From an optimization exercise on the open Yosys and OpenROAD flow, aimed at a short achievable clock period and few clock cycles; shortcuts taken in it are not production practice. RTL that was checked went through simulation tests only; none was proved equivalent to the original. Not every run is shown, and edits may drop behaviour that the tests do not exercise. Only the layout flow was run in runs 4 to 12 and 15; the RTL was not checked for function there.

==> design.v <==
`timescale 1ns / 1ps
`timescale 1ns / 1ps
 `timescale 1ns / 1ps
module ALU(
    input wire [31:0] Operand1,
    input wire [31:0] Operand2,
    input wire [3:0] AluContrl,
    output reg [31:0] AluOut
    );
    always @(*)
    begin
        case(AluContrl)
            4'd0: AluOut = Operand1 << Operand2[4:0];
            4'd1: AluOut = Operand1 >> Operand2[4:0];
            4'd2: AluOut = $signed(Operand1) >>> Operand2[4:0];
            4'd3: AluOut = Operand1 + Operand2;
            4'd4: AluOut = Operand1 - Operand2;
            4'd5: AluOut = Operand1 ^ Operand2;
            4'd6: AluOut = Operand1 | Operand2;
            4'd7: AluOut = Operand1 & Operand2;
            4'd8:
            begin
                if ($signed(Operand1) < $signed(Operand2))
                    AluOut = 32'd1;
                else
                    AluOut = 32'd0;
            end
            4'd9:
            begin
                if ($unsigned(Operand1) < $unsigned(Operand2))
                    AluOut = 32'd1;
                else
                    AluOut = 32'd0;
            end
            4'd10: AluOut = Operand2;
            4'd11: AluOut = Operand1;
            4'd12: AluOut = Operand1 | Operand2;
            4'd13: AluOut = (~Operand1) & Operand2;
            default: AluOut = 32'hxxxxxxxx;
        endcase
    end
endmodule
`timescale 1ns / 1ps
 `timescale 1ns / 1ps
module BranchDecisionMaking(
    input wire [2:0] BranchTypeE,
    input wire [31:0] Operand1,Operand2,
    output reg BranchE
    );
    always @(*)
    begin
        case (BranchTypeE)
            3'd1: BranchE = (Operand1 == Operand2) ? 1'b1 : 1'b0;
            3'd2: BranchE = (Operand1 == Operand2) ? 1'b0 : 1'b1;
            3'd3: BranchE = ($signed(Operand1) < $signed(Operand2)) ? 1'b1: 1'b0;
            3'd4: BranchE = ($unsigned(Operand1) < $unsigned(Operand2)) ? 1'b1 : 1'b0;
            3'd5: BranchE = ($signed(Operand1) >= $signed(Operand2)) ? 1'b1 : 1'b0;
            3'd6: BranchE = ($unsigned(Operand1) >= $unsigned(Operand2)) ? 1'b1 : 1'b0;
            default: BranchE = 1'b0;
        endcase
    end
endmodule
`timescale 1ns / 1ps
 `timescale 1ns / 1ps
module ControlUnit(
    input wire [6:0] Op,
    input wire [2:0] Fn3,
    input wire [6:0] Fn7,
    output wire JalD,
    output wire JalrD,
    output reg [2:0] RegWriteD,
    output wire MemToRegD,
    output reg [3:0] MemWriteD,
    output wire LoadNpcD,
    output reg [1:0] RegReadD,       
    output reg [2:0] BranchTypeD,
    output reg [3:0] AluContrlD,
    output wire [1:0] AluSrc2D,
    output wire AluSrc1D,
    output reg [2:0] ImmType,
    output reg CSRWriteD,
    output reg CSRReadD,
    output reg csrrwD,
    output wire MemReadD
    );
    assign JalD = (Op == 7'b1101111) ? 1'b1 : 1'b0;
    assign JalrD = (Op == 7'b1100111) ? 1'b1 : 1'b0;
    assign MemToRegD = (Op == 7'b0000011) ? 1'b1 : 1'b0;
    assign MemReadD = (Op == 7'b0000011) ? 1'b1 : 1'b0;
    assign LoadNpcD = (Op == 7'b1100111 || Op == 7'b1101111) ? 1'b1 : 1'b0;  
    assign AluSrc1D = (Op == 7'b0010111) ? 1'b1 : 1'b0;   
    assign AluSrc2D[0] = (Op == 7'b0010011) ? 1'b1 : 1'b0;   
    assign AluSrc2D[1] = ((Op == 7'b0010011 && Fn3 != 3'b001 && Fn3 != 3'b101) || Op == 7'b1100111 || Op == 7'b0000011 || Op == 7'b0100011 || Op == 7'b0110111 || Op == 7'b0010111) ? 1'b1 : 1'b0;   
    always @(*)
    begin
        case (Op)
            7'b0010011:  
            begin
                CSRWriteD = 1'b0;
                CSRReadD = 1'b0;
                RegWriteD = 3'd3;
                BranchTypeD = 3'd0;
                ImmType = 3'd1;
                MemWriteD = 4'd0;
                RegReadD = 2'b10;
                csrrwD = 1'b0;
                case (Fn3)
                    3'b000: AluContrlD = 4'd3;      
                    3'b001: AluContrlD = 4'd0;      
                    3'b010: AluContrlD = 4'd8;      
                    3'b011: AluContrlD = 4'd9;     
                    3'b100: AluContrlD = 4'd5;      
                    3'b101:
                    begin
                        if (Fn7 == 7'd0)
                            AluContrlD = 4'd1;      
                        else
                            AluContrlD = 4'd2;      
                    end
                    3'b110: AluContrlD = 4'd6;       
                    3'b111: AluContrlD = 4'd7;      
                    default: AluContrlD = 4'd3;     
                endcase
            end
            7'b0110011:
            begin
                CSRWriteD = 1'b0;
                CSRReadD = 1'b0;
                RegWriteD = 3'd3;
                BranchTypeD = 3'd0;
                ImmType = 3'd0;
                MemWriteD = 4'd0;
                RegReadD = 2'b11;
                csrrwD = 1'b0;
                case (Fn3)
                    3'b000:
                    begin
                        if (Fn7 == 7'd0)
                            AluContrlD = 4'd3;      
                        else
                            AluContrlD = 4'd4;      
                    end
                    3'b001: AluContrlD = 4'd0;      
                    3'b010: AluContrlD = 4'd8;      
                    3'b011: AluContrlD = 4'd9;     
                    3'b100: AluContrlD = 4'd5;      
                    3'b101:
                    begin
                        if (Fn7 == 7'd0)
                            AluContrlD = 4'd1;      
                        else
                            AluContrlD = 4'd2;      
                    end
                    3'b110: AluContrlD = 4'd6;       
                    3'b111: AluContrlD = 4'd7;      
                    default: AluContrlD = 4'd3;     
                endcase
            end
            7'b0110111:  
            begin
                CSRWriteD = 1'b0;
                CSRReadD = 1'b0;
                RegWriteD = 3'd3;
                BranchTypeD = 3'd0;
                ImmType = 3'd4;
                MemWriteD = 4'd0;
                AluContrlD = 4'd10;
                RegReadD = 2'b00;
                csrrwD = 1'b0;
            end
            7'b0010111:  
            begin
                CSRWriteD = 1'b0;
                CSRReadD = 1'b0;
                RegWriteD = 3'd3;
                BranchTypeD = 3'd0;
                ImmType = 3'd4;
                MemWriteD = 4'd0;
                AluContrlD = 4'd3;
                RegReadD = 2'b00;
                csrrwD = 1'b0;
            end
            7'b1100111:  
            begin
                CSRWriteD = 1'b0;
                CSRReadD = 1'b0;
                RegWriteD = 3'd3;
                BranchTypeD = 3'd0;
                ImmType = 3'd1;
                MemWriteD = 4'd0;
                AluContrlD = 4'd3;
                RegReadD = 2'b10;
                csrrwD = 1'b0;
            end
            7'b1101111:  
            begin
                CSRWriteD = 1'b0;
                CSRReadD = 1'b0;
                RegWriteD = 3'd3;
                BranchTypeD = 3'd0;
                ImmType = 3'd5;
                MemWriteD = 4'd0;
                AluContrlD = 4'd3;
                RegReadD = 2'b00;
                csrrwD = 1'b0;
            end
            7'b1100011:  
            begin
                CSRWriteD = 1'b0;
                CSRReadD = 1'b0;
                RegWriteD = 3'b0;
                ImmType = 3'd3;
                MemWriteD = 4'd0;
                AluContrlD = 4'd4;                      
                RegReadD = 2'b11;
                csrrwD = 1'b0;
                case (Fn3)
                    3'b000: BranchTypeD = 3'd1;         
                    3'b001: BranchTypeD = 3'd2;         
                    3'b100: BranchTypeD = 3'd3;         
                    3'b101: BranchTypeD = 3'd5;         
                    3'b110: BranchTypeD = 3'd4;        
                    3'b111: BranchTypeD = 3'd6;        
                    default: BranchTypeD = 3'd0;   
                endcase
            end
            7'b0000011:  
            begin
                CSRWriteD = 1'b0;
                CSRReadD = 1'b0;
                BranchTypeD = 3'd0;
                ImmType = 3'd1;
                MemWriteD = 4'd0;
                AluContrlD = 4'd3;
                RegReadD = 2'b10;
                csrrwD = 1'b0;
                case (Fn3)
                    3'b000: RegWriteD = 3'd1;
                    3'b001: RegWriteD = 3'd2;
                    3'b010: RegWriteD = 3'd3;
                    3'b100: RegWriteD = 3'd4;
                    3'b101: RegWriteD = 3'd5;
                    default: RegWriteD = 3'b0;
                endcase
            end
            7'b0100011:  
            begin
                CSRWriteD = 1'b0;
                CSRReadD = 1'b0;
                RegWriteD = 3'b0;
                BranchTypeD = 3'd0;
                ImmType = 3'd2;
                AluContrlD = 4'd3;
                RegReadD = 2'b11;
                csrrwD = 1'b0;
                case (Fn3)
                    3'b000: MemWriteD = 4'b0001;    
                    3'b001: MemWriteD = 4'b0011;    
                    3'b010: MemWriteD = 4'b1111;    
                    default: MemWriteD = 4'b0000;   
                endcase
            end
            7'b1110011:  
            begin
                CSRReadD = 1'b1;
                CSRWriteD = 1'b1;
                RegWriteD = 3'd3;
                BranchTypeD = 3'd0;
                ImmType = 3'd1;            
                MemWriteD <= 4'd0;
                case (Fn3)
                    3'b001:      
                    begin
                        AluContrlD = 4'd11;
                        RegReadD = 2'b10;
                        csrrwD = 1'b1;
                    end
                    3'b010:      
                    begin
                        AluContrlD = 4'd12;
                        RegReadD = 2'b10;
                        csrrwD = 1'b0;
                    end
                    3'b011:      
                    begin
                        AluContrlD = 4'd13;
                        RegReadD = 2'b10;
                        csrrwD = 1'b0;
                    end
                    3'b101:      
                    begin
                        AluContrlD = 4'd11;
                        RegReadD = 2'b00;
                        csrrwD = 1'b1;
                    end
                    3'b110:      
                    begin
                        AluContrlD = 4'd12;
                        RegReadD = 2'b00;
                        csrrwD = 1'b0;
                    end
                    3'b111:      
                    begin
                        AluContrlD = 4'd13;
                        RegReadD = 2'b00;
                        csrrwD = 1'b0;
                    end
                    default:     
                    begin
                        AluContrlD = 4'd11;
                        RegReadD = 2'b00;
                        csrrwD = 1'b0;
                    end
                endcase
            end
            default:     
            begin
                RegWriteD = 3'b0;
                MemWriteD = 3'd0;
                BranchTypeD = 3'd0;
                ImmType = 3'd0;
                AluContrlD = 4'd3;
                RegReadD = 2'b00;
                CSRWriteD = 1'b0;
                CSRReadD = 1'b0;
                csrrwD = 1'b0;
            end
        endcase
    end
endmodule
`timescale 1ns / 1ps
 `timescale 1ns / 1ps
module DataExt(
    input wire [31:0] IN,
    input wire [1:0] LoadedBytesSelect,
    input wire [2:0] RegWriteW,
    output reg [31:0] OUT
    );
    always @(*)
    begin
        case (LoadedBytesSelect)
            2'b00:
            begin
                case (RegWriteW)
                    3'b0: OUT <= 32'hxxxxxxxx;
                    3'd1: OUT <= { {24{IN[7]}}, IN[7:0] };
                    3'd2: OUT <= { {16{IN[15]}}, IN[15:0] };
                    3'd3: OUT <= IN;
                    3'd4: OUT <= { 24'd0, IN[7:0] };
                    3'd5: OUT <= { 16'd0, IN[15:0] };
                    default: OUT <= 32'hxxxxxxxx;
                endcase
            end
            2'b01:
            begin
                case (RegWriteW)
                    3'b0: OUT <= 32'hxxxxxxxx;
                    3'd1: OUT <= { {24{IN[15]}}, IN[15:8] };
                    3'd2: OUT <= { {16{IN[23]}}, IN[23:8] };
                    3'd3: OUT <= { {8{IN[31]}}, IN[31:8] };
                    3'd4: OUT <= { 24'd0, IN[15:8] };
                    3'd5: OUT <= { 16'd0, IN[23:8] };
                    default: OUT <= 32'hxxxxxxxx;
                endcase
            end
            2'b10:
            begin
                case (RegWriteW)
                    3'b0: OUT <= 32'hxxxxxxxx;
                    3'd1: OUT <= { {24{IN[23]}}, IN[23:16] };
                    3'd2: OUT <= { {16{IN[31]}}, IN[31:16] };
                    3'd3: OUT <= { {16{IN[31]}}, IN[31:16] };
                    3'd4: OUT <= { 24'd0, IN[23:16] };
                    3'd5: OUT <= { 16'd0, IN[31:16] };
                    default: OUT <= 32'hxxxxxxxx;
                endcase
            end
            2'b11:
            begin
                case (RegWriteW)
                    3'b0: OUT <= 32'hxxxxxxxx;
                    3'd1: OUT <= { {24{IN[31]}}, IN[31:24] };
                    3'd2: OUT <= { {24{IN[31]}}, IN[31:24] };
                    3'd3: OUT <= { {24{IN[31]}}, IN[31:24] };
                    3'd4: OUT <= { 24'd0, IN[31:24] };
                    3'd5: OUT <= { 24'd0, IN[31:24] };
                    default: OUT <= 32'hxxxxxxxx;
                endcase
            end
            default: OUT <= 32'hxxxxxxxx;
        endcase
    end
endmodule
`timescale 1ns / 1ps
module EXSegReg(
    input wire clk,
    input wire en,
    input wire clear,
    input wire [31:0] PCD,
    output reg [31:0] PCE, 
    input wire [31:0] JalNPC,
    output reg [31:0] BrNPC,
    input wire [31:0] ImmD,
    output reg [31:0] ImmE,
    input wire [4:0] RdD,
    output reg [4:0] RdE,
    input wire [4:0] Rs1D,
    output reg [4:0] Rs1E,
    input wire [4:0] Rs2D,
    output reg [4:0] Rs2E,
    input wire [31:0] RegOut1D,
    output reg [31:0] RegOut1E,
    input wire [31:0] RegOut2D,
    output reg [31:0] RegOut2E,
    input wire JalrD,
    output reg JalrE,
    input wire [2:0] RegWriteD,
    output reg [2:0] RegWriteE,
    input wire MemToRegD,
    output reg MemToRegE,
    input wire [3:0] MemWriteD,
    output reg [3:0] MemWriteE,
    input wire LoadNpcD,
    output reg LoadNpcE,
    input wire [1:0] RegReadD,
    output reg [1:0] RegReadE,
    input wire [2:0] BranchTypeD,
    output reg [2:0] BranchTypeE,
    input wire [4:0] AluContrlD,
    output reg [4:0] AluContrlE,
    input wire AluSrc1D,
    output reg AluSrc1E,
    input wire [1:0] AluSrc2D,
    output reg [1:0] AluSrc2E,
    input wire CSRWriteD,
    output reg CSRWriteE,
    input wire [31:0] CSRD,
    output reg [31:0] CSRE,
    input wire CSRReadD,
    output reg CSRReadE,
    input wire csrrwD,
    output reg csrrwE,
    input wire [11:0] Rd_CSRD,
    output reg [11:0] Rd_CSRE,
    input wire [11:0] Rs_CSRD,
    output reg [11:0] Rs_CSRE,
    input wire MemReadD,
    output reg MemReadE,
    input wire [31:0] InstrD,
    output reg [31:0] InstrE,
    input wire BTB_HitD,
    output reg BTB_HitE,
    input wire BHT_HitD,
    output reg BHT_HitE
    );
    always@(posedge clk) begin
        if(en)
            if(clear)
                begin
                PCE<=32'b0;
                BrNPC<=32'b0;
                ImmE<=32'b0;
                RdE<=32'b0;
                Rs1E<=5'b0;
                Rs2E<=5'b0;
                RegOut1E<=32'b0;
                RegOut2E<=32'b0;
                JalrE<=1'b0;
                RegWriteE<=1'b0;
                MemToRegE<=1'b0;
                MemWriteE<=1'b0;
                LoadNpcE<=1'b0;
                RegReadE<=2'b00;
                BranchTypeE <= 3'b0;
                AluContrlE<=5'b0;
                AluSrc1E<=1'b0;
                AluSrc2E<=2'b0;
                CSRE <= 32'd0;
                CSRWriteE <= 1'b0;
                CSRReadE <= 1'b0;
                csrrwE <= 1'b0;
                Rd_CSRE <= 12'd0;
                Rs_CSRE <= 12'd0;
                MemReadE <= 1'b0;
                InstrE <= 32'd0;
                BTB_HitE <= 1'b0;
                BHT_HitE <= 1'b0;
            end else begin
                PCE<=PCD;
                BrNPC<=JalNPC;
                ImmE<=ImmD;
                RdE<=RdD;
                Rs1E<=Rs1D;
                Rs2E<=Rs2D;
                RegOut1E<=RegOut1D;
                RegOut2E<=RegOut2D;
                JalrE<=JalrD;
                RegWriteE<=RegWriteD;
                MemToRegE<=MemToRegD;
                MemWriteE<=MemWriteD;
                LoadNpcE<=LoadNpcD;
                RegReadE<=RegReadD;
                BranchTypeE <= BranchTypeD;
                AluContrlE<=AluContrlD;
                AluSrc1E<=AluSrc1D;
                AluSrc2E<=AluSrc2D;
                CSRE <= CSRD;
                CSRWriteE <= CSRWriteD;
                CSRReadE <= CSRReadD;
                csrrwE <= csrrwD;
                Rd_CSRE <= Rd_CSRD;
                Rs_CSRE <= Rs_CSRD;
                MemReadE <= MemReadD;
                InstrE <= InstrD;
                BTB_HitE <= BTB_HitD;
                BHT_HitE <= BHT_HitD;
            end
        end
endmodule
`timescale 1ns / 1ps
module HarzardUnit(
    input wire CpuRst, ICacheMiss, DCacheMiss,
    input wire BranchE, BTB_HitE, BHT_HitE, JalrE, JalD, BrInstE,
    input wire [4:0] Rs1D, Rs2D, Rs1E, Rs2E, RdE, RdM, RdW,
    input wire [1:0] RegReadE,
    input wire MemToRegE,
    input wire [2:0] RegWriteM, RegWriteW,
    input wire CSRReadE, CSRWriteM, CSRWriteW,
    input wire [11:0] Rs_CSRE, Rd_CSRM, Rd_CSRW,
    output reg StallF, FlushF, StallD, FlushD, StallE, FlushE, StallM, FlushM, StallW, FlushW,
    output reg [1:0] Forward1E, Forward2E,
    output reg [1:0] ForwardCSRE
    );
    wire Branch_Flush;
    assign Branch_Flush = (BranchE & ~(BTB_HitE & BHT_HitE)) | (~BranchE & (BTB_HitE & BHT_HitE) & BrInstE);
    always @(*)
    begin
        if (CpuRst)
        begin
            StallF = 1'b0;
            FlushF = 1'b1;
            StallD = 1'b0;
            FlushD = 1'b1;
            StallE = 1'b0;
            FlushE = 1'b1;
            StallM = 1'b0;
            FlushM = 1'b1;
            StallW = 1'b0;
            FlushW = 1'b1;
            Forward1E = 2'b00;
            Forward2E = 2'b00;
            ForwardCSRE = 2'b00;
        end
        else
        begin
            if (Rs1E == RdM && RegWriteM != 3'b000)                      
            begin
                if (RegReadE[1] == 1'b1 && RdM != 5'd0)
                    Forward1E = 2'b10;                                  
                else
                    Forward1E = 2'b00;
            end
            else if (Rs1E == RdW && RegWriteW != 3'b000)
            begin
                if (RegReadE[1] == 1'b1 && RdW != 5'd0)
                    Forward1E = 2'b01;                                  
                else
                    Forward1E = 2'b00;
            end
            else
                Forward1E = 2'b00;
            if (Rs2E == RdM && RegWriteM != 3'b000)                      
            begin
                if (RegReadE[0] == 1'b1 && RdM != 5'd0)
                    Forward2E = 2'b10;                                  
                else
                    Forward2E = 2'b00;
            end
            else if (Rs2E == RdW && RegWriteW != 3'b000)
            begin
                if (RegReadE[0] == 1'b1 && RdW != 5'd0)
                    Forward2E = 2'b01;                                  
                else
                    Forward2E = 2'b00;
            end
            else
                Forward2E = 2'b00;
            if ((Rs1D == RdE || Rs2D == RdE) && MemToRegE == 1'b1)    
            begin
                StallF = 1'b1;
                StallD = 1'b1;
            end
            else
            begin
                StallF = 1'b0;
                StallD = 1'b0;
            end
            if (Branch_Flush | JalrE)                         
            begin
                FlushD = 1'b1;
            end
            else if (JalD == 1'b1)
            begin
                FlushD = 1'b1;
            end
            else
            begin
                FlushD = 1'b0;
            end
            if (((Rs1D == RdE || Rs2D == RdE) && MemToRegE == 1'b1) || (Branch_Flush == 1'b1 || JalrE == 1'b1))   
                FlushE = 1'b1;
            else
                FlushE = 1'b0;
            if (CSRReadE == 1'b1 && CSRWriteM == 1'b1 && Rs_CSRE == Rd_CSRM)
                ForwardCSRE = 2'b10;
            else if (CSRReadE == 1'b1 && CSRWriteW == 1'b1 && Rs_CSRE == Rd_CSRW)
                ForwardCSRE = 2'b01;
            else
                ForwardCSRE = 2'b00;
            StallE = 1'b0;
            StallM = 1'b0;
            StallW = 1'b0;
            FlushF = 1'b0;
            FlushM = 1'b0;
            FlushW = 1'b0;
        end
    end
endmodule
`timescale 1ns / 1ps
module IDSegReg(
    input wire clk,
    input wire clear,
    input wire en,
    input wire [31:0] A,
    output wire [31:0] RD,
    output wire [31:0] IMemAddr,
    input wire [31:0] IMemRData,
    input wire [31:0] PCF,
    output reg [31:0] PCD,
    input wire BTB_HitF,
    output reg BTB_HitD,
    input wire BHT_HitF,
    output reg BHT_HitD
    );
    always@(posedge clk)
        if(en) begin
            PCD <= clear ? 0: PCF;
            BTB_HitD <= clear ? 1'b0 : BTB_HitF;
            BHT_HitD <= clear ? 1'b0 : BHT_HitF;
        end
    wire [31:0] RD_raw;
    assign IMemAddr = A;
    assign RD_raw = IMemRData;
    reg stall_ff;
    reg clear_ff;
    reg [31:0] RD_old;
    always @ (posedge clk)
    begin
        stall_ff<=~en;
        clear_ff<=clear;
        RD_old<=RD;
    end    
    assign RD = stall_ff ? RD_old : (clear_ff ? 32'b0 : RD_raw );
endmodule
`timescale 1ns / 1ps
module IFSegReg(
    input wire clk,
    input wire en, clear,
    input wire [31:0] PC_In,
    output reg [31:0] PCF
    );
    always@(posedge clk)
        if(en) begin
            if(clear)
                PCF <= 0;
            else 
                PCF <= PC_In;
        end
endmodule
`timescale 1ns / 1ps
 `timescale 1ns / 1ps
module ImmOperandUnit(
    input wire [31:7] In,
    input wire [2:0] Type,
    output reg [31:0] Out
    );
    always @(*)
    begin
        case(Type)
            3'd1:  Out = { {20{In[31]}}, In[31:20] };
            3'd2:  Out = { {20{In[31]}}, In[31:25], In[11:7] };
            3'd3:  Out = { {20{In[31]}}, In[7], In[30:25], In[11:8], 1'b0 };
            3'd4:  Out = { In[31:12], 12'd0 };
            3'd5:  Out = { {12{In[31]}}, In[19:12], In[20], In[30:21], 1'b0 };
            default: Out = 32'hxxxxxxxx;
        endcase
    end
endmodule
`timescale 1ns / 1ps
module MEMSegReg(
    input wire clk,
    input wire en,
    input wire clear,
    input wire [31:0] AluOutE,
    output reg [31:0] AluOutM, 
    input wire [31:0] ForwardData2,
    output reg [31:0] StoreDataM, 
    input wire [4:0] RdE,
    output reg [4:0] RdM,
    input wire [31:0] PCE,
    output reg [31:0] PCM,
    input wire [2:0] RegWriteE,
    output reg [2:0] RegWriteM,
    input wire MemToRegE,
    output reg MemToRegM,
    input wire [3:0] MemWriteE,
    output reg [3:0] MemWriteM,
    input wire LoadNpcE,
    output reg LoadNpcM,
    input wire [31:0] CSRE,
    output reg [31:0] CSRM,
    input wire CSRWriteE,
    output reg CSRWriteM,
    input wire CSRReadE,
    output reg CSRReadM,
    input wire [11:0] Rd_CSRE,
    output reg [11:0] Rd_CSRM,
    input wire MemReadE,
    output reg MemReadM,
    input wire [31:0] InstrE,
    output reg [31:0] InstrM
    );
    always@(posedge clk)
        if(en) begin
            AluOutM    <= clear ?     0 : AluOutE;
            StoreDataM <= clear ?     0 : ForwardData2;
            RdM        <= clear ?  5'h0 : RdE;
            PCM        <= clear ?     0 : PCE;
            RegWriteM  <= clear ?  3'h0 : RegWriteE;
            MemToRegM  <= clear ?  1'b0 : MemToRegE;
            MemWriteM  <= clear ?  4'b0 : MemWriteE;
            LoadNpcM   <= clear ?     0 : LoadNpcE;
            CSRM       <= clear ? 32'd0 : CSRE;
            CSRWriteM  <= clear ?  1'b0 : CSRWriteE;
            CSRReadM   <= clear ?  1'b0 : CSRReadE;
            Rd_CSRM    <= clear ? 12'd0 : Rd_CSRE;
            MemReadM   <= clear ?  1'b0 : MemReadE;
            InstrM     <= clear ? 32'd0 : InstrE;
        end
endmodule
`timescale 1ns / 1ps
module NPC_Generator(
    input wire [31:0] PCF, PCE, JalrTarget, BranchTarget, JalTarget, PredictPC,
    input wire BranchE,JalD,JalrE,BTB_HitF,BTB_HitE,BHT_HitF,BHT_HitE,BrInstE,
    output reg [31:0] PC_In
    );
    always @(*)
    begin
        if (JalrE)
            PC_In = JalrTarget;
        else if (BranchE & ~(BHT_HitE & BTB_HitE))          
            PC_In = BranchTarget;
        else if (~BranchE & (BTB_HitE & BHT_HitE) & BrInstE)
            PC_In = PCE + 4;
        else if (JalD)
            PC_In = JalTarget;
        else if (BTB_HitF & BHT_HitF)        
            PC_In = PredictPC;
        else
            PC_In = PCF + 4;
    end
endmodule
`timescale 1ns / 1ps
module RegisterFile(
    input wire clk,
    input wire rst,
    input wire WE3,
    input wire CSR_WE,
    input wire [4:0] A1,
    input wire [4:0] A2,
    input wire [4:0] A3,
    input wire [11:0] A_CSR_1,      
    input wire [11:0] A_CSR_2,      
    input wire [31:0] WD3,
    input wire [31:0] WD_CSR,
    output wire [31:0] RD1,
    output wire [31:0] RD2,
    output wire [31:0] RD_CSR
    );
    reg [31:0] RegFile[31:1];
    integer i;
    always@(negedge clk or posedge rst) 
    begin 
        if(rst)
        begin
            for(i=1;i<32;i=i+1) RegFile[i][31:0]<=32'b0;
        end
        else if( (WE3==1'b1) && (A3!=5'b0) )    RegFile[A3]<=WD3;   
    end
    assign RD1= (A1==5'b0) ? 32'b0 : ((A3 == A1 && WE3 == 1'b1) ? WD3 : RegFile[A1]);   
    assign RD2= (A2==5'b0) ? 32'b0 : ((A3 == A2 && WE3 == 1'b1) ? WD3 : RegFile[A2]);
    assign RD_CSR = 32'd0;
endmodule
`timescale 1ns / 1ps
module WBSegReg(
    input wire clk,
    input wire rst,
    input wire en,
    input wire clear,
    input wire [31:0] A,
    input wire [31:0] WD,
    input wire [3:0] WE,
    output wire [31:0] RD,
    output reg [1:0] LoadedBytesSelect,
    output wire [31:0] DMemAddr,
    output wire [3:0] DMemWE,
    output wire [31:0] DMemWData,
    input wire [31:0] DMemRData,
    input wire [31:0] ResultM,
    output reg [31:0] ResultW, 
    input wire [4:0] RdM,
    output reg [4:0] RdW,
    input wire [2:0] RegWriteM,
    output reg [2:0] RegWriteW,
    input wire MemToRegM,
    output reg MemToRegW,
    input wire [31:0] CSRM,
    output reg [31:0] CSRW,
    input wire CSRWriteM,
    output reg CSRWriteW,
    input wire CSRReadM,
    output reg CSRReadW,
    input wire [11:0] Rd_CSRM,
    output reg [11:0] Rd_CSRW,
    output wire DCacheMiss,
    input wire MemReadM,
    input wire [31:0] InstrM,
    output reg [31:0] InstrW
    );
    wire WE_en;
    assign WE_en = |WE;
    always@(posedge clk)
        if(en) begin
            LoadedBytesSelect <= clear ? 2'b00 : A[1:0];
            RegWriteW         <= clear ?  1'b0 : RegWriteM;
            MemToRegW         <= clear ?  1'b0 : MemToRegM;
            ResultW           <= clear ?     0 : ResultM;
            RdW               <= clear ?  5'b0 : RdM;
            CSRW              <= clear ? 32'd0 : CSRM;
            CSRWriteW         <= clear ?  1'b0 : CSRWriteM;
            CSRReadW          <= clear ?  1'b0 : CSRReadM;
            Rd_CSRW           <= clear ? 12'd0 : Rd_CSRM;
            InstrW            <= clear ? 32'd0 : InstrM;
        end
    wire [31:0] RD_raw;
    reg [3:0] WE_NEW;
    reg [31:0] WD_NEW;
    always @(*)
    begin
        case(A[1:0])
            2'b00:
            begin
                WE_NEW <= WE;
                WD_NEW <= WD;
            end
            2'b01:
            begin
                WE_NEW <= WE << 1;
                WD_NEW <= WD << 8;
            end
            2'b10:
            begin
                WE_NEW <= WE << 2;
                WD_NEW <= WD << 16;
            end
            2'b11:
            begin
                WE_NEW <= WE << 3;
                WD_NEW <= WD << 24;
            end
            default:
            begin
                WE_NEW <= WE;
                WD_NEW <= WD;
            end
        endcase
    end
    assign DMemAddr  = A;
    assign DMemWE    = WE_NEW;
    assign DMemWData = WD_NEW;
    assign RD_raw    = DMemRData;
    assign DCacheMiss = 1'b0;
    reg stall_ff;
    reg clear_ff;
    reg [31:0] RD_old;
    always @ (posedge clk)
    begin
        stall_ff<=~en;
        clear_ff<=clear;
        RD_old<=RD;
    end
    assign RD = stall_ff ? RD_old : (clear_ff ? 32'b0 : RD_raw );
endmodule
`timescale 1ns / 1ps
module BTB_BHT #(
    parameter BTB_ADDR_LEN = 5                      
)(
    input clk,
    input rst,
    input BranchE,
    input BTB_HitE,
    input BHT_HitE,
    input BrInstE,
    input [31:0] PCF,                            
    input [31:0] PCE,                            
    input [31:0] BrNPC,                          
    output [31:0] PredictPC,                     
    output reg BTB_HitF,
    output BHT_HitF
);
localparam BTB_SIZE = 1 << BTB_ADDR_LEN;
wire we;
wire clear;
wire [BTB_ADDR_LEN - 1:0] PCF_addr, PCE_addr;
assign PCF_addr = {PCF[BTB_ADDR_LEN - 1:0]};
assign PCE_addr = {PCE[BTB_ADDR_LEN - 1:0]};
assign we = (BranchE & ~BTB_HitE);
assign clear = (~BranchE & BTB_HitE & BrInstE);
assign PredictPC = (BTB_HitF & BHT_HitF) ? BTB[PCF_addr][31:0] : 32'dx;
assign BHT_HitF = 1'b0;
reg [64:0] BTB [0:BTB_SIZE - 1];       
reg [1:0] BHT [0:BTB_SIZE - 1];
always @(*) begin
    if (rst) begin
        BTB_HitF = 1'b0;
    end
    else begin
        if (BTB[PCF_addr][64] == 1'b1 && PCF == BTB[PCF_addr][63:32]) begin
            BTB_HitF = 1'b1;
        end
        else begin
            BTB_HitF = 1'b0;
        end
    end
end
always @(posedge clk or posedge rst) begin
    if (rst) begin
        for (integer i = 0; i < BTB_SIZE; i++) begin
            BTB[i] <= 65'd0;
        end
    end
    else begin
        if (we) begin
            BTB[PCE_addr] <= {1'b1, PCE, BrNPC};
        end
        else if (clear) begin
            BTB[PCE_addr][64] <= 1'b0;
        end
    end
end
always @(posedge clk or posedge rst) begin
    if (rst) begin
        for (integer i = 0; i < BTB_SIZE; i++) begin
            BHT[i] <= 2'b11;
        end
    end
    else begin
        case (BHT[PCF_addr])
        2'b00:
        begin
            if (~BranchE & BrInstE) begin
                BHT[PCF_addr] <= 2'b00;
            end
            else if (BranchE & BrInstE) begin
                BHT[PCF_addr] <= 2'b01;
            end
            else begin
                BHT[PCF_addr] <= 2'b00;
            end
        end
        2'b01:
        begin
            if (~BranchE & BrInstE) begin
                BHT[PCF_addr] <= 2'b00;
            end
            else if (BranchE & BrInstE) begin
                BHT[PCF_addr] <= 2'b10;
            end
            else begin
                BHT[PCF_addr] <= 2'b01;
            end
        end
        2'b10:
        begin
            if (~BranchE & BrInstE) begin
                BHT[PCF_addr] <= 2'b01;
            end
            else if (BranchE & BrInstE) begin
                BHT[PCF_addr] <= 2'b11;
            end
            else begin
                BHT[PCF_addr] <= 2'b10;
            end
        end
        2'b11:
        begin
            if (~BranchE & BrInstE) begin
                BHT[PCF_addr] <= 2'b10;
            end
            else if (BranchE & BrInstE) begin
                BHT[PCF_addr] <= 2'b11;
            end
            else begin
                BHT[PCF_addr] <= 2'b11;
            end
        end
        default:
        begin
            BHT[PCF_addr] <= 2'b11;
        end
        endcase
    end
end
endmodule
`timescale 1ns / 1ps
 `timescale 1ns / 1ps
module RV32ICore(
    input wire CPU_CLK,
    input wire CPU_RST,
    output wire [31:0] IMEM_ADDR,
    input wire [31:0] IMEM_RDATA,
    output wire [31:0] DMEM_ADDR,
    output wire [3:0] DMEM_WE,
    output wire [31:0] DMEM_WDATA,
    input wire [31:0] DMEM_RDATA
    );
    wire StallF, FlushF, StallD, FlushD, StallE, FlushE, StallM, FlushM, StallW, FlushW;
    wire [31:0] PC_In;
    wire [31:0] PCF;
    wire [31:0] Instr, PCD;
    wire JalD, JalrD, LoadNpcD, MemToRegD, AluSrc1D;
    wire [2:0] RegWriteD;
    wire [3:0] MemWriteD;
    wire [1:0] RegReadD;
    wire [2:0] BranchTypeD;
    wire [4:0] AluContrlD;
    wire [1:0] AluSrc2D;
    wire [2:0] RegWriteW;
    wire [4:0] RdW;
    wire [31:0] RegWriteData;
    wire [31:0] DM_RD_Ext;
    wire [2:0] ImmType;
    wire [31:0] ImmD;
    wire [31:0] JalNPC;
    wire [31:0] BrNPC; 
    wire [31:0] ImmE;
    wire [6:0] OpCodeD, Funct7D;
    wire [2:0] Funct3D;
    wire [4:0] Rs1D, Rs2D, RdD;
    wire [4:0] Rs1E, Rs2E, RdE;
    wire [31:0] RegOut1D;
    wire [31:0] RegOut1E;
    wire [31:0] RegOut2D;
    wire [31:0] RegOut2E;
    wire JalrE;
    wire [2:0] RegWriteE;
    wire MemToRegE;
    wire [3:0] MemWriteE;
    wire LoadNpcE;
    wire [1:0] RegReadE;
    wire [2:0] BranchTypeE;
    wire [3:0] AluContrlE;
    wire AluSrc1E;
    wire [1:0] AluSrc2E;
    wire [31:0] Operand1;
    wire [31:0] Operand2;
    wire BranchE;
    wire [31:0] AluOutE;
    wire [31:0] AluOutM; 
    wire [31:0] ForwardData1;
    wire [31:0] ForwardData2;
    wire [31:0] PCE;
    wire [31:0] StoreDataM; 
    wire [4:0] RdM;
    wire [31:0] PCM;
    wire [2:0] RegWriteM;
    wire MemToRegM;
    wire [3:0] MemWriteM;
    wire LoadNpcM;
    wire [31:0] DM_RD;
    wire [31:0] ResultM;
    wire [31:0] ResultW;
    wire MemToRegW;
    wire [1:0] Forward1E;
    wire [1:0] Forward2E;
    wire [1:0] ForwardCSRE;
    wire [1:0] LoadedBytesSelect;
    wire [11:0] Rs_CSRD, Rs_CSRE, Rd_CSRD, Rd_CSRE, Rd_CSRM, Rd_CSRW;
    wire CSRRead, csrrwD, csrrwE;
    wire CSRWriteD, CSRWriteE, CSRWriteM, CSRWriteW;
    wire CSRReadD, CSRReadE, CSRReadM, CSRReadW;
    wire [31:0] CSRD, CSRE, CSRM, CSRW, ForwardCSRData, RegWriteData_plus_CSR;
    wire [31:0] CSRM_or_DataM, CSRW_or_DataW;
    wire MemReadD, MemReadE, MemReadM;
    wire ICacheMiss, DCacheMiss;
    wire [31:0] InstrE, InstrM, InstrW;
    wire BTB_HitF, BTB_HitD, BTB_HitE, BHT_HitF, BHT_HitD, BHT_HitE, BrInstE;
    wire [31:0] NPC, PredictPC;
    assign {Funct7D, Rs2D, Rs1D, Funct3D, RdD, OpCodeD} = Instr;
    assign Rs_CSRD = Instr[31:20];
    assign Rd_CSRD = Instr[31:20];
    assign JalNPC=ImmD+PCD;
    assign CSRM_or_DataM = CSRWriteM ? CSRM : AluOutM;
    assign CSRW_or_DataW = CSRWriteW ? CSRW : RegWriteData;
    assign ForwardData1 = Forward1E[1]?(CSRM_or_DataM):( Forward1E[0]?CSRW_or_DataW:RegOut1E );
    assign Operand1 = (RegReadE[1] == 1'b0 && CSRReadE == 1'b1) ? Rs1E : (AluSrc1E ? PCE : ForwardData1);
    assign ForwardData2 = Forward2E[1]?(CSRM_or_DataM):( Forward2E[0]?CSRW_or_DataW:RegOut2E );
    assign Operand2 = ForwardCSRE[1] ? AluOutM : ( ForwardCSRE[0] ? ResultW : (CSRReadE ? CSRE : (AluSrc2E[1] ? (ImmE) : ( AluSrc2E[0] ? Rs2E : ForwardData2 ))));
    assign ResultM = LoadNpcM ? (PCM+4) : AluOutM;
    assign RegWriteData = (~MemToRegW ? ResultW : DM_RD_Ext);      
    assign RegWriteData_plus_CSR = CSRWriteW ? CSRW : RegWriteData;
    assign ForwardCSRData = ForwardCSRE[1] ? AluOutM : (ForwardCSRE[0] ? ResultW : CSRE);
    assign BrInstE = (BranchTypeE != 3'd0);
    NPC_Generator NPC_Generator1(
        .PCF(PCF),
        .PCE(PCE),
        .JalrTarget(AluOutE), 
        .BranchTarget(BrNPC),
        .JalTarget(JalNPC),
        .BranchE(BranchE),
        .JalD(JalD),
        .JalrE(JalrE),
        .PC_In(PC_In),
        .BTB_HitF(BTB_HitF),
        .BTB_HitE(BTB_HitE),
        .BHT_HitF(BHT_HitF),
        .BHT_HitE(BHT_HitE),
        .PredictPC(PredictPC),
        .BrInstE(BrInstE)
    );
    BTB_BHT BTB1(
        .clk(CPU_CLK),
        .rst(CPU_RST),
        .BranchE(BranchE),
        .BTB_HitF(BTB_HitF),
        .BTB_HitE(BTB_HitE),
        .BrInstE(BrInstE),
        .PCF(PCF),
        .PCE(PCE),
        .BrNPC(BrNPC),
        .PredictPC(PredictPC),
        .BHT_HitF(BHT_HitF),
        .BHT_HitE(BHT_HitE)
    );
    IFSegReg IFSegReg1(
        .clk(CPU_CLK),
        .en(~StallF),
        .clear(FlushF), 
        .PC_In(PC_In),
        .PCF(PCF)
    );
    IDSegReg IDSegReg1(
        .clk(CPU_CLK),
        .clear(FlushD),
        .en(~StallD),
        .A(PCF),
        .RD(Instr),
        .IMemAddr(IMEM_ADDR),
        .IMemRData(IMEM_RDATA),
        .PCF(PCF),
        .PCD(PCD),
        .BTB_HitF(BTB_HitF),
        .BTB_HitD(BTB_HitD),
        .BHT_HitF(BHT_HitF),
        .BHT_HitD(BHT_HitD)
    );
    ControlUnit ControlUnit1(
        .Op(OpCodeD),
        .Fn3(Funct3D),
        .Fn7(Funct7D),
        .JalD(JalD),
        .JalrD(JalrD),
        .RegWriteD(RegWriteD),
        .MemToRegD(MemToRegD),
        .MemWriteD(MemWriteD),
        .LoadNpcD(LoadNpcD),
        .RegReadD(RegReadD),
        .BranchTypeD(BranchTypeD),
        .AluContrlD(AluContrlD),
        .AluSrc1D(AluSrc1D),
        .AluSrc2D(AluSrc2D),
        .ImmType(ImmType),
        .CSRWriteD(CSRWriteD),
        .CSRReadD(CSRReadD),
        .csrrwD(csrrwD),
        .MemReadD(MemReadD)
    );
    ImmOperandUnit ImmOperandUnit1(
        .In(Instr[31:7]),
        .Type(ImmType),
        .Out(ImmD)
    );
    RegisterFile RegisterFile1(
        .clk(CPU_CLK),
        .rst(CPU_RST),
        .WE3(|RegWriteW),
        .A1(Rs1D),
        .A2(Rs2D),
        .A3(RdW),
        .WD3(RegWriteData_plus_CSR),
        .RD1(RegOut1D),
        .RD2(RegOut2D),
        .CSR_WE(CSRWriteW),
        .WD_CSR(ResultW),
        .RD_CSR(CSRD),
        .A_CSR_1(Rs_CSRD),
        .A_CSR_2(Rd_CSRW)
    );
    EXSegReg EXSegReg1(
        .clk(CPU_CLK),
        .en(~StallE),
        .clear(FlushE),
        .PCD(PCD),
        .PCE(PCE), 
        .JalNPC(JalNPC),
        .BrNPC(BrNPC), 
        .ImmD(ImmD),
        .ImmE(ImmE),
        .RdD(RdD),
        .RdE(RdE),
        .Rs1D(Rs1D),
        .Rs1E(Rs1E),
        .Rs2D(Rs2D),
        .Rs2E(Rs2E),
        .RegOut1D(RegOut1D),
        .RegOut1E(RegOut1E),
        .RegOut2D(RegOut2D),
        .RegOut2E(RegOut2E),
        .JalrD(JalrD),
        .JalrE(JalrE),
        .RegWriteD(RegWriteD),
        .RegWriteE(RegWriteE),
        .MemToRegD(MemToRegD),
        .MemToRegE(MemToRegE),
        .MemWriteD(MemWriteD),
        .MemWriteE(MemWriteE),
        .LoadNpcD(LoadNpcD),
        .LoadNpcE(LoadNpcE),
        .RegReadD(RegReadD),
        .RegReadE(RegReadE),
        .BranchTypeD(BranchTypeD),
        .BranchTypeE(BranchTypeE),
        .AluContrlD(AluContrlD),
        .AluContrlE(AluContrlE),
        .AluSrc1D(AluSrc1D),
        .AluSrc1E(AluSrc1E),
        .AluSrc2D(AluSrc2D),
        .AluSrc2E(AluSrc2E),
        .CSRD(CSRD),
        .CSRE(CSRE),
        .CSRWriteD(CSRWriteD),
        .CSRWriteE(CSRWriteE),
        .CSRReadD(CSRReadD),
        .CSRReadE(CSRReadE),
        .csrrwD(csrrwD),
        .csrrwE(csrrwE),
        .Rd_CSRD(Rd_CSRD),
        .Rd_CSRE(Rd_CSRE),
        .Rs_CSRD(Rs_CSRD),
        .Rs_CSRE(Rs_CSRE),
        .MemReadD(MemReadD),
        .MemReadE(MemReadE),
        .InstrD(Instr),
        .InstrE(InstrE),
        .BTB_HitD(BTB_HitD),
        .BTB_HitE(BTB_HitE),
        .BHT_HitD(BHT_HitD),
        .BHT_HitE(BHT_HitE)
    	); 
    ALU ALU1(
        .Operand1(Operand1),
        .Operand2(Operand2),
        .AluContrl(AluContrlE),
        .AluOut(AluOutE)
    	);
    BranchDecisionMaking BranchDecisionMaking1(
        .BranchTypeE(BranchTypeE),
        .Operand1(Operand1),
        .Operand2(Operand2),
        .BranchE(BranchE)
        );
    MEMSegReg MEMSegReg1(
        .clk(CPU_CLK),
        .en(~StallM),
        .clear(FlushM),
        .AluOutE(AluOutE),
        .AluOutM(AluOutM), 
        .ForwardData2(ForwardData2),
        .StoreDataM(StoreDataM), 
        .RdE(RdE),
        .RdM(RdM),
        .PCE(PCE),
        .PCM(PCM),
        .RegWriteE(RegWriteE),
        .RegWriteM(RegWriteM),
        .MemToRegE(MemToRegE),
        .MemToRegM(MemToRegM),
        .MemWriteE(MemWriteE),
        .MemWriteM(MemWriteM),
        .LoadNpcE(LoadNpcE),
        .LoadNpcM(LoadNpcM),
        .CSRE(ForwardCSRData),
        .CSRM(CSRM),
        .CSRWriteE(CSRWriteE),
        .CSRWriteM(CSRWriteM),
        .CSRReadE(CSRReadE),
        .CSRReadM(CSRReadM),
        .Rd_CSRE(Rd_CSRE),
        .Rd_CSRM(Rd_CSRM),
        .MemReadE(MemReadE),
        .MemReadM(MemReadM),
        .InstrE(InstrE),
        .InstrM(InstrM)
    );
    WBSegReg WBSegReg1(
        .clk(CPU_CLK),
        .rst(CPU_RST),
        .en(~StallW),
        .clear(FlushW),
        .A(AluOutM),
        .WD(StoreDataM),
        .WE(MemWriteM),
        .RD(DM_RD),
        .LoadedBytesSelect(LoadedBytesSelect),
        .DMemAddr(DMEM_ADDR),
        .DMemWE(DMEM_WE),
        .DMemWData(DMEM_WDATA),
        .DMemRData(DMEM_RDATA),
        .ResultM(ResultM),
        .ResultW(ResultW), 
        .RdM(RdM),
        .RdW(RdW),
        .RegWriteM(RegWriteM),
        .RegWriteW(RegWriteW),
        .MemToRegM(MemToRegM),
        .MemToRegW(MemToRegW),
        .CSRM(CSRM),
        .CSRW(CSRW),
        .CSRWriteM(CSRWriteM),
        .CSRWriteW(CSRWriteW),
        .CSRReadM(CSRReadM),
        .CSRReadW(CSRReadW),
        .Rd_CSRM(Rd_CSRM),
        .Rd_CSRW(Rd_CSRW),
        .DCacheMiss(DCacheMiss),
        .MemReadM(MemReadM),
        .InstrM(InstrM),
        .InstrW(InstrW)
    );
    DataExt DataExt1(
        .IN(DM_RD),
        .LoadedBytesSelect(LoadedBytesSelect),
        .RegWriteW(RegWriteW),
        .OUT(DM_RD_Ext)
    );
    HarzardUnit HarzardUnit1(
        .CpuRst(CPU_RST),
        .BranchE(BranchE),
        .BrInstE(BrInstE),
        .BTB_HitE(BTB_HitE),
        .BHT_HitE(BHT_HitE),
        .JalrE(JalrE),
        .JalD(JalD),
        .Rs1D(Rs1D),
        .Rs2D(Rs2D),
        .Rs1E(Rs1E),
        .Rs2E(Rs2E),
        .RegReadE(RegReadE),
        .MemToRegE(MemToRegE),
        .RdE(RdE),
        .RdM(RdM),
        .RegWriteM(RegWriteM),
        .RdW(RdW),
        .RegWriteW(RegWriteW),
        .ICacheMiss(1'b0),
        .DCacheMiss(DCacheMiss),
        .StallF(StallF),
        .FlushF(FlushF),
        .StallD(StallD),
        .FlushD(FlushD),
        .StallE(StallE),
        .FlushE(FlushE),
        .StallM(StallM),
        .FlushM(FlushM),
        .StallW(StallW),
        .FlushW(FlushW),
        .Forward1E(Forward1E),
        .Forward2E(Forward2E),
        .CSRReadE(CSRReadE),
        .CSRWriteM(CSRWriteM),
        .CSRWriteW(CSRWriteW),
        .Rs_CSRE(Rs_CSRE),
        .Rd_CSRM(Rd_CSRM),
        .Rd_CSRW(Rd_CSRW),
        .ForwardCSRE(ForwardCSRE)
    	);    
endmodule
==> run.sh <==
#!/bin/bash
# synth_recipe.tcl (not shown) runs the flow's synth.tcl, then flattens the netlist and writes it again
# the make line also repeats each setting of config.mk as NAME=value (left out here)
make -C /OpenROAD-flow-scripts/flow DESIGN_CONFIG=/design/flow/config.mk WORK_HOME=/design/flow/orfs CLKGATE_MAP_FILE= SYNTH_SCRIPT=/design/flow/synth_recipe.tcl finish
==> config.mk <==
export PLATFORM = sky130hd
export DESIGN_NAME = RV32ICore
export DESIGN_NICKNAME = RV32ICore
export VERILOG_FILES = /design/flow/design.v
export SDC_FILE = /design/flow/constraint.sdc
export NUM_CORES = 4
export LEC_CHECK = 0
export CAP_MARGIN = 20
export CORE_MARGIN = 2
export CORE_UTILIZATION = 30
export GPL_ROUTABILITY_DRIVEN = 1
export PLACE_DENSITY = 0.45
export SLEW_MARGIN = 20
==> constraint.sdc <==
create_clock -name core_clock -period 10.0 [get_ports {CPU_CLK}]
set_input_delay 2.0000 -clock core_clock [delete_from_list [all_inputs] [get_ports {CPU_CLK}]]
set_output_delay 2.0000 -clock core_clock [all_outputs]
set_load 0.01 [all_outputs]
==> summary.md, run 1 <==
| Metric | Value |
|---|---|
| Status | `finished clean` |
| Final net count | `roughly 9700` |
| Most frequent cells in the layout | `nand2_1 (1298), o21ai_0 (1262), dfrtn_1 (992), a22oi_1 (657), nor2_1 (486)` |
| Area after DPL | `around 90000 µm²` |
| # port buffers | `around 170` |
| Fraction of layout cells with a size suffix above 1 | `between 10% and 20%` |
| Vias per cell | `~6.3` |
| Synth unique cells | `roughly 120` |
| Number of synthesized flops with an enable pin | `64` |
| DR pass1 iterations | `10` |
| Clock sinks | `1536` |
| GP Congestion | `about 1.0` |
| Core area | `~270000 µm²` |
| Post-synth ARST share | `between 60% and 70%` |
| Clk buf depth | `4` |
| Biggest register | `RegisterFile1.RegFile` |
| CTS clk-pin slew, worst paths | `about 0.06 ns` |
| WL/cell | `~37 µm` |
| Largest family of logic cells by synthesized area | `compound AO/OA/AOI/OAI gates` |
| Setup Fix Bufs, Post-CTS | `0` |
| Adder-Cell Fraction of Synth Area | `2.069%` |
| Clock latency at the later pin of the worst-skew pair | `about 0.91 ns` |
| Total gr overflow | `0` |
| HPWL Detailed | `323.9 mm` |
| Final Hold Fails | `0` |
| DRC viols | `0` |
| Most common cell after layout, fill and taps aside | `nand2_1` |
Testbench counts for the RTL of run 1, summed over its fixed seeds: cycles 352,998.
==> run 1: final cells by class <==
type	count	area [µm²]
clock inverters	78	959.7
multi-input cells	6910	42600
repair buffers	675	6347
clock buffers	258	5310
fillers	27961	174200
flip-flops and latches	1536	36360
inverters	168	658.1
well taps	3570	4467
diodes	25	62.56
==> run 1: routing by layer <==
layer,global-route usage (%),up-vias,wire [µm]
li1,-,34778,-
met5,0.1905,-,274
met3,10.77,1489,57360
met1,45.76,41779,201300
met4,16.85,32,28640
met2,49.14,5784,201400
==> run 1: cell usage after synthesis, types with 49 or more instances <==
master	count	share of area (%)
nand4_1	188	1.4
dfxtp_1	480	12
edfxtp_1	64	2.3
a221oi_1	173	1.9
a21o_1	60	0.55
a22oi_1	657	6.0
xnor2_1	99	1.1
o21ai_0	1265	7.7
o211ai_1	109	1.0
xor2_1	70	0.75
and2_1	139	1.1
nor3_1	97	0.59
a22o_1	150	1.6
a21oi_1	404	2.5
a31oi_1	49	0.37
buf_2	69	0.42
clkbuf_1	688	3.2
mux2i_1	160	2.0
nand3_1	195	1.2
inv_1	151	0.69
dfrtn_1	992	30
nand2_1	1325	6.1
nor2b_1	184	1.4
ha_1	129	2.0
nor2_1	554	2.5
a211oi_1	115	1.1
a222oi_1	62	0.76
==> run 1: worst paths after layout <==
check	start	endpoint	cells past startpoint
min	EXSegReg1.RegWriteE[2]	MEMSegReg1.RegWriteM[2]	1
min reg2reg	EXSegReg1.RegWriteE[2]	MEMSegReg1.RegWriteM[2]	1
max in group asynchronous	CPU_RST	RegisterFile1.RegFile[2][8]	4
min in group asynchronous	CPU_RST	RegisterFile1.RegFile[19][27]	3
max reg2reg	WBSegReg1.RegWriteW[2]	RegisterFile1.RegFile[15][29]	8
max	DMEM_RDATA[15]	RegisterFile1.RegFile[12][24]	10
==> run 1: critical path, cell delays in order <==
cell             delay, ns
clkdlybuf4s50_1       0.56
nor2b_1               0.26
maj3_1                0.43
nand3_1               0.18
buf_4                 0.22
a311oi_1              0.12
buf_4                 0.18
nor2_2                0.38
buf_12                0.24
o21ai_0               0.12
### Nets reached from selected ports, run 1

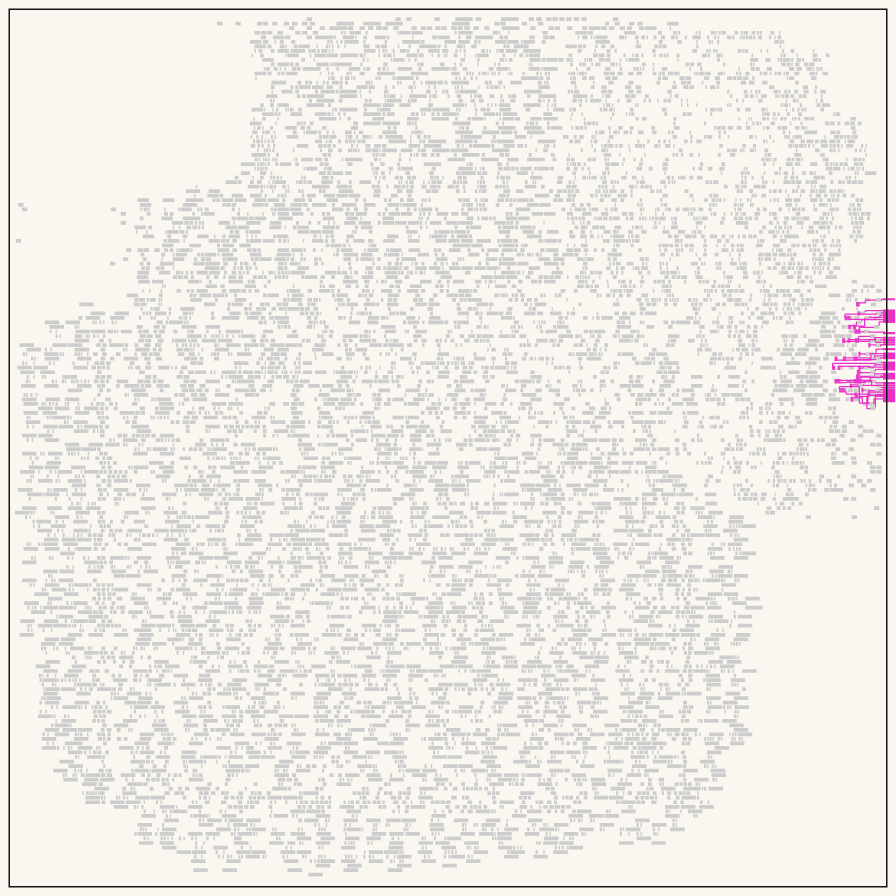
legend:
  DMEM_WDATA:
    colour: magenta
    bits: 32
    direction: output
    end_cells: 32
    buffers: 32
    wire: 634 µm

### The whole layout, all layers, run 1

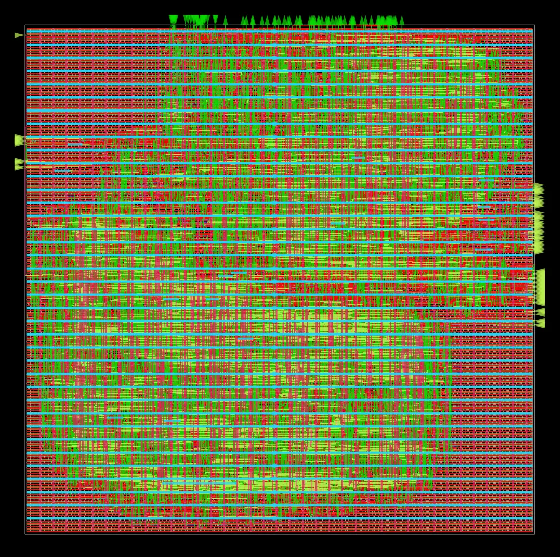
die height: 526.4 µm
Finished Cell Area: 96770 µm²
final core utilization: 35.71%

### Signal metal coverage by tile, run 1

Scale bar: 200 µm. The die is cut into 26 by 26 equal tiles; white is low, dark blue is high, scaled to the fullest tile. Values are wire area over tile area, all layers added.
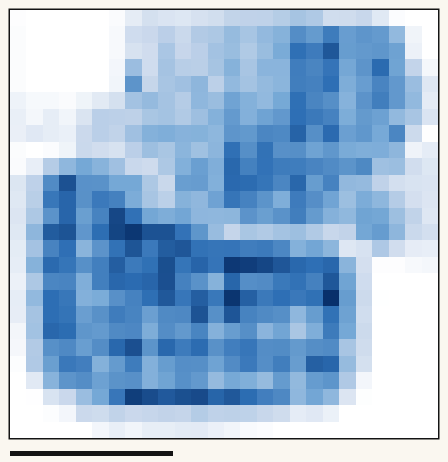
densest ninth of the die: centre
nearly empty tiles: 15%
emptiest ninth of the die: north-west
Vias: 83862
DRT Wirelength: 489.0 mm
Total Routing Usage GR: 34.13%

### Signal wires on met4, run 1

Supply wires on this layer in grey. Cells faint in the background.
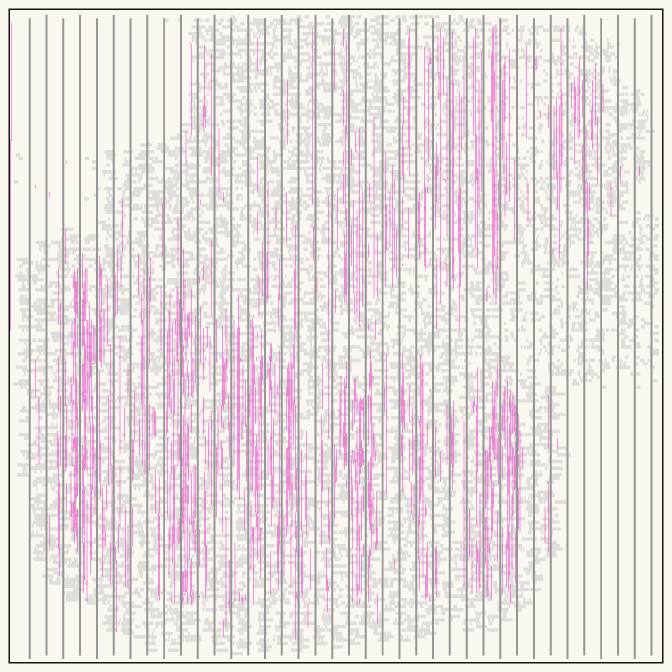

## Run 2: files that changed since run 1, shown whole
removed: run.sh
==> design.v <==
`timescale 1ns / 1ps
module RV32ICore(
    input  wire        CPU_CLK,
    input  wire        CPU_RST,
    output wire [31:0] IMEM_ADDR,
    input  wire [31:0] IMEM_RDATA,
    output wire [31:0] DMEM_ADDR,
    output wire [3:0]  DMEM_WE,
    output wire [31:0] DMEM_WDATA,
    input  wire [31:0] DMEM_RDATA
    );
    localparam BTB_IB = 4;                
    localparam BTB_N  = 1 << BTB_IB;
    localparam BTB_TB = 8;                
    wire clk = CPU_CLK;
    wire rst = CPU_RST;
    reg  [29:0] pcF;
    reg         f2v, f2skid, f2pt, f2hit;
    reg  [1:0]  f2ctr;
    reg  [29:0] f2pc, f2ptgt;
    reg  [31:0] skid;
    reg         dv, dpt, dhit;
    reg  [1:0]  dctr;
    reg  [29:0] dpc, dptgt;
    reg  [31:0] ir;
    reg         ev, ept, ehit;
    reg  [1:0]  ectr;
    reg  [29:0] epc, elink, ebt;
    reg  [31:0] ea, eb, es, epmi;
    reg         eaM, eaW, ebM, ebW, esM, esW;
    reg  [29:0] eptgt;
    wire        eptok = (ebt == eptgt);
    reg         eAdd, eSub, eSll, eSr, eSra, eXor, eOr, eAnd, eSlt, eSltu, eLink;
    reg         eBr, eJal, eJalr, eLd, eSt, eWen;
    reg  [2:0]  ef3;
    reg  [4:0]  erd;
    reg  [31:0] mres, mwdata;
    reg  [3:0]  mwe;
    reg         mLd, mWen;
    reg  [2:0]  mf3;
    reg  [4:0]  mrd;
    reg  [31:0] wres;
    reg         wLd, wWen;
    reg  [2:0]  wf3;
    reg  [1:0]  wlo;
    reg  [4:0]  wrd;
    reg  [31:0] w2val;
    wire [31:0] wdata;
    reg  [31:0] rf [1:31];
    reg         btbV   [0:BTB_N-1];
    reg  [BTB_TB-1:0] btbTag [0:BTB_N-1];
    reg  [29:0] btbT   [0:BTB_N-1];
    reg  [1:0]  btbC   [0:BTB_N-1];
    wire [31:0] A = eaM ? mres : (eaW ? w2val : ea);
    wire [31:0] B = ebM ? mres : (ebW ? w2val : eb);
    wire [31:0] S = esM ? mres : (esW ? w2val : es);
    wire [31:0] sum  = A + (eSub ? ~B : B) + {31'd0, eSub};
    wire        eq   = (A == B);
    wire        ltu  = (A < B);
    wire        lt   = (A[31] ^ B[31]) ? A[31] : ltu;
    wire [31:0] sll  = A << B[4:0];
    wire [31:0] sr   = $signed({eSra & A[31], A}) >>> B[4:0];
    wire [31:0] res  = ({32{eAdd}}  & sum)
                     | ({32{eSll}}  & sll)
                     | ({32{eSr}}   & sr)
                     | ({32{eXor}}  & (A ^ B))
                     | ({32{eOr}}   & (A | B))
                     | ({32{eAnd}}  & (A & B))
                     | ({32{eSlt}}  & {31'd0, lt})
                     | ({32{eSltu}} & {31'd0, ltu})
                     | ({32{eLink}} & {elink, 2'b00});
    wire        brc    = (ef3[2] ? (ef3[1] ? ltu : lt) : eq) ^ ef3[0];
    wire        taken  = eJal | eJalr | (eBr & brc);
    wire [29:0] seqpc  = stall ? pcF : npc;
    wire        eBJ    = eBr | eJal;
    wire        misT   = ev & (eBJ ? (~ept | ~eptok) : (~eJalr & ept));
    wire        misN   = ev & (eBr ? ept : eJal ? (~ept | ~eptok) : (~eJalr & ept));
    wire [29:0] nxtT   = misT ? (eBJ  ? ebt : elink) : seqpc;
    wire [29:0] nxtN   = misN ? (eJal ? ebt : elink) : seqpc;
    wire        misJ   = ev & eJalr & (~ept | (A != epmi));
    wire        mis    = misJ | (brc ? misT : misN);
    wire [29:0] nxt    = misJ ? sum[31:2] : (brc ? nxtT : nxtN);
    wire [29:0] rtgt   = eJalr ? sum[31:2] : ebt;
    reg  [3:0]  we_n;
    reg  [31:0] wd_n;
    always @(*) begin
        case (ef3[1:0])
            2'b00:   begin we_n = 4'b0001 << sum[1:0];            wd_n = {4{S[7:0]}};  end
            2'b01:   begin we_n = sum[1] ? 4'b1100 : 4'b0011;     wd_n = {2{S[15:0]}}; end
            default: begin we_n = 4'b1111;                        wd_n = S;            end
        endcase
    end
    wire [6:0] op  = ir[6:0];
    wire [2:0] f3  = ir[14:12];
    wire [4:0] rd  = ir[11:7];
    wire [4:0] rs1 = ir[19:15];
    wire [4:0] rs2 = ir[24:20];
    wire isLUI  = (op == 7'b0110111);
    wire isAUI  = (op == 7'b0010111);
    wire isJAL  = (op == 7'b1101111);
    wire isJALR = (op == 7'b1100111);
    wire isBR   = (op == 7'b1100011);
    wire isLD   = (op == 7'b0000011);
    wire isST   = (op == 7'b0100011);
    wire isOPI  = (op == 7'b0010011);
    wire isOP   = (op == 7'b0110011);
    wire use1 = isJALR | isBR | isLD | isST | isOPI | isOP;
    wire use2 = isBR | isST | isOP;
    wire wen  = (isLUI | isAUI | isJAL | isJALR | isLD | isOPI | isOP) & (rd != 5'd0);
    wire [31:0] immI = {{20{ir[31]}}, ir[31:20]};
    wire [31:0] immS = {{20{ir[31]}}, ir[31:25], ir[11:7]};
    wire [31:0] immB = {{19{ir[31]}}, ir[31], ir[7], ir[30:25], ir[11:8], 1'b0};
    wire [31:0] immU = {ir[31:12], 12'd0};
    wire [31:0] immJ = {{11{ir[31]}}, ir[31], ir[19:12], ir[20], ir[30:21], 1'b0};
    wire mFwdOk = mWen & ~mLd;
    wire wFwdOk = wWen & ~wLd;
    wire eHit1 = ev & eWen & (erd == rs1);
    wire eHit2 = ev & eWen & (erd == rs2);
    wire mHit1 = mWen & (mrd == rs1);
    wire mHit2 = mWen & (mrd == rs2);
    wire wHit1 = wWen & (wrd == rs1);
    wire wHit2 = wWen & (wrd == rs2);
    wire [31:0] rf1 = (rs1 == 5'd0) ? 32'd0 : rf[rs1];
    wire [31:0] rf2 = (rs2 == 5'd0) ? 32'd0 : rf[rs2];
    wire [31:0] rv1 = (mHit1 & ~mLd) ? mres : ((wHit1 & ~wLd) ? wres : rf1);
    wire [31:0] rv2 = (mHit2 & ~mLd) ? mres : ((wHit2 & ~wLd) ? wres : rf2);
    wire fa1M = eHit1;
    wire fa1W = ~eHit1 & ~mHit1 & wHit1 & wLd;
    wire fa2M = eHit2;
    wire fa2W = ~eHit2 & ~mHit2 & wHit2 & wLd;
    wire stall = dv & ((ev & eLd & eWen & ((use1 & erd == rs1) | (use2 & erd == rs2))) |
                       (mLd & mWen & ((use1 & mrd == rs1) | (use2 & mrd == rs2))));
    wire aPc   = isAUI | isJAL;
    wire aZero = isLUI;
    wire bImm  = ~(isOP | isBR);
    wire [31:0] immX = isST ? immS : ((isLUI | isAUI) ? immU : immI);
    wire [29:0] dbtJ = dpc + immJ[31:2];
    wire [29:0] dbtB = dpc + immB[31:2];
    wire [29:0] dbt = isJAL ? dbtJ : dbtB;
    wire [31:0] dpmi = {dptgt, 2'b00} - immI;
    wire fIsSub  = isOP & (f3 == 3'b000) & ir[30];
    wire fAluOp  = isOP | isOPI;
    wire fAdd    = ~fAluOp | (f3 == 3'b000);
    wire fSll    = fAluOp & (f3 == 3'b001);
    wire fSr     = fAluOp & (f3 == 3'b101);
    wire fSlt    = fAluOp & (f3 == 3'b010);
    wire fSltu   = fAluOp & (f3 == 3'b011);
    wire fXor    = fAluOp & (f3 == 3'b100);
    wire fOr     = fAluOp & (f3 == 3'b110);
    wire fAnd    = fAluOp & (f3 == 3'b111);
    wire fLink   = isJAL | isJALR;
    wire [BTB_IB-1:0] fidx = pcF[BTB_IB-1:0];
    wire [BTB_TB-1:0] ftag = pcF[BTB_IB+BTB_TB-1:BTB_IB];
    wire        fhit  = btbV[fidx] & (btbTag[fidx] == ftag);
    wire [1:0]  fctr  = btbC[fidx];
    wire        fpt   = fhit & fctr[1];
    wire [29:0] fptgt = btbT[fidx];
    wire [29:0] npc   = fpt ? fptgt : (pcF + 30'd1);
    assign IMEM_ADDR = {pcF, 2'b00};
    wire [31:0] f2instr = f2skid ? skid : IMEM_RDATA;
    always @(posedge clk) begin
        if (rst) begin
            pcF <= 30'd0;
            f2v <= 1'b0; f2skid <= 1'b0;
            dv <= 1'b0;
            ev <= 1'b0;
            mwe <= 4'd0; mWen <= 1'b0; mLd <= 1'b0;
            wWen <= 1'b0; wLd <= 1'b0;
        end else begin
            pcF    <= nxt;
            f2v    <= ~mis & (stall ? f2v : 1'b1);
            f2skid <= ~mis & stall;
            dv     <= ~mis & (stall ? dv : f2v);
            ev <= dv & ~stall & ~mis;
            mwe  <= (ev & eSt) ? we_n : 4'd0;
            mWen <= ev & eWen;
            mLd  <= ev & eLd;
            wWen <= mWen;
            wLd  <= mLd;
        end
        if (stall) begin
            if (!f2skid) skid <= IMEM_RDATA;
        end else begin
            f2pc <= pcF; f2pt <= fpt; f2ptgt <= fptgt; f2hit <= fhit; f2ctr <= fctr;
            ir <= f2instr;
            dpc <= f2pc; dpt <= f2pt; dptgt <= f2ptgt; dhit <= f2hit; dctr <= f2ctr;
        end
        epc <= dpc; elink <= dpc + 30'd1; ebt <= dbt; epmi <= dpmi;
        ept <= dpt; ehit <= dhit; ectr <= dctr;
        eptgt <= dptgt;
        ea <= aZero ? 32'd0 : (aPc ? {dpc, 2'b00} : rv1);
        eb <= bImm ? immX : rv2;
        es <= rv2;
        eaM <= fa1M & use1 & ~aPc & ~aZero; eaW <= fa1W & use1 & ~aPc & ~aZero;
        ebM <= fa2M & use2 & ~bImm;          ebW <= fa2W & use2 & ~bImm;
        esM <= fa2M & isST;                  esW <= fa2W & isST;
        eSub <= fIsSub; eSll <= fSll; eSr <= fSr; eSra <= ir[30];
        eXor <= fXor; eOr <= fOr; eAnd <= fAnd; eSlt <= fSlt; eSltu <= fSltu;
        eAdd <= fAdd & ~fLink; eLink <= fLink;
        eBr <= isBR; eJal <= isJAL; eJalr <= isJALR; eLd <= isLD; eSt <= isST; eWen <= wen;
        ef3 <= f3; erd <= rd;
        mres <= res; mwdata <= wd_n; mf3 <= ef3; mrd <= erd;
        wres <= mres; wf3 <= mf3; wlo <= mres[1:0]; wrd <= mrd;
        w2val <= wdata;
        if (wWen) rf[wrd] <= wdata;
    end
    reg               uV, uTaken, uJ, uHit;
    reg  [1:0]        uCtr;
    reg  [BTB_IB-1:0] uIdx;
    reg  [BTB_TB-1:0] uTag;
    reg  [29:0]       uTgt;
    integer k;
    always @(posedge clk) begin
        uV <= ~rst & ev & (eBr | eJal | eJalr);
        uTaken <= taken; uJ <= eJal | eJalr; uHit <= ehit; uCtr <= ectr;
        uIdx <= epc[BTB_IB-1:0]; uTag <= epc[BTB_IB+BTB_TB-1:BTB_IB]; uTgt <= rtgt;
        for (k = 0; k < BTB_N; k = k + 1)
            btbV[k] <= ~rst & (btbV[k] | (uV & uTaken & (uIdx == k)));
        if (uV) begin
            if (uTaken) begin
                btbTag[uIdx] <= uTag;
                btbT[uIdx]   <= uTgt;
                btbC[uIdx]   <= uJ ? 2'b11 : (uHit ? ((uCtr == 2'b11) ? 2'b11 : uCtr + 2'b01) : 2'b10);
            end else if (uHit) begin
                btbC[uIdx]   <= (uCtr == 2'b00) ? 2'b00 : uCtr - 2'b01;
            end
        end
    end
    assign DMEM_ADDR  = mres;
    assign DMEM_WE    = mwe;
    assign DMEM_WDATA = mwdata;
    wire [7:0]  lb = wlo[1] ? (wlo[0] ? DMEM_RDATA[31:24] : DMEM_RDATA[23:16])
                            : (wlo[0] ? DMEM_RDATA[15:8]  : DMEM_RDATA[7:0]);
    wire [15:0] lh = wlo[1] ? DMEM_RDATA[31:16] : DMEM_RDATA[15:0];
    reg [31:0] ldata;
    always @(*) begin
        case (wf3)
            3'b000:  ldata = {{24{lb[7]}}, lb};
            3'b100:  ldata = {24'd0, lb};
            3'b001:  ldata = {{16{lh[15]}}, lh};
            3'b101:  ldata = {16'd0, lh};
            default: ldata = DMEM_RDATA;
        endcase
    end
    assign wdata = wLd ? ldata : wres;
endmodule
==> flow/run.sh <==
#!/bin/bash
set -euo pipefail
bash standard.sh SETUP_SLACK_MARGIN=${MARGIN:-7} finish > standard_flow.log 2>&1
==> standard.sh <==
#!/bin/bash
# synth_recipe.tcl (not shown) runs the flow's synth.tcl, then flattens the netlist and writes it again
# the make line also repeats each setting of config.mk as NAME=value (left out here)
make -C /OpenROAD-flow-scripts/flow DESIGN_CONFIG=/design/flow/config.mk WORK_HOME=/design/flow/orfs CLKGATE_MAP_FILE= SYNTH_SCRIPT=/design/flow/synth_recipe.tcl "${@:-finish}"
==> config.mk <==
export PLATFORM = sky130hd
export DESIGN_NAME = RV32ICore
export DESIGN_NICKNAME = RV32ICore
export VERILOG_FILES = /design/flow/design.v
export SDC_FILE = /design/flow/constraint.sdc
export NUM_CORES = 4
export LEC_CHECK = 0
export CAP_MARGIN = 20
export CORE_MARGIN = 2
export CORE_UTILIZATION = 30
export GPL_ROUTABILITY_DRIVEN = 1
export GPL_TIMING_DRIVEN = 1
export PLACE_DENSITY = 0.45
export SETUP_SLACK_MARGIN = 5
export SLEW_MARGIN = 20
export TNS_END_PERCENT = 100
### Signal wires on met4, run 2

Supply wires on this layer in grey. Cells faint in the background.
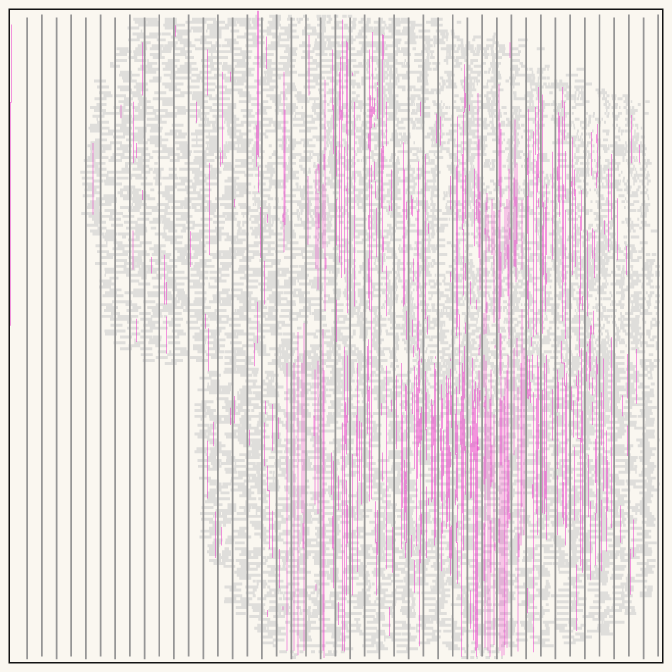
main direction: vertical
nets with wire on the layer: 318
share of all routed wire: 6.2%
wire length on this layer: 30.0 mm
longest straight run: 303 µm
DRT Wirelength: 481.7 mm
Vias: 75936

### The whole layout, all layers, run 2

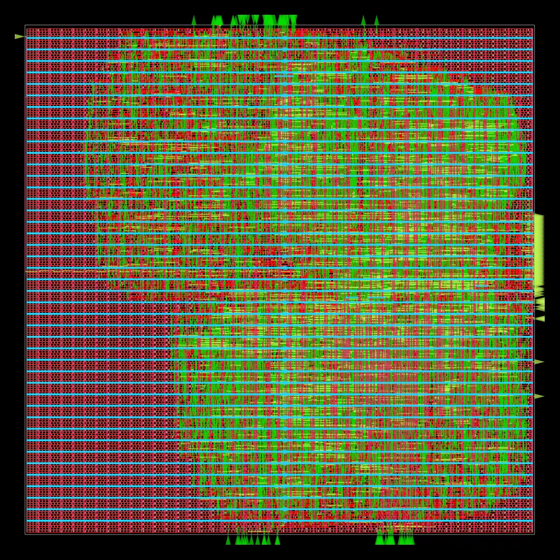
non-filler instance count after layout: 13265
die height: 602.9 µm
Finished Cell Area: 143200 µm²

### Nets reached from selected ports, run 2

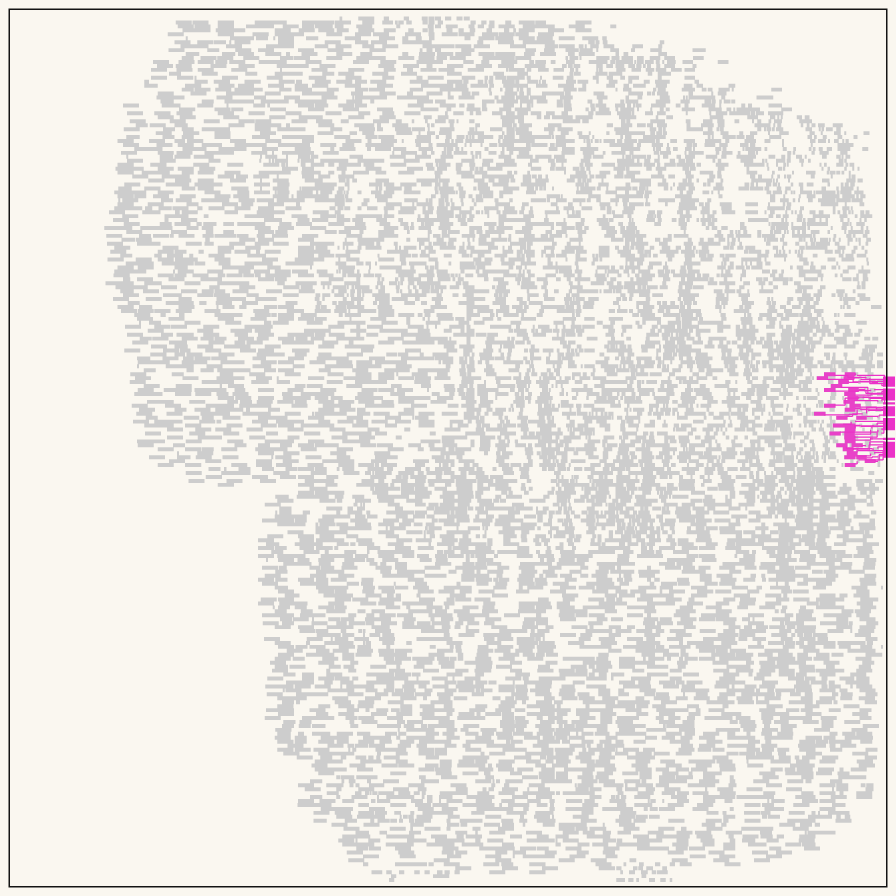
legend:
  DMEM_WDATA:
    colour: magenta
    bits: 32
    direction: output
    end_cells: 32
    buffers: 32
    wire: 799 µm
# port buffers: 163
I/O pin count: 166

### Signal metal coverage by tile, run 2

Scale bar: 200 µm. The die is cut into 30 by 30 equal tiles; white is low, dark blue is high, scaled to the fullest tile. Values are wire area over tile area, all layers added.
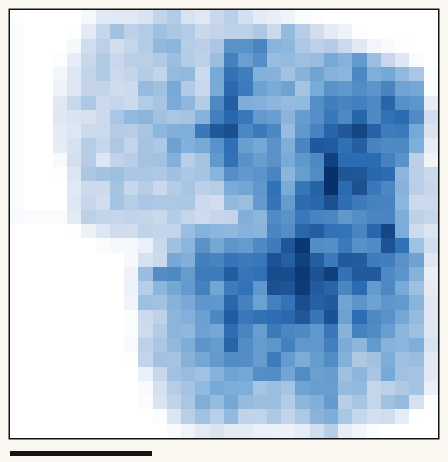
tiles over half the peak: 32%
nearly empty tiles: 21%
emptiest ninth of the die: south-west
mean over tiles: 0.22
fullest tile: 0.64
densest ninth of the die: east
WL/cell: 36.32 µm
Total Routing Usage GR: 25.57%

==> summary.md, run 2 <==
| Metric | Value |
|---|---|
| Leading area contributor after synthesis | `edfxtp_1` |
| Max-cap check violation count | `0` |
| Most used cell, CP | `a211o_1` |
| Sum of negative setup slack | `0 ns` |
| Setup WS pre-CTS | `roughly 4.4 ns` |
| Status | `finished clean` |
| Most common cell after layout, fill and taps aside | `edfxtp_1` |
| Delay-heaviest family, CP | `compound AO/OA/AOI/OAI gates` |
| Top cells by area, synth | `edfxtp_1 (51%), mux4_2 (15%), dfxtp_1 (9.8%)` |
| DR pass1 iterations | `6` |
| Core area | `356500 µm²` |
| Final net count | `8534` |
| # setup viols final | `0` |
| Clock latency at the later pin of the worst-skew pair | `0.91 ns` |
| Synth unique cells | `slightly below 100` |
| H-tree levels | `5` |
| GP Congestion | `0.9522` |
| Top Metal Used | `met5` |
| CP max stage cell | `dfxtp_4` |
| WL met1 | `between 150 and 200 mm` |
| Worst path cell trace | `buf_12, buf_4, mux2_2, mux2i_4, inv_2, ha_4, a21o_4, a21o_1, o211ai_1, nand4_1, a211o_1, a211o_1, o211ai_4, o21bai_4, a211oi_4, xnor2_4, a221o_1` |
| Met2 routed WL | `roughly 220 mm` |
| Most frequent cell after synthesis | `edfxtp_1` |
| Top cell type's share of synthesized area | `between 50% and 60%` |
| Clock sinks | `around 2300` |
| Adder-Cell Fraction of Synth Area | `around 2.2%` |
| Synth cell count leaders | `edfxtp_1 (1824), mux4_2 (734), nor2_1 (569)` |
| Post-synth ARST share | `0%` |
| Fraction of layout cells with a size suffix above 1 | `39.54%` |
| Final Hold Fails | `0` |
| CP bufs+invs | `3` |
| Largest family of logic cells by synthesized area | `multiplexers` |
Testbench counts for the RTL of run 2, summed over its fixed seeds: cycles 308,681.
==> run 2: worst reg2reg max path, cell delays in order (launching register included) <==
cell and delay (ns):
dfxtp_4 0.40, buf_12 0.15, buf_4 0.12, mux2_2 0.36
mux2i_4 0.22, inv_2 0.11, ha_4 0.27, a21o_4 0.23
a21o_1 0.22, o211ai_1 0.23, nand4_1 0.24, a211o_1 0.39
a211o_1 0.34, o211ai_4 0.15, o21bai_4 0.13, a211oi_4 0.31
xnor2_4 0.19, a221o_1 0.34
==> run 2: kinds of logic (layout without fill, tap and decap cells) <==
group / Yosys count / count (layout)
DFF: 2349 / 2349
AOI/OAI and AO/OA: 1316 / 1361
and+or+nand+nor: 1280 / 1284
muxes: 1168 / 1172
buffers and inverters: 620 / 1887
xor gates and xnor gates: 248 / 248
adders and majority gates: 192 / 192
other: 1 / 21
==> run 2: final cells by class <==
class                   count  area (µm²)
multi-input cells        4259       46310
flip-flops and latches   2349       65570
inverters                 155       636.9
fillers                 32519      213300
clock buffers             346        7416
clock inverters           146        1260
repair buffers           1239       16000
well taps                4751        5944
diodes                     19       47.55
repair inverters            1       7.507
==> run 2: metrics by stage <==
stage          util, %  std cells
2_1_floorplan        -       7175
3_3_place_gp     32.57      11791
3_5_place_dp     32.58      11792
4_1_cts          38.83      13016
5_1_grt          40.16      13257
6_report         40.17      13265
==> run 2: timing repair <==
| action | in CTS | in global routing |
|---|---|---|
| setup endpoints to repair | 1719 | 1483 |
| resized for setup | 1608 | 532 |
| buffers inserted | 597 | 203 |
| cloned | 135 | 26 |
| pin swaps | 260 | 280 |
==> run 2: final timing paths <==
check | endpoint | depth (start not counted) | from
max | mres[28] | 17 | eaW
min reg2reg | uTag[5] | 0 | epc[9]
min | uTag[5] | 0 | epc[9]
max reg2reg | mres[28] | 17 | eaW
==> run 2: layer usage <==
| layer | vias up | GRT usage, % |
|---|---|---|
| li1 | 30701 | - |
| met1 | 40279 | 34.42 |
| met2 | 3993 | 39.29 |
| met3 | 955 | 4.693 |
| met4 | 8 | 13.41 |
| met5 | - | 0 |
### Sequential cells coloured by netlist name, run 2

Scale bar: 200 µm. Other sequential cells in the stronger grey, the rest of the logic in the fainter grey.
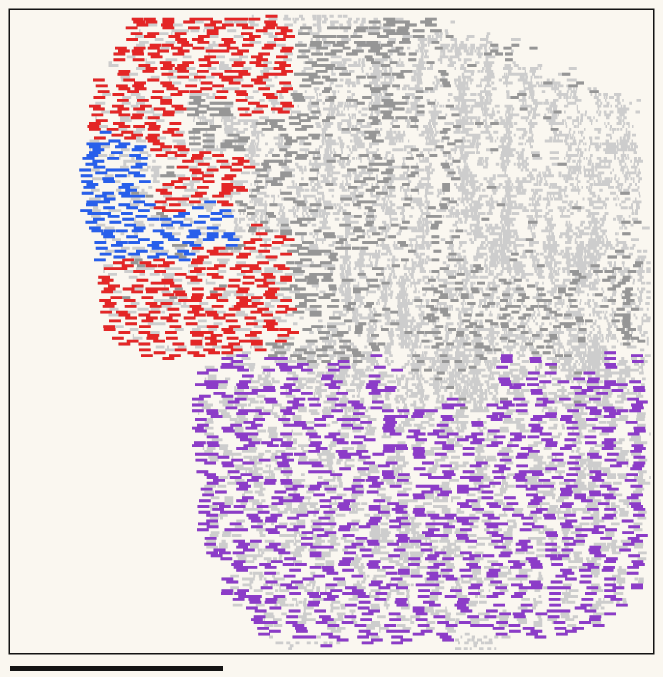

==> run 3: a larger rewrite; changed files in full <==
==> design.v <==
`timescale 1ns / 1ps
module RV32ICore(
    input  wire        CPU_CLK,
    input  wire        CPU_RST,
    output wire [31:0] IMEM_ADDR,
    input  wire [31:0] IMEM_RDATA,
    output wire [31:0] DMEM_ADDR,
    output wire [3:0]  DMEM_WE,
    output wire [31:0] DMEM_WDATA,
    input  wire [31:0] DMEM_RDATA
    );
    localparam BTB_IB = 4;                
    localparam BTB_N  = 1 << BTB_IB;
    localparam BTB_TB = 8;                
    localparam BTB_XB = 12;               
    wire clk = CPU_CLK;
    wire rst = CPU_RST;
    reg  [29:0] pcF;
    reg         f2v, f2skid, f2pt, f2hit;
    reg  [1:0]  f2ctr;
    reg  [29:0] f2pc, f2ptgt;
    reg  [31:0] skid;
    reg         dv, dpt, dhit;
    reg  [1:0]  dctr;
    reg  [29:0] dpc, dptgt;
    reg  [31:0] ir;
    reg         ev, ept, ehit;
    reg  [1:0]  ectr;
    reg  [29:0] epc, elink, ebt, eptgt;
    reg  [31:0] ea, eb, ebx, es, epmi;
    reg         eaM, ebM, esM;
    reg         eAdd, eSub, eSll, eSr, eSra, eXor, eOr, eAnd, eSlt, eSltu, eLink;
    reg         eBr, eJal, eJalr, eLd, eSt, eWen;
    reg  [2:0]  ef3;
    reg  [4:0]  erd;
    reg  [31:0] mres, mwdata;
    reg  [3:0]  mwe;
    reg         mLd, mWen;
    reg  [2:0]  mf3;
    reg  [4:0]  mrd;
    reg  [31:0] wres;
    reg         wLd, wWen;
    reg  [2:0]  wf3;
    reg  [1:0]  wlo;
    reg  [4:0]  wrd;
    wire [31:0] wdata;
    wire        stall;
    wire [29:0] npc;
    reg  [31:0] rf [1:31];
    reg                btbV   [0:BTB_N-1];
    reg  [BTB_TB-1:0]  btbTag [0:BTB_N-1];
    reg  [BTB_XB-1:0]  btbT   [0:BTB_N-1];
    reg  [1:0]         btbC   [0:BTB_N-1];
    wire [31:0] A = eaM ? mres : ea;
    wire [31:0] B = ebM ? mres : eb;
    wire [31:0] S = esM ? mres : es;
    wire [31:0] mresx = eSub ? ~mres : mres;
    wire [31:0] sumRR = ea   + ebx   + {31'd0, eSub};
    wire [31:0] sumMR = mres + ebx   + {31'd0, eSub};
    wire [31:0] sumRM = ea   + mresx + {31'd0, eSub};
    wire [31:0] sum   = eaM ? sumMR : (ebM ? sumRM : sumRR);
    wire        eqRR  = (ea == eb),   eqMR  = (mres == eb),   eqRM  = (ea == mres);
    wire        ltuRR = (ea < eb),    ltuMR = (mres < eb),    ltuRM = (ea < mres);
    wire        ltRR  = (ea[31] ^ eb[31]) ? ea[31] : ltuRR;
    wire        ltMR  = (mres[31] ^ eb[31]) ? mres[31] : ltuMR;
    wire        ltRM  = (ea[31] ^ mres[31]) ? ea[31] : ltuRM;
    wire        brcRR = (ef3[2] ? (ef3[1] ? ltuRR : ltRR) : eqRR) ^ ef3[0];
    wire        brcMR = (ef3[2] ? (ef3[1] ? ltuMR : ltMR) : eqMR) ^ ef3[0];
    wire        brcRM = (ef3[2] ? (ef3[1] ? ltuRM : ltRM) : eqRM) ^ ef3[0];
    wire        brc   = eaM ? brcMR : (ebM ? brcRM : brcRR);
    wire        lt    = eaM ? ltMR  : (ebM ? ltRM  : ltRR);
    wire        ltu   = eaM ? ltuMR : (ebM ? ltuRM : ltuRR);
    wire [31:0] sll  = A << B[4:0];
    wire [31:0] sr   = $signed({eSra & A[31], A}) >>> B[4:0];
    wire [31:0] res  = ({32{eAdd}}  & sum)
                     | ({32{eSll}}  & sll)
                     | ({32{eSr}}   & sr)
                     | ({32{eXor}}  & (A ^ B))
                     | ({32{eOr}}   & (A | B))
                     | ({32{eAnd}}  & (A & B))
                     | ({32{eSlt}}  & {31'd0, lt})
                     | ({32{eSltu}} & {31'd0, ltu})
                     | ({32{eLink}} & {elink, 2'b00});
    wire        taken  = eJal | eJalr | (eBr & brc);
    wire [29:0] seqpc  = stall ? pcF : npc;
    wire        eptok  = (ebt == eptgt);
    wire        eBJ    = eBr | eJal;
    wire        misT   = ev & (eBJ ? (~ept | ~eptok) : (~eJalr & ept));
    wire        misN   = ev & (eBr ? ept : eJal ? (~ept | ~eptok) : (~eJalr & ept));
    wire [29:0] nxtT   = misT ? (eBJ  ? ebt : elink) : seqpc;
    wire [29:0] nxtN   = misN ? (eJal ? ebt : elink) : seqpc;
    wire        jneq   = eaM ? (mres != epmi) : (ea != epmi);
    wire        misJ   = ev & eJalr & (~ept | jneq);
    wire        mis    = misJ | (brc ? misT : misN);
    wire [29:0] nxt    = misJ ? sum[31:2] : (brc ? nxtT : nxtN);
    wire [29:0] rtgt   = eJalr ? sum[31:2] : ebt;
    reg  [3:0]  we_n;
    reg  [31:0] wd_n;
    always @(*) begin
        case (ef3[1:0])
            2'b00:   begin we_n = 4'b0001 << sum[1:0];            wd_n = {4{S[7:0]}};  end
            2'b01:   begin we_n = sum[1] ? 4'b1100 : 4'b0011;     wd_n = {2{S[15:0]}}; end
            default: begin we_n = 4'b1111;                        wd_n = S;            end
        endcase
    end
    wire [6:0] op  = ir[6:0];
    wire [2:0] f3  = ir[14:12];
    wire [4:0] rd  = ir[11:7];
    wire [4:0] rs1 = ir[19:15];
    wire [4:0] rs2 = ir[24:20];
    wire isLUI  = (op == 7'b0110111);
    wire isAUI  = (op == 7'b0010111);
    wire isJAL  = (op == 7'b1101111);
    wire isJALR = (op == 7'b1100111);
    wire isBR   = (op == 7'b1100011);
    wire isLD   = (op == 7'b0000011);
    wire isST   = (op == 7'b0100011);
    wire isOPI  = (op == 7'b0010011);
    wire isOP   = (op == 7'b0110011);
    wire use1 = isJALR | isBR | isLD | isST | isOPI | isOP;
    wire use2 = isBR | isST | isOP;
    wire wen  = (isLUI | isAUI | isJAL | isJALR | isLD | isOPI | isOP) & (rd != 5'd0);
    wire [31:0] immI = {{20{ir[31]}}, ir[31:20]};
    wire [31:0] immS = {{20{ir[31]}}, ir[31:25], ir[11:7]};
    wire [31:0] immB = {{19{ir[31]}}, ir[31], ir[7], ir[30:25], ir[11:8], 1'b0};
    wire [31:0] immU = {ir[31:12], 12'd0};
    wire [31:0] immJ = {{11{ir[31]}}, ir[31], ir[19:12], ir[20], ir[30:21], 1'b0};
    wire eHit1 = ev & eWen & (erd == rs1);
    wire eHit2 = ev & eWen & (erd == rs2);
    wire mHit1 = mWen & (mrd == rs1);
    wire mHit2 = mWen & (mrd == rs2);
    wire wHit1 = wWen & (wrd == rs1);
    wire wHit2 = wWen & (wrd == rs2);
    wire [31:0] rf1 = (rs1 == 5'd0) ? 32'd0 : rf[rs1];
    wire [31:0] rf2 = (rs2 == 5'd0) ? 32'd0 : rf[rs2];
    wire [31:0] rv1 = mHit1 ? mres : (wHit1 ? wdata : rf1);
    wire [31:0] rv2 = mHit2 ? mres : (wHit2 ? wdata : rf2);
    wire aPc   = isAUI | isJAL;
    wire aZero = isLUI;
    wire bImm  = ~(isOP | isBR);
    wire aFwd  = eHit1 & use1 & ~aPc & ~aZero;
    wire bFwd  = eHit2 & use2 & ~bImm;
    wire sFwd  = eHit2 & isST;
    assign stall = dv & ((ev & eLd & eWen & ((use1 & erd == rs1) | (use2 & erd == rs2))) |
                       (mLd & mWen & ((use1 & mrd == rs1) | (use2 & mrd == rs2))) |
                       (aFwd & bFwd));
    wire [31:0] immX = isST ? immS : ((isLUI | isAUI) ? immU : immI);
    wire [31:0] bval = bImm ? immX : rv2;
    wire [29:0] dbtJ = dpc + immJ[31:2];
    wire [29:0] dbtB = dpc + immB[31:2];
    wire [29:0] dbt  = isJAL ? dbtJ : dbtB;
    wire [31:0] dpmi = {dptgt, 2'b00} - immI;
    wire fIsSub  = isOP & (f3 == 3'b000) & ir[30];
    wire fAluOp  = isOP | isOPI;
    wire fLink   = isJAL | isJALR;
    wire fAdd    = (~fAluOp | (f3 == 3'b000)) & ~fLink;
    wire fSll    = fAluOp & (f3 == 3'b001);
    wire fSr     = fAluOp & (f3 == 3'b101);
    wire fSlt    = fAluOp & (f3 == 3'b010);
    wire fSltu   = fAluOp & (f3 == 3'b011);
    wire fXor    = fAluOp & (f3 == 3'b100);
    wire fOr     = fAluOp & (f3 == 3'b110);
    wire fAnd    = fAluOp & (f3 == 3'b111);
    wire [BTB_IB-1:0] fidx = pcF[BTB_IB-1:0];
    wire [BTB_TB-1:0] ftag = pcF[BTB_IB+BTB_TB-1:BTB_IB];
    wire        fhit  = btbV[fidx] & (btbTag[fidx] == ftag);
    wire [1:0]  fctr  = btbC[fidx];
    wire        fpt   = fhit & fctr[1];
    wire [29:0] fptgt = {pcF[29:BTB_XB], btbT[fidx]};
    assign npc = fpt ? fptgt : (pcF + 30'd1);
    assign IMEM_ADDR = {pcF, 2'b00};
    wire [31:0] f2instr = f2skid ? skid : IMEM_RDATA;
    always @(posedge clk) begin
        if (rst) begin
            pcF <= 30'd0;
            f2v <= 1'b0; f2skid <= 1'b0;
            dv <= 1'b0;
            ev <= 1'b0;
            mwe <= 4'd0; mWen <= 1'b0; mLd <= 1'b0;
            wWen <= 1'b0; wLd <= 1'b0;
        end else begin
            pcF    <= nxt;
            f2v    <= ~mis & (stall ? f2v : 1'b1);
            f2skid <= ~mis & stall;
            dv     <= ~mis & (stall ? dv : f2v);
            ev     <= dv & ~stall & ~mis;
            mwe    <= (ev & eSt) ? we_n : 4'd0;
            mWen   <= ev & eWen;
            mLd    <= ev & eLd;
            wWen   <= mWen;
            wLd    <= mLd;
        end
        if (stall) begin
            if (!f2skid) skid <= IMEM_RDATA;
        end else begin
            f2pc <= pcF; f2pt <= fpt; f2ptgt <= fptgt; f2hit <= fhit; f2ctr <= fctr;
            ir <= f2instr;
            dpc <= f2pc; dpt <= f2pt; dptgt <= f2ptgt; dhit <= f2hit; dctr <= f2ctr;
        end
        epc <= dpc; elink <= dpc + 30'd1; ebt <= dbt; epmi <= dpmi; eptgt <= dptgt;
        ept <= dpt; ehit <= dhit; ectr <= dctr;
        ea  <= aZero ? 32'd0 : (aPc ? {dpc, 2'b00} : rv1);
        eb  <= bval;
        ebx <= fIsSub ? ~bval : bval;
        es  <= rv2;
        eaM <= aFwd; ebM <= bFwd; esM <= sFwd;
        eSub <= fIsSub; eSll <= fSll; eSr <= fSr; eSra <= ir[30];
        eXor <= fXor; eOr <= fOr; eAnd <= fAnd; eSlt <= fSlt; eSltu <= fSltu;
        eAdd <= fAdd; eLink <= fLink;
        eBr <= isBR; eJal <= isJAL; eJalr <= isJALR; eLd <= isLD; eSt <= isST; eWen <= wen;
        ef3 <= f3; erd <= rd;
        mres <= res; mwdata <= wd_n; mf3 <= ef3; mrd <= erd;
        wres <= mres; wf3 <= mf3; wlo <= mres[1:0]; wrd <= mrd;
        if (wWen) rf[wrd] <= wdata;
    end
    reg               uV, uTaken, uJ, uHit;
    reg  [1:0]        uCtr;
    reg  [BTB_IB-1:0] uIdx;
    reg  [BTB_TB-1:0] uTag;
    reg  [BTB_XB-1:0] uTgt;
    integer k;
    always @(posedge clk) begin
        uV <= ~rst & ev & (eBr | eJal | eJalr);
        uTaken <= taken; uJ <= eJal | eJalr; uHit <= ehit; uCtr <= ectr;
        uIdx <= epc[BTB_IB-1:0]; uTag <= epc[BTB_IB+BTB_TB-1:BTB_IB]; uTgt <= rtgt[BTB_XB-1:0];
        for (k = 0; k < BTB_N; k = k + 1)
            btbV[k] <= ~rst & (btbV[k] | (uV & uTaken & (uIdx == k)));
        if (uV) begin
            if (uTaken) begin
                btbTag[uIdx] <= uTag;
                btbT[uIdx]   <= uTgt;
                btbC[uIdx]   <= uJ ? 2'b11 : (uHit ? ((uCtr == 2'b11) ? 2'b11 : uCtr + 2'b01) : 2'b10);
            end else if (uHit) begin
                btbC[uIdx]   <= (uCtr == 2'b00) ? 2'b00 : uCtr - 2'b01;
            end
        end
    end
    assign DMEM_ADDR  = mres;
    assign DMEM_WE    = mwe;
    assign DMEM_WDATA = mwdata;
    wire [7:0]  lb = wlo[1] ? (wlo[0] ? DMEM_RDATA[31:24] : DMEM_RDATA[23:16])
                            : (wlo[0] ? DMEM_RDATA[15:8]  : DMEM_RDATA[7:0]);
    wire [15:0] lh = wlo[1] ? DMEM_RDATA[31:16] : DMEM_RDATA[15:0];
    reg  [31:0] ldata;
    always @(*) begin
        case (wf3)
            3'b000:  ldata = {{24{lb[7]}}, lb};
            3'b100:  ldata = {24'd0, lb};
            3'b001:  ldata = {{16{lh[15]}}, lh};
            3'b101:  ldata = {16'd0, lh};
            default: ldata = DMEM_RDATA;
        endcase
    end
    assign wdata = wLd ? ldata : wres;
endmodule
### Sequential cells coloured by netlist name, run 3

Scale bar: 200 µm. Other sequential cells in the stronger grey, the rest of the logic in the fainter grey.
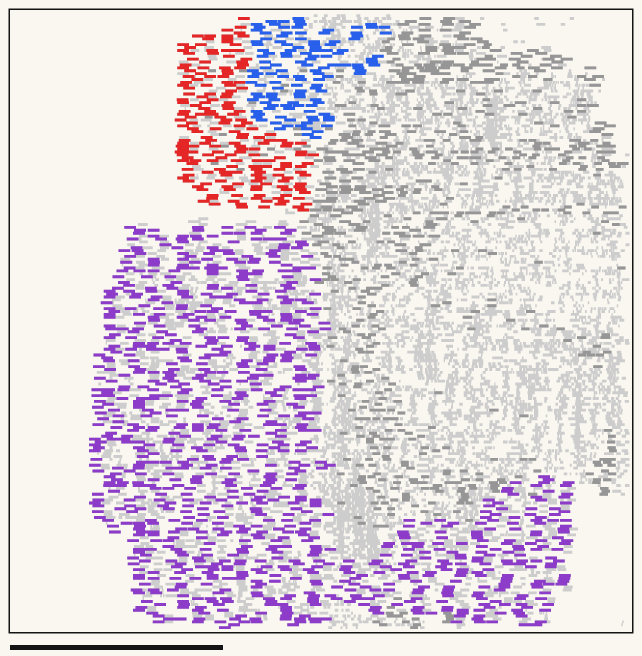
legend:
  rf:
    colour: purple
    sequential_cells: 992
  btbT:
    colour: red
    sequential_cells: 192
  btbTag:
    colour: blue
    sequential_cells: 128
    where: north

### Signal wires on met4, run 3

Supply wires on this layer in grey. Cells faint in the background.
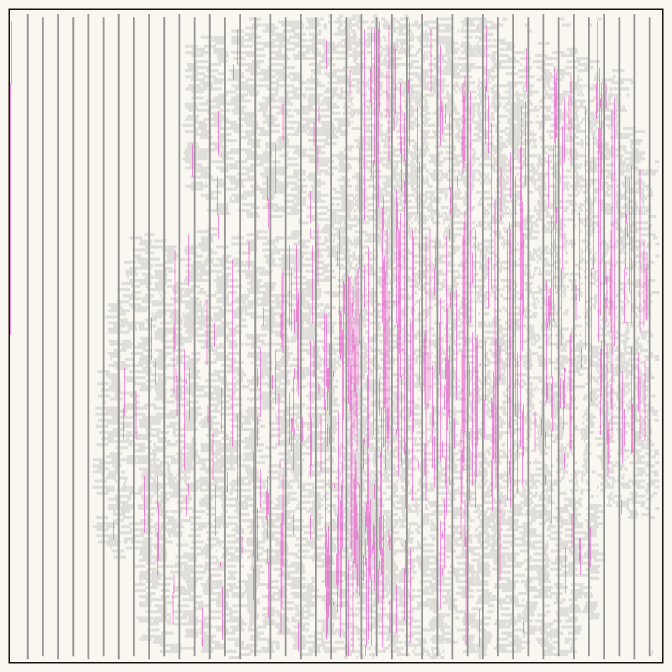
main direction: vertical
longest straight run: 294 µm
nets with wire on the layer: 280
share of all routed wire: 5.9%
wire length on this layer: 27.1 mm

### Nets reached from selected ports, run 3

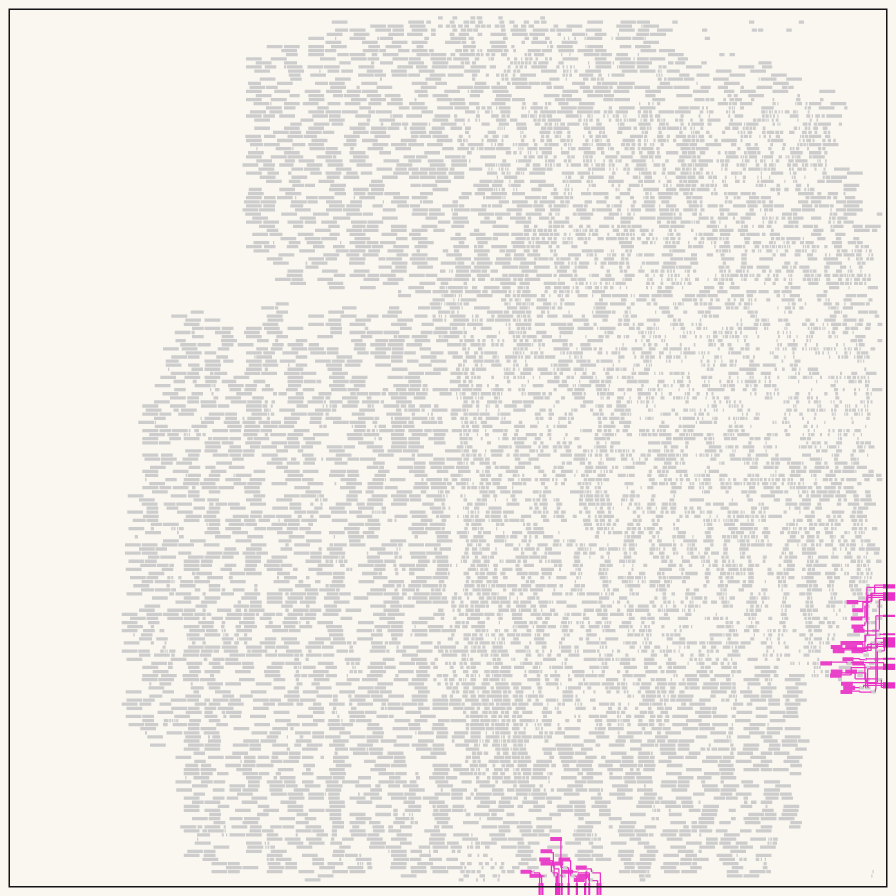

### Signal metal coverage by tile, run 3

Scale bar: 200 µm. The die is cut into 29 by 29 equal tiles; white is low, dark blue is high, scaled to the fullest tile. Values are wire area over tile area, all layers added.
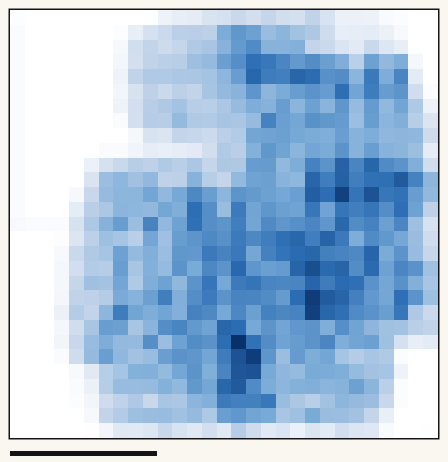
emptiest ninth of the die: north-west
fullest tile: 0.63
tiles over half the peak: 34%
mean over tiles: 0.23
DRT Wirelength: 458.6 mm
WL/cell: 35.11 µm
Vias: 75750
Total Routing Usage GR: 25.77%

==> summary.md, run 3 <==
| Metric | Value |
|---|---|
| Placed insts | `roughly 12000` |
| Leading area contributor after synthesis | `edfxtp_1` |
| Vias per cell | `roughly 5.8` |
| Total gr overflow | `0` |
| Clk buf depth | `4` |
| Synth cell count leaders | `edfxtp_1 (1500), mux4_2 (643), nor2_1 (586)` |
| Non-filler instance count after layout | `13059` |
| Top cell type's share of synthesized area | `between 40% and 50%` |
| GRT Max-Usage Layer | `met2` |
| Final net count | `about 8900` |
| Post-synthesis sequential area ratio | `between 50% and 60%` |
| Delay-heaviest family, CP | `compound AO/OA/AOI/OAI gates` |
| CP peak stage delay | `slightly above 0.6 ns` |
| Post-synth ARST share | `0%` |
| Synth unique cells | `~90` |
| # port buffers | `163` |
| Setup CP Type | `reg -> reg` |
| GR Util met3 | `under 10%` |
| CP bufs+invs | `4` |
| Clock latency at the later pin of the worst-skew pair | `0.94 ns` |
| Most frequent cells in the layout | `edfxtp_1 (1500), mux4_2 (643), buf_4 (581), nor2_1 (500), nand2_1 (381)` |
| Sum of negative setup slack | `0 ns` |
| Final Hold Fails | `0` |
| Core area | `between 300000 and 400000 µm²` |
| HPWL Detailed | `280.2 mm` |
| DR pass1 iterations | `6` |
| Die height | `between 500 and 600 µm` |
| Root buf cell | `clkbuf_16` |
| Number of synthesized flops with an enable pin | `1500` |
| Clock sinks | `~2000` |
| DRC viols | `0` |
| Most frequent cell after synthesis | `edfxtp_1` |
| # setup viols final | `0` |
| Final core utilization | `around 40%` |
| Max-cap check violation count | `0` |
| Worst path cell trace | `buf_12, buf_6, buf_6, buf_6, xor2_1, ha_1, o21ai_2, o21bai_4, or3_4, o21ai_4, a21oi_4, a31oi_2, xor2_1, mux2i_2, o211ai_1, o211ai_1` |
| Most common cell after layout, fill and taps aside | `edfxtp_1` |
| CTS clk-pin slew, worst paths | `roughly 0.08 ns` |
| H-tree levels | `4` |
| Top cells by area, synth | `edfxtp_1 (45%), mux4_2 (14%), dfxtp_1 (10%)` |
| Most used cell, CP | `buf_6` |
| Biggest register | `rf` |
| Filler Cell Count | `approximately 31000` |
| M2 GR Usage | `39.70%` |
| CP max stage cell | `o211ai_1` |
| GP Congestion | `0.9932` |
| Status | `finished clean` |
| Met1 Use GR | `about a third` |
| I/O pin count | `166` |
Testbench counts for the RTL of run 3, summed over its fixed seeds: cycles 309,077.
## run 3: final timing paths
check / endpoint / cells after the start / from / slack, ns
worst min register to register: wf3[2] / 0 / mf3[2] / 0.29
worst max register to register: pcF[22] / 16 / eSub / 5.98
worst max-delay path: pcF[22] / 16 / eSub / 5.98
worst min-delay path: wf3[2] / 0 / mf3[2] / 0.29
## run 3: timing repair
item,in CTS,in global routing
buffers inserted,515,219
resized for setup,1663,597
pin swaps,280,307
setup endpoints to repair,1856,1362
hold endpoints to repair,0,0
cloned,71,33
## run 3: cells by family (layout without fill, tap and decap cells)
group | Yosys count | after routing | share of synthesized area (%)
compound gates | 1603 | 1613 | 10.40
xor+xnor | 320 | 320 | 2.784
fa+ha+maj | 321 | 321 | 4.034
other cells | 1 | 12 | 0.003725
flops | 2004 | 2004 | 54.76
simple gates | 1518 | 1537 | 6.857
buf+inv | 747 | 1846 | 2.949
mux | 1019 | 1019 | 18.21
## run 3: metal layers
layer  vias to the layer above  routed length (µm)  share of wire [%]
met5                         -                 138              0.030
met4                        18               27070                5.9
met3                       882               37460                8.2
met2                      3842              203500                 44
met1                     39630              190400                 42
li1                      31378                   -                  -
## run 3: final cells by class
type | instances | area [µm²] | share of cell area [%]
Sequential cell | 2004 | 55500 | 42.10
Multi-Input combinational cell | 4812 | 48630 | 36.89
Timing Repair Buffer | 1165 | 13330 | 10.11
Clock buffer | 276 | 6037 | 4.579
Tap cell | 4387 | 5489 | 4.163
Clock inverter | 131 | 1486 | 1.127
Inverter | 253 | 1131 | 0.8579
Timing Repair inverter | 21 | 212.7 | 0.1613
Antenna cell | 10 | 25.02 | 0.01898
## run 3: per-stage QoR
| step | cell area, µm² | hold slack [ns] | worst slack (ns) |
|---|---|---|---|
| after floorplan | 101600 | 0.3096 | 5.993 |
| after global placement | 108600 | 0.3127 | 4.406 |
| after detailed placement | 108800 | 0.3121 | 4.431 |
| after CTS | 127000 | 0.2662 | 5.979 |
| after global routing | 131800 | 0.2782 | 5.956 |
| final | 131800 | 0.2930 | 5.981 |
### The whole layout, all layers, run 3

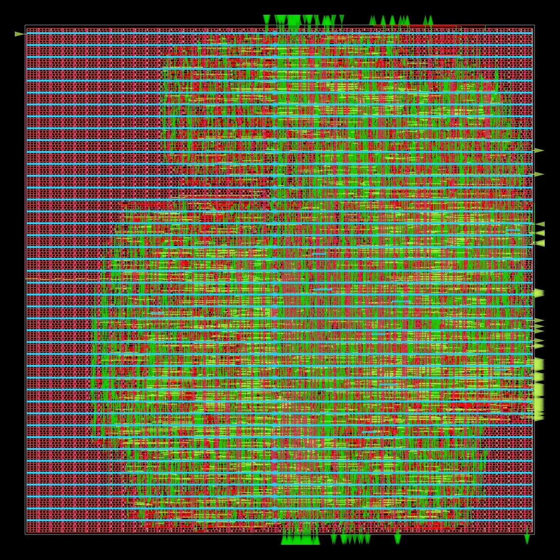

--- run 4 (diff from run 3) ---
--- a/design.v
+++ b/design.v
@@ -1 +1,29 @@
+`timescale 1ns / 1ps
+module KSAdd #(parameter W = 32) (
+    input  wire [W-1:0] a,
+    input  wire [W-1:0] b,
+    input  wire         cin,
+    output wire [W-1:0] s
+    );
+    localparam L = $clog2(W + 1);
+    wire [W:0] g [0:L];
+    wire [W:0] p [0:L];
+    assign g[0] = {a & b, cin};
+    assign p[0] = {a ^ b, 1'b0};
+    genvar i, j;
+    generate
+        for (j = 0; j < L; j = j + 1) begin : lvl
+            for (i = 0; i <= W; i = i + 1) begin : bitx
+                if (i >= (1 << j)) begin : op
+                    assign g[j+1][i] = g[j][i] | (p[j][i] & g[j][i - (1 << j)]);
+                    assign p[j+1][i] = p[j][i] & p[j][i - (1 << j)];
+                end else begin : pass
+                    assign g[j+1][i] = g[j][i];
+                    assign p[j+1][i] = p[j][i];
+                end
+            end
+        end
+    endgenerate
+    assign s = p[0][W:1] ^ g[L][W-1:0];
+endmodule
 `timescale 1ns / 1ps
@@ -26,2 +54,3 @@
     reg  [31:0] ir;
+    reg  [29:0] dimm;
     reg         ev, ept, ehit;
@@ -47,3 +76,2 @@
     wire        stall;
-    wire [29:0] npc;
     reg  [31:0] rf [1:31];
@@ -57,5 +85,6 @@
     wire [31:0] mresx = eSub ? ~mres : mres;
-    wire [31:0] sumRR = ea   + ebx   + {31'd0, eSub};
-    wire [31:0] sumMR = mres + ebx   + {31'd0, eSub};
-    wire [31:0] sumRM = ea   + mresx + {31'd0, eSub};
+    wire [31:0] sumRR, sumMR, sumRM;
+    KSAdd #(32) addRR (.a(ea),   .b(ebx),   .cin(eSub), .s(sumRR));
+    KSAdd #(32) addMR (.a(mres), .b(ebx),   .cin(eSub), .s(sumMR));
+    KSAdd #(32) addRM (.a(ea),   .b(mresx), .cin(eSub), .s(sumRM));
     wire [31:0] sum   = eaM ? sumMR : (ebM ? sumRM : sumRR);
@@ -84,3 +113,2 @@
     wire        taken  = eJal | eJalr | (eBr & brc);
-    wire [29:0] seqpc  = stall ? pcF : npc;
     wire        eptok  = (ebt == eptgt);
@@ -89,4 +117,2 @@
     wire        misN   = ev & (eBr ? ept : eJal ? (~ept | ~eptok) : (~eJalr & ept));
-    wire [29:0] nxtT   = misT ? (eBJ  ? ebt : elink) : seqpc;
-    wire [29:0] nxtN   = misN ? (eJal ? ebt : elink) : seqpc;
     wire        jneq   = eaM ? (mres != epmi) : (ea != epmi);
@@ -94,3 +120,14 @@
     wire        mis    = misJ | (brc ? misT : misN);
-    wire [29:0] nxt    = misJ ? sum[31:2] : (brc ? nxtT : nxtN);
+    wire        sEbt   = ~misJ & (brc ? (misT & eBJ)  : (misN & eJal));
+    wire        sLink  = ~misJ & (brc ? (misT & ~eBJ) : (misN & ~eJal));
+    wire        sSeq   = ~mis;
+    wire        sPred  = sSeq & ~stall & fpt;
+    wire        sInc   = sSeq & ~stall & ~fpt;
+    wire        sHold  = sSeq & stall;
+    wire [29:0] nxt    = ({30{misJ}}  & sum[31:2])
+                       | ({30{sEbt}}  & ebt)
+                       | ({30{sLink}} & elink)
+                       | ({30{sPred}} & fptgt)
+                       | ({30{sInc}}  & (pcF + 30'd1))
+                       | ({30{sHold}} & pcF);
     wire [29:0] rtgt   = eJalr ? sum[31:2] : ebt;
@@ -148,5 +185,4 @@
     wire [31:0] bval = bImm ? immX : rv2;
-    wire [29:0] dbtJ = dpc + immJ[31:2];
-    wire [29:0] dbtB = dpc + immB[31:2];
-    wire [29:0] dbt  = isJAL ? dbtJ : dbtB;
+    wire [29:0] dbt;
+    KSAdd #(30) addBT (.a(dpc), .b(dimm), .cin(1'b0), .s(dbt));
     wire [31:0] dpmi = {dptgt, 2'b00} - immI;
@@ -169,5 +205,7 @@
     wire [29:0] fptgt = {pcF[29:BTB_XB], btbT[fidx]};
-    assign npc = fpt ? fptgt : (pcF + 30'd1);
     assign IMEM_ADDR = {pcF, 2'b00};
     wire [31:0] f2instr = f2skid ? skid : IMEM_RDATA;
+    wire        f2jal   = (f2instr[6:0] == 7'b1101111);
+    wire [29:0] f2imm   = f2jal ? {{12{f2instr[31]}}, f2instr[19:12], f2instr[20], f2instr[30:22]}
+                                : {{20{f2instr[31]}}, f2instr[7], f2instr[30:25], f2instr[11:9]};
     always @(posedge clk) begin
@@ -196,3 +234,3 @@
             f2pc <= pcF; f2pt <= fpt; f2ptgt <= fptgt; f2hit <= fhit; f2ctr <= fctr;
-            ir <= f2instr;
+            ir <= f2instr; dimm <= f2imm;
             dpc <= f2pc; dpt <= f2pt; dptgt <= f2ptgt; dhit <= f2hit; dctr <= f2ctr;
### The whole layout, all layers, run 4

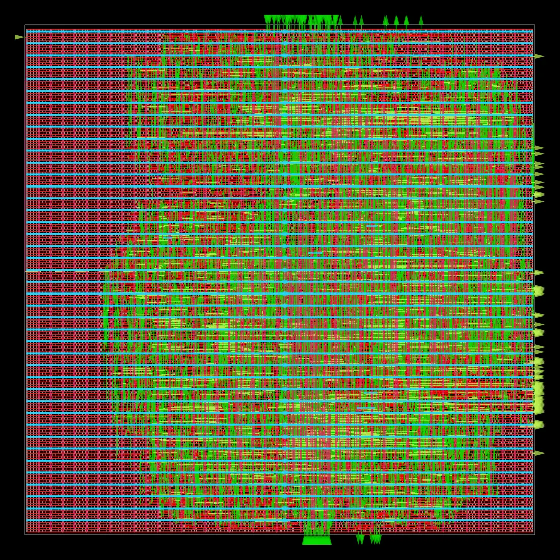
Finished Cell Area: 130800 µm²
final core utilization: 39.52%
die span in x: 581.2 µm
non-filler instance count after layout: 12797

### Signal metal coverage by tile, run 4

Scale bar: 200 µm. The die is cut into 29 by 29 equal tiles; white is low, dark blue is high, scaled to the fullest tile. Values are wire area over tile area, all layers added.
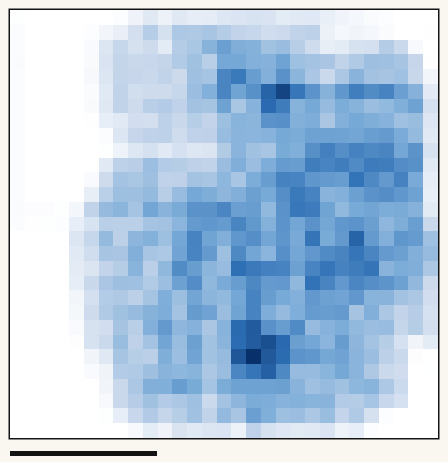
fullest tile: 0.71
densest ninth of the die: east
nearly empty tiles: 20%
emptiest ninth of the die: north-west
tiles over half the peak: 24%
Vias: 74016
WL/cell: 35.40 µm
Total Routing Usage GR: 25.82%
DRT Wirelength: 453.0 mm

### Signal wires on met4, run 4

Supply wires on this layer in grey. Cells faint in the background.
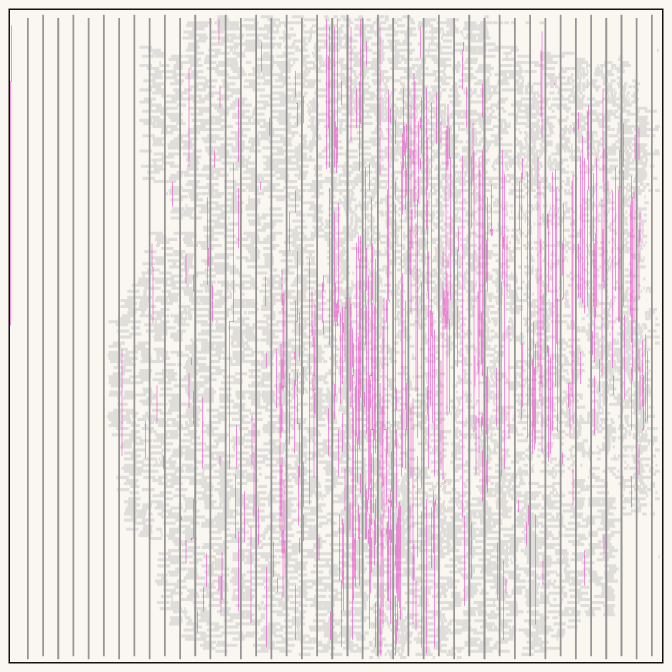
wire length on this layer: 28.1 mm
main direction: vertical
nets with wire on the layer: 300
longest straight run: 322 µm

### Nets reached from selected ports, run 4

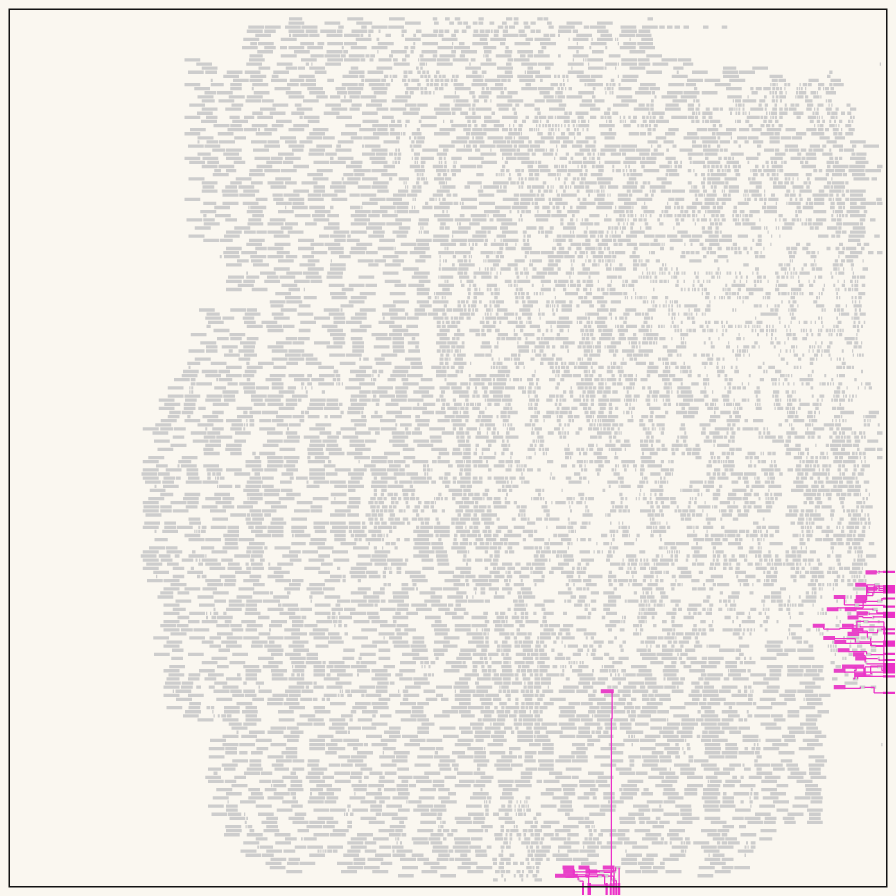
legend:
  DMEM_WDATA:
    colour: magenta
    bits: 32
    direction: output
    end_cells: 32
    buffers: 32
    wire: 870 µm

==> summary.md, run 4 <==
| Metric | Value |
|---|---|
| Met2 routed WL | `202.3 mm` |
| Final Hold Fails | `0` |
| Clock latency at the later pin of the worst-skew pair | `roughly 0.93 ns` |
| FF+latch count | `just over 2000` |
| Final Hold Slack | `roughly 0.33 ns` |
| Max-cap check violation count | `0` |
| Most frequent cells in the layout | `edfxtp_1 (1512), mux4_2 (641), buf_4 (555), nand2_1 (376), nor2_1 (373)` |
| Top cells by area, synth | `edfxtp_1 (45%), mux4_2 (14%), dfxtp_1 (10%)` |
| Length of routed met3 wiring | `roughly 34 mm` |
| # setup viols final | `0` |
| Hold endpoint | `uCtr[1]` |
| Worst path cell trace | `buf_12, inv_4, ha_4, nand4_1, or4_4, nor4_4, o31a_1, o311ai_4, o311ai_4, a31oi_4, buf_12, buf_6, mux2_4, nand3_4, buf_12, a222oi_1, a21oi_1` |
| Synth unique cells | `94` |
| Worst Hold Depth | `0` |
| Setup CP Type | `reg -> reg` |
| Most frequent cell after synthesis | `edfxtp_1` |
| Multi-input gate area | `about 47000 µm²` |
| Non-CTS inverters | `just over 300` |
| H-tree levels | `4` |
| Status | `finished clean` |
| Fraction of layout cells with a size suffix above 1 | `37.35%` |
| Post-synth ARST share | `0%` |
| WL met1 | `between 150 and 200 mm` |
| Core area | `roughly 330000 µm²` |
| CP bufs+invs | `5` |
| Clk tree area frac | `about 5.8%` |
| Register area | `between 50000 and 60000 µm²` |
| Clkbuf count | `~280` |
| Root buf cell | `clkbuf_16` |
| Reg2Reg Depth | `17` |
| CP max stage cell | `or4_4` |
| Clock sinks | `~2000` |
| Vias per cell | `between 5 and 6` |
| Reg2reg setup slack | `roughly 6.0 ns` |
| Signal buffers | `around 1100` |
-- run 4: changes by cell type in the layout (fill, tap and decap cells not counted), sizes merged, moves of 18 or more --
| cell | previous run | this run |
|---|---|---|
| nor2 | 601 | 444 |
| mux2i | 309 | 243 |
| a21oi | 492 | 436 |
| o221ai | 43 | 77 |
| xor2 | 90 | 121 |
| a211oi | 174 | 148 |
| a31oi | 33 | 58 |
| buf | 1075 | 1052 |
| nand3 | 123 | 103 |
| o21a | 34 | 52 |
-- run 4: worst max path at each step --
stage                     slack [ns]  endpoint  cells after the start           start
after CTS                       6.00   pcF[14]                     17        mres[31]
after floorplan                 5.88   ebx[16]                     12  DMEM_RDATA[31]
after global placement          4.74   pcF[28]                     12            eSub
final                           5.97   pcF[14]                     17        mres[31]
after global routing            5.88   pcF[15]                     17        mres[22]
after detailed placement        4.69   pcF[27]                     12          pcF[0]
-- run 4: timing repair --
item	4_1_cts	5_1_grt
setup endpoints to repair	1851	1266
resized for setup	1785	466
pin swaps	246	228
hold buffers	0	0
buffers inserted	538	176
cloned	91	23
-- run 4: cell families after synthesis --
kind of cell	count (synthesis)	synth area share (%)
multiplexers	958	17.76
buffers and inverters	769	3.088
adder cells (fa/ha/maj)	321	4.041
other	1	0.003752
XOR/XNOR	337	2.953
flip-flops	2016	55.52
AO/OA/AOI/OAI	1588	10.55
AND/OR/NAND/NOR	1323	6.084
-- run 4: layer usage --
layer  vias to the layer above  global-route usage (%)
li1                      30626                       -
met3                       911                   3.751
met4                        10                   13.18
met2                      3616                   40.12
met5                         -                       0
met1                     38853                   35.09
-- run 4: through the flow --
step	std cells	utilization, %	setup slack [ns]	instance area, µm²
2_1_floorplan	7314	-	5.877	100900
3_3_place_gp	11546	32.53	4.737	107700
3_5_place_dp	11546	32.54	4.691	107700
4_1_cts	12592	38.37	5.999	127000
5_1_grt	12792	39.52	5.879	130800
6_report	12797	39.52	5.971	130800
### Sequential cells coloured by netlist name, run 4

Scale bar: 200 µm. Other sequential cells in the stronger grey, the rest of the logic in the fainter grey.
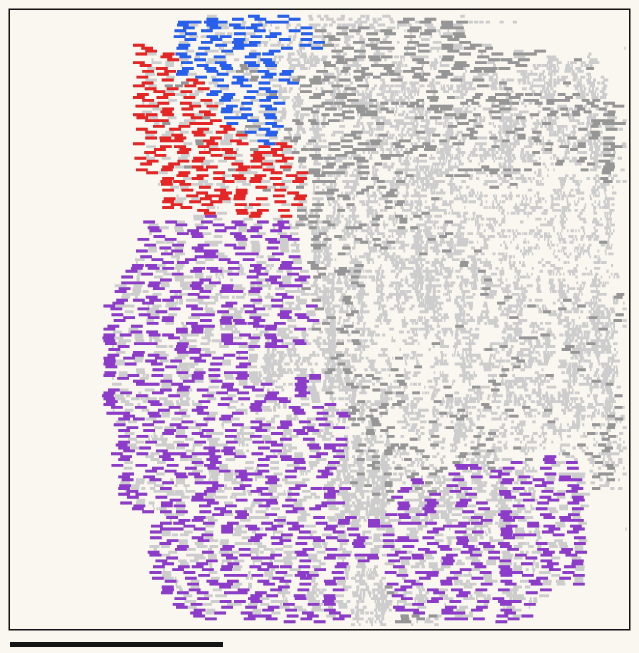

--- run 5 (diff from run 4) ---
--- a/design.v
+++ b/design.v
@@ -46,2 +46,4 @@
     reg  [29:0] pcF;
+    reg  [29:0] pcOut;
+    reg  [31:0] maddr;
     reg         f2v, f2skid, f2pt, f2hit;
@@ -75,3 +77,7 @@
     wire [31:0] wdata;
+    reg  [31:0] x2val;
+    reg         x2Wen;
+    reg  [4:0]  x2rd;
     wire        stall;
+    wire        dred;
     reg  [31:0] rf [1:31];
@@ -84,3 +90,2 @@
     wire [31:0] S = esM ? mres : es;
-    wire [31:0] mresx = eSub ? ~mres : mres;
     wire [31:0] sumRR, sumMR, sumRM;
@@ -88,3 +93,3 @@
     KSAdd #(32) addMR (.a(mres), .b(ebx),   .cin(eSub), .s(sumMR));
-    KSAdd #(32) addRM (.a(ea),   .b(mresx), .cin(eSub), .s(sumRM));
+    KSAdd #(32) addRM (.a(ea),   .b(mres),  .cin(1'b0), .s(sumRM));
     wire [31:0] sum   = eaM ? sumMR : (ebM ? sumRM : sumRR);
@@ -123,8 +128,11 @@
     wire        sSeq   = ~mis;
-    wire        sPred  = sSeq & ~stall & fpt;
-    wire        sInc   = sSeq & ~stall & ~fpt;
+    wire        sDred  = sSeq & dred;
+    wire        sPred  = sSeq & ~stall & ~dred & fpt;
+    wire        sInc   = sSeq & ~stall & ~dred & ~fpt;
     wire        sHold  = sSeq & stall;
-    wire [29:0] nxt    = ({30{misJ}}  & sum[31:2])
+    wire [31:0] jtgt   = eaM ? sumMR : sumRR;
+    wire [29:0] nxt    = ({30{misJ}}  & jtgt[31:2])
                        | ({30{sEbt}}  & ebt)
                        | ({30{sLink}} & elink)
+                       | ({30{sDred}} & dbt)
                        | ({30{sPred}} & fptgt)
@@ -132,3 +140,3 @@
                        | ({30{sHold}} & pcF);
-    wire [29:0] rtgt   = eJalr ? sum[31:2] : ebt;
+    wire [29:0] rtgt   = eJalr ? jtgt[31:2] : ebt;
     reg  [3:0]  we_n;
@@ -172,4 +180,9 @@
     wire [31:0] rf2 = (rs2 == 5'd0) ? 32'd0 : rf[rs2];
-    wire [31:0] rv1 = mHit1 ? mres : (wHit1 ? wdata : rf1);
-    wire [31:0] rv2 = mHit2 ? mres : (wHit2 ? wdata : rf2);
+    wire x2Hit1 = x2Wen & (x2rd == rs1);
+    wire x2Hit2 = x2Wen & (x2rd == rs2);
+    wire [31:0] rv1e = mHit1 ? mres : (x2Hit1 ? x2val : rf1);
+    wire [31:0] rv2e = mHit2 ? mres : (x2Hit2 ? x2val : rf2);
+    wire        wb1  = wHit1 & ~mHit1;
+    wire        wb2  = wHit2 & ~mHit2;
+    wire [31:0] rv2  = wb2 ? wdata : rv2e;
     wire aPc   = isAUI | isJAL;
@@ -182,5 +195,9 @@
                        (mLd & mWen & ((use1 & mrd == rs1) | (use2 & mrd == rs2))) |
-                       (aFwd & bFwd));
+                       (aFwd & bFwd) | (bFwd & fIsSub));
     wire [31:0] immX = isST ? immS : ((isLUI | isAUI) ? immU : immI);
-    wire [31:0] bval = bImm ? immX : rv2;
+    wire [31:0] aval = wb1 & ~aZero & ~aPc ? wdata :
+                       (aZero ? 32'd0 : (aPc ? {dpc, 2'b00} : rv1e));
+    wire [31:0] bvale = bImm ? immX : rv2e;
+    wire [31:0] bval  = wb2 & ~bImm ? wdata : bvale;
+    wire [31:0] bvalx = wb2 & ~bImm ? (fIsSub ? ~wdata : wdata) : (fIsSub ? ~bvale : bvale);
     wire [29:0] dbt;
@@ -188,2 +205,3 @@
     wire [31:0] dpmi = {dptgt, 2'b00} - immI;
+    assign dred = dv & ~stall & ~dpt & (isJAL | (isBR & ir[31] & ~dhit));
     wire fIsSub  = isOP & (f3 == 3'b000) & ir[30];
@@ -205,3 +223,3 @@
     wire [29:0] fptgt = {pcF[29:BTB_XB], btbT[fidx]};
-    assign IMEM_ADDR = {pcF, 2'b00};
+    assign IMEM_ADDR = {pcOut, 2'b00};
     wire [31:0] f2instr = f2skid ? skid : IMEM_RDATA;
@@ -217,8 +235,8 @@
             mwe <= 4'd0; mWen <= 1'b0; mLd <= 1'b0;
-            wWen <= 1'b0; wLd <= 1'b0;
+            wWen <= 1'b0; wLd <= 1'b0; x2Wen <= 1'b0;
         end else begin
             pcF    <= nxt;
-            f2v    <= ~mis & (stall ? f2v : 1'b1);
+            f2v    <= ~mis & ~dred & (stall ? f2v : 1'b1);
             f2skid <= ~mis & stall;
-            dv     <= ~mis & (stall ? dv : f2v);
+            dv     <= ~mis & (stall ? dv : (f2v & ~dred));
             ev     <= dv & ~stall & ~mis;
@@ -228,4 +246,6 @@
             wWen   <= mWen;
+            x2Wen  <= wWen;
             wLd    <= mLd;
         end
+        pcOut <= nxt & {30{~rst}};
         if (stall) begin
@@ -237,7 +257,7 @@
         end
-        epc <= dpc; elink <= dpc + 30'd1; ebt <= dbt; epmi <= dpmi; eptgt <= dptgt;
-        ept <= dpt; ehit <= dhit; ectr <= dctr;
-        ea  <= aZero ? 32'd0 : (aPc ? {dpc, 2'b00} : rv1);
+        epc <= dpc; elink <= dpc + 30'd1; ebt <= dbt; epmi <= dpmi; eptgt <= dred ? dbt : dptgt;
+        ept <= dpt | dred; ehit <= dhit; ectr <= dctr;
+        ea  <= aval;
         eb  <= bval;
-        ebx <= fIsSub ? ~bval : bval;
+        ebx <= bvalx;
         es  <= rv2;
@@ -249,5 +269,6 @@
         ef3 <= f3; erd <= rd;
-        mres <= res; mwdata <= wd_n; mf3 <= ef3; mrd <= erd;
+        mres <= res; maddr <= sum; mwdata <= wd_n; mf3 <= ef3; mrd <= erd;
         wres <= mres; wf3 <= mf3; wlo <= mres[1:0]; wrd <= mrd;
-        if (wWen) rf[wrd] <= wdata;
+        x2val <= wdata; x2rd <= wrd;
+        if (x2Wen) rf[x2rd] <= x2val;
     end
@@ -275,3 +296,3 @@
     end
-    assign DMEM_ADDR  = mres;
+    assign DMEM_ADDR  = maddr;
     assign DMEM_WE    = mwe;
### Sequential cells coloured by netlist name, run 5

Scale bar: 200 µm. Other sequential cells in the stronger grey, the rest of the logic in the fainter grey.
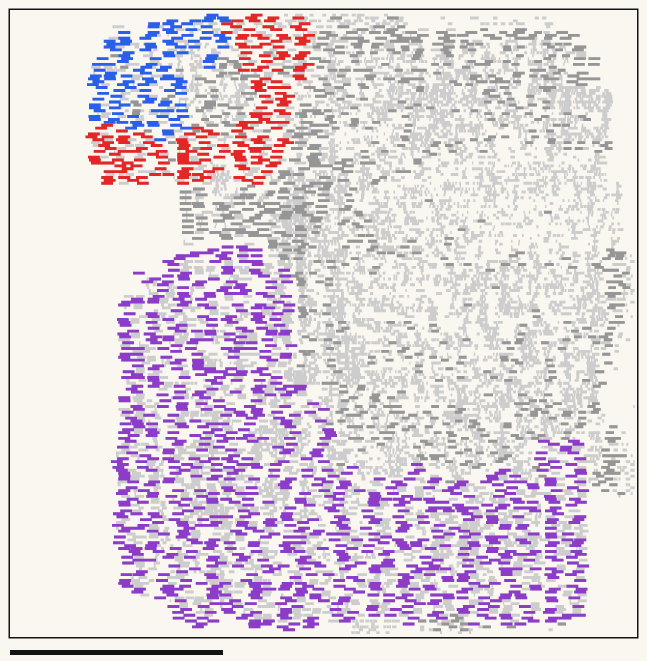
legend:
  rf:
    colour: purple
    sequential_cells: 992
  btbTag:
    colour: blue
    sequential_cells: 128
    where: north-west
  btbT:
    colour: red
    sequential_cells: 192
not coloured: 804

### Signal wires on met4, run 5

Supply wires on this layer in grey. Cells faint in the background.
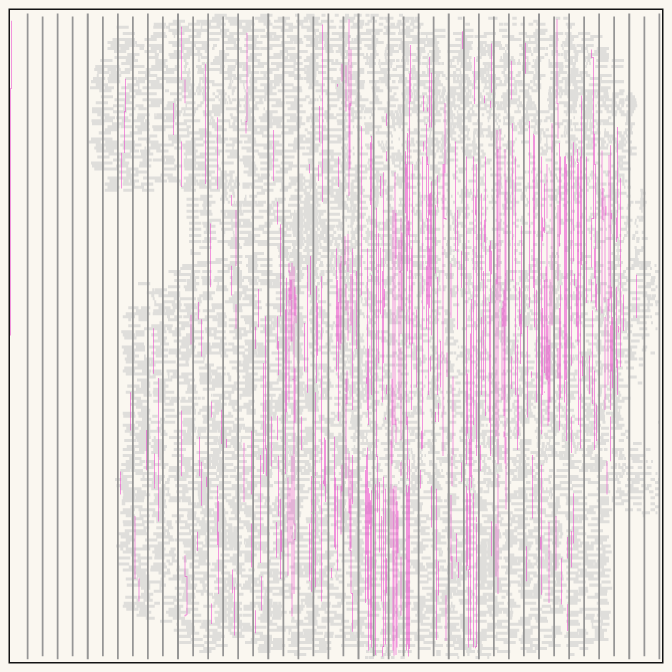
longest straight run: 293 µm
wire length on this layer: 28.7 mm
main direction: vertical

### Signal metal coverage by tile, run 5

Scale bar: 200 µm. The die is cut into 29 by 29 equal tiles; white is low, dark blue is high, scaled to the fullest tile. Values are wire area over tile area, all layers added.
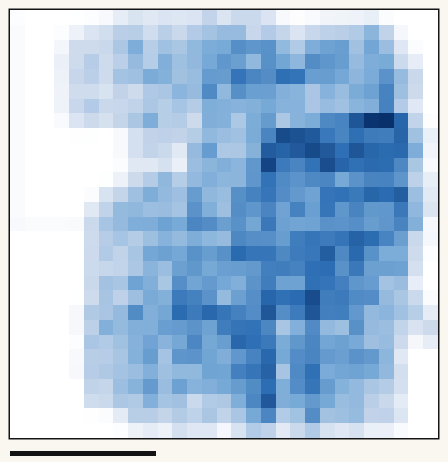
mean over tiles: 0.22
fullest tile: 0.62
nearly empty tiles: 18%
tiles over half the peak: 33%

### Nets reached from selected ports, run 5

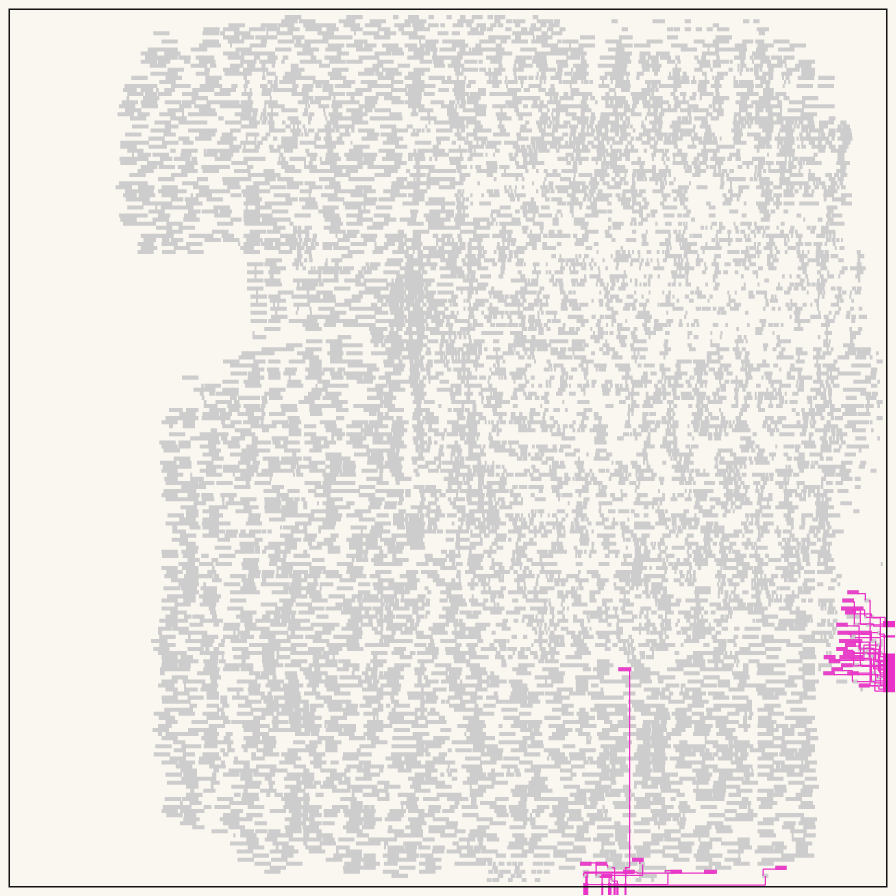

==> summary.md, run 5 <==
| Metric | Value |
|---|---|
| Status | `finished clean` |
| # setup viols final | `0` |
| Vias per cell | `approximately 5.7` |
| Worst Hold Depth | `0` |
| Post-synth ARST share | `0%` |
| Reg2Reg Depth | `19` |
| Finished Cell Area | `135100 µm²` |
| Die span in x | `approximately 590 µm` |
| Top cell type's share of synthesized area | `44.34%` |
| Root buf cell | `clkbuf_16` |
| Setup CP Type | `reg -> reg` |
| GRT Max-Usage Layer | `met2` |
| WL/cell | `34.61 µm` |
| Biggest register | `rf` |
| Total gr overflow | `0` |
| Area after DPL | `around 110000 µm²` |
| Most common cell after layout, fill and taps aside | `edfxtp_1` |
| Stages on worst setup path | `19` |
| Synth unique cells | `86` |
| Reg2reg setup slack | `5.86 ns` |
| Core area | `about 340000 µm²` |
| GP Congestion | `roughly 0.96` |
| Most frequent cell after synthesis | `edfxtp_1` |
| Post-synthesis sequential area ratio | `approximately 56%` |
| CP max stage cell | `dfxtp_4` |
| M2 GR Usage | `40.49%` |
| CP bufs+invs | `8` |
| Clock sinks | `approximately 2100` |
| H-tree levels | `4` |
| Vias | `approximately 75000` |
| I/O pin count | `166` |
| Die height | `roughly 600 µm` |
| # port buffers | `roughly 160` |
==> run 5: area by class of cell <==
| type | instances | area (µm²) | area share [%] |
|---|---|---|---|
| Clock inverter | 123 | 1146 | 0.8480 |
| Inverter | 244 | 1006 | 0.7444 |
| Clock buffer | 312 | 6623 | 4.900 |
| Timing Repair inverter | 2 | 15.01 | 0.01111 |
| Sequential cell | 2116 | 57860 | 42.82 |
| Antenna cell | 11 | 27.53 | 0.02037 |
| Timing Repair Buffer | 1170 | 13860 | 10.26 |
| Multi-Input combinational cell | 4780 | 48930 | 36.20 |
| Tap cell | 4536 | 5675 | 4.199 |
==> run 5: through the flow <==
step	hold WS [ns]	util (%)	worst slack [ns]	cells
final	0.2617	39.77	5.864	13294
after global routing	0.2701	39.77	5.796	13285
after CTS	0.2635	38.10	5.958	12973
after detailed placement	0.3128	32.69	4.401	12026
after global placement	0.3109	32.65	4.393	12020
after floorplan	0.3096	-	5.939	7592
==> run 5: final timing paths <==
path / startpoint / end
worst max-delay path: mres[25] / pcOut[18]
worst min-delay path: epc[0] / uIdx[0]
worst max register to register: mres[25] / pcOut[18]
worst min register to register: epc[0] / uIdx[0]
==> run 5: cell families after synthesis <==
| kind of cell | after synthesis | synth area share (%) |
|---|---|---|
| other | 1 | 0.003662 |
| and+or+nand+nor | 1506 | 6.594 |
| xor gates and xnor gates | 314 | 2.686 |
| buffers and inverters | 706 | 2.666 |
| AOI/OAI and AO/OA | 1654 | 10.35 |
| DFF | 2116 | 56.15 |
| adders and majority gates | 322 | 3.964 |
| muxes | 972 | 17.58 |
==> run 5: layer usage <==
metal / routed length [µm] / part of all wire [%]
met5: 82 / 0.018
met4: 28670 / 6.2
met3: 31810 / 6.9
met2: 210800 / 46
met1: 188700 / 41
==> run 5: what timing repair did <==
item / in CTS / in global routing
pin swaps: 286 / 293
gates cloned: 64 / 41
setup buffers: 448 / 268
gates resized for setup: 1684 / 576
setup endpoints to repair: 1070 / 592
### The whole layout, all layers, run 5

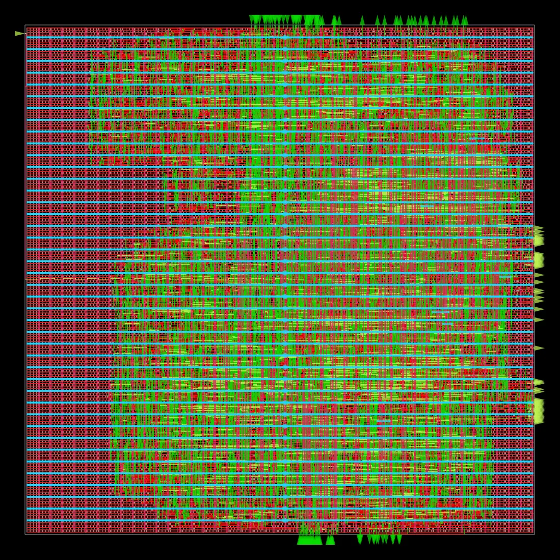

--- run 6 (diff from run 5) ---
--- a/design.v
+++ b/design.v
@@ -28,2 +28,29 @@
 endmodule
+module FastCmp #(parameter W = 32) (
+    input  wire [W-1:0] a,
+    input  wire [W-1:0] b,
+    output wire         ltu,
+    output wire         eq
+    );
+    localparam L = $clog2(W);
+    wire [W-1:0] g [0:L];
+    wire [W-1:0] p [0:L];
+    assign g[0] = a & ~b;
+    assign p[0] = ~(a ^ b);
+    genvar i, j;
+    generate
+        for (j = 0; j < L; j = j + 1) begin : lvl
+            for (i = 0; i < (W >> (j + 1)); i = i + 1) begin : grp
+                assign g[j+1][i] = g[j][2*i+1] | (p[j][2*i+1] & g[j][2*i]);
+                assign p[j+1][i] = p[j][2*i+1] & p[j][2*i];
+            end
+            for (i = (W >> (j + 1)); i < W; i = i + 1) begin : pad
+                assign g[j+1][i] = 1'b0;
+                assign p[j+1][i] = 1'b0;
+            end
+        end
+    endgenerate
+    assign ltu = ~(g[L][0] | p[L][0]);
+    assign eq  = p[L][0];
+endmodule
 `timescale 1ns / 1ps
@@ -95,4 +122,6 @@
     wire [31:0] sum   = eaM ? sumMR : (ebM ? sumRM : sumRR);
-    wire        eqRR  = (ea == eb),   eqMR  = (mres == eb),   eqRM  = (ea == mres);
-    wire        ltuRR = (ea < eb),    ltuMR = (mres < eb),    ltuRM = (ea < mres);
+    wire        eqRR, eqMR, eqRM, ltuRR, ltuMR, ltuRM;
+    FastCmp #(32) cmpRR (.a(ea),   .b(eb),   .ltu(ltuRR), .eq(eqRR));
+    FastCmp #(32) cmpMR (.a(mres), .b(eb),   .ltu(ltuMR), .eq(eqMR));
+    FastCmp #(32) cmpRM (.a(ea),   .b(mres), .ltu(ltuRM), .eq(eqRM));
     wire        ltRR  = (ea[31] ^ eb[31]) ? ea[31] : ltuRR;
### The whole layout, all layers, run 6

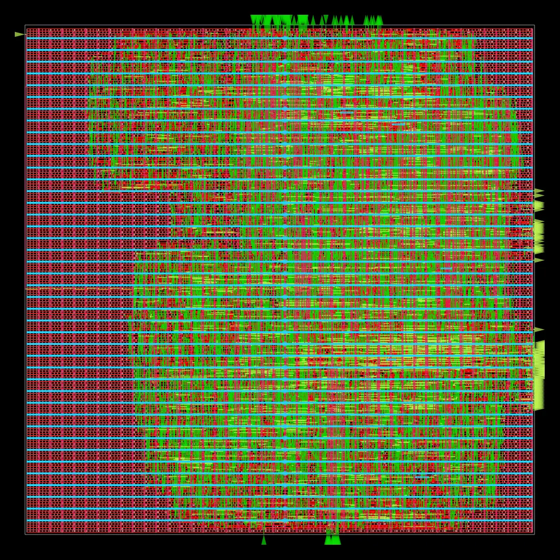
die height: 589.2 µm
Finished Cell Area: 133000 µm²
cell row count: 214
final core utilization: 39.08%
die span in x: 589.2 µm

### Signal metal coverage by tile, run 6

Scale bar: 200 µm. The die is cut into 29 by 29 equal tiles; white is low, dark blue is high, scaled to the fullest tile. Values are wire area over tile area, all layers added.
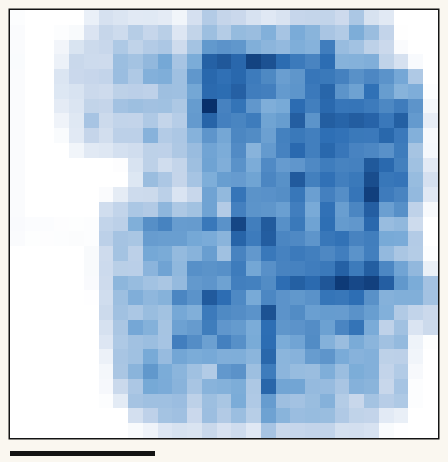
mean over tiles: 0.22
nearly empty tiles: 20%
fullest tile: 0.59
tiles over half the peak: 34%

### Signal wires on met4, run 6

Supply wires on this layer in grey. Cells faint in the background.
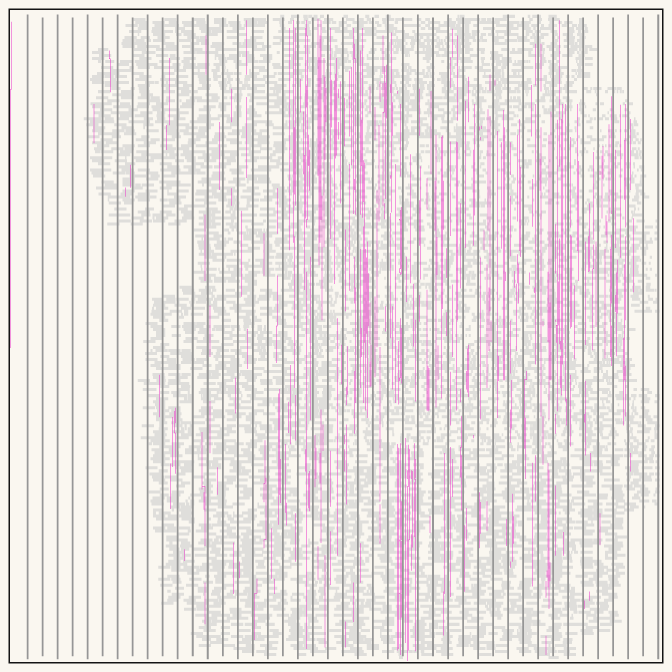
DRT Wirelength: 454.8 mm
Vias: 74609

### Sequential cells coloured by netlist name, run 6

Scale bar: 200 µm. Other sequential cells in the stronger grey, the rest of the logic in the fainter grey.
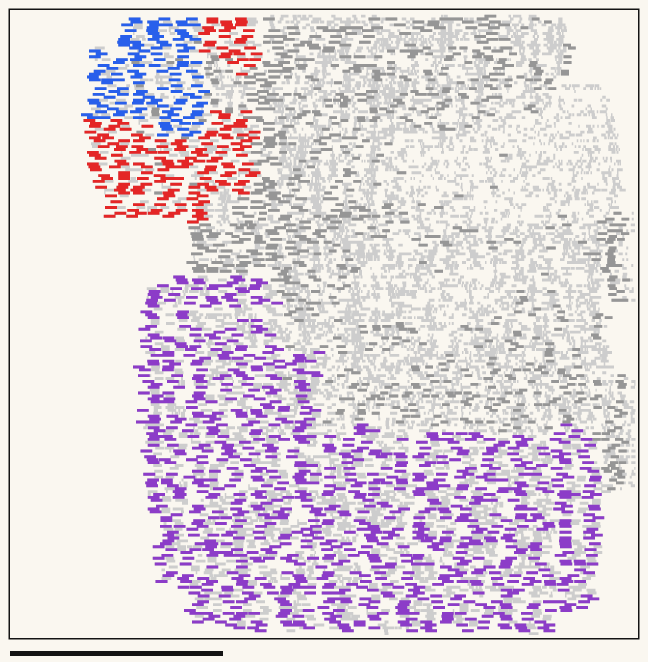
legend:
  btbT:
    colour: red
    sequential_cells: 192
  rf:
    colour: purple
    sequential_cells: 992
  btbTag:
    colour: blue
    sequential_cells: 128
    where: north-west
not coloured: 804
register area: 57890 µm²
sequential cell area share: 43.53%

==> summary.md, run 6 <==
| Metric | Value |
|---|---|
| Status | `finished clean` |
| Core area | `approximately 340000 µm²` |
| Clk buf depth | `4` |
| Most frequent cell after synthesis | `edfxtp_1` |
| Area after DPL | `111000 µm²` |
| Final Hold Fails | `0` |
| Synth cell count leaders | `edfxtp_1 (1512), mux4_2 (668), dfxtp_1 (604)` |
| DRC viols | `0` |
| Clock sinks | `roughly 2100` |
| Post-CTS sizing | `1568` |
| CTS clk-pin slew, worst paths | `0.06 ns` |
| Fraction of layout cells with a size suffix above 1 | `between 30% and 40%` |
| Reg2reg setup slack | `between 5 and 6 ns` |
| Setup CP Type | `reg -> reg` |
| Number of synthesized flops with an enable pin | `1512` |
| Max-cap check violation count | `0` |
| Final worst slack | `5.847 ns` |
| HPWL Detailed | `about 280 mm` |
| Cts hold-fix bufs | `0` |
| H-tree levels | `4` |
| Worst Hold Depth | `0` |
| Setup Fix Bufs, Post-CTS | `around 450` |
| Post-synthesis sequential area ratio | `a little under three fifths` |
| R2r startpoint | `eb[23]` |
| Top cells by area, synth | `edfxtp_1 (44%), mux4_2 (15%), dfxtp_1 (12%)` |
| # port buffers | `roughly 160` |
[run 6: cell count changes in the layout (fill, tap and decap cells not counted), sizes merged, moves of 35 or more]
| cell | before | now |
|---|---|---|
| xnor2 | 192 | 227 |
| xor2 | 122 | 87 |
| nand2 | 422 | 528 |
| o21a | 25 | 60 |
| buf | 1070 | 957 |
| nor2 | 615 | 568 |
[run 6: cell families after synthesis]
kind of cell               after synthesis  synth area share, %
xor gates and xnor gates               314                2.677
other                                    1             0.003650
AOI/OAI and AO/OA                     1634                10.18
DFF                                   2116                55.96
adders and majority gates              322                3.951
muxes                                  962                17.63
and+or+nand+nor                       1569                6.850
buffers and inverters                  718                2.749
[run 6: per-layer routing]
metal / vias to the layer above / share of wire (%) / global-route usage (%)
met3: 782 / 7.2 / 4.184
met1: 39206 / 42 / 34.16
met4: 10 / 5.5 / 11.79
met2: 3318 / 45 / 39.80
met5: - / 0.013 / 0
li1: 31293 / - / -
[run 6: layout make-up]
cell class / count / area [µm²]
Inverter: 244 / 974.7
Multi-Input combinational cell: 4810 / 48470
Antenna cell: 15 / 37.54
Fill cell: 31589 / 207300
Clock buffer: 316 / 6560
Sequential cell: 2116 / 57890
Timing Repair inverter: 1 / 7.507
Tap cell: 4536 / 5675
Clock inverter: 118 / 1167
Timing Repair Buffer: 1040 / 12210
[run 6: worst max-delay path, cell delays in order, from the launching register on]
cell and delay (ns):
dfxtp_2 0.34, inv_4 0.05, buf_12 0.12, ha_1 0.31, a21oi_1 0.16, o21ai_0 0.17, a21oi_1 0.19, o211ai_1 0.23
nor3_2 0.43, o31ai_4 0.10, buf_12 0.17, buf_4 0.13, nand4_1 0.13, o211ai_4 0.17, buf_6 0.17, or3_4 0.47
buf_16 0.21, nor3b_2 0.16, a21oi_1 0.07, a31oi_1 0.19
[run 6: stage by stage]
step                cells  hold WS, ns
finish              13196       0.3263
global route        13188       0.3325
CTS                 12995       0.3280
detailed placement  12037       0.3121
global placement    12034       0.3112
floorplan            7637       0.3096
[run 6: worst max path at each step]
stage                     slack [ns]   endpoint            from
final                           5.85  pcOut[12]          eb[23]
after global routing            5.77  pcOut[22]          eb[23]
after CTS                       5.97   pcOut[6]          eb[23]
after detailed placement        4.27     pcF[1]             eaM
after global placement          4.22     pcF[1]             eaM
after floorplan                 6.01    ebx[11]  DMEM_RDATA[31]
### Nets reached from selected ports, run 6

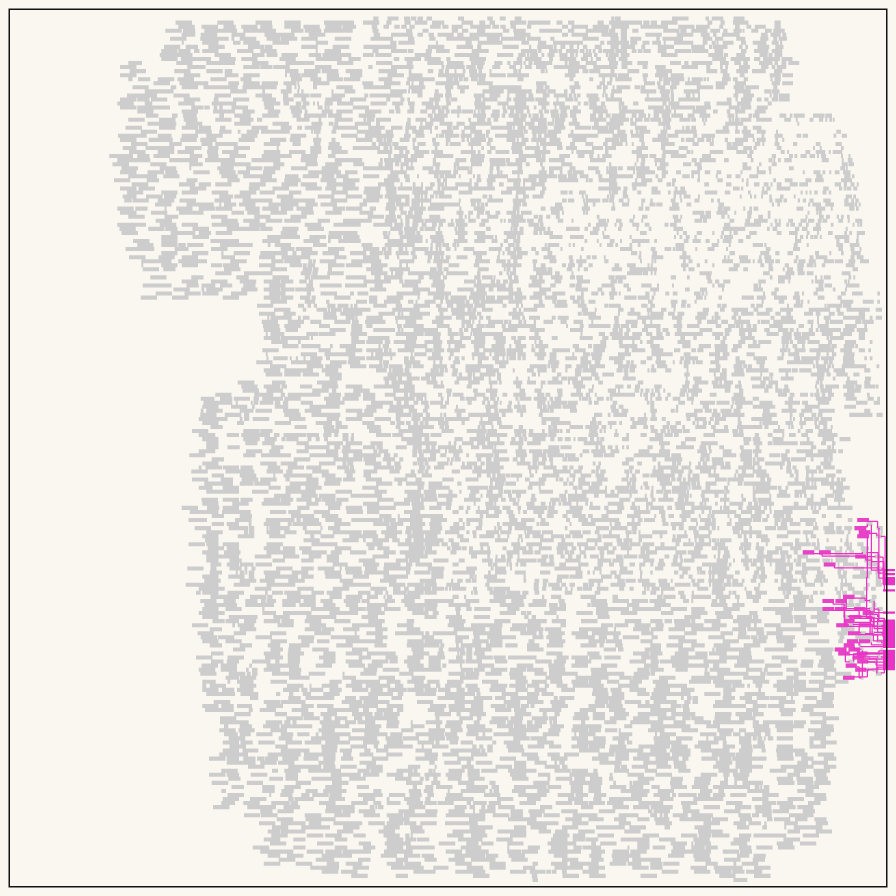

--- run 7 (diff from run 6) ---
--- a/design.v
+++ b/design.v
@@ -154,17 +154,11 @@
     wire        mis    = misJ | (brc ? misT : misN);
-    wire        sEbt   = ~misJ & (brc ? (misT & eBJ)  : (misN & eJal));
-    wire        sLink  = ~misJ & (brc ? (misT & ~eBJ) : (misN & ~eJal));
-    wire        sSeq   = ~mis;
-    wire        sDred  = sSeq & dred;
-    wire        sPred  = sSeq & ~stall & ~dred & fpt;
-    wire        sInc   = sSeq & ~stall & ~dred & ~fpt;
-    wire        sHold  = sSeq & stall;
+    wire [29:0] seq    = ({30{dred}}                     & dbt)
+                       | ({30{~dred & ~stall & fpt}}     & fptgt)
+                       | ({30{~dred & ~stall & ~fpt}}    & (pcF + 30'd1))
+                       | ({30{stall}}                    & pcF);
+    wire [29:0] nxtT   = misT ? (eBJ  ? ebt : elink) : seq;
+    wire [29:0] nxtN   = misN ? (eJal ? ebt : elink) : seq;
     wire [31:0] jtgt   = eaM ? sumMR : sumRR;
-    wire [29:0] nxt    = ({30{misJ}}  & jtgt[31:2])
-                       | ({30{sEbt}}  & ebt)
-                       | ({30{sLink}} & elink)
-                       | ({30{sDred}} & dbt)
-                       | ({30{sPred}} & fptgt)
-                       | ({30{sInc}}  & (pcF + 30'd1))
-                       | ({30{sHold}} & pcF);
+    wire [29:0] nxtB   = brc ? nxtT : nxtN;
+    wire [29:0] nxt    = misJ ? jtgt[31:2] : nxtB;
     wire [29:0] rtgt   = eJalr ? jtgt[31:2] : ebt;
### Nets reached from selected ports, run 7

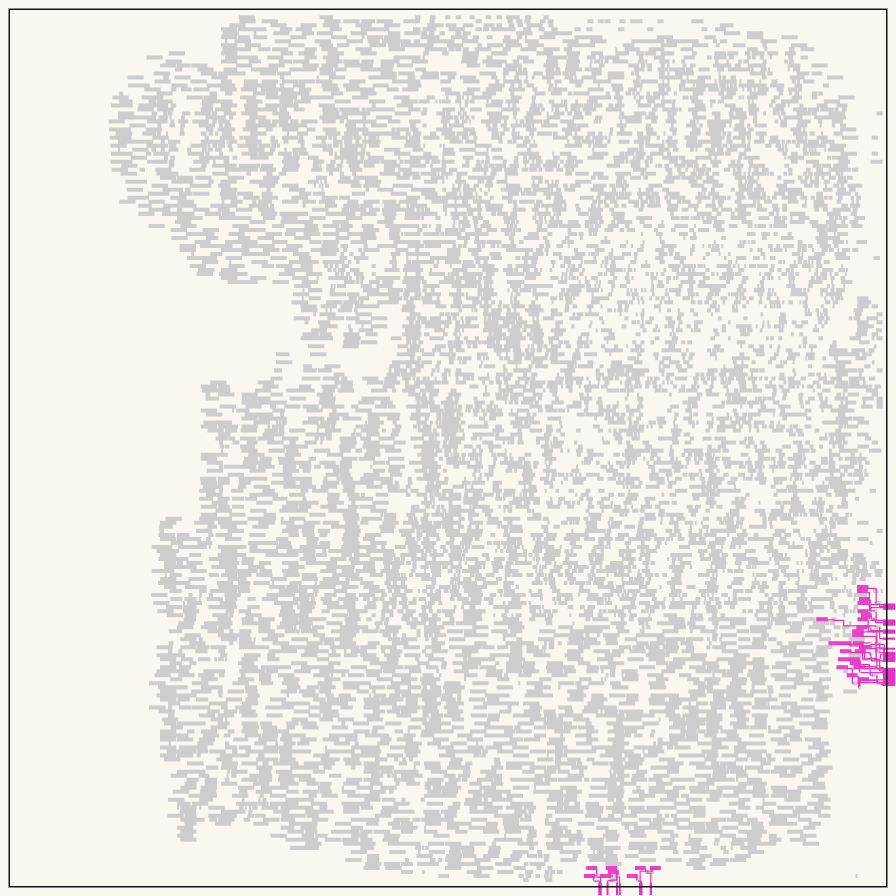

### Sequential cells coloured by netlist name, run 7

Scale bar: 200 µm. Other sequential cells in the stronger grey, the rest of the logic in the fainter grey.
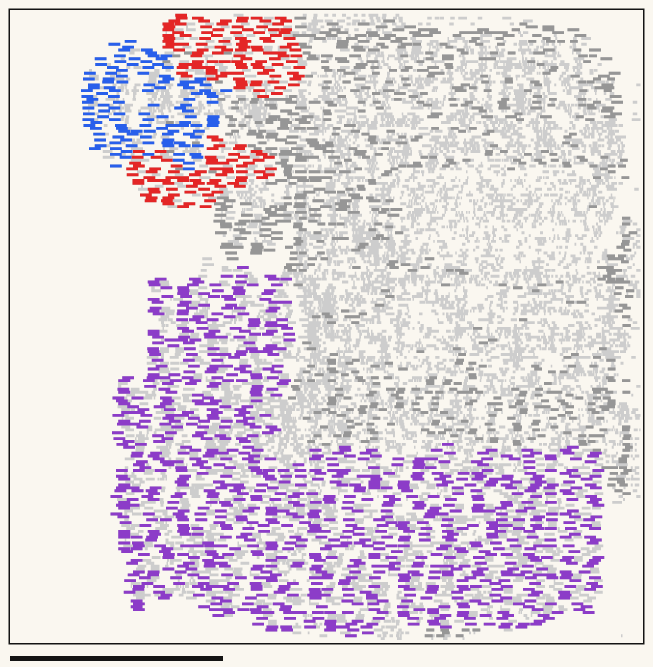
legend:
  btbTag:
    colour: blue
    sequential_cells: 128
    where: north-west
  btbT:
    colour: red
    sequential_cells: 192
  rf:
    colour: purple
    sequential_cells: 992
not coloured: 804
register area: 57860 µm²
final core utilization: 39.69%

==> summary.md, run 7 <==
| Metric | Value |
|---|---|
| # port buffers | `163` |
| DR pass1 iterations | `5` |
| WL met1 | `193.2 mm` |
| Cts hold-fix bufs | `0` |
| Area after DPL | `about 110000 µm²` |
| Total gr overflow | `0` |
| # setup viols final | `0` |
| Root buf cell | `clkbuf_16` |
| Worst Hold Depth | `0` |
| CTS clk-pin slew, worst paths | `about 0.070 ns` |
| Worst flop-to-flop path endpoint | `f2v` |
| Leading area contributor after synthesis | `edfxtp_1` |
| Die height | `between 500 and 600 µm` |
| Most common cell after layout, fill and taps aside | `edfxtp_1` |
| Number of synthesized flops with an enable pin | `roughly 1500` |
| Most frequent cell after synthesis | `edfxtp_1` |
| Final Hold Slack | `0.3291 ns` |
| Met1 Use GR | `34.60%` |
| HPWL Detailed | `289.9 mm` |
| Clock sinks | `approximately 2100` |
| Status | `finished clean` |
| I/O pin count | `around 170` |
| HP Start | `mf3[2]` |
| GP Congestion | `about 0.95` |
| Fraction of layout cells with a size suffix above 1 | `37.48%` |
| Final Hold Fails | `0` |
| Most frequent cells in the layout | `edfxtp_1 (1512), mux4_2 (642), buf_4 (606), nor2_1 (509), nand2_1 (487)` |
| Die span in x | `approximately 590 µm` |
| Top cells by area, synth | `edfxtp_1 (44%), mux4_2 (14%), dfxtp_1 (12%)` |
| Final worst slack | `6.143 ns` |
| Sum of negative setup slack | `0 ns` |
| DRC viols | `0` |
| Met2 routed WL | `around 210 mm` |
| Setup WS pre-CTS | `4.253 ns` |
| Top Metal Used | `met5` |
| Cell row count | `between 200 and 250` |
| Core area | `between 300000 and 400000 µm²` |
| Setup CP Type | `reg -> reg` |
| Clk buf depth | `4` |
### The whole layout, all layers, run 7

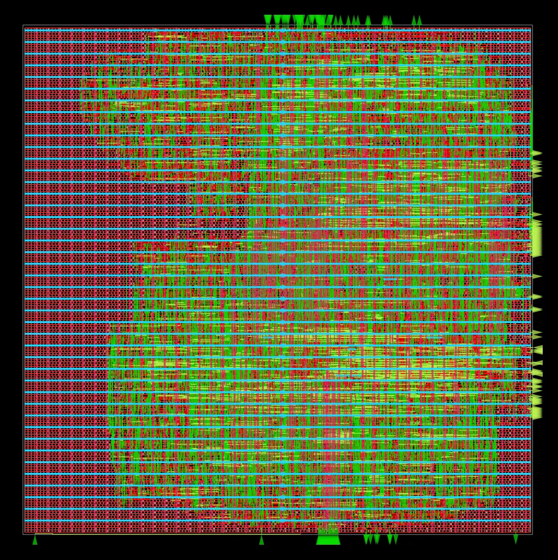
die area: 352600 µm²
DRT Wirelength: 465.7 mm
Finished Cell Area: 137400 µm²
non-filler instance count after layout: 13651

### Signal metal coverage by tile, run 7

Scale bar: 200 µm. The die is cut into 30 by 30 equal tiles; white is low, dark blue is high, scaled to the fullest tile. Values are wire area over tile area, all layers added.
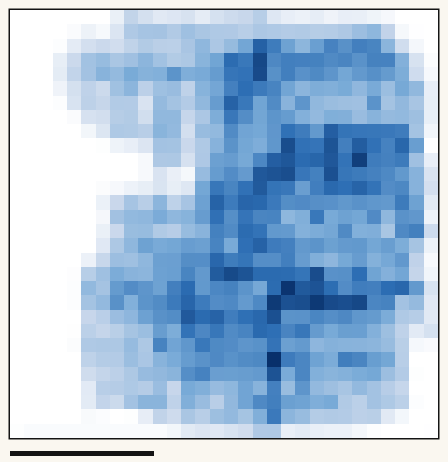
Vias: 77673
WL/cell: 34.12 µm
Total Routing Usage GR: 25.50%

==> run 7: cell families after synthesis <==
family,after synthesis,share of synthesized area (%)
other,1,0.003593
multiplexers,1016,17.56
adder cells (fa/ha/maj),322,3.889
buffers and inverters,782,2.979
AND/OR/NAND/NOR,1634,6.937
AO/OA/AOI/OAI,1742,10.92
flip-flops,2116,55.09
XOR/XNOR,312,2.618
==> run 7: how the worst max path moves through the flow <==
| stage | cells past startpoint | startpoint | slack, ns | to |
|---|---|---|---|---|
| floorplan | 12 | DMEM_RDATA[31] | 5.93 | ebx[14] |
| global placement | 13 | eaM | 4.25 | pcF[12] |
| detailed placement | 13 | eaM | 4.25 | pcOut[12] |
| CTS | 14 | pcF[0] | 6.25 | pcOut[19] |
| global route | 16 | pcF[0] | 6.04 | pcOut[19] |
| finish | 15 | mres[1] | 6.14 | f2v |
==> run 7: what timing repair did <==
item	CTS	global route
endpoints found under the setup margin	879	798
resized for setup	1875	485
buffers inserted	505	207
gates cloned	83	15
pin swaps	347	338
==> run 7: layout make-up <==
cell class                 instances  area, µm²
tap                             4578       5728
inverter                         281       1104
sequential                      2116      57860
timing repair inverter             1      8.758
multi-input combinational       5029      50550
antenna                           15      37.54
clock inverter                   137       1572
fill                           32184     208800
clock buffer                     303       6491
timing repair buffer            1191      14050
==> run 7: through the flow <==
stage,utilization (%),std cells
after CTS,38.47,13414
after global placement,32.53,12383
final,39.69,13651
after floorplan,-,7926
after detailed placement,32.55,12386
after global routing,39.68,13639
==> run 7: worst max-delay path, stage by stage, from the launching register on <==
cell	delay [ns]
dfxtp_4	0.43
inv_4	0.05
ha_4	0.22
a211oi_2	0.22
o211ai_1	0.17
a22oi_2	0.36
a31oi_4	0.19
a211oi_4	0.32
a21oi_4	0.10
buf_12	0.15
o31ai_4	0.32
nor2b_4	0.24
buf_8	0.14
mux2i_4	0.33
nand2b_4	0.31
nor2_1	0.06
### Signal wires on met4, run 7

Supply wires on this layer in grey. Cells faint in the background.
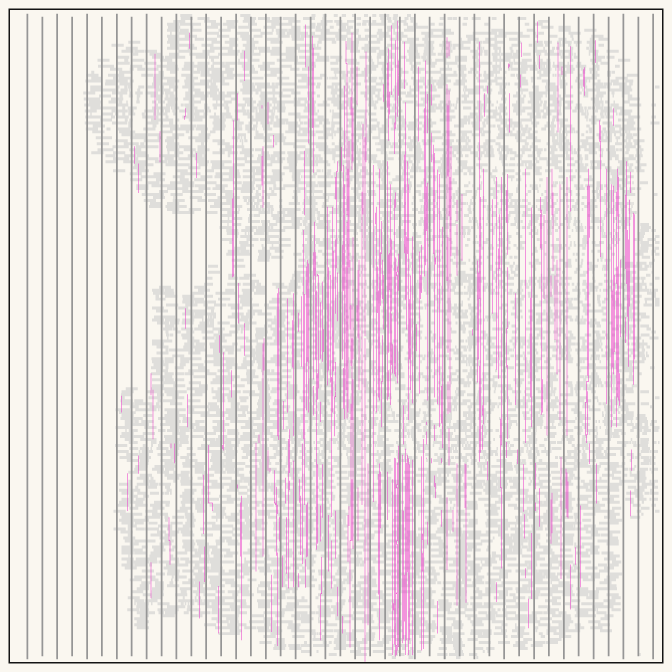

--- run 8 (diff from run 7) ---
--- a/design.v
+++ b/design.v
@@ -84,2 +84,3 @@
     reg  [29:0] dimm;
+    reg  [31:1] rs1oh, rs2oh;
     reg         ev, ept, ehit;
@@ -89,3 +90,3 @@
     reg         eaM, ebM, esM;
-    reg         eAdd, eSub, eSll, eSr, eSra, eXor, eOr, eAnd, eSlt, eSltu, eLink;
+    reg         eAddRR, eAddMR, eAddRM, eSub, eSll, eSr, eSra, eXor, eOr, eAnd, eSlt, eSltu, eLink;
     reg         eBr, eJal, eJalr, eLd, eSt, eWen;
@@ -121,3 +122,3 @@
     KSAdd #(32) addRM (.a(ea),   .b(mres),  .cin(1'b0), .s(sumRM));
-    wire [31:0] sum   = eaM ? sumMR : (ebM ? sumRM : sumRR);
+    wire [31:0] sum   = eaM ? sumMR : sumRR;
     wire        eqRR, eqMR, eqRM, ltuRR, ltuMR, ltuRM;
@@ -137,3 +138,5 @@
     wire [31:0] sr   = $signed({eSra & A[31], A}) >>> B[4:0];
-    wire [31:0] res  = ({32{eAdd}}  & sum)
+    wire [31:0] res  = ({32{eAddRR}} & sumRR)
+                     | ({32{eAddMR}} & sumMR)
+                     | ({32{eAddRM}} & sumRM)
                      | ({32{eSll}}  & sll)
@@ -201,4 +204,12 @@
     wire wHit2 = wWen & (wrd == rs2);
-    wire [31:0] rf1 = (rs1 == 5'd0) ? 32'd0 : rf[rs1];
-    wire [31:0] rf2 = (rs2 == 5'd0) ? 32'd0 : rf[rs2];
+    reg  [31:0] rf1, rf2;
+    integer r;
+    always @(*) begin
+        rf1 = 32'd0;
+        rf2 = 32'd0;
+        for (r = 1; r < 32; r = r + 1) begin
+            rf1 = rf1 | ({32{rs1oh[r]}} & rf[r]);
+            rf2 = rf2 | ({32{rs2oh[r]}} & rf[r]);
+        end
+    end
     wire x2Hit1 = x2Wen & (x2rd == rs1);
@@ -248,2 +259,10 @@
     wire [31:0] f2instr = f2skid ? skid : IMEM_RDATA;
+    wire [31:1] f2rs1oh, f2rs2oh;
+    genvar gi;
+    generate
+        for (gi = 1; gi < 32; gi = gi + 1) begin : rsdec
+            assign f2rs1oh[gi] = (f2instr[19:15] == gi);
+            assign f2rs2oh[gi] = (f2instr[24:20] == gi);
+        end
+    endgenerate
     wire        f2jal   = (f2instr[6:0] == 7'b1101111);
@@ -277,3 +296,3 @@
             f2pc <= pcF; f2pt <= fpt; f2ptgt <= fptgt; f2hit <= fhit; f2ctr <= fctr;
-            ir <= f2instr; dimm <= f2imm;
+            ir <= f2instr; dimm <= f2imm; rs1oh <= f2rs1oh; rs2oh <= f2rs2oh;
             dpc <= f2pc; dpt <= f2pt; dptgt <= f2ptgt; dhit <= f2hit; dctr <= f2ctr;
@@ -289,3 +308,4 @@
         eXor <= fXor; eOr <= fOr; eAnd <= fAnd; eSlt <= fSlt; eSltu <= fSltu;
-        eAdd <= fAdd; eLink <= fLink;
+        eAddRR <= fAdd & ~aFwd & ~bFwd; eAddMR <= fAdd & aFwd; eAddRM <= fAdd & bFwd;
+        eLink <= fLink;
         eBr <= isBR; eJal <= isJAL; eJalr <= isJALR; eLd <= isLD; eSt <= isST; eWen <= wen;
### Signal wires on met4, run 8

Supply wires on this layer in grey. Cells faint in the background.
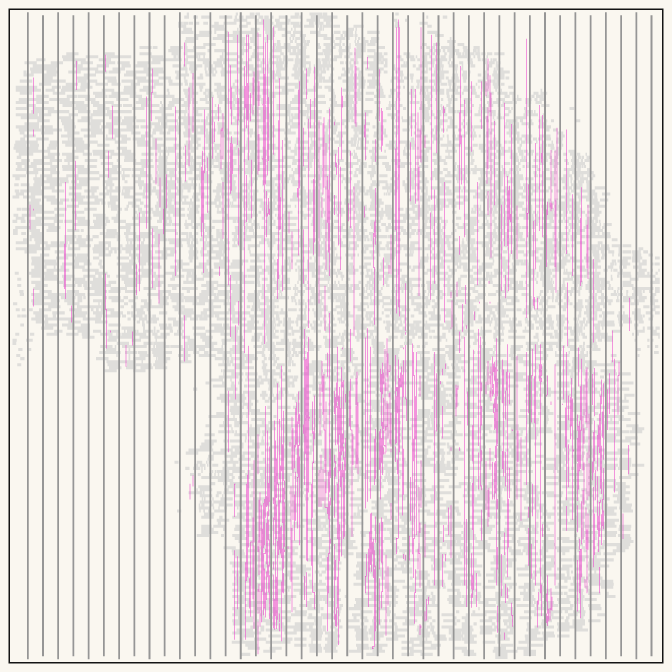
share of all routed wire: 6.0%
longest straight run: 258 µm
nets with wire on the layer: 349

### Nets reached from selected ports, run 8

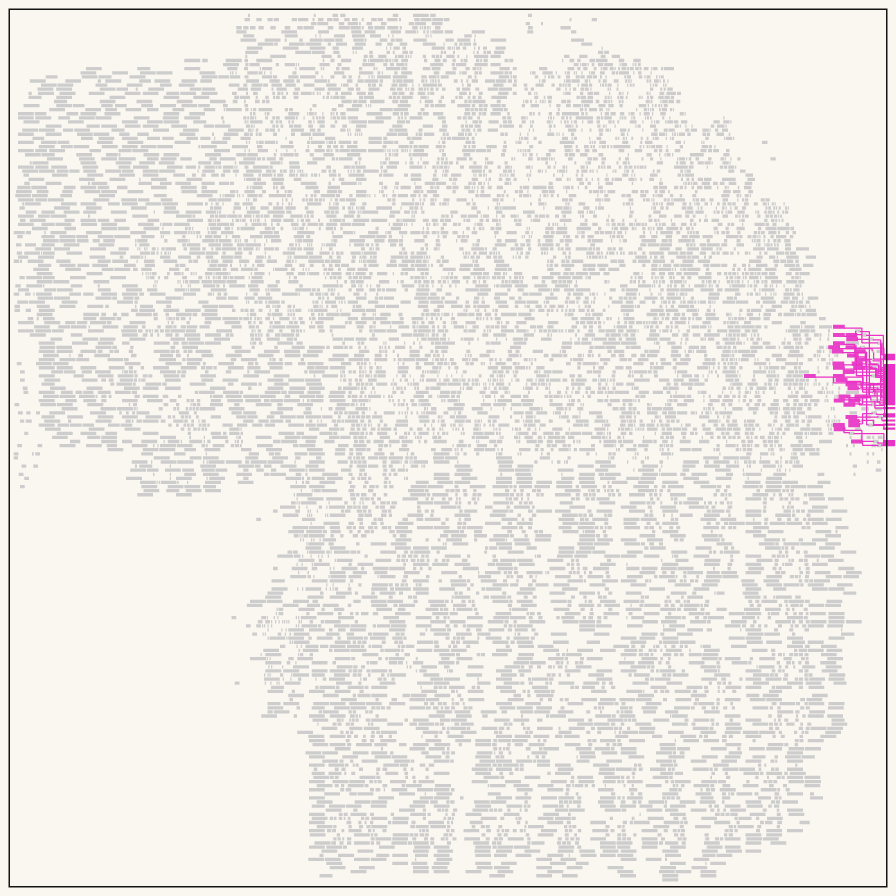
legend:
  DMEM_WDATA:
    colour: magenta
    bits: 32
    direction: output
    end_cells: 32
    buffers: 32
    wire: 1020 µm

### The whole layout, all layers, run 8

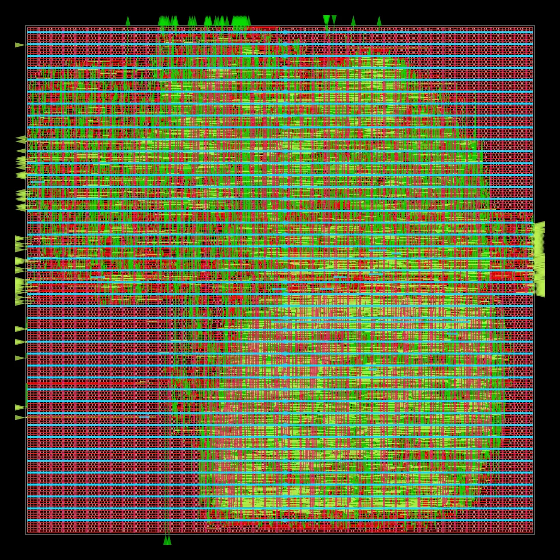
cell row count: 212
final core utilization: 38.59%
Finished Cell Area: 128400 µm²
die span in x: 581.6 µm

### Signal metal coverage by tile, run 8

Scale bar: 200 µm. The die is cut into 29 by 29 equal tiles; white is low, dark blue is high, scaled to the fullest tile. Values are wire area over tile area, all layers added.
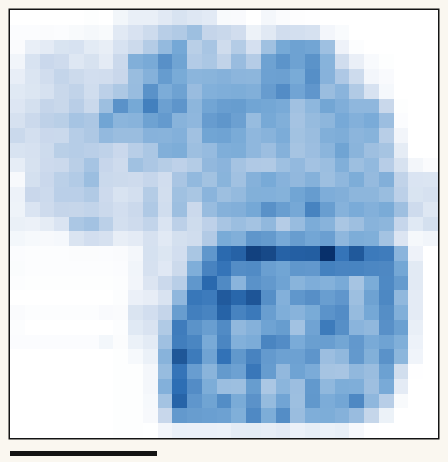
emptiest ninth of the die: south-west
nearly empty tiles: 21%
densest ninth of the die: south
tiles over half the peak: 21%
mean over tiles: 0.27
fullest tile: 0.91
WL/cell: 38.33 µm
Vias: 84785
DRT Wirelength: 520.0 mm

==> summary.md, run 8 <==
| Metric | Value |
|---|---|
| Status | `finished clean` |
| Delay-heaviest family, CP | `simple AND/OR/NAND/NOR gates` |
| DR pass1 iterations | `10` |
| Worst path cell trace | `xnor2_1, nand4_1, nor4_2, a21oi_1, o21ai_2, nor4_2, or4_4, buf_12, buf_16, a222oi_1, a21oi_1` |
| Post-synth ARST share | `0%` |
| Final Hold Slack | `0.3207 ns` |
| Core area | `332900 µm²` |
| Total Routing Usage GR | `between 20% and 30%` |
| DRC viols | `0` |
| Sum of negative setup slack | `0 ns` |
| GP Congestion | `around 0.96` |
| HPWL Detailed | `between 300 and 400 mm` |
| Final net count | `9344` |
| Total gr overflow | `0` |
| H-tree levels | `4` |
| Max-cap check violation count | `0` |
| Most frequent cell after synthesis | `edfxtp_1` |
| Top cell type's share of synthesized area | `between 40 and 50%` |
| Number of synthesized flops with an enable pin | `~1600` |
| CP peak stage delay | `roughly 0.66 ns` |
| Most common cell after layout, fill and taps aside | `edfxtp_1` |
| Cts hold-fix bufs | `0` |
| Post-synthesis sequential area ratio | `about three fifths` |
| # port buffers | `about 160` |
| Fraction of layout cells with a size suffix above 1 | `27.62%` |
| Synth cell count leaders | `edfxtp_1 (1574), dfxtp_1 (596), nor2_1 (583)` |
| # setup viols final | `0` |
| Clock latency at the later pin of the worst-skew pair | `1.00 ns` |
| Final Hold Fails | `0` |
| Clk buf depth | `4` |
| Biggest register | `rf` |
| Final ANT Viol Nets | `0` |
| Die area | `about 340000 µm²` |
| Leading area contributor after synthesis | `edfxtp_1` |
| Mapped Cells | `about 8300` |
| I/O pin count | `166` |
| Dominant synthesized flop cell | `edfxtp_1` |
| Fin crit share | `41.25%` |
| Setup CP Type | `reg -> reg` |
| Vias per cell | `around 6.3` |
| Clock sinks | `about 2200` |
| Yosys warns | `5` |
| Synth unique cells | `97` |
| CP bufs+invs | `2` |
| Root buf cell | `clkbuf_16` |
| CTS clk-pin slew, worst paths | `around 0.07 ns` |
| Most frequent cells in the layout | `edfxtp_1 (1574), buf_4 (516), nor2_1 (496), nand2_1 (466), dfxtp_1 (432)` |
| CP max stage cell | `o21ai_2` |
==> run 8: cell types whose count changed after synthesis, sizes merged, moves of 69 or more <==
cell,previous run,this run
mux2i,288,176
a22o,19,278
a22oi,44,418
clkbuf,340,410
a211oi,126,57
a221oi,40,332
buf,161,91
nand4,61,181
mux4,643,88
==> run 8: path summary, 6_finish.rpt <==
kind	cells after the start	slack, ns	from	end
max	11	5.87	ebt[12]	pcOut[13]
min reg2reg	0	0.32	ectr[1]	uCtr[1]
min	0	0.32	ectr[1]	uCtr[1]
max reg2reg	11	5.87	ebt[12]	pcOut[13]
==> run 8: timing repair <==
action | CTS | global route
resized for setup | 1520 | 552
endpoints found under the setup margin | 758 | 549
setup buffers | 324 | 147
pin swaps | 235 | 258
gates cloned | 22 | 15
==> run 8: through the flow <==
step	setup slack (ns)	instances	instance area, µm²	utilization, %
after floorplan	5.935	8255	101100	-
after global placement	4.229	12590	108600	32.63
after detailed placement	4.575	12591	108700	32.65
after CTS	6.051	13387	124600	37.44
after global routing	5.840	13553	128400	38.58
final	5.875	13564	128400	38.59
==> run 8: routing by layer <==
| metal | wire [µm] | global-route usage (%) |
|---|---|---|
| met1 | 207700 | 40.32 |
| met5 | 359 | 0 |
| met3 | 67730 | 8.370 |
| met4 | 31340 | 14.03 |
| met2 | 212800 | 41.68 |
==> run 8: logic make-up (layout without fill, tap and decap cells) <==
group	count (synthesis)	after routing	synth area share, %
AOI/OAI and AO/OA	2488	2488	17.96
xor gates and xnor gates	317	317	2.774
adders and majority gates	322	322	4.055
buffers and inverters	795	1699	3.061
DFF	2170	2170	59.14
muxes	337	337	4.561
other	1	17	0.003746
and+or+nand+nor	1824	1827	8.445
==> run 8: final cells by class <==
class                      instances  area (µm²)
fill                           31624      204400
sequential                      2170       59540
multi-input combinational       5293       43910
timing repair buffer             954        9849
clock buffer                     295        6610
tap                             4387        5489
clock inverter                   155        1839
inverter                         294        1160
antenna                           15       37.54
timing repair inverter             1       7.507
### Sequential cells coloured by netlist name, run 8

Scale bar: 200 µm. Other sequential cells in the stronger grey, the rest of the logic in the fainter grey.
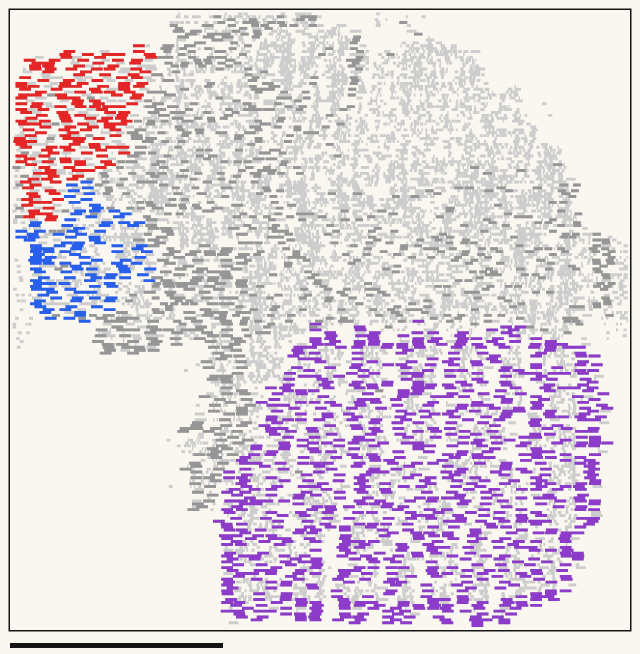

--- run 9 (diff from run 8) ---
--- a/design.v
+++ b/design.v
@@ -109,2 +109,5 @@
     wire        stall;
+    reg         rmis;
+    reg  [29:0] rnpc;
+    wire        ek = ev & ~rmis;
     wire        dred;
@@ -152,6 +155,6 @@
     wire        eBJ    = eBr | eJal;
-    wire        misT   = ev & (eBJ ? (~ept | ~eptok) : (~eJalr & ept));
-    wire        misN   = ev & (eBr ? ept : eJal ? (~ept | ~eptok) : (~eJalr & ept));
+    wire        misT   = ek & (eBJ ? (~ept | ~eptok) : (~eJalr & ept));
+    wire        misN   = ek & (eBr ? ept : eJal ? (~ept | ~eptok) : (~eJalr & ept));
     wire        jneq   = eaM ? (mres != epmi) : (ea != epmi);
-    wire        misJ   = ev & eJalr & (~ept | jneq);
+    wire        misJ   = ek & eJalr & (~ept | jneq);
     wire        mis    = misJ | (brc ? misT : misN);
@@ -161,7 +164,5 @@
                        | ({30{stall}}                    & pcF);
-    wire [29:0] nxtT   = misT ? (eBJ  ? ebt : elink) : seq;
-    wire [29:0] nxtN   = misN ? (eJal ? ebt : elink) : seq;
     wire [31:0] jtgt   = eaM ? sumMR : sumRR;
-    wire [29:0] nxtB   = brc ? nxtT : nxtN;
-    wire [29:0] nxt    = misJ ? jtgt[31:2] : nxtB;
+    wire [29:0] enpc   = eJalr ? jtgt[31:2] : ((eJal | (eBr & brc)) ? ebt : elink);
+    wire [29:0] nxt    = rmis ? rnpc : seq;
     wire [29:0] rtgt   = eJalr ? jtgt[31:2] : ebt;
@@ -275,3 +276,3 @@
             dv <= 1'b0;
-            ev <= 1'b0;
+            ev <= 1'b0; rmis <= 1'b0;
             mwe <= 4'd0; mWen <= 1'b0; mLd <= 1'b0;
@@ -280,9 +281,10 @@
             pcF    <= nxt;
-            f2v    <= ~mis & ~dred & (stall ? f2v : 1'b1);
-            f2skid <= ~mis & stall;
-            dv     <= ~mis & (stall ? dv : (f2v & ~dred));
-            ev     <= dv & ~stall & ~mis;
-            mwe    <= (ev & eSt) ? we_n : 4'd0;
-            mWen   <= ev & eWen;
-            mLd    <= ev & eLd;
+            f2v    <= ~rmis & ~dred & (stall ? f2v : 1'b1);
+            f2skid <= ~rmis & stall;
+            dv     <= ~rmis & (stall ? dv : (f2v & ~dred));
+            ev     <= dv & ~stall & ~rmis;
+            rmis   <= mis;
+            mwe    <= (ek & eSt) ? we_n : 4'd0;
+            mWen   <= ek & eWen;
+            mLd    <= ek & eLd;
             wWen   <= mWen;
@@ -312,2 +314,3 @@
         ef3 <= f3; erd <= rd;
+        rnpc <= enpc;
         mres <= res; maddr <= sum; mwdata <= wd_n; mf3 <= ef3; mrd <= erd;
@@ -324,3 +327,3 @@
     always @(posedge clk) begin
-        uV <= ~rst & ev & (eBr | eJal | eJalr);
+        uV <= ~rst & ek & (eBr | eJal | eJalr);
         uTaken <= taken; uJ <= eJal | eJalr; uHit <= ehit; uCtr <= ectr;
### Sequential cells coloured by netlist name, run 9

Scale bar: 200 µm. Other sequential cells in the stronger grey, the rest of the logic in the fainter grey.
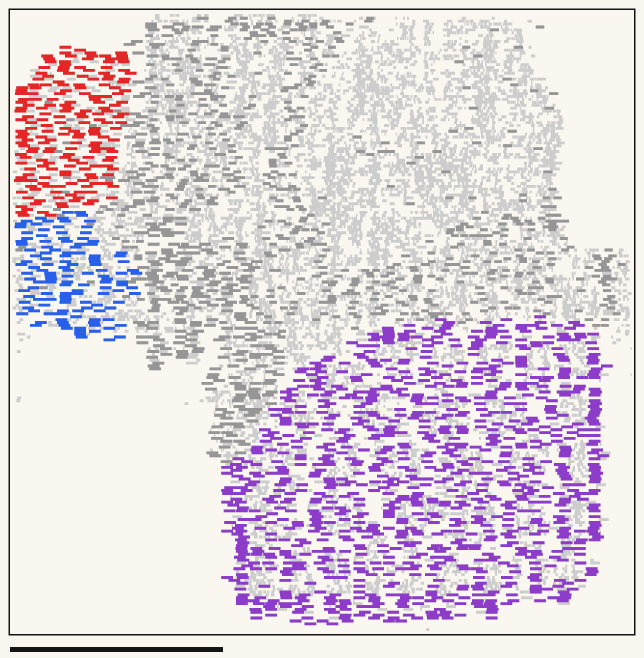
final core utilization: 38.64%
sequential cell area share: 46.25%
register area: 60190 µm²

### Signal wires on met4, run 9

Supply wires on this layer in grey. Cells faint in the background.
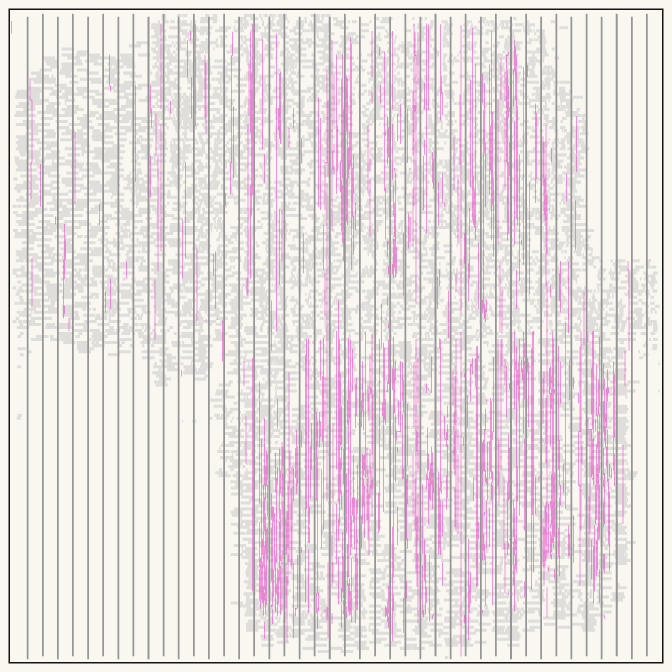
DRT Wirelength: 522.1 mm
Vias: 84672

==> summary.md, run 9 <==
| Metric | Value |
|---|---|
| Worst flop-to-flop path endpoint | `rnpc[25]` |
| CP max stage cell | `o311ai_4` |
| HPWL Detailed | `approximately 320 mm` |
| Worst path cell trace | `buf_6, buf_8, ha_4, a21oi_2, nand3_1, a221oi_2, o221ai_4, o311ai_4, buf_6, a221oi_4, nor3b_4, buf_12, buf_12, mux2_4, mux2_4` |
| Sum of negative setup slack | `0 ns` |
| Mapped Cells | `8251` |
| Yosys warns | `5` |
| Max-cap check violation count | `0` |
| # setup viols final | `0` |
| Cts hold-fix bufs | `0` |
| Vias per cell | `6.180` |
| Final ANT Viol Nets | `0` |
| Final net count | `about 9300` |
| HP Start | `mf3[1]` |
| Number of synthesized flops with an enable pin | `~1600` |
| R2r startpoint | `mres[3]` |
| Final Hold Fails | `0` |
| Reg2Reg Depth | `15` |
| Most common cell after layout, fill and taps aside | `edfxtp_1` |
| Fin crit share | `between 30% and 40%` |
| Placed insts | `between 10000 and 15000` |
| CP peak stage delay | `approximately 0.56 ns` |
| DR pass1 iterations | `9` |
| Status | `finished clean` |
| Most frequent cell after synthesis | `edfxtp_1` |
| Clk buf depth | `4` |
| Core area | `between 300000 and 400000 µm²` |
| # port buffers | `around 160` |
| Setup WS pre-CTS | `between 4 and 5 ns` |
| Setup CP Type | `reg -> reg` |
| Stages on worst setup path | `15` |
| CP bufs+invs | `5` |
| Reg2reg setup slack | `6.28 ns` |
| Top cell type's share of synthesized area | `46.55%` |
| Final worst slack | `6.278 ns` |
| Post-synth ARST share | `0%` |
| CTS clk-pin slew, worst paths | `0.06 ns` |
| Final Hold Slack | `between 0.3 and 0.4 ns` |
| DRC viols | `0` |
| Most frequent cells in the layout | `edfxtp_1 (1574), buf_4 (523), nor2_1 (476), dfxtp_1 (460), a22oi_1 (416)` |
| Delay-heaviest family, CP | `compound AO/OA/AOI/OAI gates` |
| Biggest register | `rf` |
| Synth unique cells | `97` |
| Dominant synthesized flop cell | `edfxtp_1` |
| Root buf cell | `clkbuf_16` |
### The whole layout, all layers, run 9

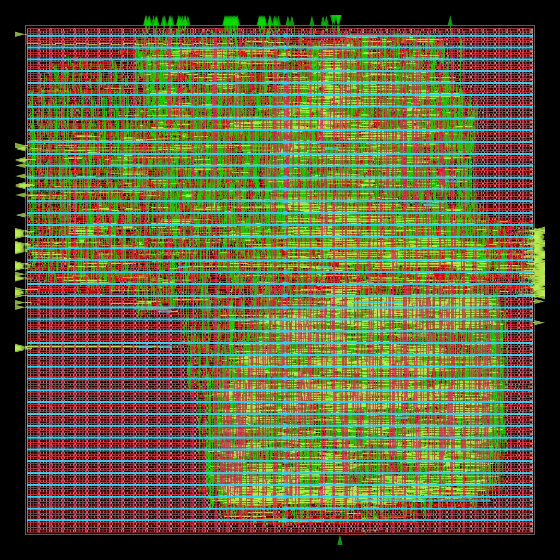
die span in x: 585.8 µm
die area: 343100 µm²
Finished Cell Area: 130200 µm²
cell row count: 213
non-filler instance count after layout: 13701

### Signal metal coverage by tile, run 9

Scale bar: 200 µm. The die is cut into 29 by 29 equal tiles; white is low, dark blue is high, scaled to the fullest tile. Values are wire area over tile area, all layers added.
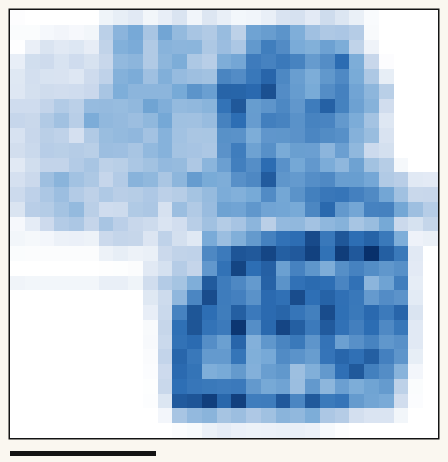
WL/cell: 38.10 µm
Total Routing Usage GR: 29.15%

## run 9: final cells by class
class	count	area (µm²)	share of cell area [%]
diodes	19	47.55	0.03653
clock buffers	320	6656	5.114
clock inverters	135	1375	1.057
inverters	287	1182	0.9085
multi-input cells	5265	45020	34.59
flip-flops and latches	2201	60190	46.25
well taps	4515	5649	4.341
repair buffers	956	9993	7.678
repair inverters	3	38.79	0.02980
## run 9: cell families (layout without fill, tap and decap cells)
group                      Yosys count  in the layout  synth area share [%]
AOI/OAI and AO/OA                 2368           2368                 17.09
xor gates and xnor gates           313            313                 2.700
adders and majority gates          322            322                 3.998
buffers and inverters              789           1701                 3.027
DFF                               2201           2201                 58.91
muxes                              478            478                 5.919
other                                1             21              0.003693
and+or+nand+nor                   1779           1782                 8.348
## run 9: timing repair
action	4_1_cts	5_1_grt
resized for setup	1599	560
endpoints found under the setup margin	794	485
setup buffers	323	131
gates cloned	29	10
pin swaps	222	248
## run 9: layer usage
layer | GRT usage [%] | routed length [µm]
met5 | 0.5043 | 320
met1 | 39.98 | 209000
met2 | 41.55 | 213200
met3 | 8.421 | 66710
met4 | 14.72 | 32890
## run 9: worst max path at each step
stage                   startpoint   endpoint  slack [ns]
floorplan           DMEM_RDATA[31]     ebx[9]        6.22
global placement             ir[0]  pcOut[16]        4.79
detailed placement           ir[1]  pcOut[19]        4.82
CTS                         eb[20]   rnpc[19]        6.42
global route               mres[3]   rnpc[19]        6.29
finish                     mres[3]   rnpc[25]        6.28
## run 9: worst register-to-register path, cell delays in order (launching register included)
cell	delay (ns)
dfxtp_4	0.38
buf_6	0.13
buf_8	0.12
ha_4	0.25
a21oi_2	0.13
nand3_1	0.11
a221oi_2	0.31
o221ai_4	0.20
o311ai_4	0.57
buf_6	0.19
a221oi_4	0.06
nor3b_4	0.26
buf_12	0.17
buf_12	0.16
mux2_4	0.31
mux2_4	0.26
### Nets reached from selected ports, run 9

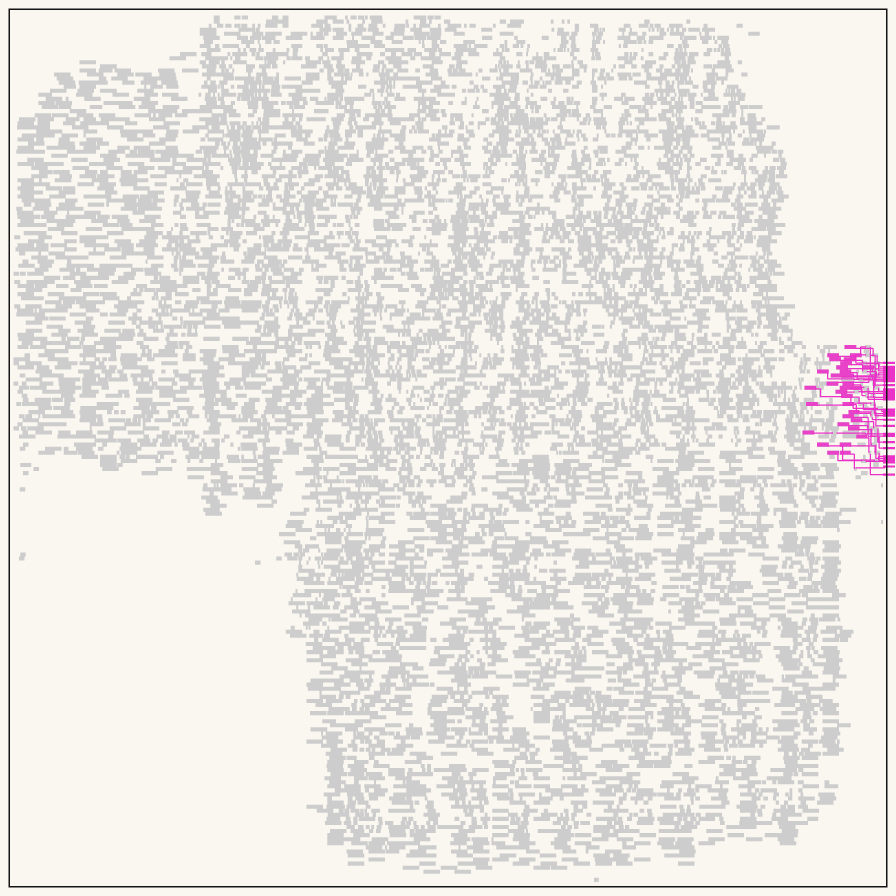

--- run 10 (diff from run 9) ---
--- a/design.v
+++ b/design.v
@@ -110,3 +110,4 @@
     reg         rmis;
-    reg  [29:0] rnpc;
+    reg  [29:0] rnpcT, rnpcN;
+    reg         rbrc;
     wire        ek = ev & ~rmis;
@@ -165,3 +166,5 @@
     wire [31:0] jtgt   = eaM ? sumMR : sumRR;
-    wire [29:0] enpc   = eJalr ? jtgt[31:2] : ((eJal | (eBr & brc)) ? ebt : elink);
+    wire [29:0] enpcT  = eJalr ? jtgt[31:2] : ((eJal | eBr) ? ebt : elink);
+    wire [29:0] enpcN  = eJalr ? jtgt[31:2] : (eJal ? ebt : elink);
+    wire [29:0] rnpc   = rbrc ? rnpcT : rnpcN;
     wire [29:0] nxt    = rmis ? rnpc : seq;
@@ -314,3 +317,3 @@
         ef3 <= f3; erd <= rd;
-        rnpc <= enpc;
+        rnpcT <= enpcT; rnpcN <= enpcN; rbrc <= brc;
         mres <= res; maddr <= sum; mwdata <= wd_n; mf3 <= ef3; mrd <= erd;
### Nets reached from selected ports, run 10

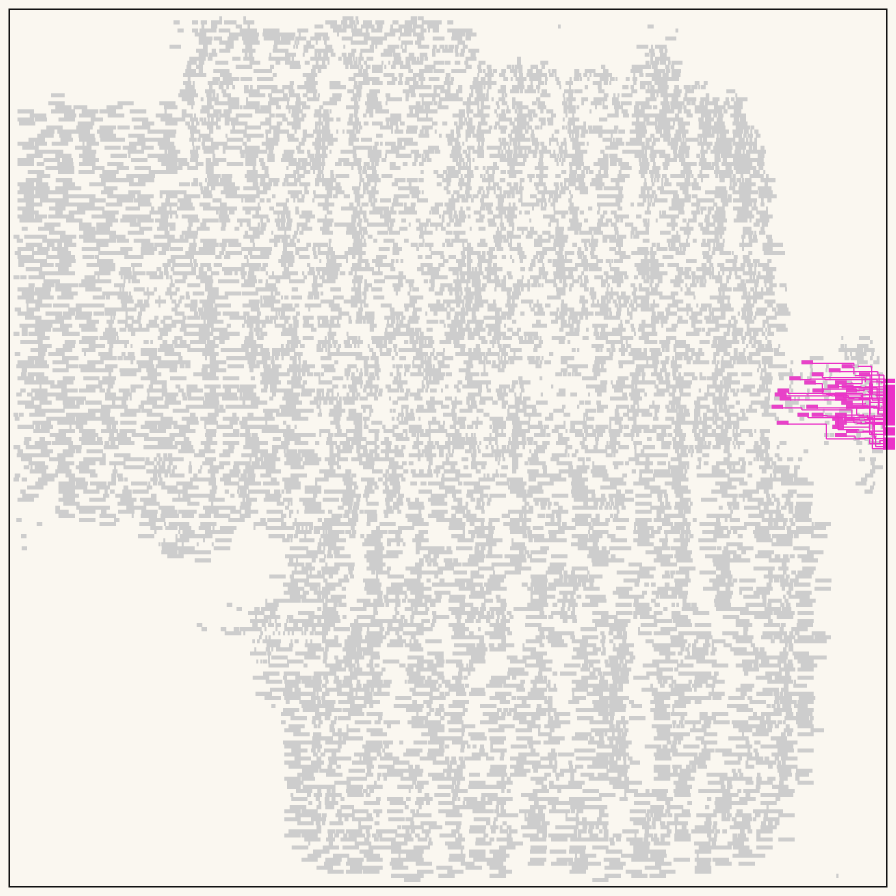
legend:
  DMEM_WDATA:
    colour: magenta
    bits: 32
    direction: output
    end_cells: 32
    buffers: 32
    wire: 1420 µm

### Sequential cells coloured by netlist name, run 10

Scale bar: 200 µm. Other sequential cells in the stronger grey, the rest of the logic in the fainter grey.
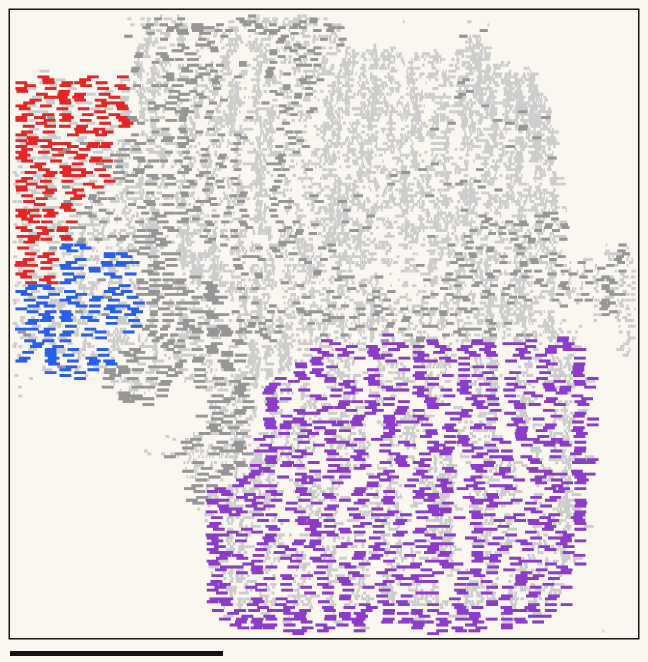
register area: 60750 µm²
final core utilization: 38.89%
sequential cell area share: 45.90%

### Signal metal coverage by tile, run 10

Scale bar: 200 µm. The die is cut into 29 by 29 equal tiles; white is low, dark blue is high, scaled to the fullest tile. Values are wire area over tile area, all layers added.
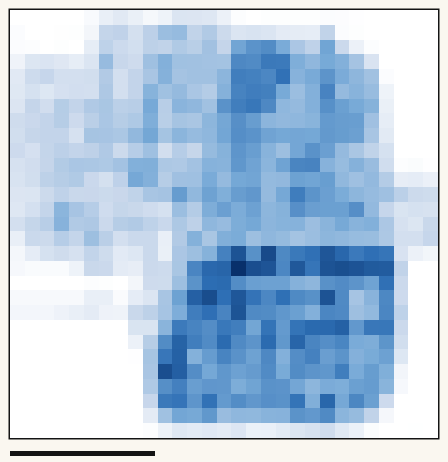
mean over tiles: 0.27
nearly empty tiles: 21%
tiles over half the peak: 27%
densest ninth of the die: south

### Signal wires on met4, run 10

Supply wires on this layer in grey. Cells faint in the background.
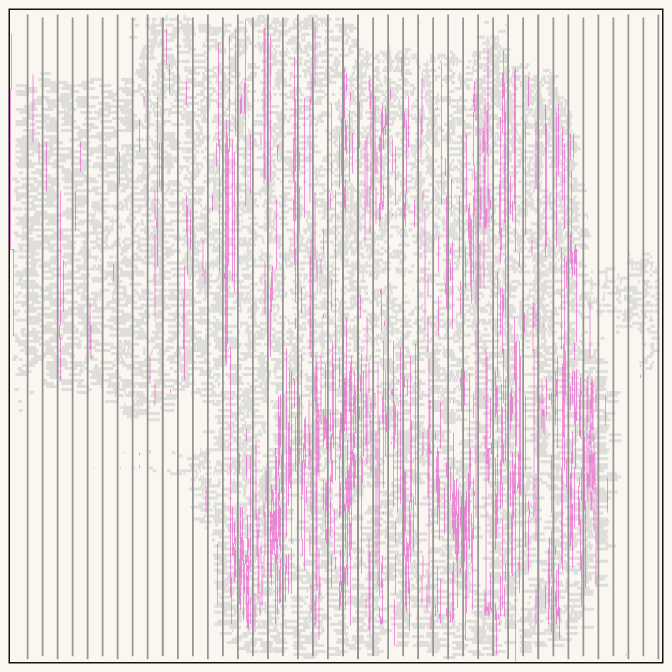
longest straight run: 288 µm
wire length on this layer: 30.3 mm
DRT Wirelength: 529.3 mm
Vias: 86274

==> summary.md, run 10 <==
| Metric | Value |
|---|---|
| Status | `finished clean` |
| Delay-heaviest family, CP | `multiplexers` |
| Number of synthesized flops with an enable pin | `~1600` |
| Cell row count | `about 210` |
| Top cells by area, synth | `edfxtp_1 (46%), dfxtp_1 (13%), ha_1 (3.9%)` |
| Dominant synthesized flop cell | `edfxtp_1` |
| # port buffers | `roughly 160` |
| Die area | `about 350000 µm²` |
| WL/cell | `about 38 µm` |
| Clock sinks | `about 2200` |
| Area after DPL | `roughly 110000 µm²` |
| CP bufs+invs | `2` |
| Final net count | `roughly 9600` |
| Fin crit share | `approximately 36%` |
| Root buf cell | `clkbuf_16` |
| GP Congestion | `0.9467` |
| # setup viols final | `0` |
| I/O pin count | `around 170` |
| Total gr overflow | `0` |
| Worst path cell trace | `buf_16, mux4_2, mux2i_2, xor2_1, nand3_1, or4_4, a211oi_4, buf_12, mux2_2, a221oi_2, a221oi_1` |
| Reg2Reg Depth | `11` |
| Core area | `340300 µm²` |
| Die height | `589.1 µm` |
| Top cell type's share of synthesized area | `46.03%` |
| Vias per cell | `~6` |
| Post-synth ARST share | `0%` |
| Biggest register | `rf` |
| Total Routing Usage GR | `between 20% and 30%` |
| Multi-input gate area | `about 46000 µm²` |
| Final ANT Viol Nets | `0` |
| Non-filler instance count after layout | `about 14000` |
==> run 10: cell count changes in the layout (fill, tap and decap cells not counted), sizes merged, moves of 17 or more <==
cell / change
o2bb2ai: -17
a31oi: -34
a221oi: +51
xor2: +30
a211oi: +30
buf: +53
mux2: -25
o21ai: +26
dfxtp: +31
a21oi: +93
nor2: +75
nor2b: +34
clkbuf: +40
==> run 10: final cells by class <==
type	instances	share of cell area [%]
Timing Repair inverter	3	0.01796
Sequential cell	2232	45.90
Inverter	294	0.9207
Antenna cell	20	0.03781
Tap cell	4536	4.288
Timing Repair Buffer	999	7.737
Clock buffer	359	5.609
Multi-Input combinational cell	5428	34.71
Clock inverter	115	0.7798
==> run 10: routing by layer <==
metal / vias to the layer above / wire length (µm) / GRT usage [%]
li1: 34635 / - / -
met1: 43741 / 214300 / 39.86
met2: 6444 / 219900 / 42.26
met3: 1414 / 64440 / 8.388
met4: 40 / 30310 / 13.51
met5: - / 322 / 0
==> run 10: through the flow <==
step	utilization (%)	setup slack [ns]
3_5_place_dp	32.72	5.024
5_1_grt	38.88	6.331
6_report	38.89	6.443
2_1_floorplan	-	6.161
3_3_place_gp	32.70	4.844
4_1_cts	37.58	6.485
==> run 10: final timing paths <==
kind	startpoint	endpoint	slack [ns]
worst max-delay path	pcF[0]	pcOut[10]	6.44
worst min-delay path	ectr[1]	uCtr[1]	0.33
worst max register to register	pcF[0]	pcOut[10]	6.44
worst min register to register	ectr[1]	uCtr[1]	0.33
==> run 10: cells by family after synthesis <==
family / count (synthesis) / share of synthesized area [%]
AO/OA/AOI/OAI: 2478 / 17.37
AND/OR/NAND/NOR: 1852 / 8.507
buffers and inverters: 805 / 3.028
other: 1 / 0.003652
multiplexers: 440 / 5.495
flip-flops: 2232 / 58.86
adder cells (fa/ha/maj): 322 / 3.953
XOR/XNOR: 327 / 2.789
==> run 10: timing repair <==
item	CTS	global route
setup buffers	335	168
resized for setup	1688	665
pin swaps	254	243
cloned	27	9
setup endpoints to repair	792	1065
### The whole layout, all layers, run 10

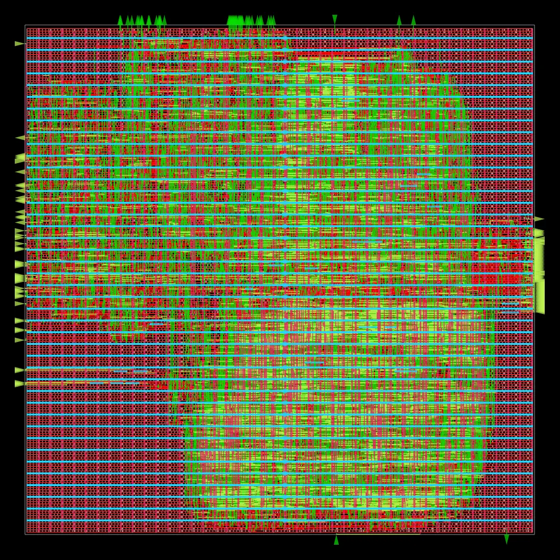

--- run 11 (diff from run 10) ---
--- a/design.v
+++ b/design.v
@@ -66,3 +66,3 @@
     );
-    localparam BTB_IB = 4;                
+    localparam BTB_IB = 5;                
     localparam BTB_N  = 1 << BTB_IB;
### The whole layout, all layers, run 11

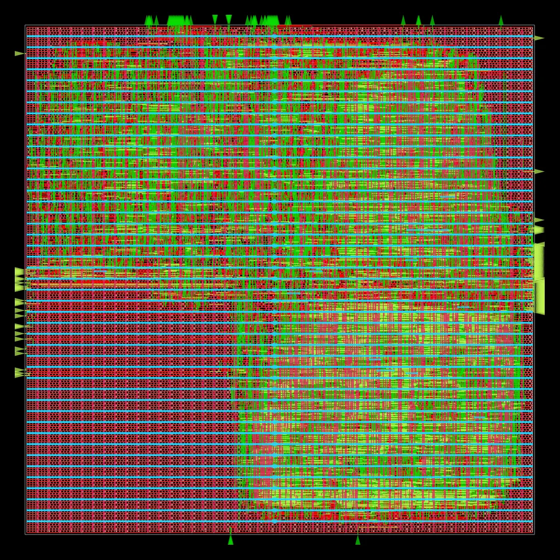
final core utilization: 38.86%
die area: 395000 µm²

### Signal wires on met4, run 11

Supply wires on this layer in grey. Cells faint in the background.
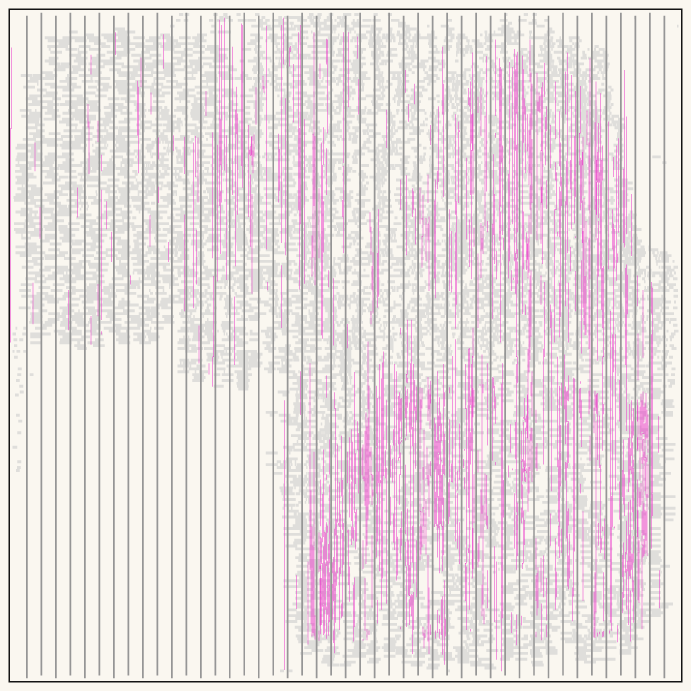
DRT Wirelength: 573.4 mm
Vias: 93518

### Signal metal coverage by tile, run 11

Scale bar: 200 µm. The die is cut into 31 by 31 equal tiles; white is low, dark blue is high, scaled to the fullest tile. Values are wire area over tile area, all layers added.
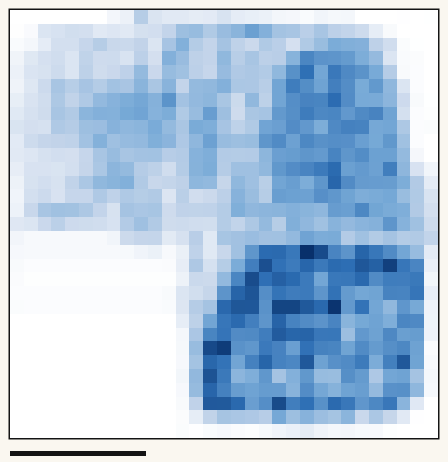
tiles over half the peak: 27%
nearly empty tiles: 20%
emptiest ninth of the die: south-west
fullest tile: 0.78
densest ninth of the die: east

### Sequential cells coloured by netlist name, run 11

Scale bar: 200 µm. Other sequential cells in the stronger grey, the rest of the logic in the fainter grey.
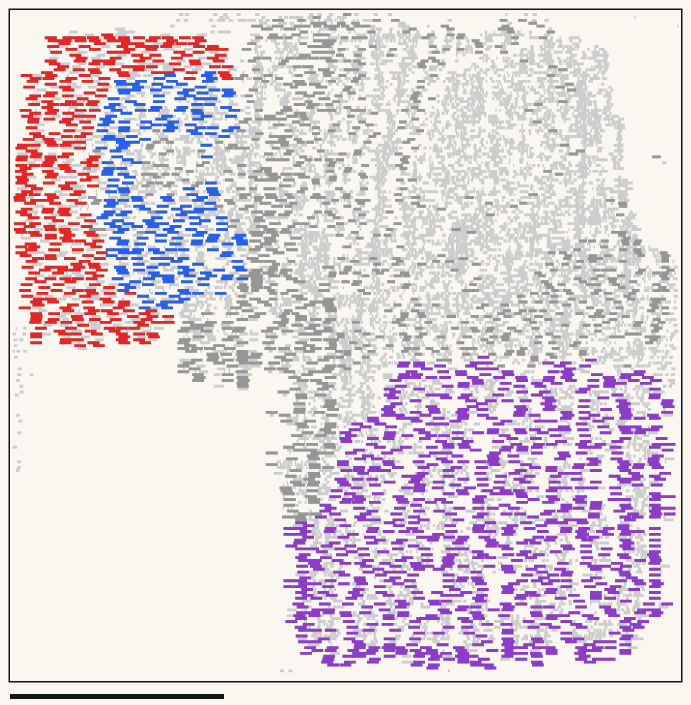
legend:
  btbTag:
    colour: blue
    sequential_cells: 256
  btbT:
    colour: red
    sequential_cells: 384
  rf:
    colour: purple
    sequential_cells: 992

==> summary.md, run 11 <==
| Metric | Value |
|---|---|
| Vias per cell | `between 6 and 7` |
| Total gr overflow | `0` |
| Sum of negative setup slack | `0 ns` |
| Status | `finished clean` |
| Die height | `around 630 µm` |
| CTS clk-pin slew, worst paths | `0.06 ns` |
| # setup viols final | `0` |
| Biggest register | `rf` |
| DR pass1 iterations | `10` |
| Dominant synthesized flop cell | `edfxtp_1` |
| GRT Max-Usage Layer | `met2` |
| Total Routing Usage GR | `27.70%` |
| Final worst slack | `roughly 6.3 ns` |
| Max-cap check violation count | `0` |
| Final ANT Viol Nets | `0` |
| Post-synthesis sequential area ratio | `61.00%` |
| Core area | `388500 µm²` |
| Cts hold-fix bufs | `0` |
| Cell row count | `around 230` |
| GP Congestion | `between 0.9 and 1` |
| Met2 routed WL | `~240 mm` |
| Most frequent cell after synthesis | `edfxtp_1` |
| CP peak stage delay | `~0.64 ns` |
| Setup WS pre-CTS | `between 4 and 5 ns` |
| Top cells by area, synth | `edfxtp_1 (49%), dfxtp_1 (12%), mux4_2 (3.6%)` |
| Final Hold Fails | `0` |
| Post-synth ARST share | `0%` |
| I/O pin count | `166` |
| Setup Fix Bufs, Post-CTS | `between 300 and 400` |
| Top Metal Used | `met5` |
| WL/cell | `approximately 37 µm` |
| Mapped Cells | `9077` |
| # port buffers | `163` |
| Die span in x | `roughly 630 µm` |
| Length of routed met3 wiring | `slightly above 60 mm` |
| M2 GR Usage | `roughly 40%` |
| HPWL Detailed | `~350 mm` |
| H-tree levels | `5` |
| Final net count | `~10000` |
| Synth unique cells | `84` |
| Clk buf depth | `4` |
| Clock latency at the later pin of the worst-skew pair | `~0.98 ns` |
| GR Util met3 | `around 6.7%` |
| Fraction of layout cells with a size suffix above 1 | `~30%` |
| Post-CTS sizing | `between 1500 and 2000` |
| Leading area contributor after synthesis | `edfxtp_1` |
| Synth cell count leaders | `edfxtp_1 (1926), dfxtp_1 (676), nor2_1 (665)` |
| CP bufs+invs | `3` |
| WL met1 | `approximately 230 mm` |
| Met1 Use GR | `a little under two fifths` |
run 11: cell types whose count changed in the layout (fill, tap and decap cells not counted), moves of 28 or more:
| cell | previous run | this run |
|---|---|---|
| edfxtp_1 | 1574 | 1926 |
| mux4_2 | 89 | 186 |
| buf_4 | 562 | 658 |
| a22oi_1 | 413 | 330 |
| a21oi_1 | 368 | 292 |
| a221oi_1 | 286 | 328 |
| clkbuf_16 | 281 | 323 |
| a22o_1 | 272 | 306 |
| a21o_1 | 81 | 111 |
| nor2_1 | 523 | 553 |
| a21oi_2 | 100 | 129 |
| nor2_4 | 41 | 69 |
run 11: stage by stage:
step / hold slack, ns / cell area, µm² / utilization, % / std cells
floorplan: 0.3096 / 118000 / - / 9078
global placement: 0.3114 / 126600 / 32.59 / 14210
detailed placement: 0.3121 / 126700 / 32.60 / 14213
CTS: 0.2712 / 146200 / 37.64 / 15181
global route: 0.2777 / 151000 / 38.85 / 15398
finish: 0.2824 / 151000 / 38.86 / 15413
run 11: cell type report:
cell class / instances / area, µm²
Antenna cell: 16 / 40.04
Clock buffer: 394 / 8388
Clock inverter: 159 / 1852
Fill cell: 36665 / 237500
Inverter: 315 / 1320
Multi-Input combinational cell: 5608 / 49780
Sequential cell: 2602 / 71770
Tap cell: 5197 / 6502
Timing Repair Buffer: 1119 / 11290
Timing Repair inverter: 3 / 48.80
run 11: worst paths after layout:
check	start	end	slack (ns)	depth (start not counted)
worst min register to register	epc[7]	uTag[2]	0.28	0
worst min-delay path	epc[7]	uTag[2]	0.28	0
worst max register to register	pcF[0]	pcOut[11]	6.29	11
worst max-delay path	pcF[0]	pcOut[11]	6.29	11
run 11: kinds of logic (layout without fill, tap and decap cells):
logic type / Yosys count / after routing / share of synthesized area [%]
xor gates and xnor gates: 323 / 323 / 2.418
DFF: 2602 / 2602 / 61.00
adders and majority gates: 324 / 324 / 3.490
buffers and inverters: 872 / 1990 / 2.899
AOI/OAI and AO/OA: 2506 / 2506 / 15.71
other: 1 / 18 / 0.003205
and+or+nand+nor: 1872 / 1876 / 7.457
muxes: 577 / 577 / 7.024
### Nets reached from selected ports, run 11

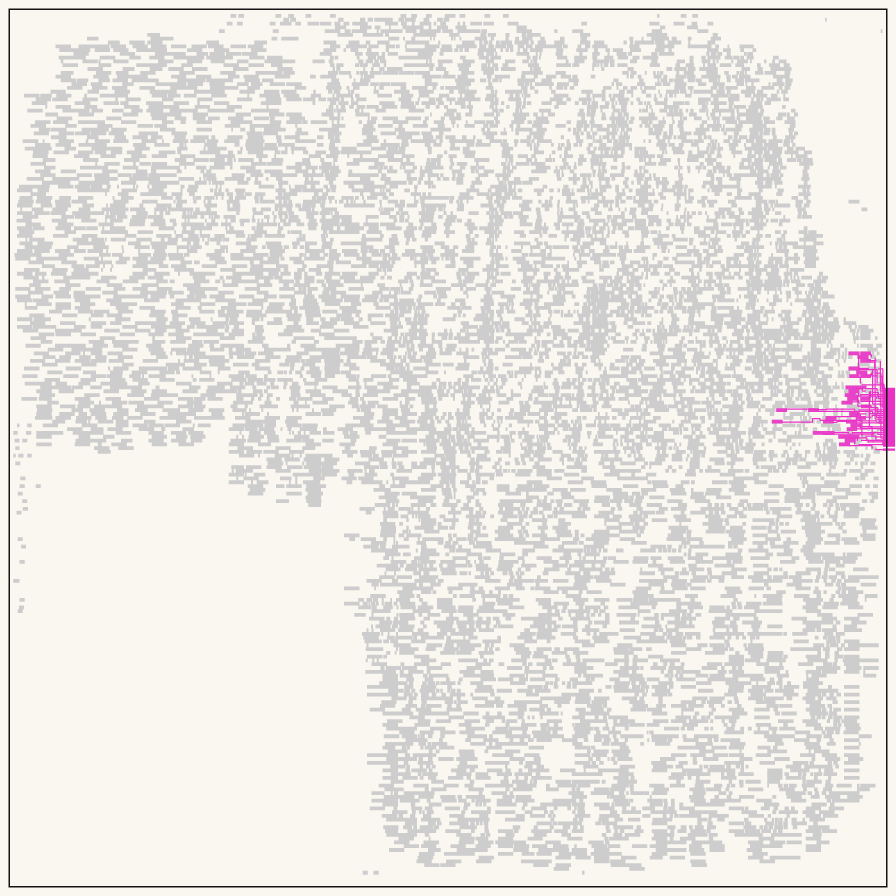

--- run 12 (diff from run 11) ---
--- a/design.v
+++ b/design.v
@@ -66,3 +66,3 @@
     );
-    localparam BTB_IB = 5;                
+    localparam BTB_IB = 4;                
     localparam BTB_N  = 1 << BTB_IB;
--- a/config.mk
+++ b/config.mk
@@ -9,6 +9,6 @@
 export CORE_MARGIN = 2
-export CORE_UTILIZATION = 30
+export CORE_UTILIZATION = 45
 export GPL_ROUTABILITY_DRIVEN = 1
 export GPL_TIMING_DRIVEN = 1
-export PLACE_DENSITY = 0.45
+export PLACE_DENSITY = 0.6
 export SETUP_SLACK_MARGIN = 5
### Nets reached from selected ports, run 12

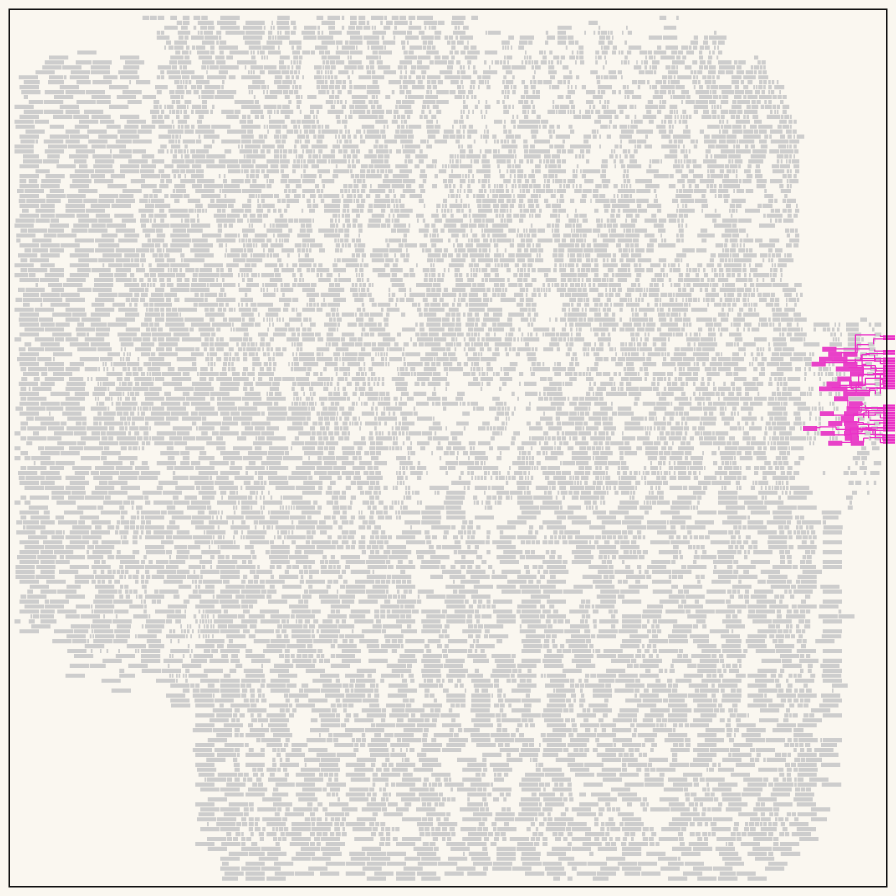
legend:
  DMEM_WDATA:
    colour: magenta
    bits: 32
    direction: output
    end_cells: 32
    buffers: 32
    wire: 743 µm

### Signal metal coverage by tile, run 12

Scale bar: 100 µm. The die is cut into 24 by 24 equal tiles; white is low, dark blue is high, scaled to the fullest tile. Values are wire area over tile area, all layers added.
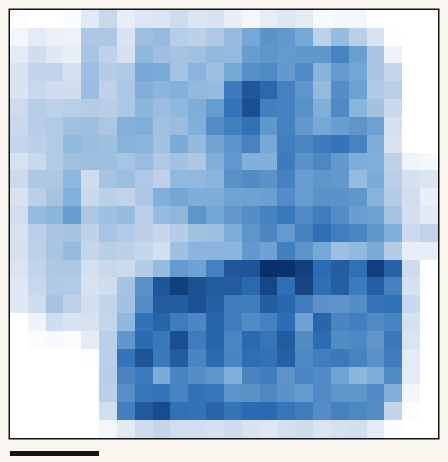
mean over tiles: 0.38
fullest tile: 0.92
emptiest ninth of the die: south-west
tiles over half the peak: 40%
densest ninth of the die: south
WL/cell: 38.62 µm
Vias: 87209
DRT Wirelength: 477.0 mm

==> summary.md, run 12 <==
| Metric | Value |
|---|---|
| Status | `finished clean` |
| Top Metal Used | `met5` |
| Most frequent cells in the layout | `edfxtp_1 (1574), buf_4 (542), nor2_1 (533), dfxtp_1 (497), a22oi_1 (416)` |
| CP max stage cell | `mux4_2` |
| CP bufs+invs | `3` |
| Final net count | `9517` |
| Clock sinks | `approximately 2200` |
| DR pass1 iterations | `13` |
| Leading area contributor after synthesis | `edfxtp_1` |
| Dominant synthesized flop cell | `edfxtp_1` |
| GR Util met3 | `about 15%` |
| Biggest register | `rf` |
| Cts hold-fix bufs | `0` |
| Met2 routed WL | `about 190 mm` |
| Number of synthesized flops with an enable pin | `roughly 1600` |
| Reg2Reg Depth | `13` |
| WL met1 | `about 170 mm` |
| Final ANT Viol Nets | `0` |
| Non-filler instance count after layout | `around 12000` |
| Register area | `60780 µm²` |
| Met1 Use GR | `52.80%` |
| Filler Cell Count | `about 18000` |
| Most common cell after layout, fill and taps aside | `edfxtp_1` |
| Worst path cell trace | `buf_8, bufbuf_16, mux4_2, mux2i_4, xor2_1, a21o_1, nand3_2, a211oi_4, buf_12, nor3_4, a311oi_2, a221oi_2, a221oi_2` |
| Core area | `227100 µm²` |
| Synth cell count leaders | `edfxtp_1 (1574), dfxtp_1 (658), nor2_1 (616)` |
| Synth unique cells | `between 80 and 90` |
| Setup WS pre-CTS | `approximately 5 ns` |
| Fraction of layout cells with a size suffix above 1 | `about a quarter` |
| Total Routing Usage GR | `roughly 39%` |
| I/O pin count | `166` |
| Total gr overflow | `0` |
| # port buffers | `between 150 and 200` |
| Hold endpoint | `wf3[1]` |
| Top cell type's share of synthesized area | `a little under half` |
| Stages on worst setup path | `13` |
| Post-synth ARST share | `0%` |
| Clock latency at the later pin of the worst-skew pair | `0.95 ns` |
| H-tree levels | `4` |
| Delay-heaviest family, CP | `compound AO/OA/AOI/OAI gates` |
| Clk buf depth | `3` |
| Length of routed met3 wiring | `approximately 76 mm` |
| Most used cell, CP | `a221oi_2` |
| Final Hold Fails | `0` |
| Final worst slack | `between 6 and 7 ns` |
| Reg2reg setup slack | `about 6.5 ns` |
| Max-cap check violation count | `0` |
| Root buf cell | `clkbuf_16` |
| Multi-input gate area | `~45000 µm²` |
| CP peak stage delay | `roughly 0.52 ns` |
| M2 GR Usage | `between 50% and 60%` |
| GRT Max-Usage Layer | `met2` |
### Signal wires on met4, run 12

Supply wires on this layer in grey. Cells faint in the background.
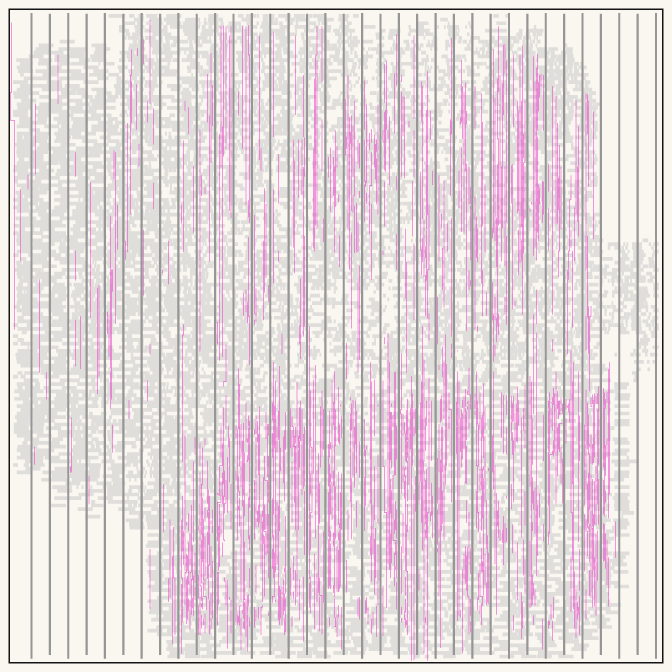

### The whole layout, all layers, run 12

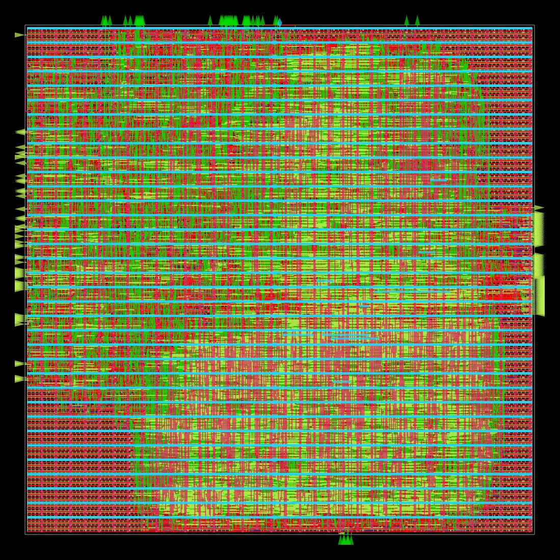
die area: 232000 µm²
die span in x: 481.7 µm
cell row count: 175
Finished Cell Area: 128600 µm²

## run 12: cell types whose count changed after synthesis, sizes merged, moves of 24 or more
cell,delta
a22oi,+88
nand3,+36
a21oi,+43
clkbuf,-24
mux4,-95
and3,-24
a22o,-35
a21o,-32
edfxtp,-352
a221oi,-37
nand2,-27
o22ai,-32
o21ai,+43
nor2,-49
## run 12: area by class of cell
class | count | area share (%)
Sequential cell | 2232 | 47.26
Multi-Input combinational cell | 5423 | 35.14
Timing Repair Buffer | 953 | 7.563
Clock buffer | 307 | 4.897
Tap cell | 3009 | 2.927
Clock inverter | 116 | 1.223
Inverter | 294 | 0.9640
Antenna cell | 14 | 0.02724
Timing Repair inverter | 1 | 0.005837
## run 12: cells by family (layout without fill, tap and decap cells)
logic type	Yosys count	count (layout)	synth area share [%]
xor gates and xnor gates	327	327	2.789
and+or+nand+nor	1852	1854	8.507
muxes	440	440	5.495
AOI/OAI and AO/OA	2478	2478	17.37
adders and majority gates	322	322	3.953
other	1	16	0.003652
DFF	2232	2232	58.86
buffers and inverters	805	1671	3.028
## run 12: repair_timing
action,4_1_cts,5_1_grt
gates cloned,23,10
resized for setup,1405,728
pin swaps,212,262
setup endpoints to repair,772,620
buffers inserted,299,193
## run 12: metrics by stage
| step | cell area, µm² | utilization [%] | hold WS (ns) |
|---|---|---|---|
| after global placement | 109100 | 48.03 | 0.3116 |
| after CTS | 123700 | 54.47 | 0.2987 |
| after detailed placement | 109100 | 48.03 | 0.3121 |
| final | 128600 | 56.64 | 0.2888 |
| after floorplan | 103400 | - | 0.3096 |
| after global routing | 128600 | 56.63 | 0.3121 |
## run 12: worst reg2reg max path, delay by kind of cell, from the launching register on
family / cells / cell delay (ns)
XOR/XNOR: 1 / 0.10
buffers and inverters: 3 / 0.60
AND/OR/NAND/NOR: 2 / 0.59
flip-flops: 1 / 0.37
multiplexers: 2 / 0.72
AO/OA/AOI/OAI: 5 / 0.92
--- run 13 (diff from run 12) ---
--- a/design.v
+++ b/design.v
@@ -7,3 +7,3 @@
     );
-    localparam L = $clog2(W + 1);
+    localparam L = (W + 1 > 32) ? 6 : 5;     
     wire [W:0] g [0:L];
@@ -34,3 +34,3 @@
     );
-    localparam L = $clog2(W);
+    localparam L = (W > 32) ? 6 : 5;         
     wire [W-1:0] g [0:L];
### Sequential cells coloured by netlist name, run 13

Scale bar: 100 µm. Other sequential cells in the stronger grey, the rest of the logic in the fainter grey.
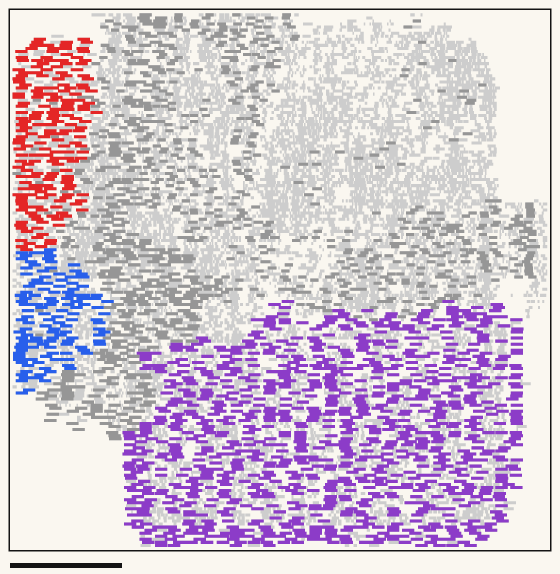
legend:
  rf:
    colour: purple
    sequential_cells: 992
  btbT:
    colour: red
    sequential_cells: 192
    where: north-west
  btbTag:
    colour: blue
    sequential_cells: 128
    where: west
not coloured: 920

==> summary.md, run 13 <==
| Metric | Value |
|---|---|
| Top cell type's share of synthesized area | `between 40 and 50%` |
| Cts hold-fix bufs | `0` |
| Clock latency at the later pin of the worst-skew pair | `0.95 ns` |
| Most frequent cells in the layout | `edfxtp_1 (1574), buf_4 (542), nor2_1 (533), dfxtp_1 (497), a22oi_1 (416)` |
| WL/cell | `38.62 µm` |
| Dominant synthesized flop cell | `edfxtp_1` |
| Filler Cell Count | `about 18000` |
| # setup viols final | `0` |
| Sum of negative setup slack | `0 ns` |
| Total Routing Usage GR | `approximately two fifths` |
| Most common cell after layout, fill and taps aside | `edfxtp_1` |
| Die height | `~480 µm` |
| Synth unique cells | `between 80 and 90` |
| Die span in x | `just under 500 µm` |
| Synth cell count leaders | `edfxtp_1 (1574), dfxtp_1 (658), nor2_1 (616)` |
| Worst Hold Depth | `0` |
| Core area | `approximately 230000 µm²` |
| DRC viols | `0` |
| DRT Wirelength | `between 400 and 500 mm` |
| Total gr overflow | `0` |
| Clock sinks | `around 2200` |
| Vias per cell | `~7.1` |
| Biggest register | `rf` |
| Cell row count | `between 150 and 200` |
| Final core utilization | `56.64%` |
| CTS clk-pin slew, worst paths | `~0.070 ns` |
| Fin crit share | `34.72%` |
| Reg2Reg Depth | `13` |
| Status | `finished clean` |
| Top cells by area, synth | `edfxtp_1 (46%), dfxtp_1 (13%), ha_1 (3.9%)` |
| Number of synthesized flops with an enable pin | `roughly 1600` |
| I/O pin count | `roughly 170` |
| Fraction of layout cells with a size suffix above 1 | `between 20% and 30%` |
| HPWL Detailed | `between 200 and 300 mm` |
| Leading area contributor after synthesis | `edfxtp_1` |
| Final Hold Fails | `0` |
| DR pass1 iterations | `13` |
| Die area | `232000 µm²` |
| Max-cap check violation count | `0` |
Testbench counts for the RTL of run 13, summed over its fixed seeds: cycles 310,390.
## run 13: kinds of logic after synthesis
logic type	share of synthesized area (%)
buf+inv	3.028
flops	58.86
other cells	0.003652
compound gates	17.37
mux	5.495
fa+ha+maj	3.953
xor+xnor	2.789
simple gates	8.507
## run 13: critical path, stage by stage (launching register included)
cell	delay, ns
dfxtp_4	0.37
buf_8	0.15
bufbuf_16	0.29
mux4_2	0.52
mux2i_4	0.20
xor2_1	0.10
a21o_1	0.22
nand3_2	0.10
a211oi_4	0.06
buf_12	0.16
nor3_4	0.49
a311oi_2	0.21
a221oi_2	0.33
a221oi_2	0.10
## run 13: stage by stage
step / std cells / setup slack (ns) / instance area [µm²] / hold WS (ns)
after floorplan: 8458 / 6.161 / 103400 / 0.3096
after global placement: 11385 / 5.022 / 109100 / 0.3116
after detailed placement: 11385 / 4.961 / 109100 / 0.3121
after CTS: 12130 / 6.562 / 123700 / 0.2987
after global routing: 12338 / 6.426 / 128600 / 0.3121
final: 12349 / 6.528 / 128600 / 0.2888
## run 13: area by class of cell
cell class | instances | area share, %
sequential | 2232 | 47.26
clock inverter | 116 | 1.223
clock buffer | 307 | 4.897
multi-input combinational | 5423 | 35.14
timing repair inverter | 1 | 0.005837
timing repair buffer | 953 | 7.563
inverter | 294 | 0.9640
antenna | 14 | 0.02724
tap | 3009 | 2.927
## run 13: final timing paths
path                              from        end  slack (ns)
worst max-delay path            pcF[0]  pcOut[20]        6.53
worst min-delay path            mf3[1]     wf3[1]        0.29
worst max register to register  pcF[0]  pcOut[20]        6.53
worst min register to register  mf3[1]     wf3[1]        0.29
## run 13: what timing repair did
action	4_1_cts	5_1_grt
pin swaps	212	262
resized for setup	1405	728
buffers inserted	299	193
endpoints found under the hold margin	0	0
gates cloned	23	10
endpoints found under the setup margin	772	620
## run 13: metal layers
metal	vias up	GRT usage, %	share of wire, %
li1	34396	-	-
met1	42724	52.80	36
met2	7984	54.35	40
met3	2087	15.22	16
met4	18	21.97	7.6
met5	-	0.3107	0.052
--- run 14 (diff from run 13) ---
==> flow/run.sh (replaced) <==
#!/bin/bash
set -euo pipefail
bash standard.sh SETUP_SLACK_MARGIN=${MARGIN:-6.5} finish > standard_flow.log 2>&1
### The whole layout, all layers, run 14

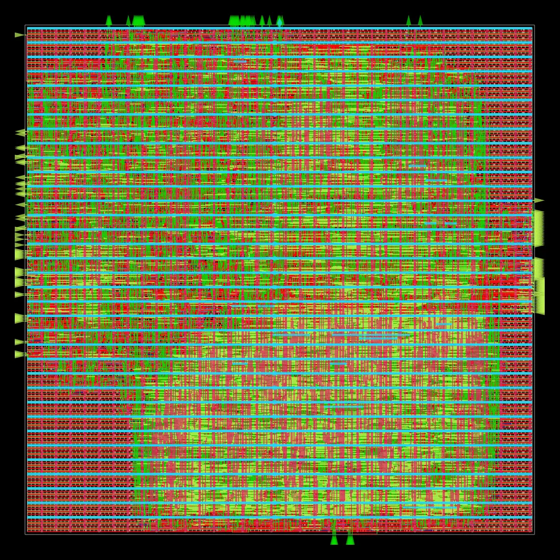
DRT Wirelength: 458.0 mm
die height: 481.7 µm

### Signal wires on met4, run 14

Supply wires on this layer in grey. Cells faint in the background.
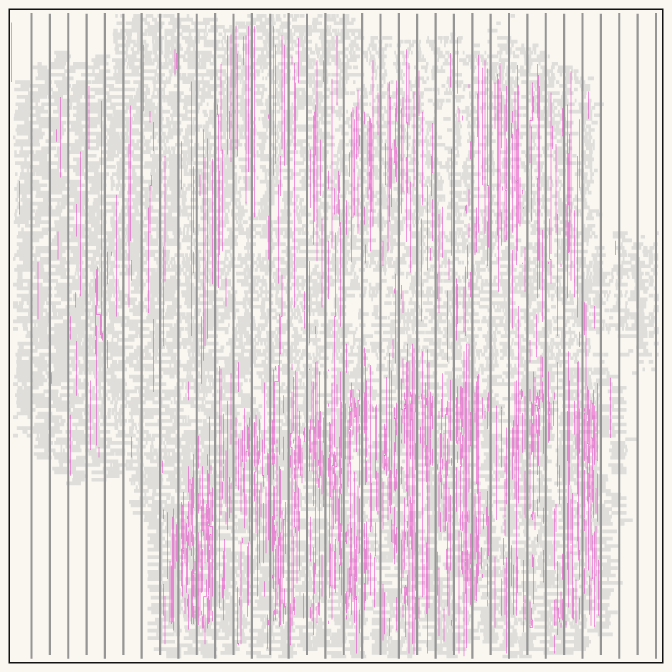
main direction: vertical
share of all routed wire: 7.2%

### Sequential cells coloured by netlist name, run 14

Scale bar: 100 µm. Other sequential cells in the stronger grey, the rest of the logic in the fainter grey.
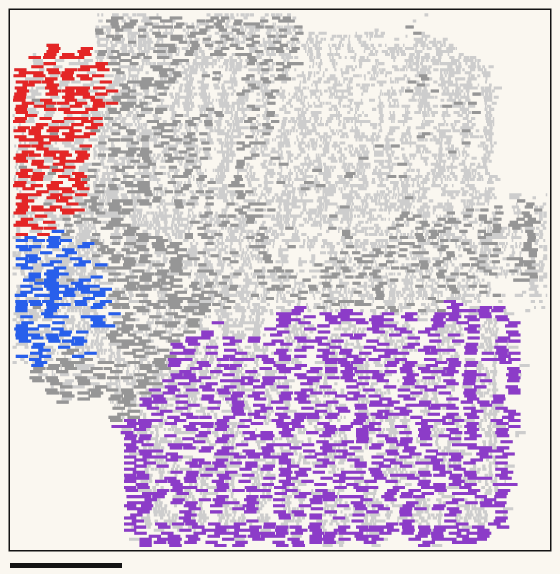
legend:
  btbT:
    colour: red
    sequential_cells: 192
    where: north-west
  btbTag:
    colour: blue
    sequential_cells: 128
    where: west
  rf:
    colour: purple
    sequential_cells: 992

### Nets reached from selected ports, run 14

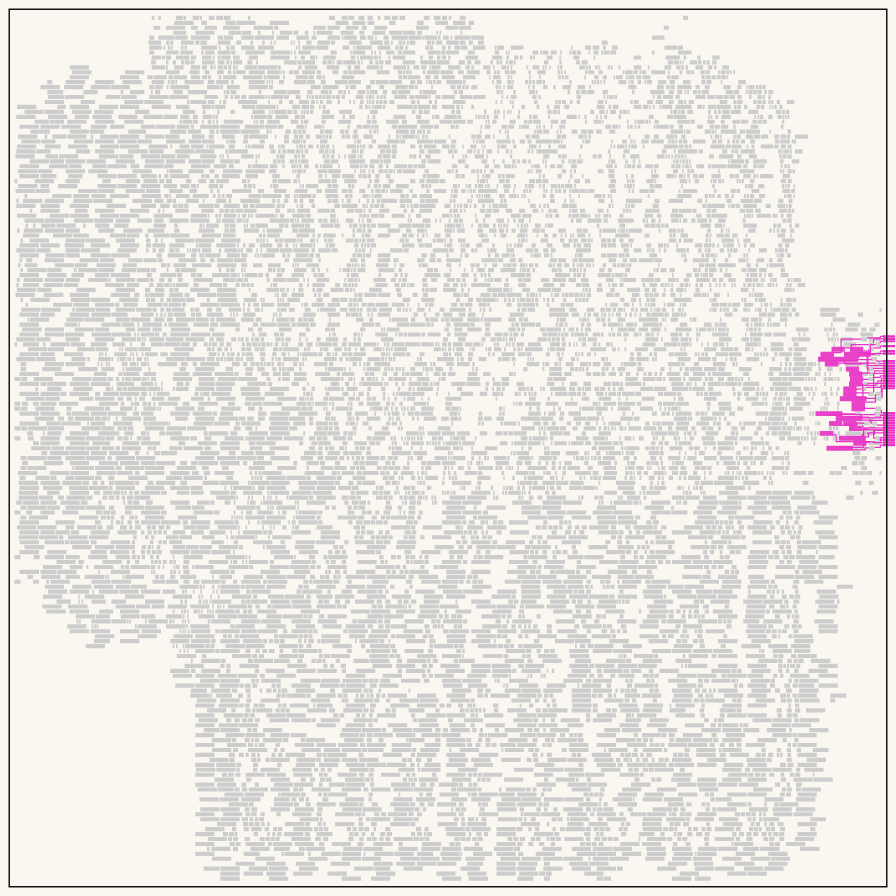
legend:
  DMEM_WDATA:
    colour: magenta
    bits: 32
    direction: output
    end_cells: 32
    buffers: 32
    wire: 615 µm

==> summary.md, run 14 <==
| Metric | Value |
|---|---|
| Top cells by area, synth | `edfxtp_1 (46%), dfxtp_1 (13%), ha_1 (3.9%)` |
| Yosys warns | `5` |
| Clock latency at the later pin of the worst-skew pair | `0.91 ns` |
| Worst Hold Depth | `0` |
| Leading area contributor after synthesis | `edfxtp_1` |
| DRC viols | `0` |
| Final ANT Viol Nets | `0` |
| Total gr overflow | `0` |
| Vias | `around 84000` |
| Clk buf depth | `3` |
| # port buffers | `163` |
| Most common cell after layout, fill and taps aside | `edfxtp_1` |
| Worst path cell trace | `buf_4, a222oi_1, nand4_1, nor3_1, a21oi_1, a21oi_1, nor2_1, a21oi_1, o22ai_1` |
| R2r startpoint | `rs1oh[28]` |
| Finished Cell Area | `119900 µm²` |
| WL/cell | `between 30 and 40 µm` |
| Reg2reg setup slack | `approximately 6.3 ns` |
| Max-cap check violation count | `0` |
| Core area | `~230000 µm²` |
| Fin crit share | `a little under two fifths` |
| Root buf cell | `clkbuf_16` |
| Cts hold-fix bufs | `0` |
| HP Start | `epc[3]` |
| Placed insts | `around 11000` |
| Status | `finished clean` |
| Final Hold Fails | `0` |
| Biggest register | `rf` |
| Most frequent cells in the layout | `edfxtp_1 (1574), dfxtp_1 (582), nor2_1 (563), a21oi_1 (469), nand2_1 (419)` |
| CP bufs+invs | `1` |
| CP peak stage delay | `about 0.81 ns` |
| Hold endpoint | `uIdx[3]` |
| Area after DPL | `around 110000 µm²` |
| Post-synth ARST share | `0%` |
| Clock sinks | `around 2200` |
| Top cell type's share of synthesized area | `between 40% and 50%` |
| Number of synthesized flops with an enable pin | `1574` |
| Cell row count | `175` |
| Worst flop-to-flop path endpoint | `ea[26]` |
| Most frequent cell after synthesis | `edfxtp_1` |
| Final core utilization | `between 50% and 60%` |
-- run 14: cell types whose count changed in the layout (fill, tap and decap cells not counted), moves of 54 or more --
cell,previous run,this run
buf_4,542,322
buf_6,200,14
a21oi_1,382,469
dfxtp_1,497,582
o21ai_0,129,206
a21oi_2,90,17
ha_1,231,295
dfxtp_2,105,50
ha_4,60,6
-- run 14: worst max-delay path by stage --
stage                    from         to  slack (ns)  cells past startpoint
6_report            rs1oh[28]     ea[26]        6.28                      9
3_3_place_gp           pcF[0]    pcF[22]        4.56                     14
3_5_place_dp           pcF[0]  pcOut[16]        4.55                     14
5_1_grt                pcF[0]  pcOut[18]        6.30                     15
2_1_floorplan  DMEM_RDATA[31]     ebx[8]        6.16                     11
4_1_cts                pcF[0]  pcOut[16]        6.40                     14
-- run 14: kinds of logic (layout without fill, tap and decap cells) --
group	count (synthesis)	after routing	share of synthesized area (%)
fa+ha+maj	322	322	3.953
mux	440	440	5.495
other cells	1	12	0.003652
simple gates	1852	1855	8.507
flops	2232	2232	58.86
buf+inv	805	1263	3.028
compound gates	2478	2478	17.37
xor+xnor	327	327	2.789
-- run 14: cell type report --
cell class | count | area (µm²) | share of cell area [%]
flip-flops and latches | 2232 | 60600 | 50.52
multi-input cells | 5424 | 41500 | 34.60
clock buffers | 279 | 6240 | 5.202
repair buffers | 545 | 5086 | 4.241
well taps | 3009 | 3765 | 3.139
clock inverters | 144 | 1589 | 1.325
inverters | 294 | 1132 | 0.9441
diodes | 10 | 25.02 | 0.02086
repair inverters | 1 | 7.507 | 0.006259
-- run 14: timing repair --
item / in CTS / in global routing
resized for setup: 507 / 241
setup buffers: 73 / 48
pin swaps: 42 / 73
cloned: 12 / 7
endpoints found under the setup margin: 588 / 250
-- run 14: metal layers --
layer	track usage [%]	wire length [µm]	up-vias
met4	20.88	33180	30
met5	0.7664	348	-
met3	14.27	72890	1842
met2	52.52	182600	7716
met1	51.44	169100	41276
li1	-	-	33528
### Signal metal coverage by tile, run 14

Scale bar: 100 µm. The die is cut into 24 by 24 equal tiles; white is low, dark blue is high, scaled to the fullest tile. Values are wire area over tile area, all layers added.
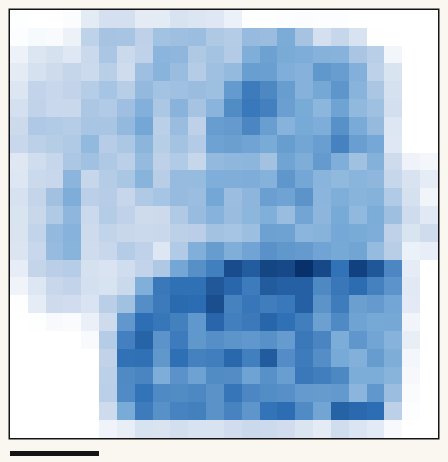

--- run 15 (diff from run 14) ---
--- a/design.v
+++ b/design.v
@@ -7,3 +7,3 @@
     );
-    localparam L = (W + 1 > 32) ? 6 : 5;     
+    localparam L = $clog2(W + 1);
     wire [W:0] g [0:L];
@@ -34,3 +34,3 @@
     );
-    localparam L = (W > 32) ? 6 : 5;         
+    localparam L = $clog2(W);
     wire [W-1:0] g [0:L];
@@ -66,3 +66,3 @@
     );
-    localparam BTB_IB = 4;                
+    localparam BTB_IB = 5;                
     localparam BTB_N  = 1 << BTB_IB;
@@ -233,3 +233,3 @@
                        (mLd & mWen & ((use1 & mrd == rs1) | (use2 & mrd == rs2))) |
-                       (aFwd & bFwd) | (bFwd & fIsSub));
+                       (aFwd & bFwd) | (bFwd & fIsSub) | (fIsSub & wHit2 & ~mHit2 & wLd));
     wire [31:0] immX = isST ? immS : ((isLUI | isAUI) ? immU : immI);
@@ -239,3 +239,3 @@
     wire [31:0] bval  = wb2 & ~bImm ? wdata : bvale;
-    wire [31:0] bvalx = wb2 & ~bImm ? (fIsSub ? ~wdata : wdata) : (fIsSub ? ~bvale : bvale);
+    wire [31:0] bvalx = wb2 & ~bImm ? (fIsSub ? ~wres : wdata) : (fIsSub ? ~bvale : bvale);
     wire [29:0] dbt;
@@ -257,5 +257,13 @@
     wire [BTB_TB-1:0] ftag = pcF[BTB_IB+BTB_TB-1:BTB_IB];
-    wire        fhit  = btbV[fidx] & (btbTag[fidx] == ftag);
+    reg  [BTB_N-1:0] ehitv, eptv;
+    integer q;
+    always @(*) begin
+        for (q = 0; q < BTB_N; q = q + 1) begin
+            ehitv[q] = btbV[q] & (btbTag[q] == ftag);
+            eptv[q]  = ehitv[q] & btbC[q][1];
+        end
+    end
+    wire        fhit  = ehitv[fidx];
     wire [1:0]  fctr  = btbC[fidx];
-    wire        fpt   = fhit & fctr[1];
+    wire        fpt   = eptv[fidx];
     wire [29:0] fptgt = {pcF[29:BTB_XB], btbT[fidx]};
==> flow/run.sh (replaced) <==
#!/bin/bash
set -euo pipefail
bash standard.sh SETUP_SLACK_MARGIN=${MARGIN:-7} finish > standard_flow.log 2>&1
### Signal metal coverage by tile, run 15

Scale bar: 200 µm. The die is cut into 26 by 26 equal tiles; white is low, dark blue is high, scaled to the fullest tile. Values are wire area over tile area, all layers added.
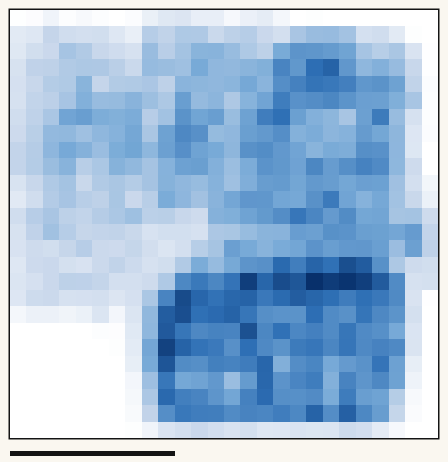
mean over tiles: 0.38
tiles over half the peak: 37%
emptiest ninth of the die: south-west
densest ninth of the die: south
nearly empty tiles: 13%

### Sequential cells coloured by netlist name, run 15

Scale bar: 200 µm. Other sequential cells in the stronger grey, the rest of the logic in the fainter grey.
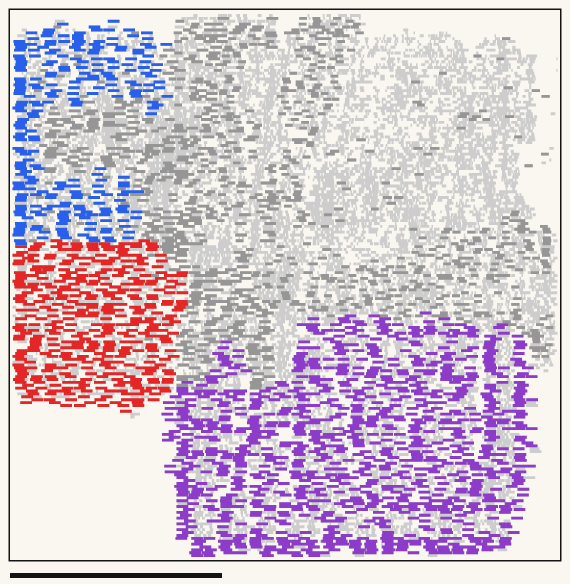
final core utilization: 56.77%
sequential cell area share: 48.11%
register area: 71700 µm²

### The whole layout, all layers, run 15

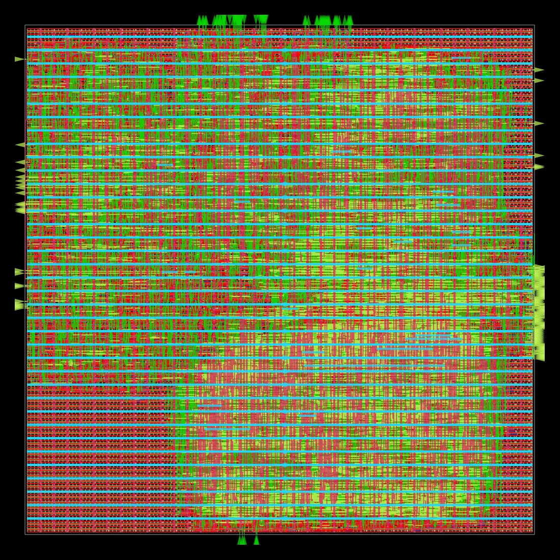
cell row count: 188
die area: 268200 µm²

### Nets reached from selected ports, run 15

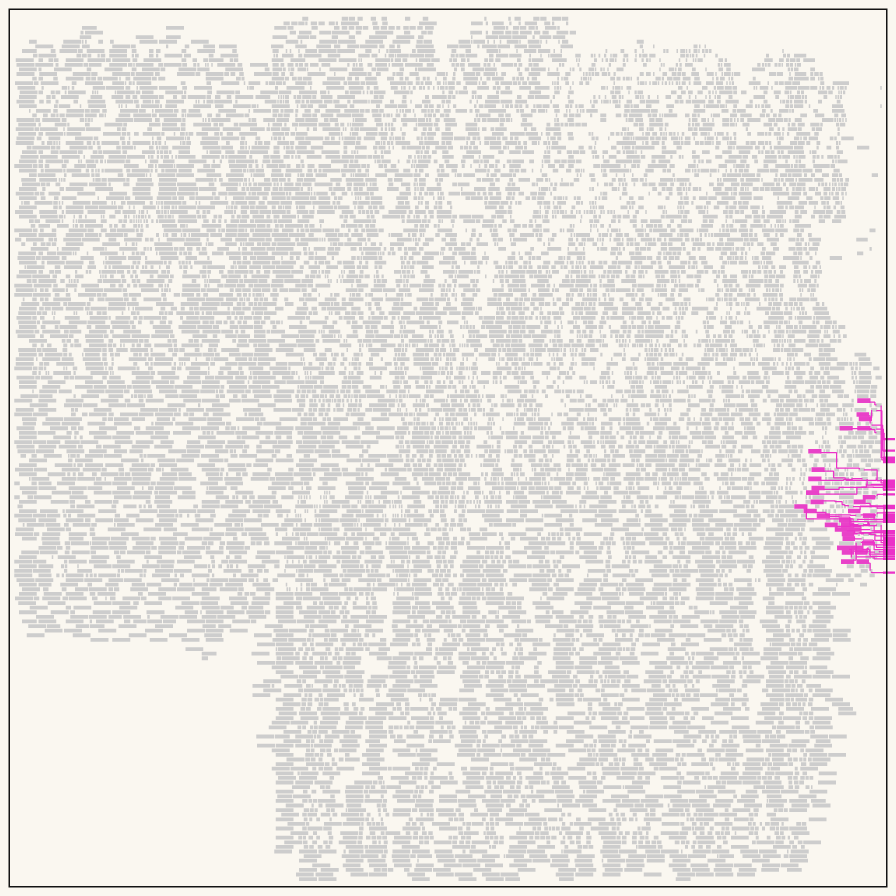
legend:
  DMEM_WDATA:
    colour: magenta
    bits: 32
    direction: output
    end_cells: 32
    buffers: 32
    wire: 881 µm

==> summary.md, run 15 <==
| Metric | Value |
|---|---|
| Status | `finished clean` |
| Synth cell count leaders | `edfxtp_1 (1926), dfxtp_1 (676), nor2_1 (659)` |
| Reg2Reg Depth | `13` |
| Mapped Cells | `approximately 9600` |
| Cts hold-fix bufs | `0` |
| Final ANT Viol Nets | `0` |
| Reg2reg setup slack | `6.48 ns` |
| Setup CP Type | `reg -> reg` |
| R2r startpoint | `ea[0]` |
| Setup WS pre-CTS | `a little over 5 ns` |
| Final worst slack | `about 6.5 ns` |
| CTS clk-pin slew, worst paths | `around 0.07 ns` |
| DR pass1 iterations | `14` |
| Vias | `about 99000` |
| Vias per cell | `6.972` |
| Biggest register | `rf` |
| Fin crit share | `a little over a third` |
| Worst setup path end | `mres[28]` |
| Post-synth ARST share | `0%` |
| Synth unique cells | `93` |
| Final Hold Slack | `slightly above 0.3 ns` |
| Leading area contributor after synthesis | `edfxtp_1` |
| DRC viols | `0` |
| Area after DPL | `around 130000 µm²` |
| Root buf cell | `clkbuf_16` |
| Fraction of layout cells with a size suffix above 1 | `roughly 26%` |
| # setup viols final | `0` |
| Die height | `517.9 µm` |
| Most common cell after layout, fill and taps aside | `edfxtp_1` |
| Total gr overflow | `0` |
| Number of synthesized flops with an enable pin | `1926` |
| Final net count | `~11000` |
| # port buffers | `roughly 160` |
| Placed insts | `approximately 13000` |
| Final Hold Fails | `0` |
| Clock sinks | `2602` |
| GP Congestion | `around 1` |
| HPWL Detailed | `between 300 and 400 mm` |
| Top cell type's share of synthesized area | `roughly half` |
| I/O pin count | `166` |
| Yosys warns | `5` |
| Total Routing Usage GR | `between 30 and 40%` |
| Post-synthesis sequential area ratio | `~60%` |
-- run 15: changes by cell type after synthesis, moves of 31 or more --
cell      change
nand4_1      +31
xnor2_1     +195
nor2_1       +43
mux2i_1      +97
a22oi_1      -47
buf_4        +32
a21boi_0     +62
nand2_1      +49
edfxtp_1    +352
o221ai_1     +70
-- run 15: timing repair --
action | 4_1_cts | 5_1_grt
endpoints found under the setup margin | 830 | 670
hold endpoints to repair | 0 | 0
pin swaps | 251 | 327
setup buffers | 357 | 232
gates resized for setup | 1570 | 642
gates cloned | 33 | 16
-- run 15: layout make-up --
cell class / count / area, µm²
Antenna cell: 17 / 42.54
Clock buffer: 366 / 7641
Clock inverter: 147 / 1775
Fill cell: 21217 / 113500
Inverter: 305 / 1232
Multi-Input combinational cell: 6125 / 50600
Sequential cell: 2602 / 71700
Tap cell: 3515 / 4398
Timing Repair Buffer: 1106 / 11600
Timing Repair inverter: 3 / 35.03
-- run 15: worst max-delay path, cell delays in order (launching register included) --
cell      delay, ns
dfxtp_4        0.37
ha_4           0.16
fa_2           0.34
nor2b_4        0.15
o211ai_1       0.17
buf_4          0.17
a31oi_4        0.09
a221o_2        0.50
a211o_1        0.34
a311o_2        0.45
buf_4          0.16
xnor2_1        0.12
a211oi_2       0.20
o211ai_1       0.13
-- run 15: per-layer routing --
| layer | GRT usage, % | wire (µm) |
|---|---|---|
| met1 | 49.43 | 191500 |
| met3 | 13.56 | 82810 |
| met2 | 55.01 | 223200 |
| met5 | 0.4623 | 609 |
| met4 | 24.15 | 46050 |
-- run 15: logic make-up after synthesis --
family	Yosys count	synth area share, %
AO/OA/AOI/OAI	2726	16.65
XOR/XNOR	533	3.928
buffers and inverters	895	3.020
AND/OR/NAND/NOR	2042	8.082
other	1	0.003155
flip-flops	2602	60.05
multiplexers	497	4.879
adder cells (fa/ha/maj)	319	3.384
-- run 15: worst min path at each step --
| stage | endpoint | start | cells after the start |
|---|---|---|---|
| 6_report | wf3[1] | mf3[1] | 0 |
| 5_1_grt | uTag[4] | epc[9] | 0 |
| 4_1_cts | wf3[1] | mf3[1] | 0 |
| 3_5_place_dp | uCtr[1] | ectr[1] | 0 |
| 3_3_place_gp | uCtr[1] | ectr[1] | 0 |
| 2_1_floorplan | uCtr[0] | ectr[0] | 0 |

static timing again, ports no longer ideal:
The flow's constraints put no driver on any port. The routed layouts listed below were extracted and timed again, unchanged, in two steps.
Step 1: set_driving_cell puts a clkbuf_16 on CPU_CLK and a buf_2 on each other input, an assumption about the parent block.
Step 2, shift: input delay + t, output delay - t, t = (earliest + latest rising clock arrival at the registers) / 2. This alone moves slack from input paths to output paths.
a / b / c = ideal / step 1 / step 2; a / b = the first two.
run | t (ns) | slack for setup (ns) | worst register clock-pin slew, ns | pins driven straight from the clock port
run 2 | 0.976 | 5.478 / 5.478 / 5.478 | 0.07 / 0.07 | 1
run 3 | 0.998 | 5.981 / 5.981 / 5.446 | 0.08 / 0.08 | 1
run 4 | 1.002 | 5.971 / 5.971 / 5.328 | 0.07 / 0.07 | 1
run 5 | 1.008 | 5.864 / 5.864 / 5.356 | 0.08 / 0.08 | 1
run 6 | 0.992 | 5.847 / 5.847 / 5.532 | 0.08 / 0.08 | 1
run 7 | 1.030 | 6.143 / 6.143 / 5.492 | 0.07 / 0.07 | 1
run 8 | 1.059 | 5.875 / 5.875 / 5.244 | 0.07 / 0.07 | 1
run 9 | 1.060 | 6.278 / 6.278 / 5.653 | 0.07 / 0.07 | 1
run 10 | 1.004 | 6.443 / 6.338 / 5.334 | 0.07 / 0.07 | 1
run 11 | 1.018 | 6.291 / 6.291 / 5.658 | 0.08 / 0.08 | 1
run 12 | 0.992 | 6.528 / 6.508 / 5.564 | 0.07 / 0.07 | 1
run 13 | 0.992 | 6.528 / 6.508 / 5.564 | 0.07 / 0.07 | 1
run 14 | 0.985 | 6.281 / 6.281 / 5.483 | 0.07 / 0.07 | 1
run 15 | 1.014 | 6.481 / 6.463 / 5.838 | 0.07 / 0.07 | 1
After both steps setup and hold are still met in every run listed. The setup slack of run 10, which loses most, moves by -0.105 ns with the drivers and by -1.109 ns with both steps.
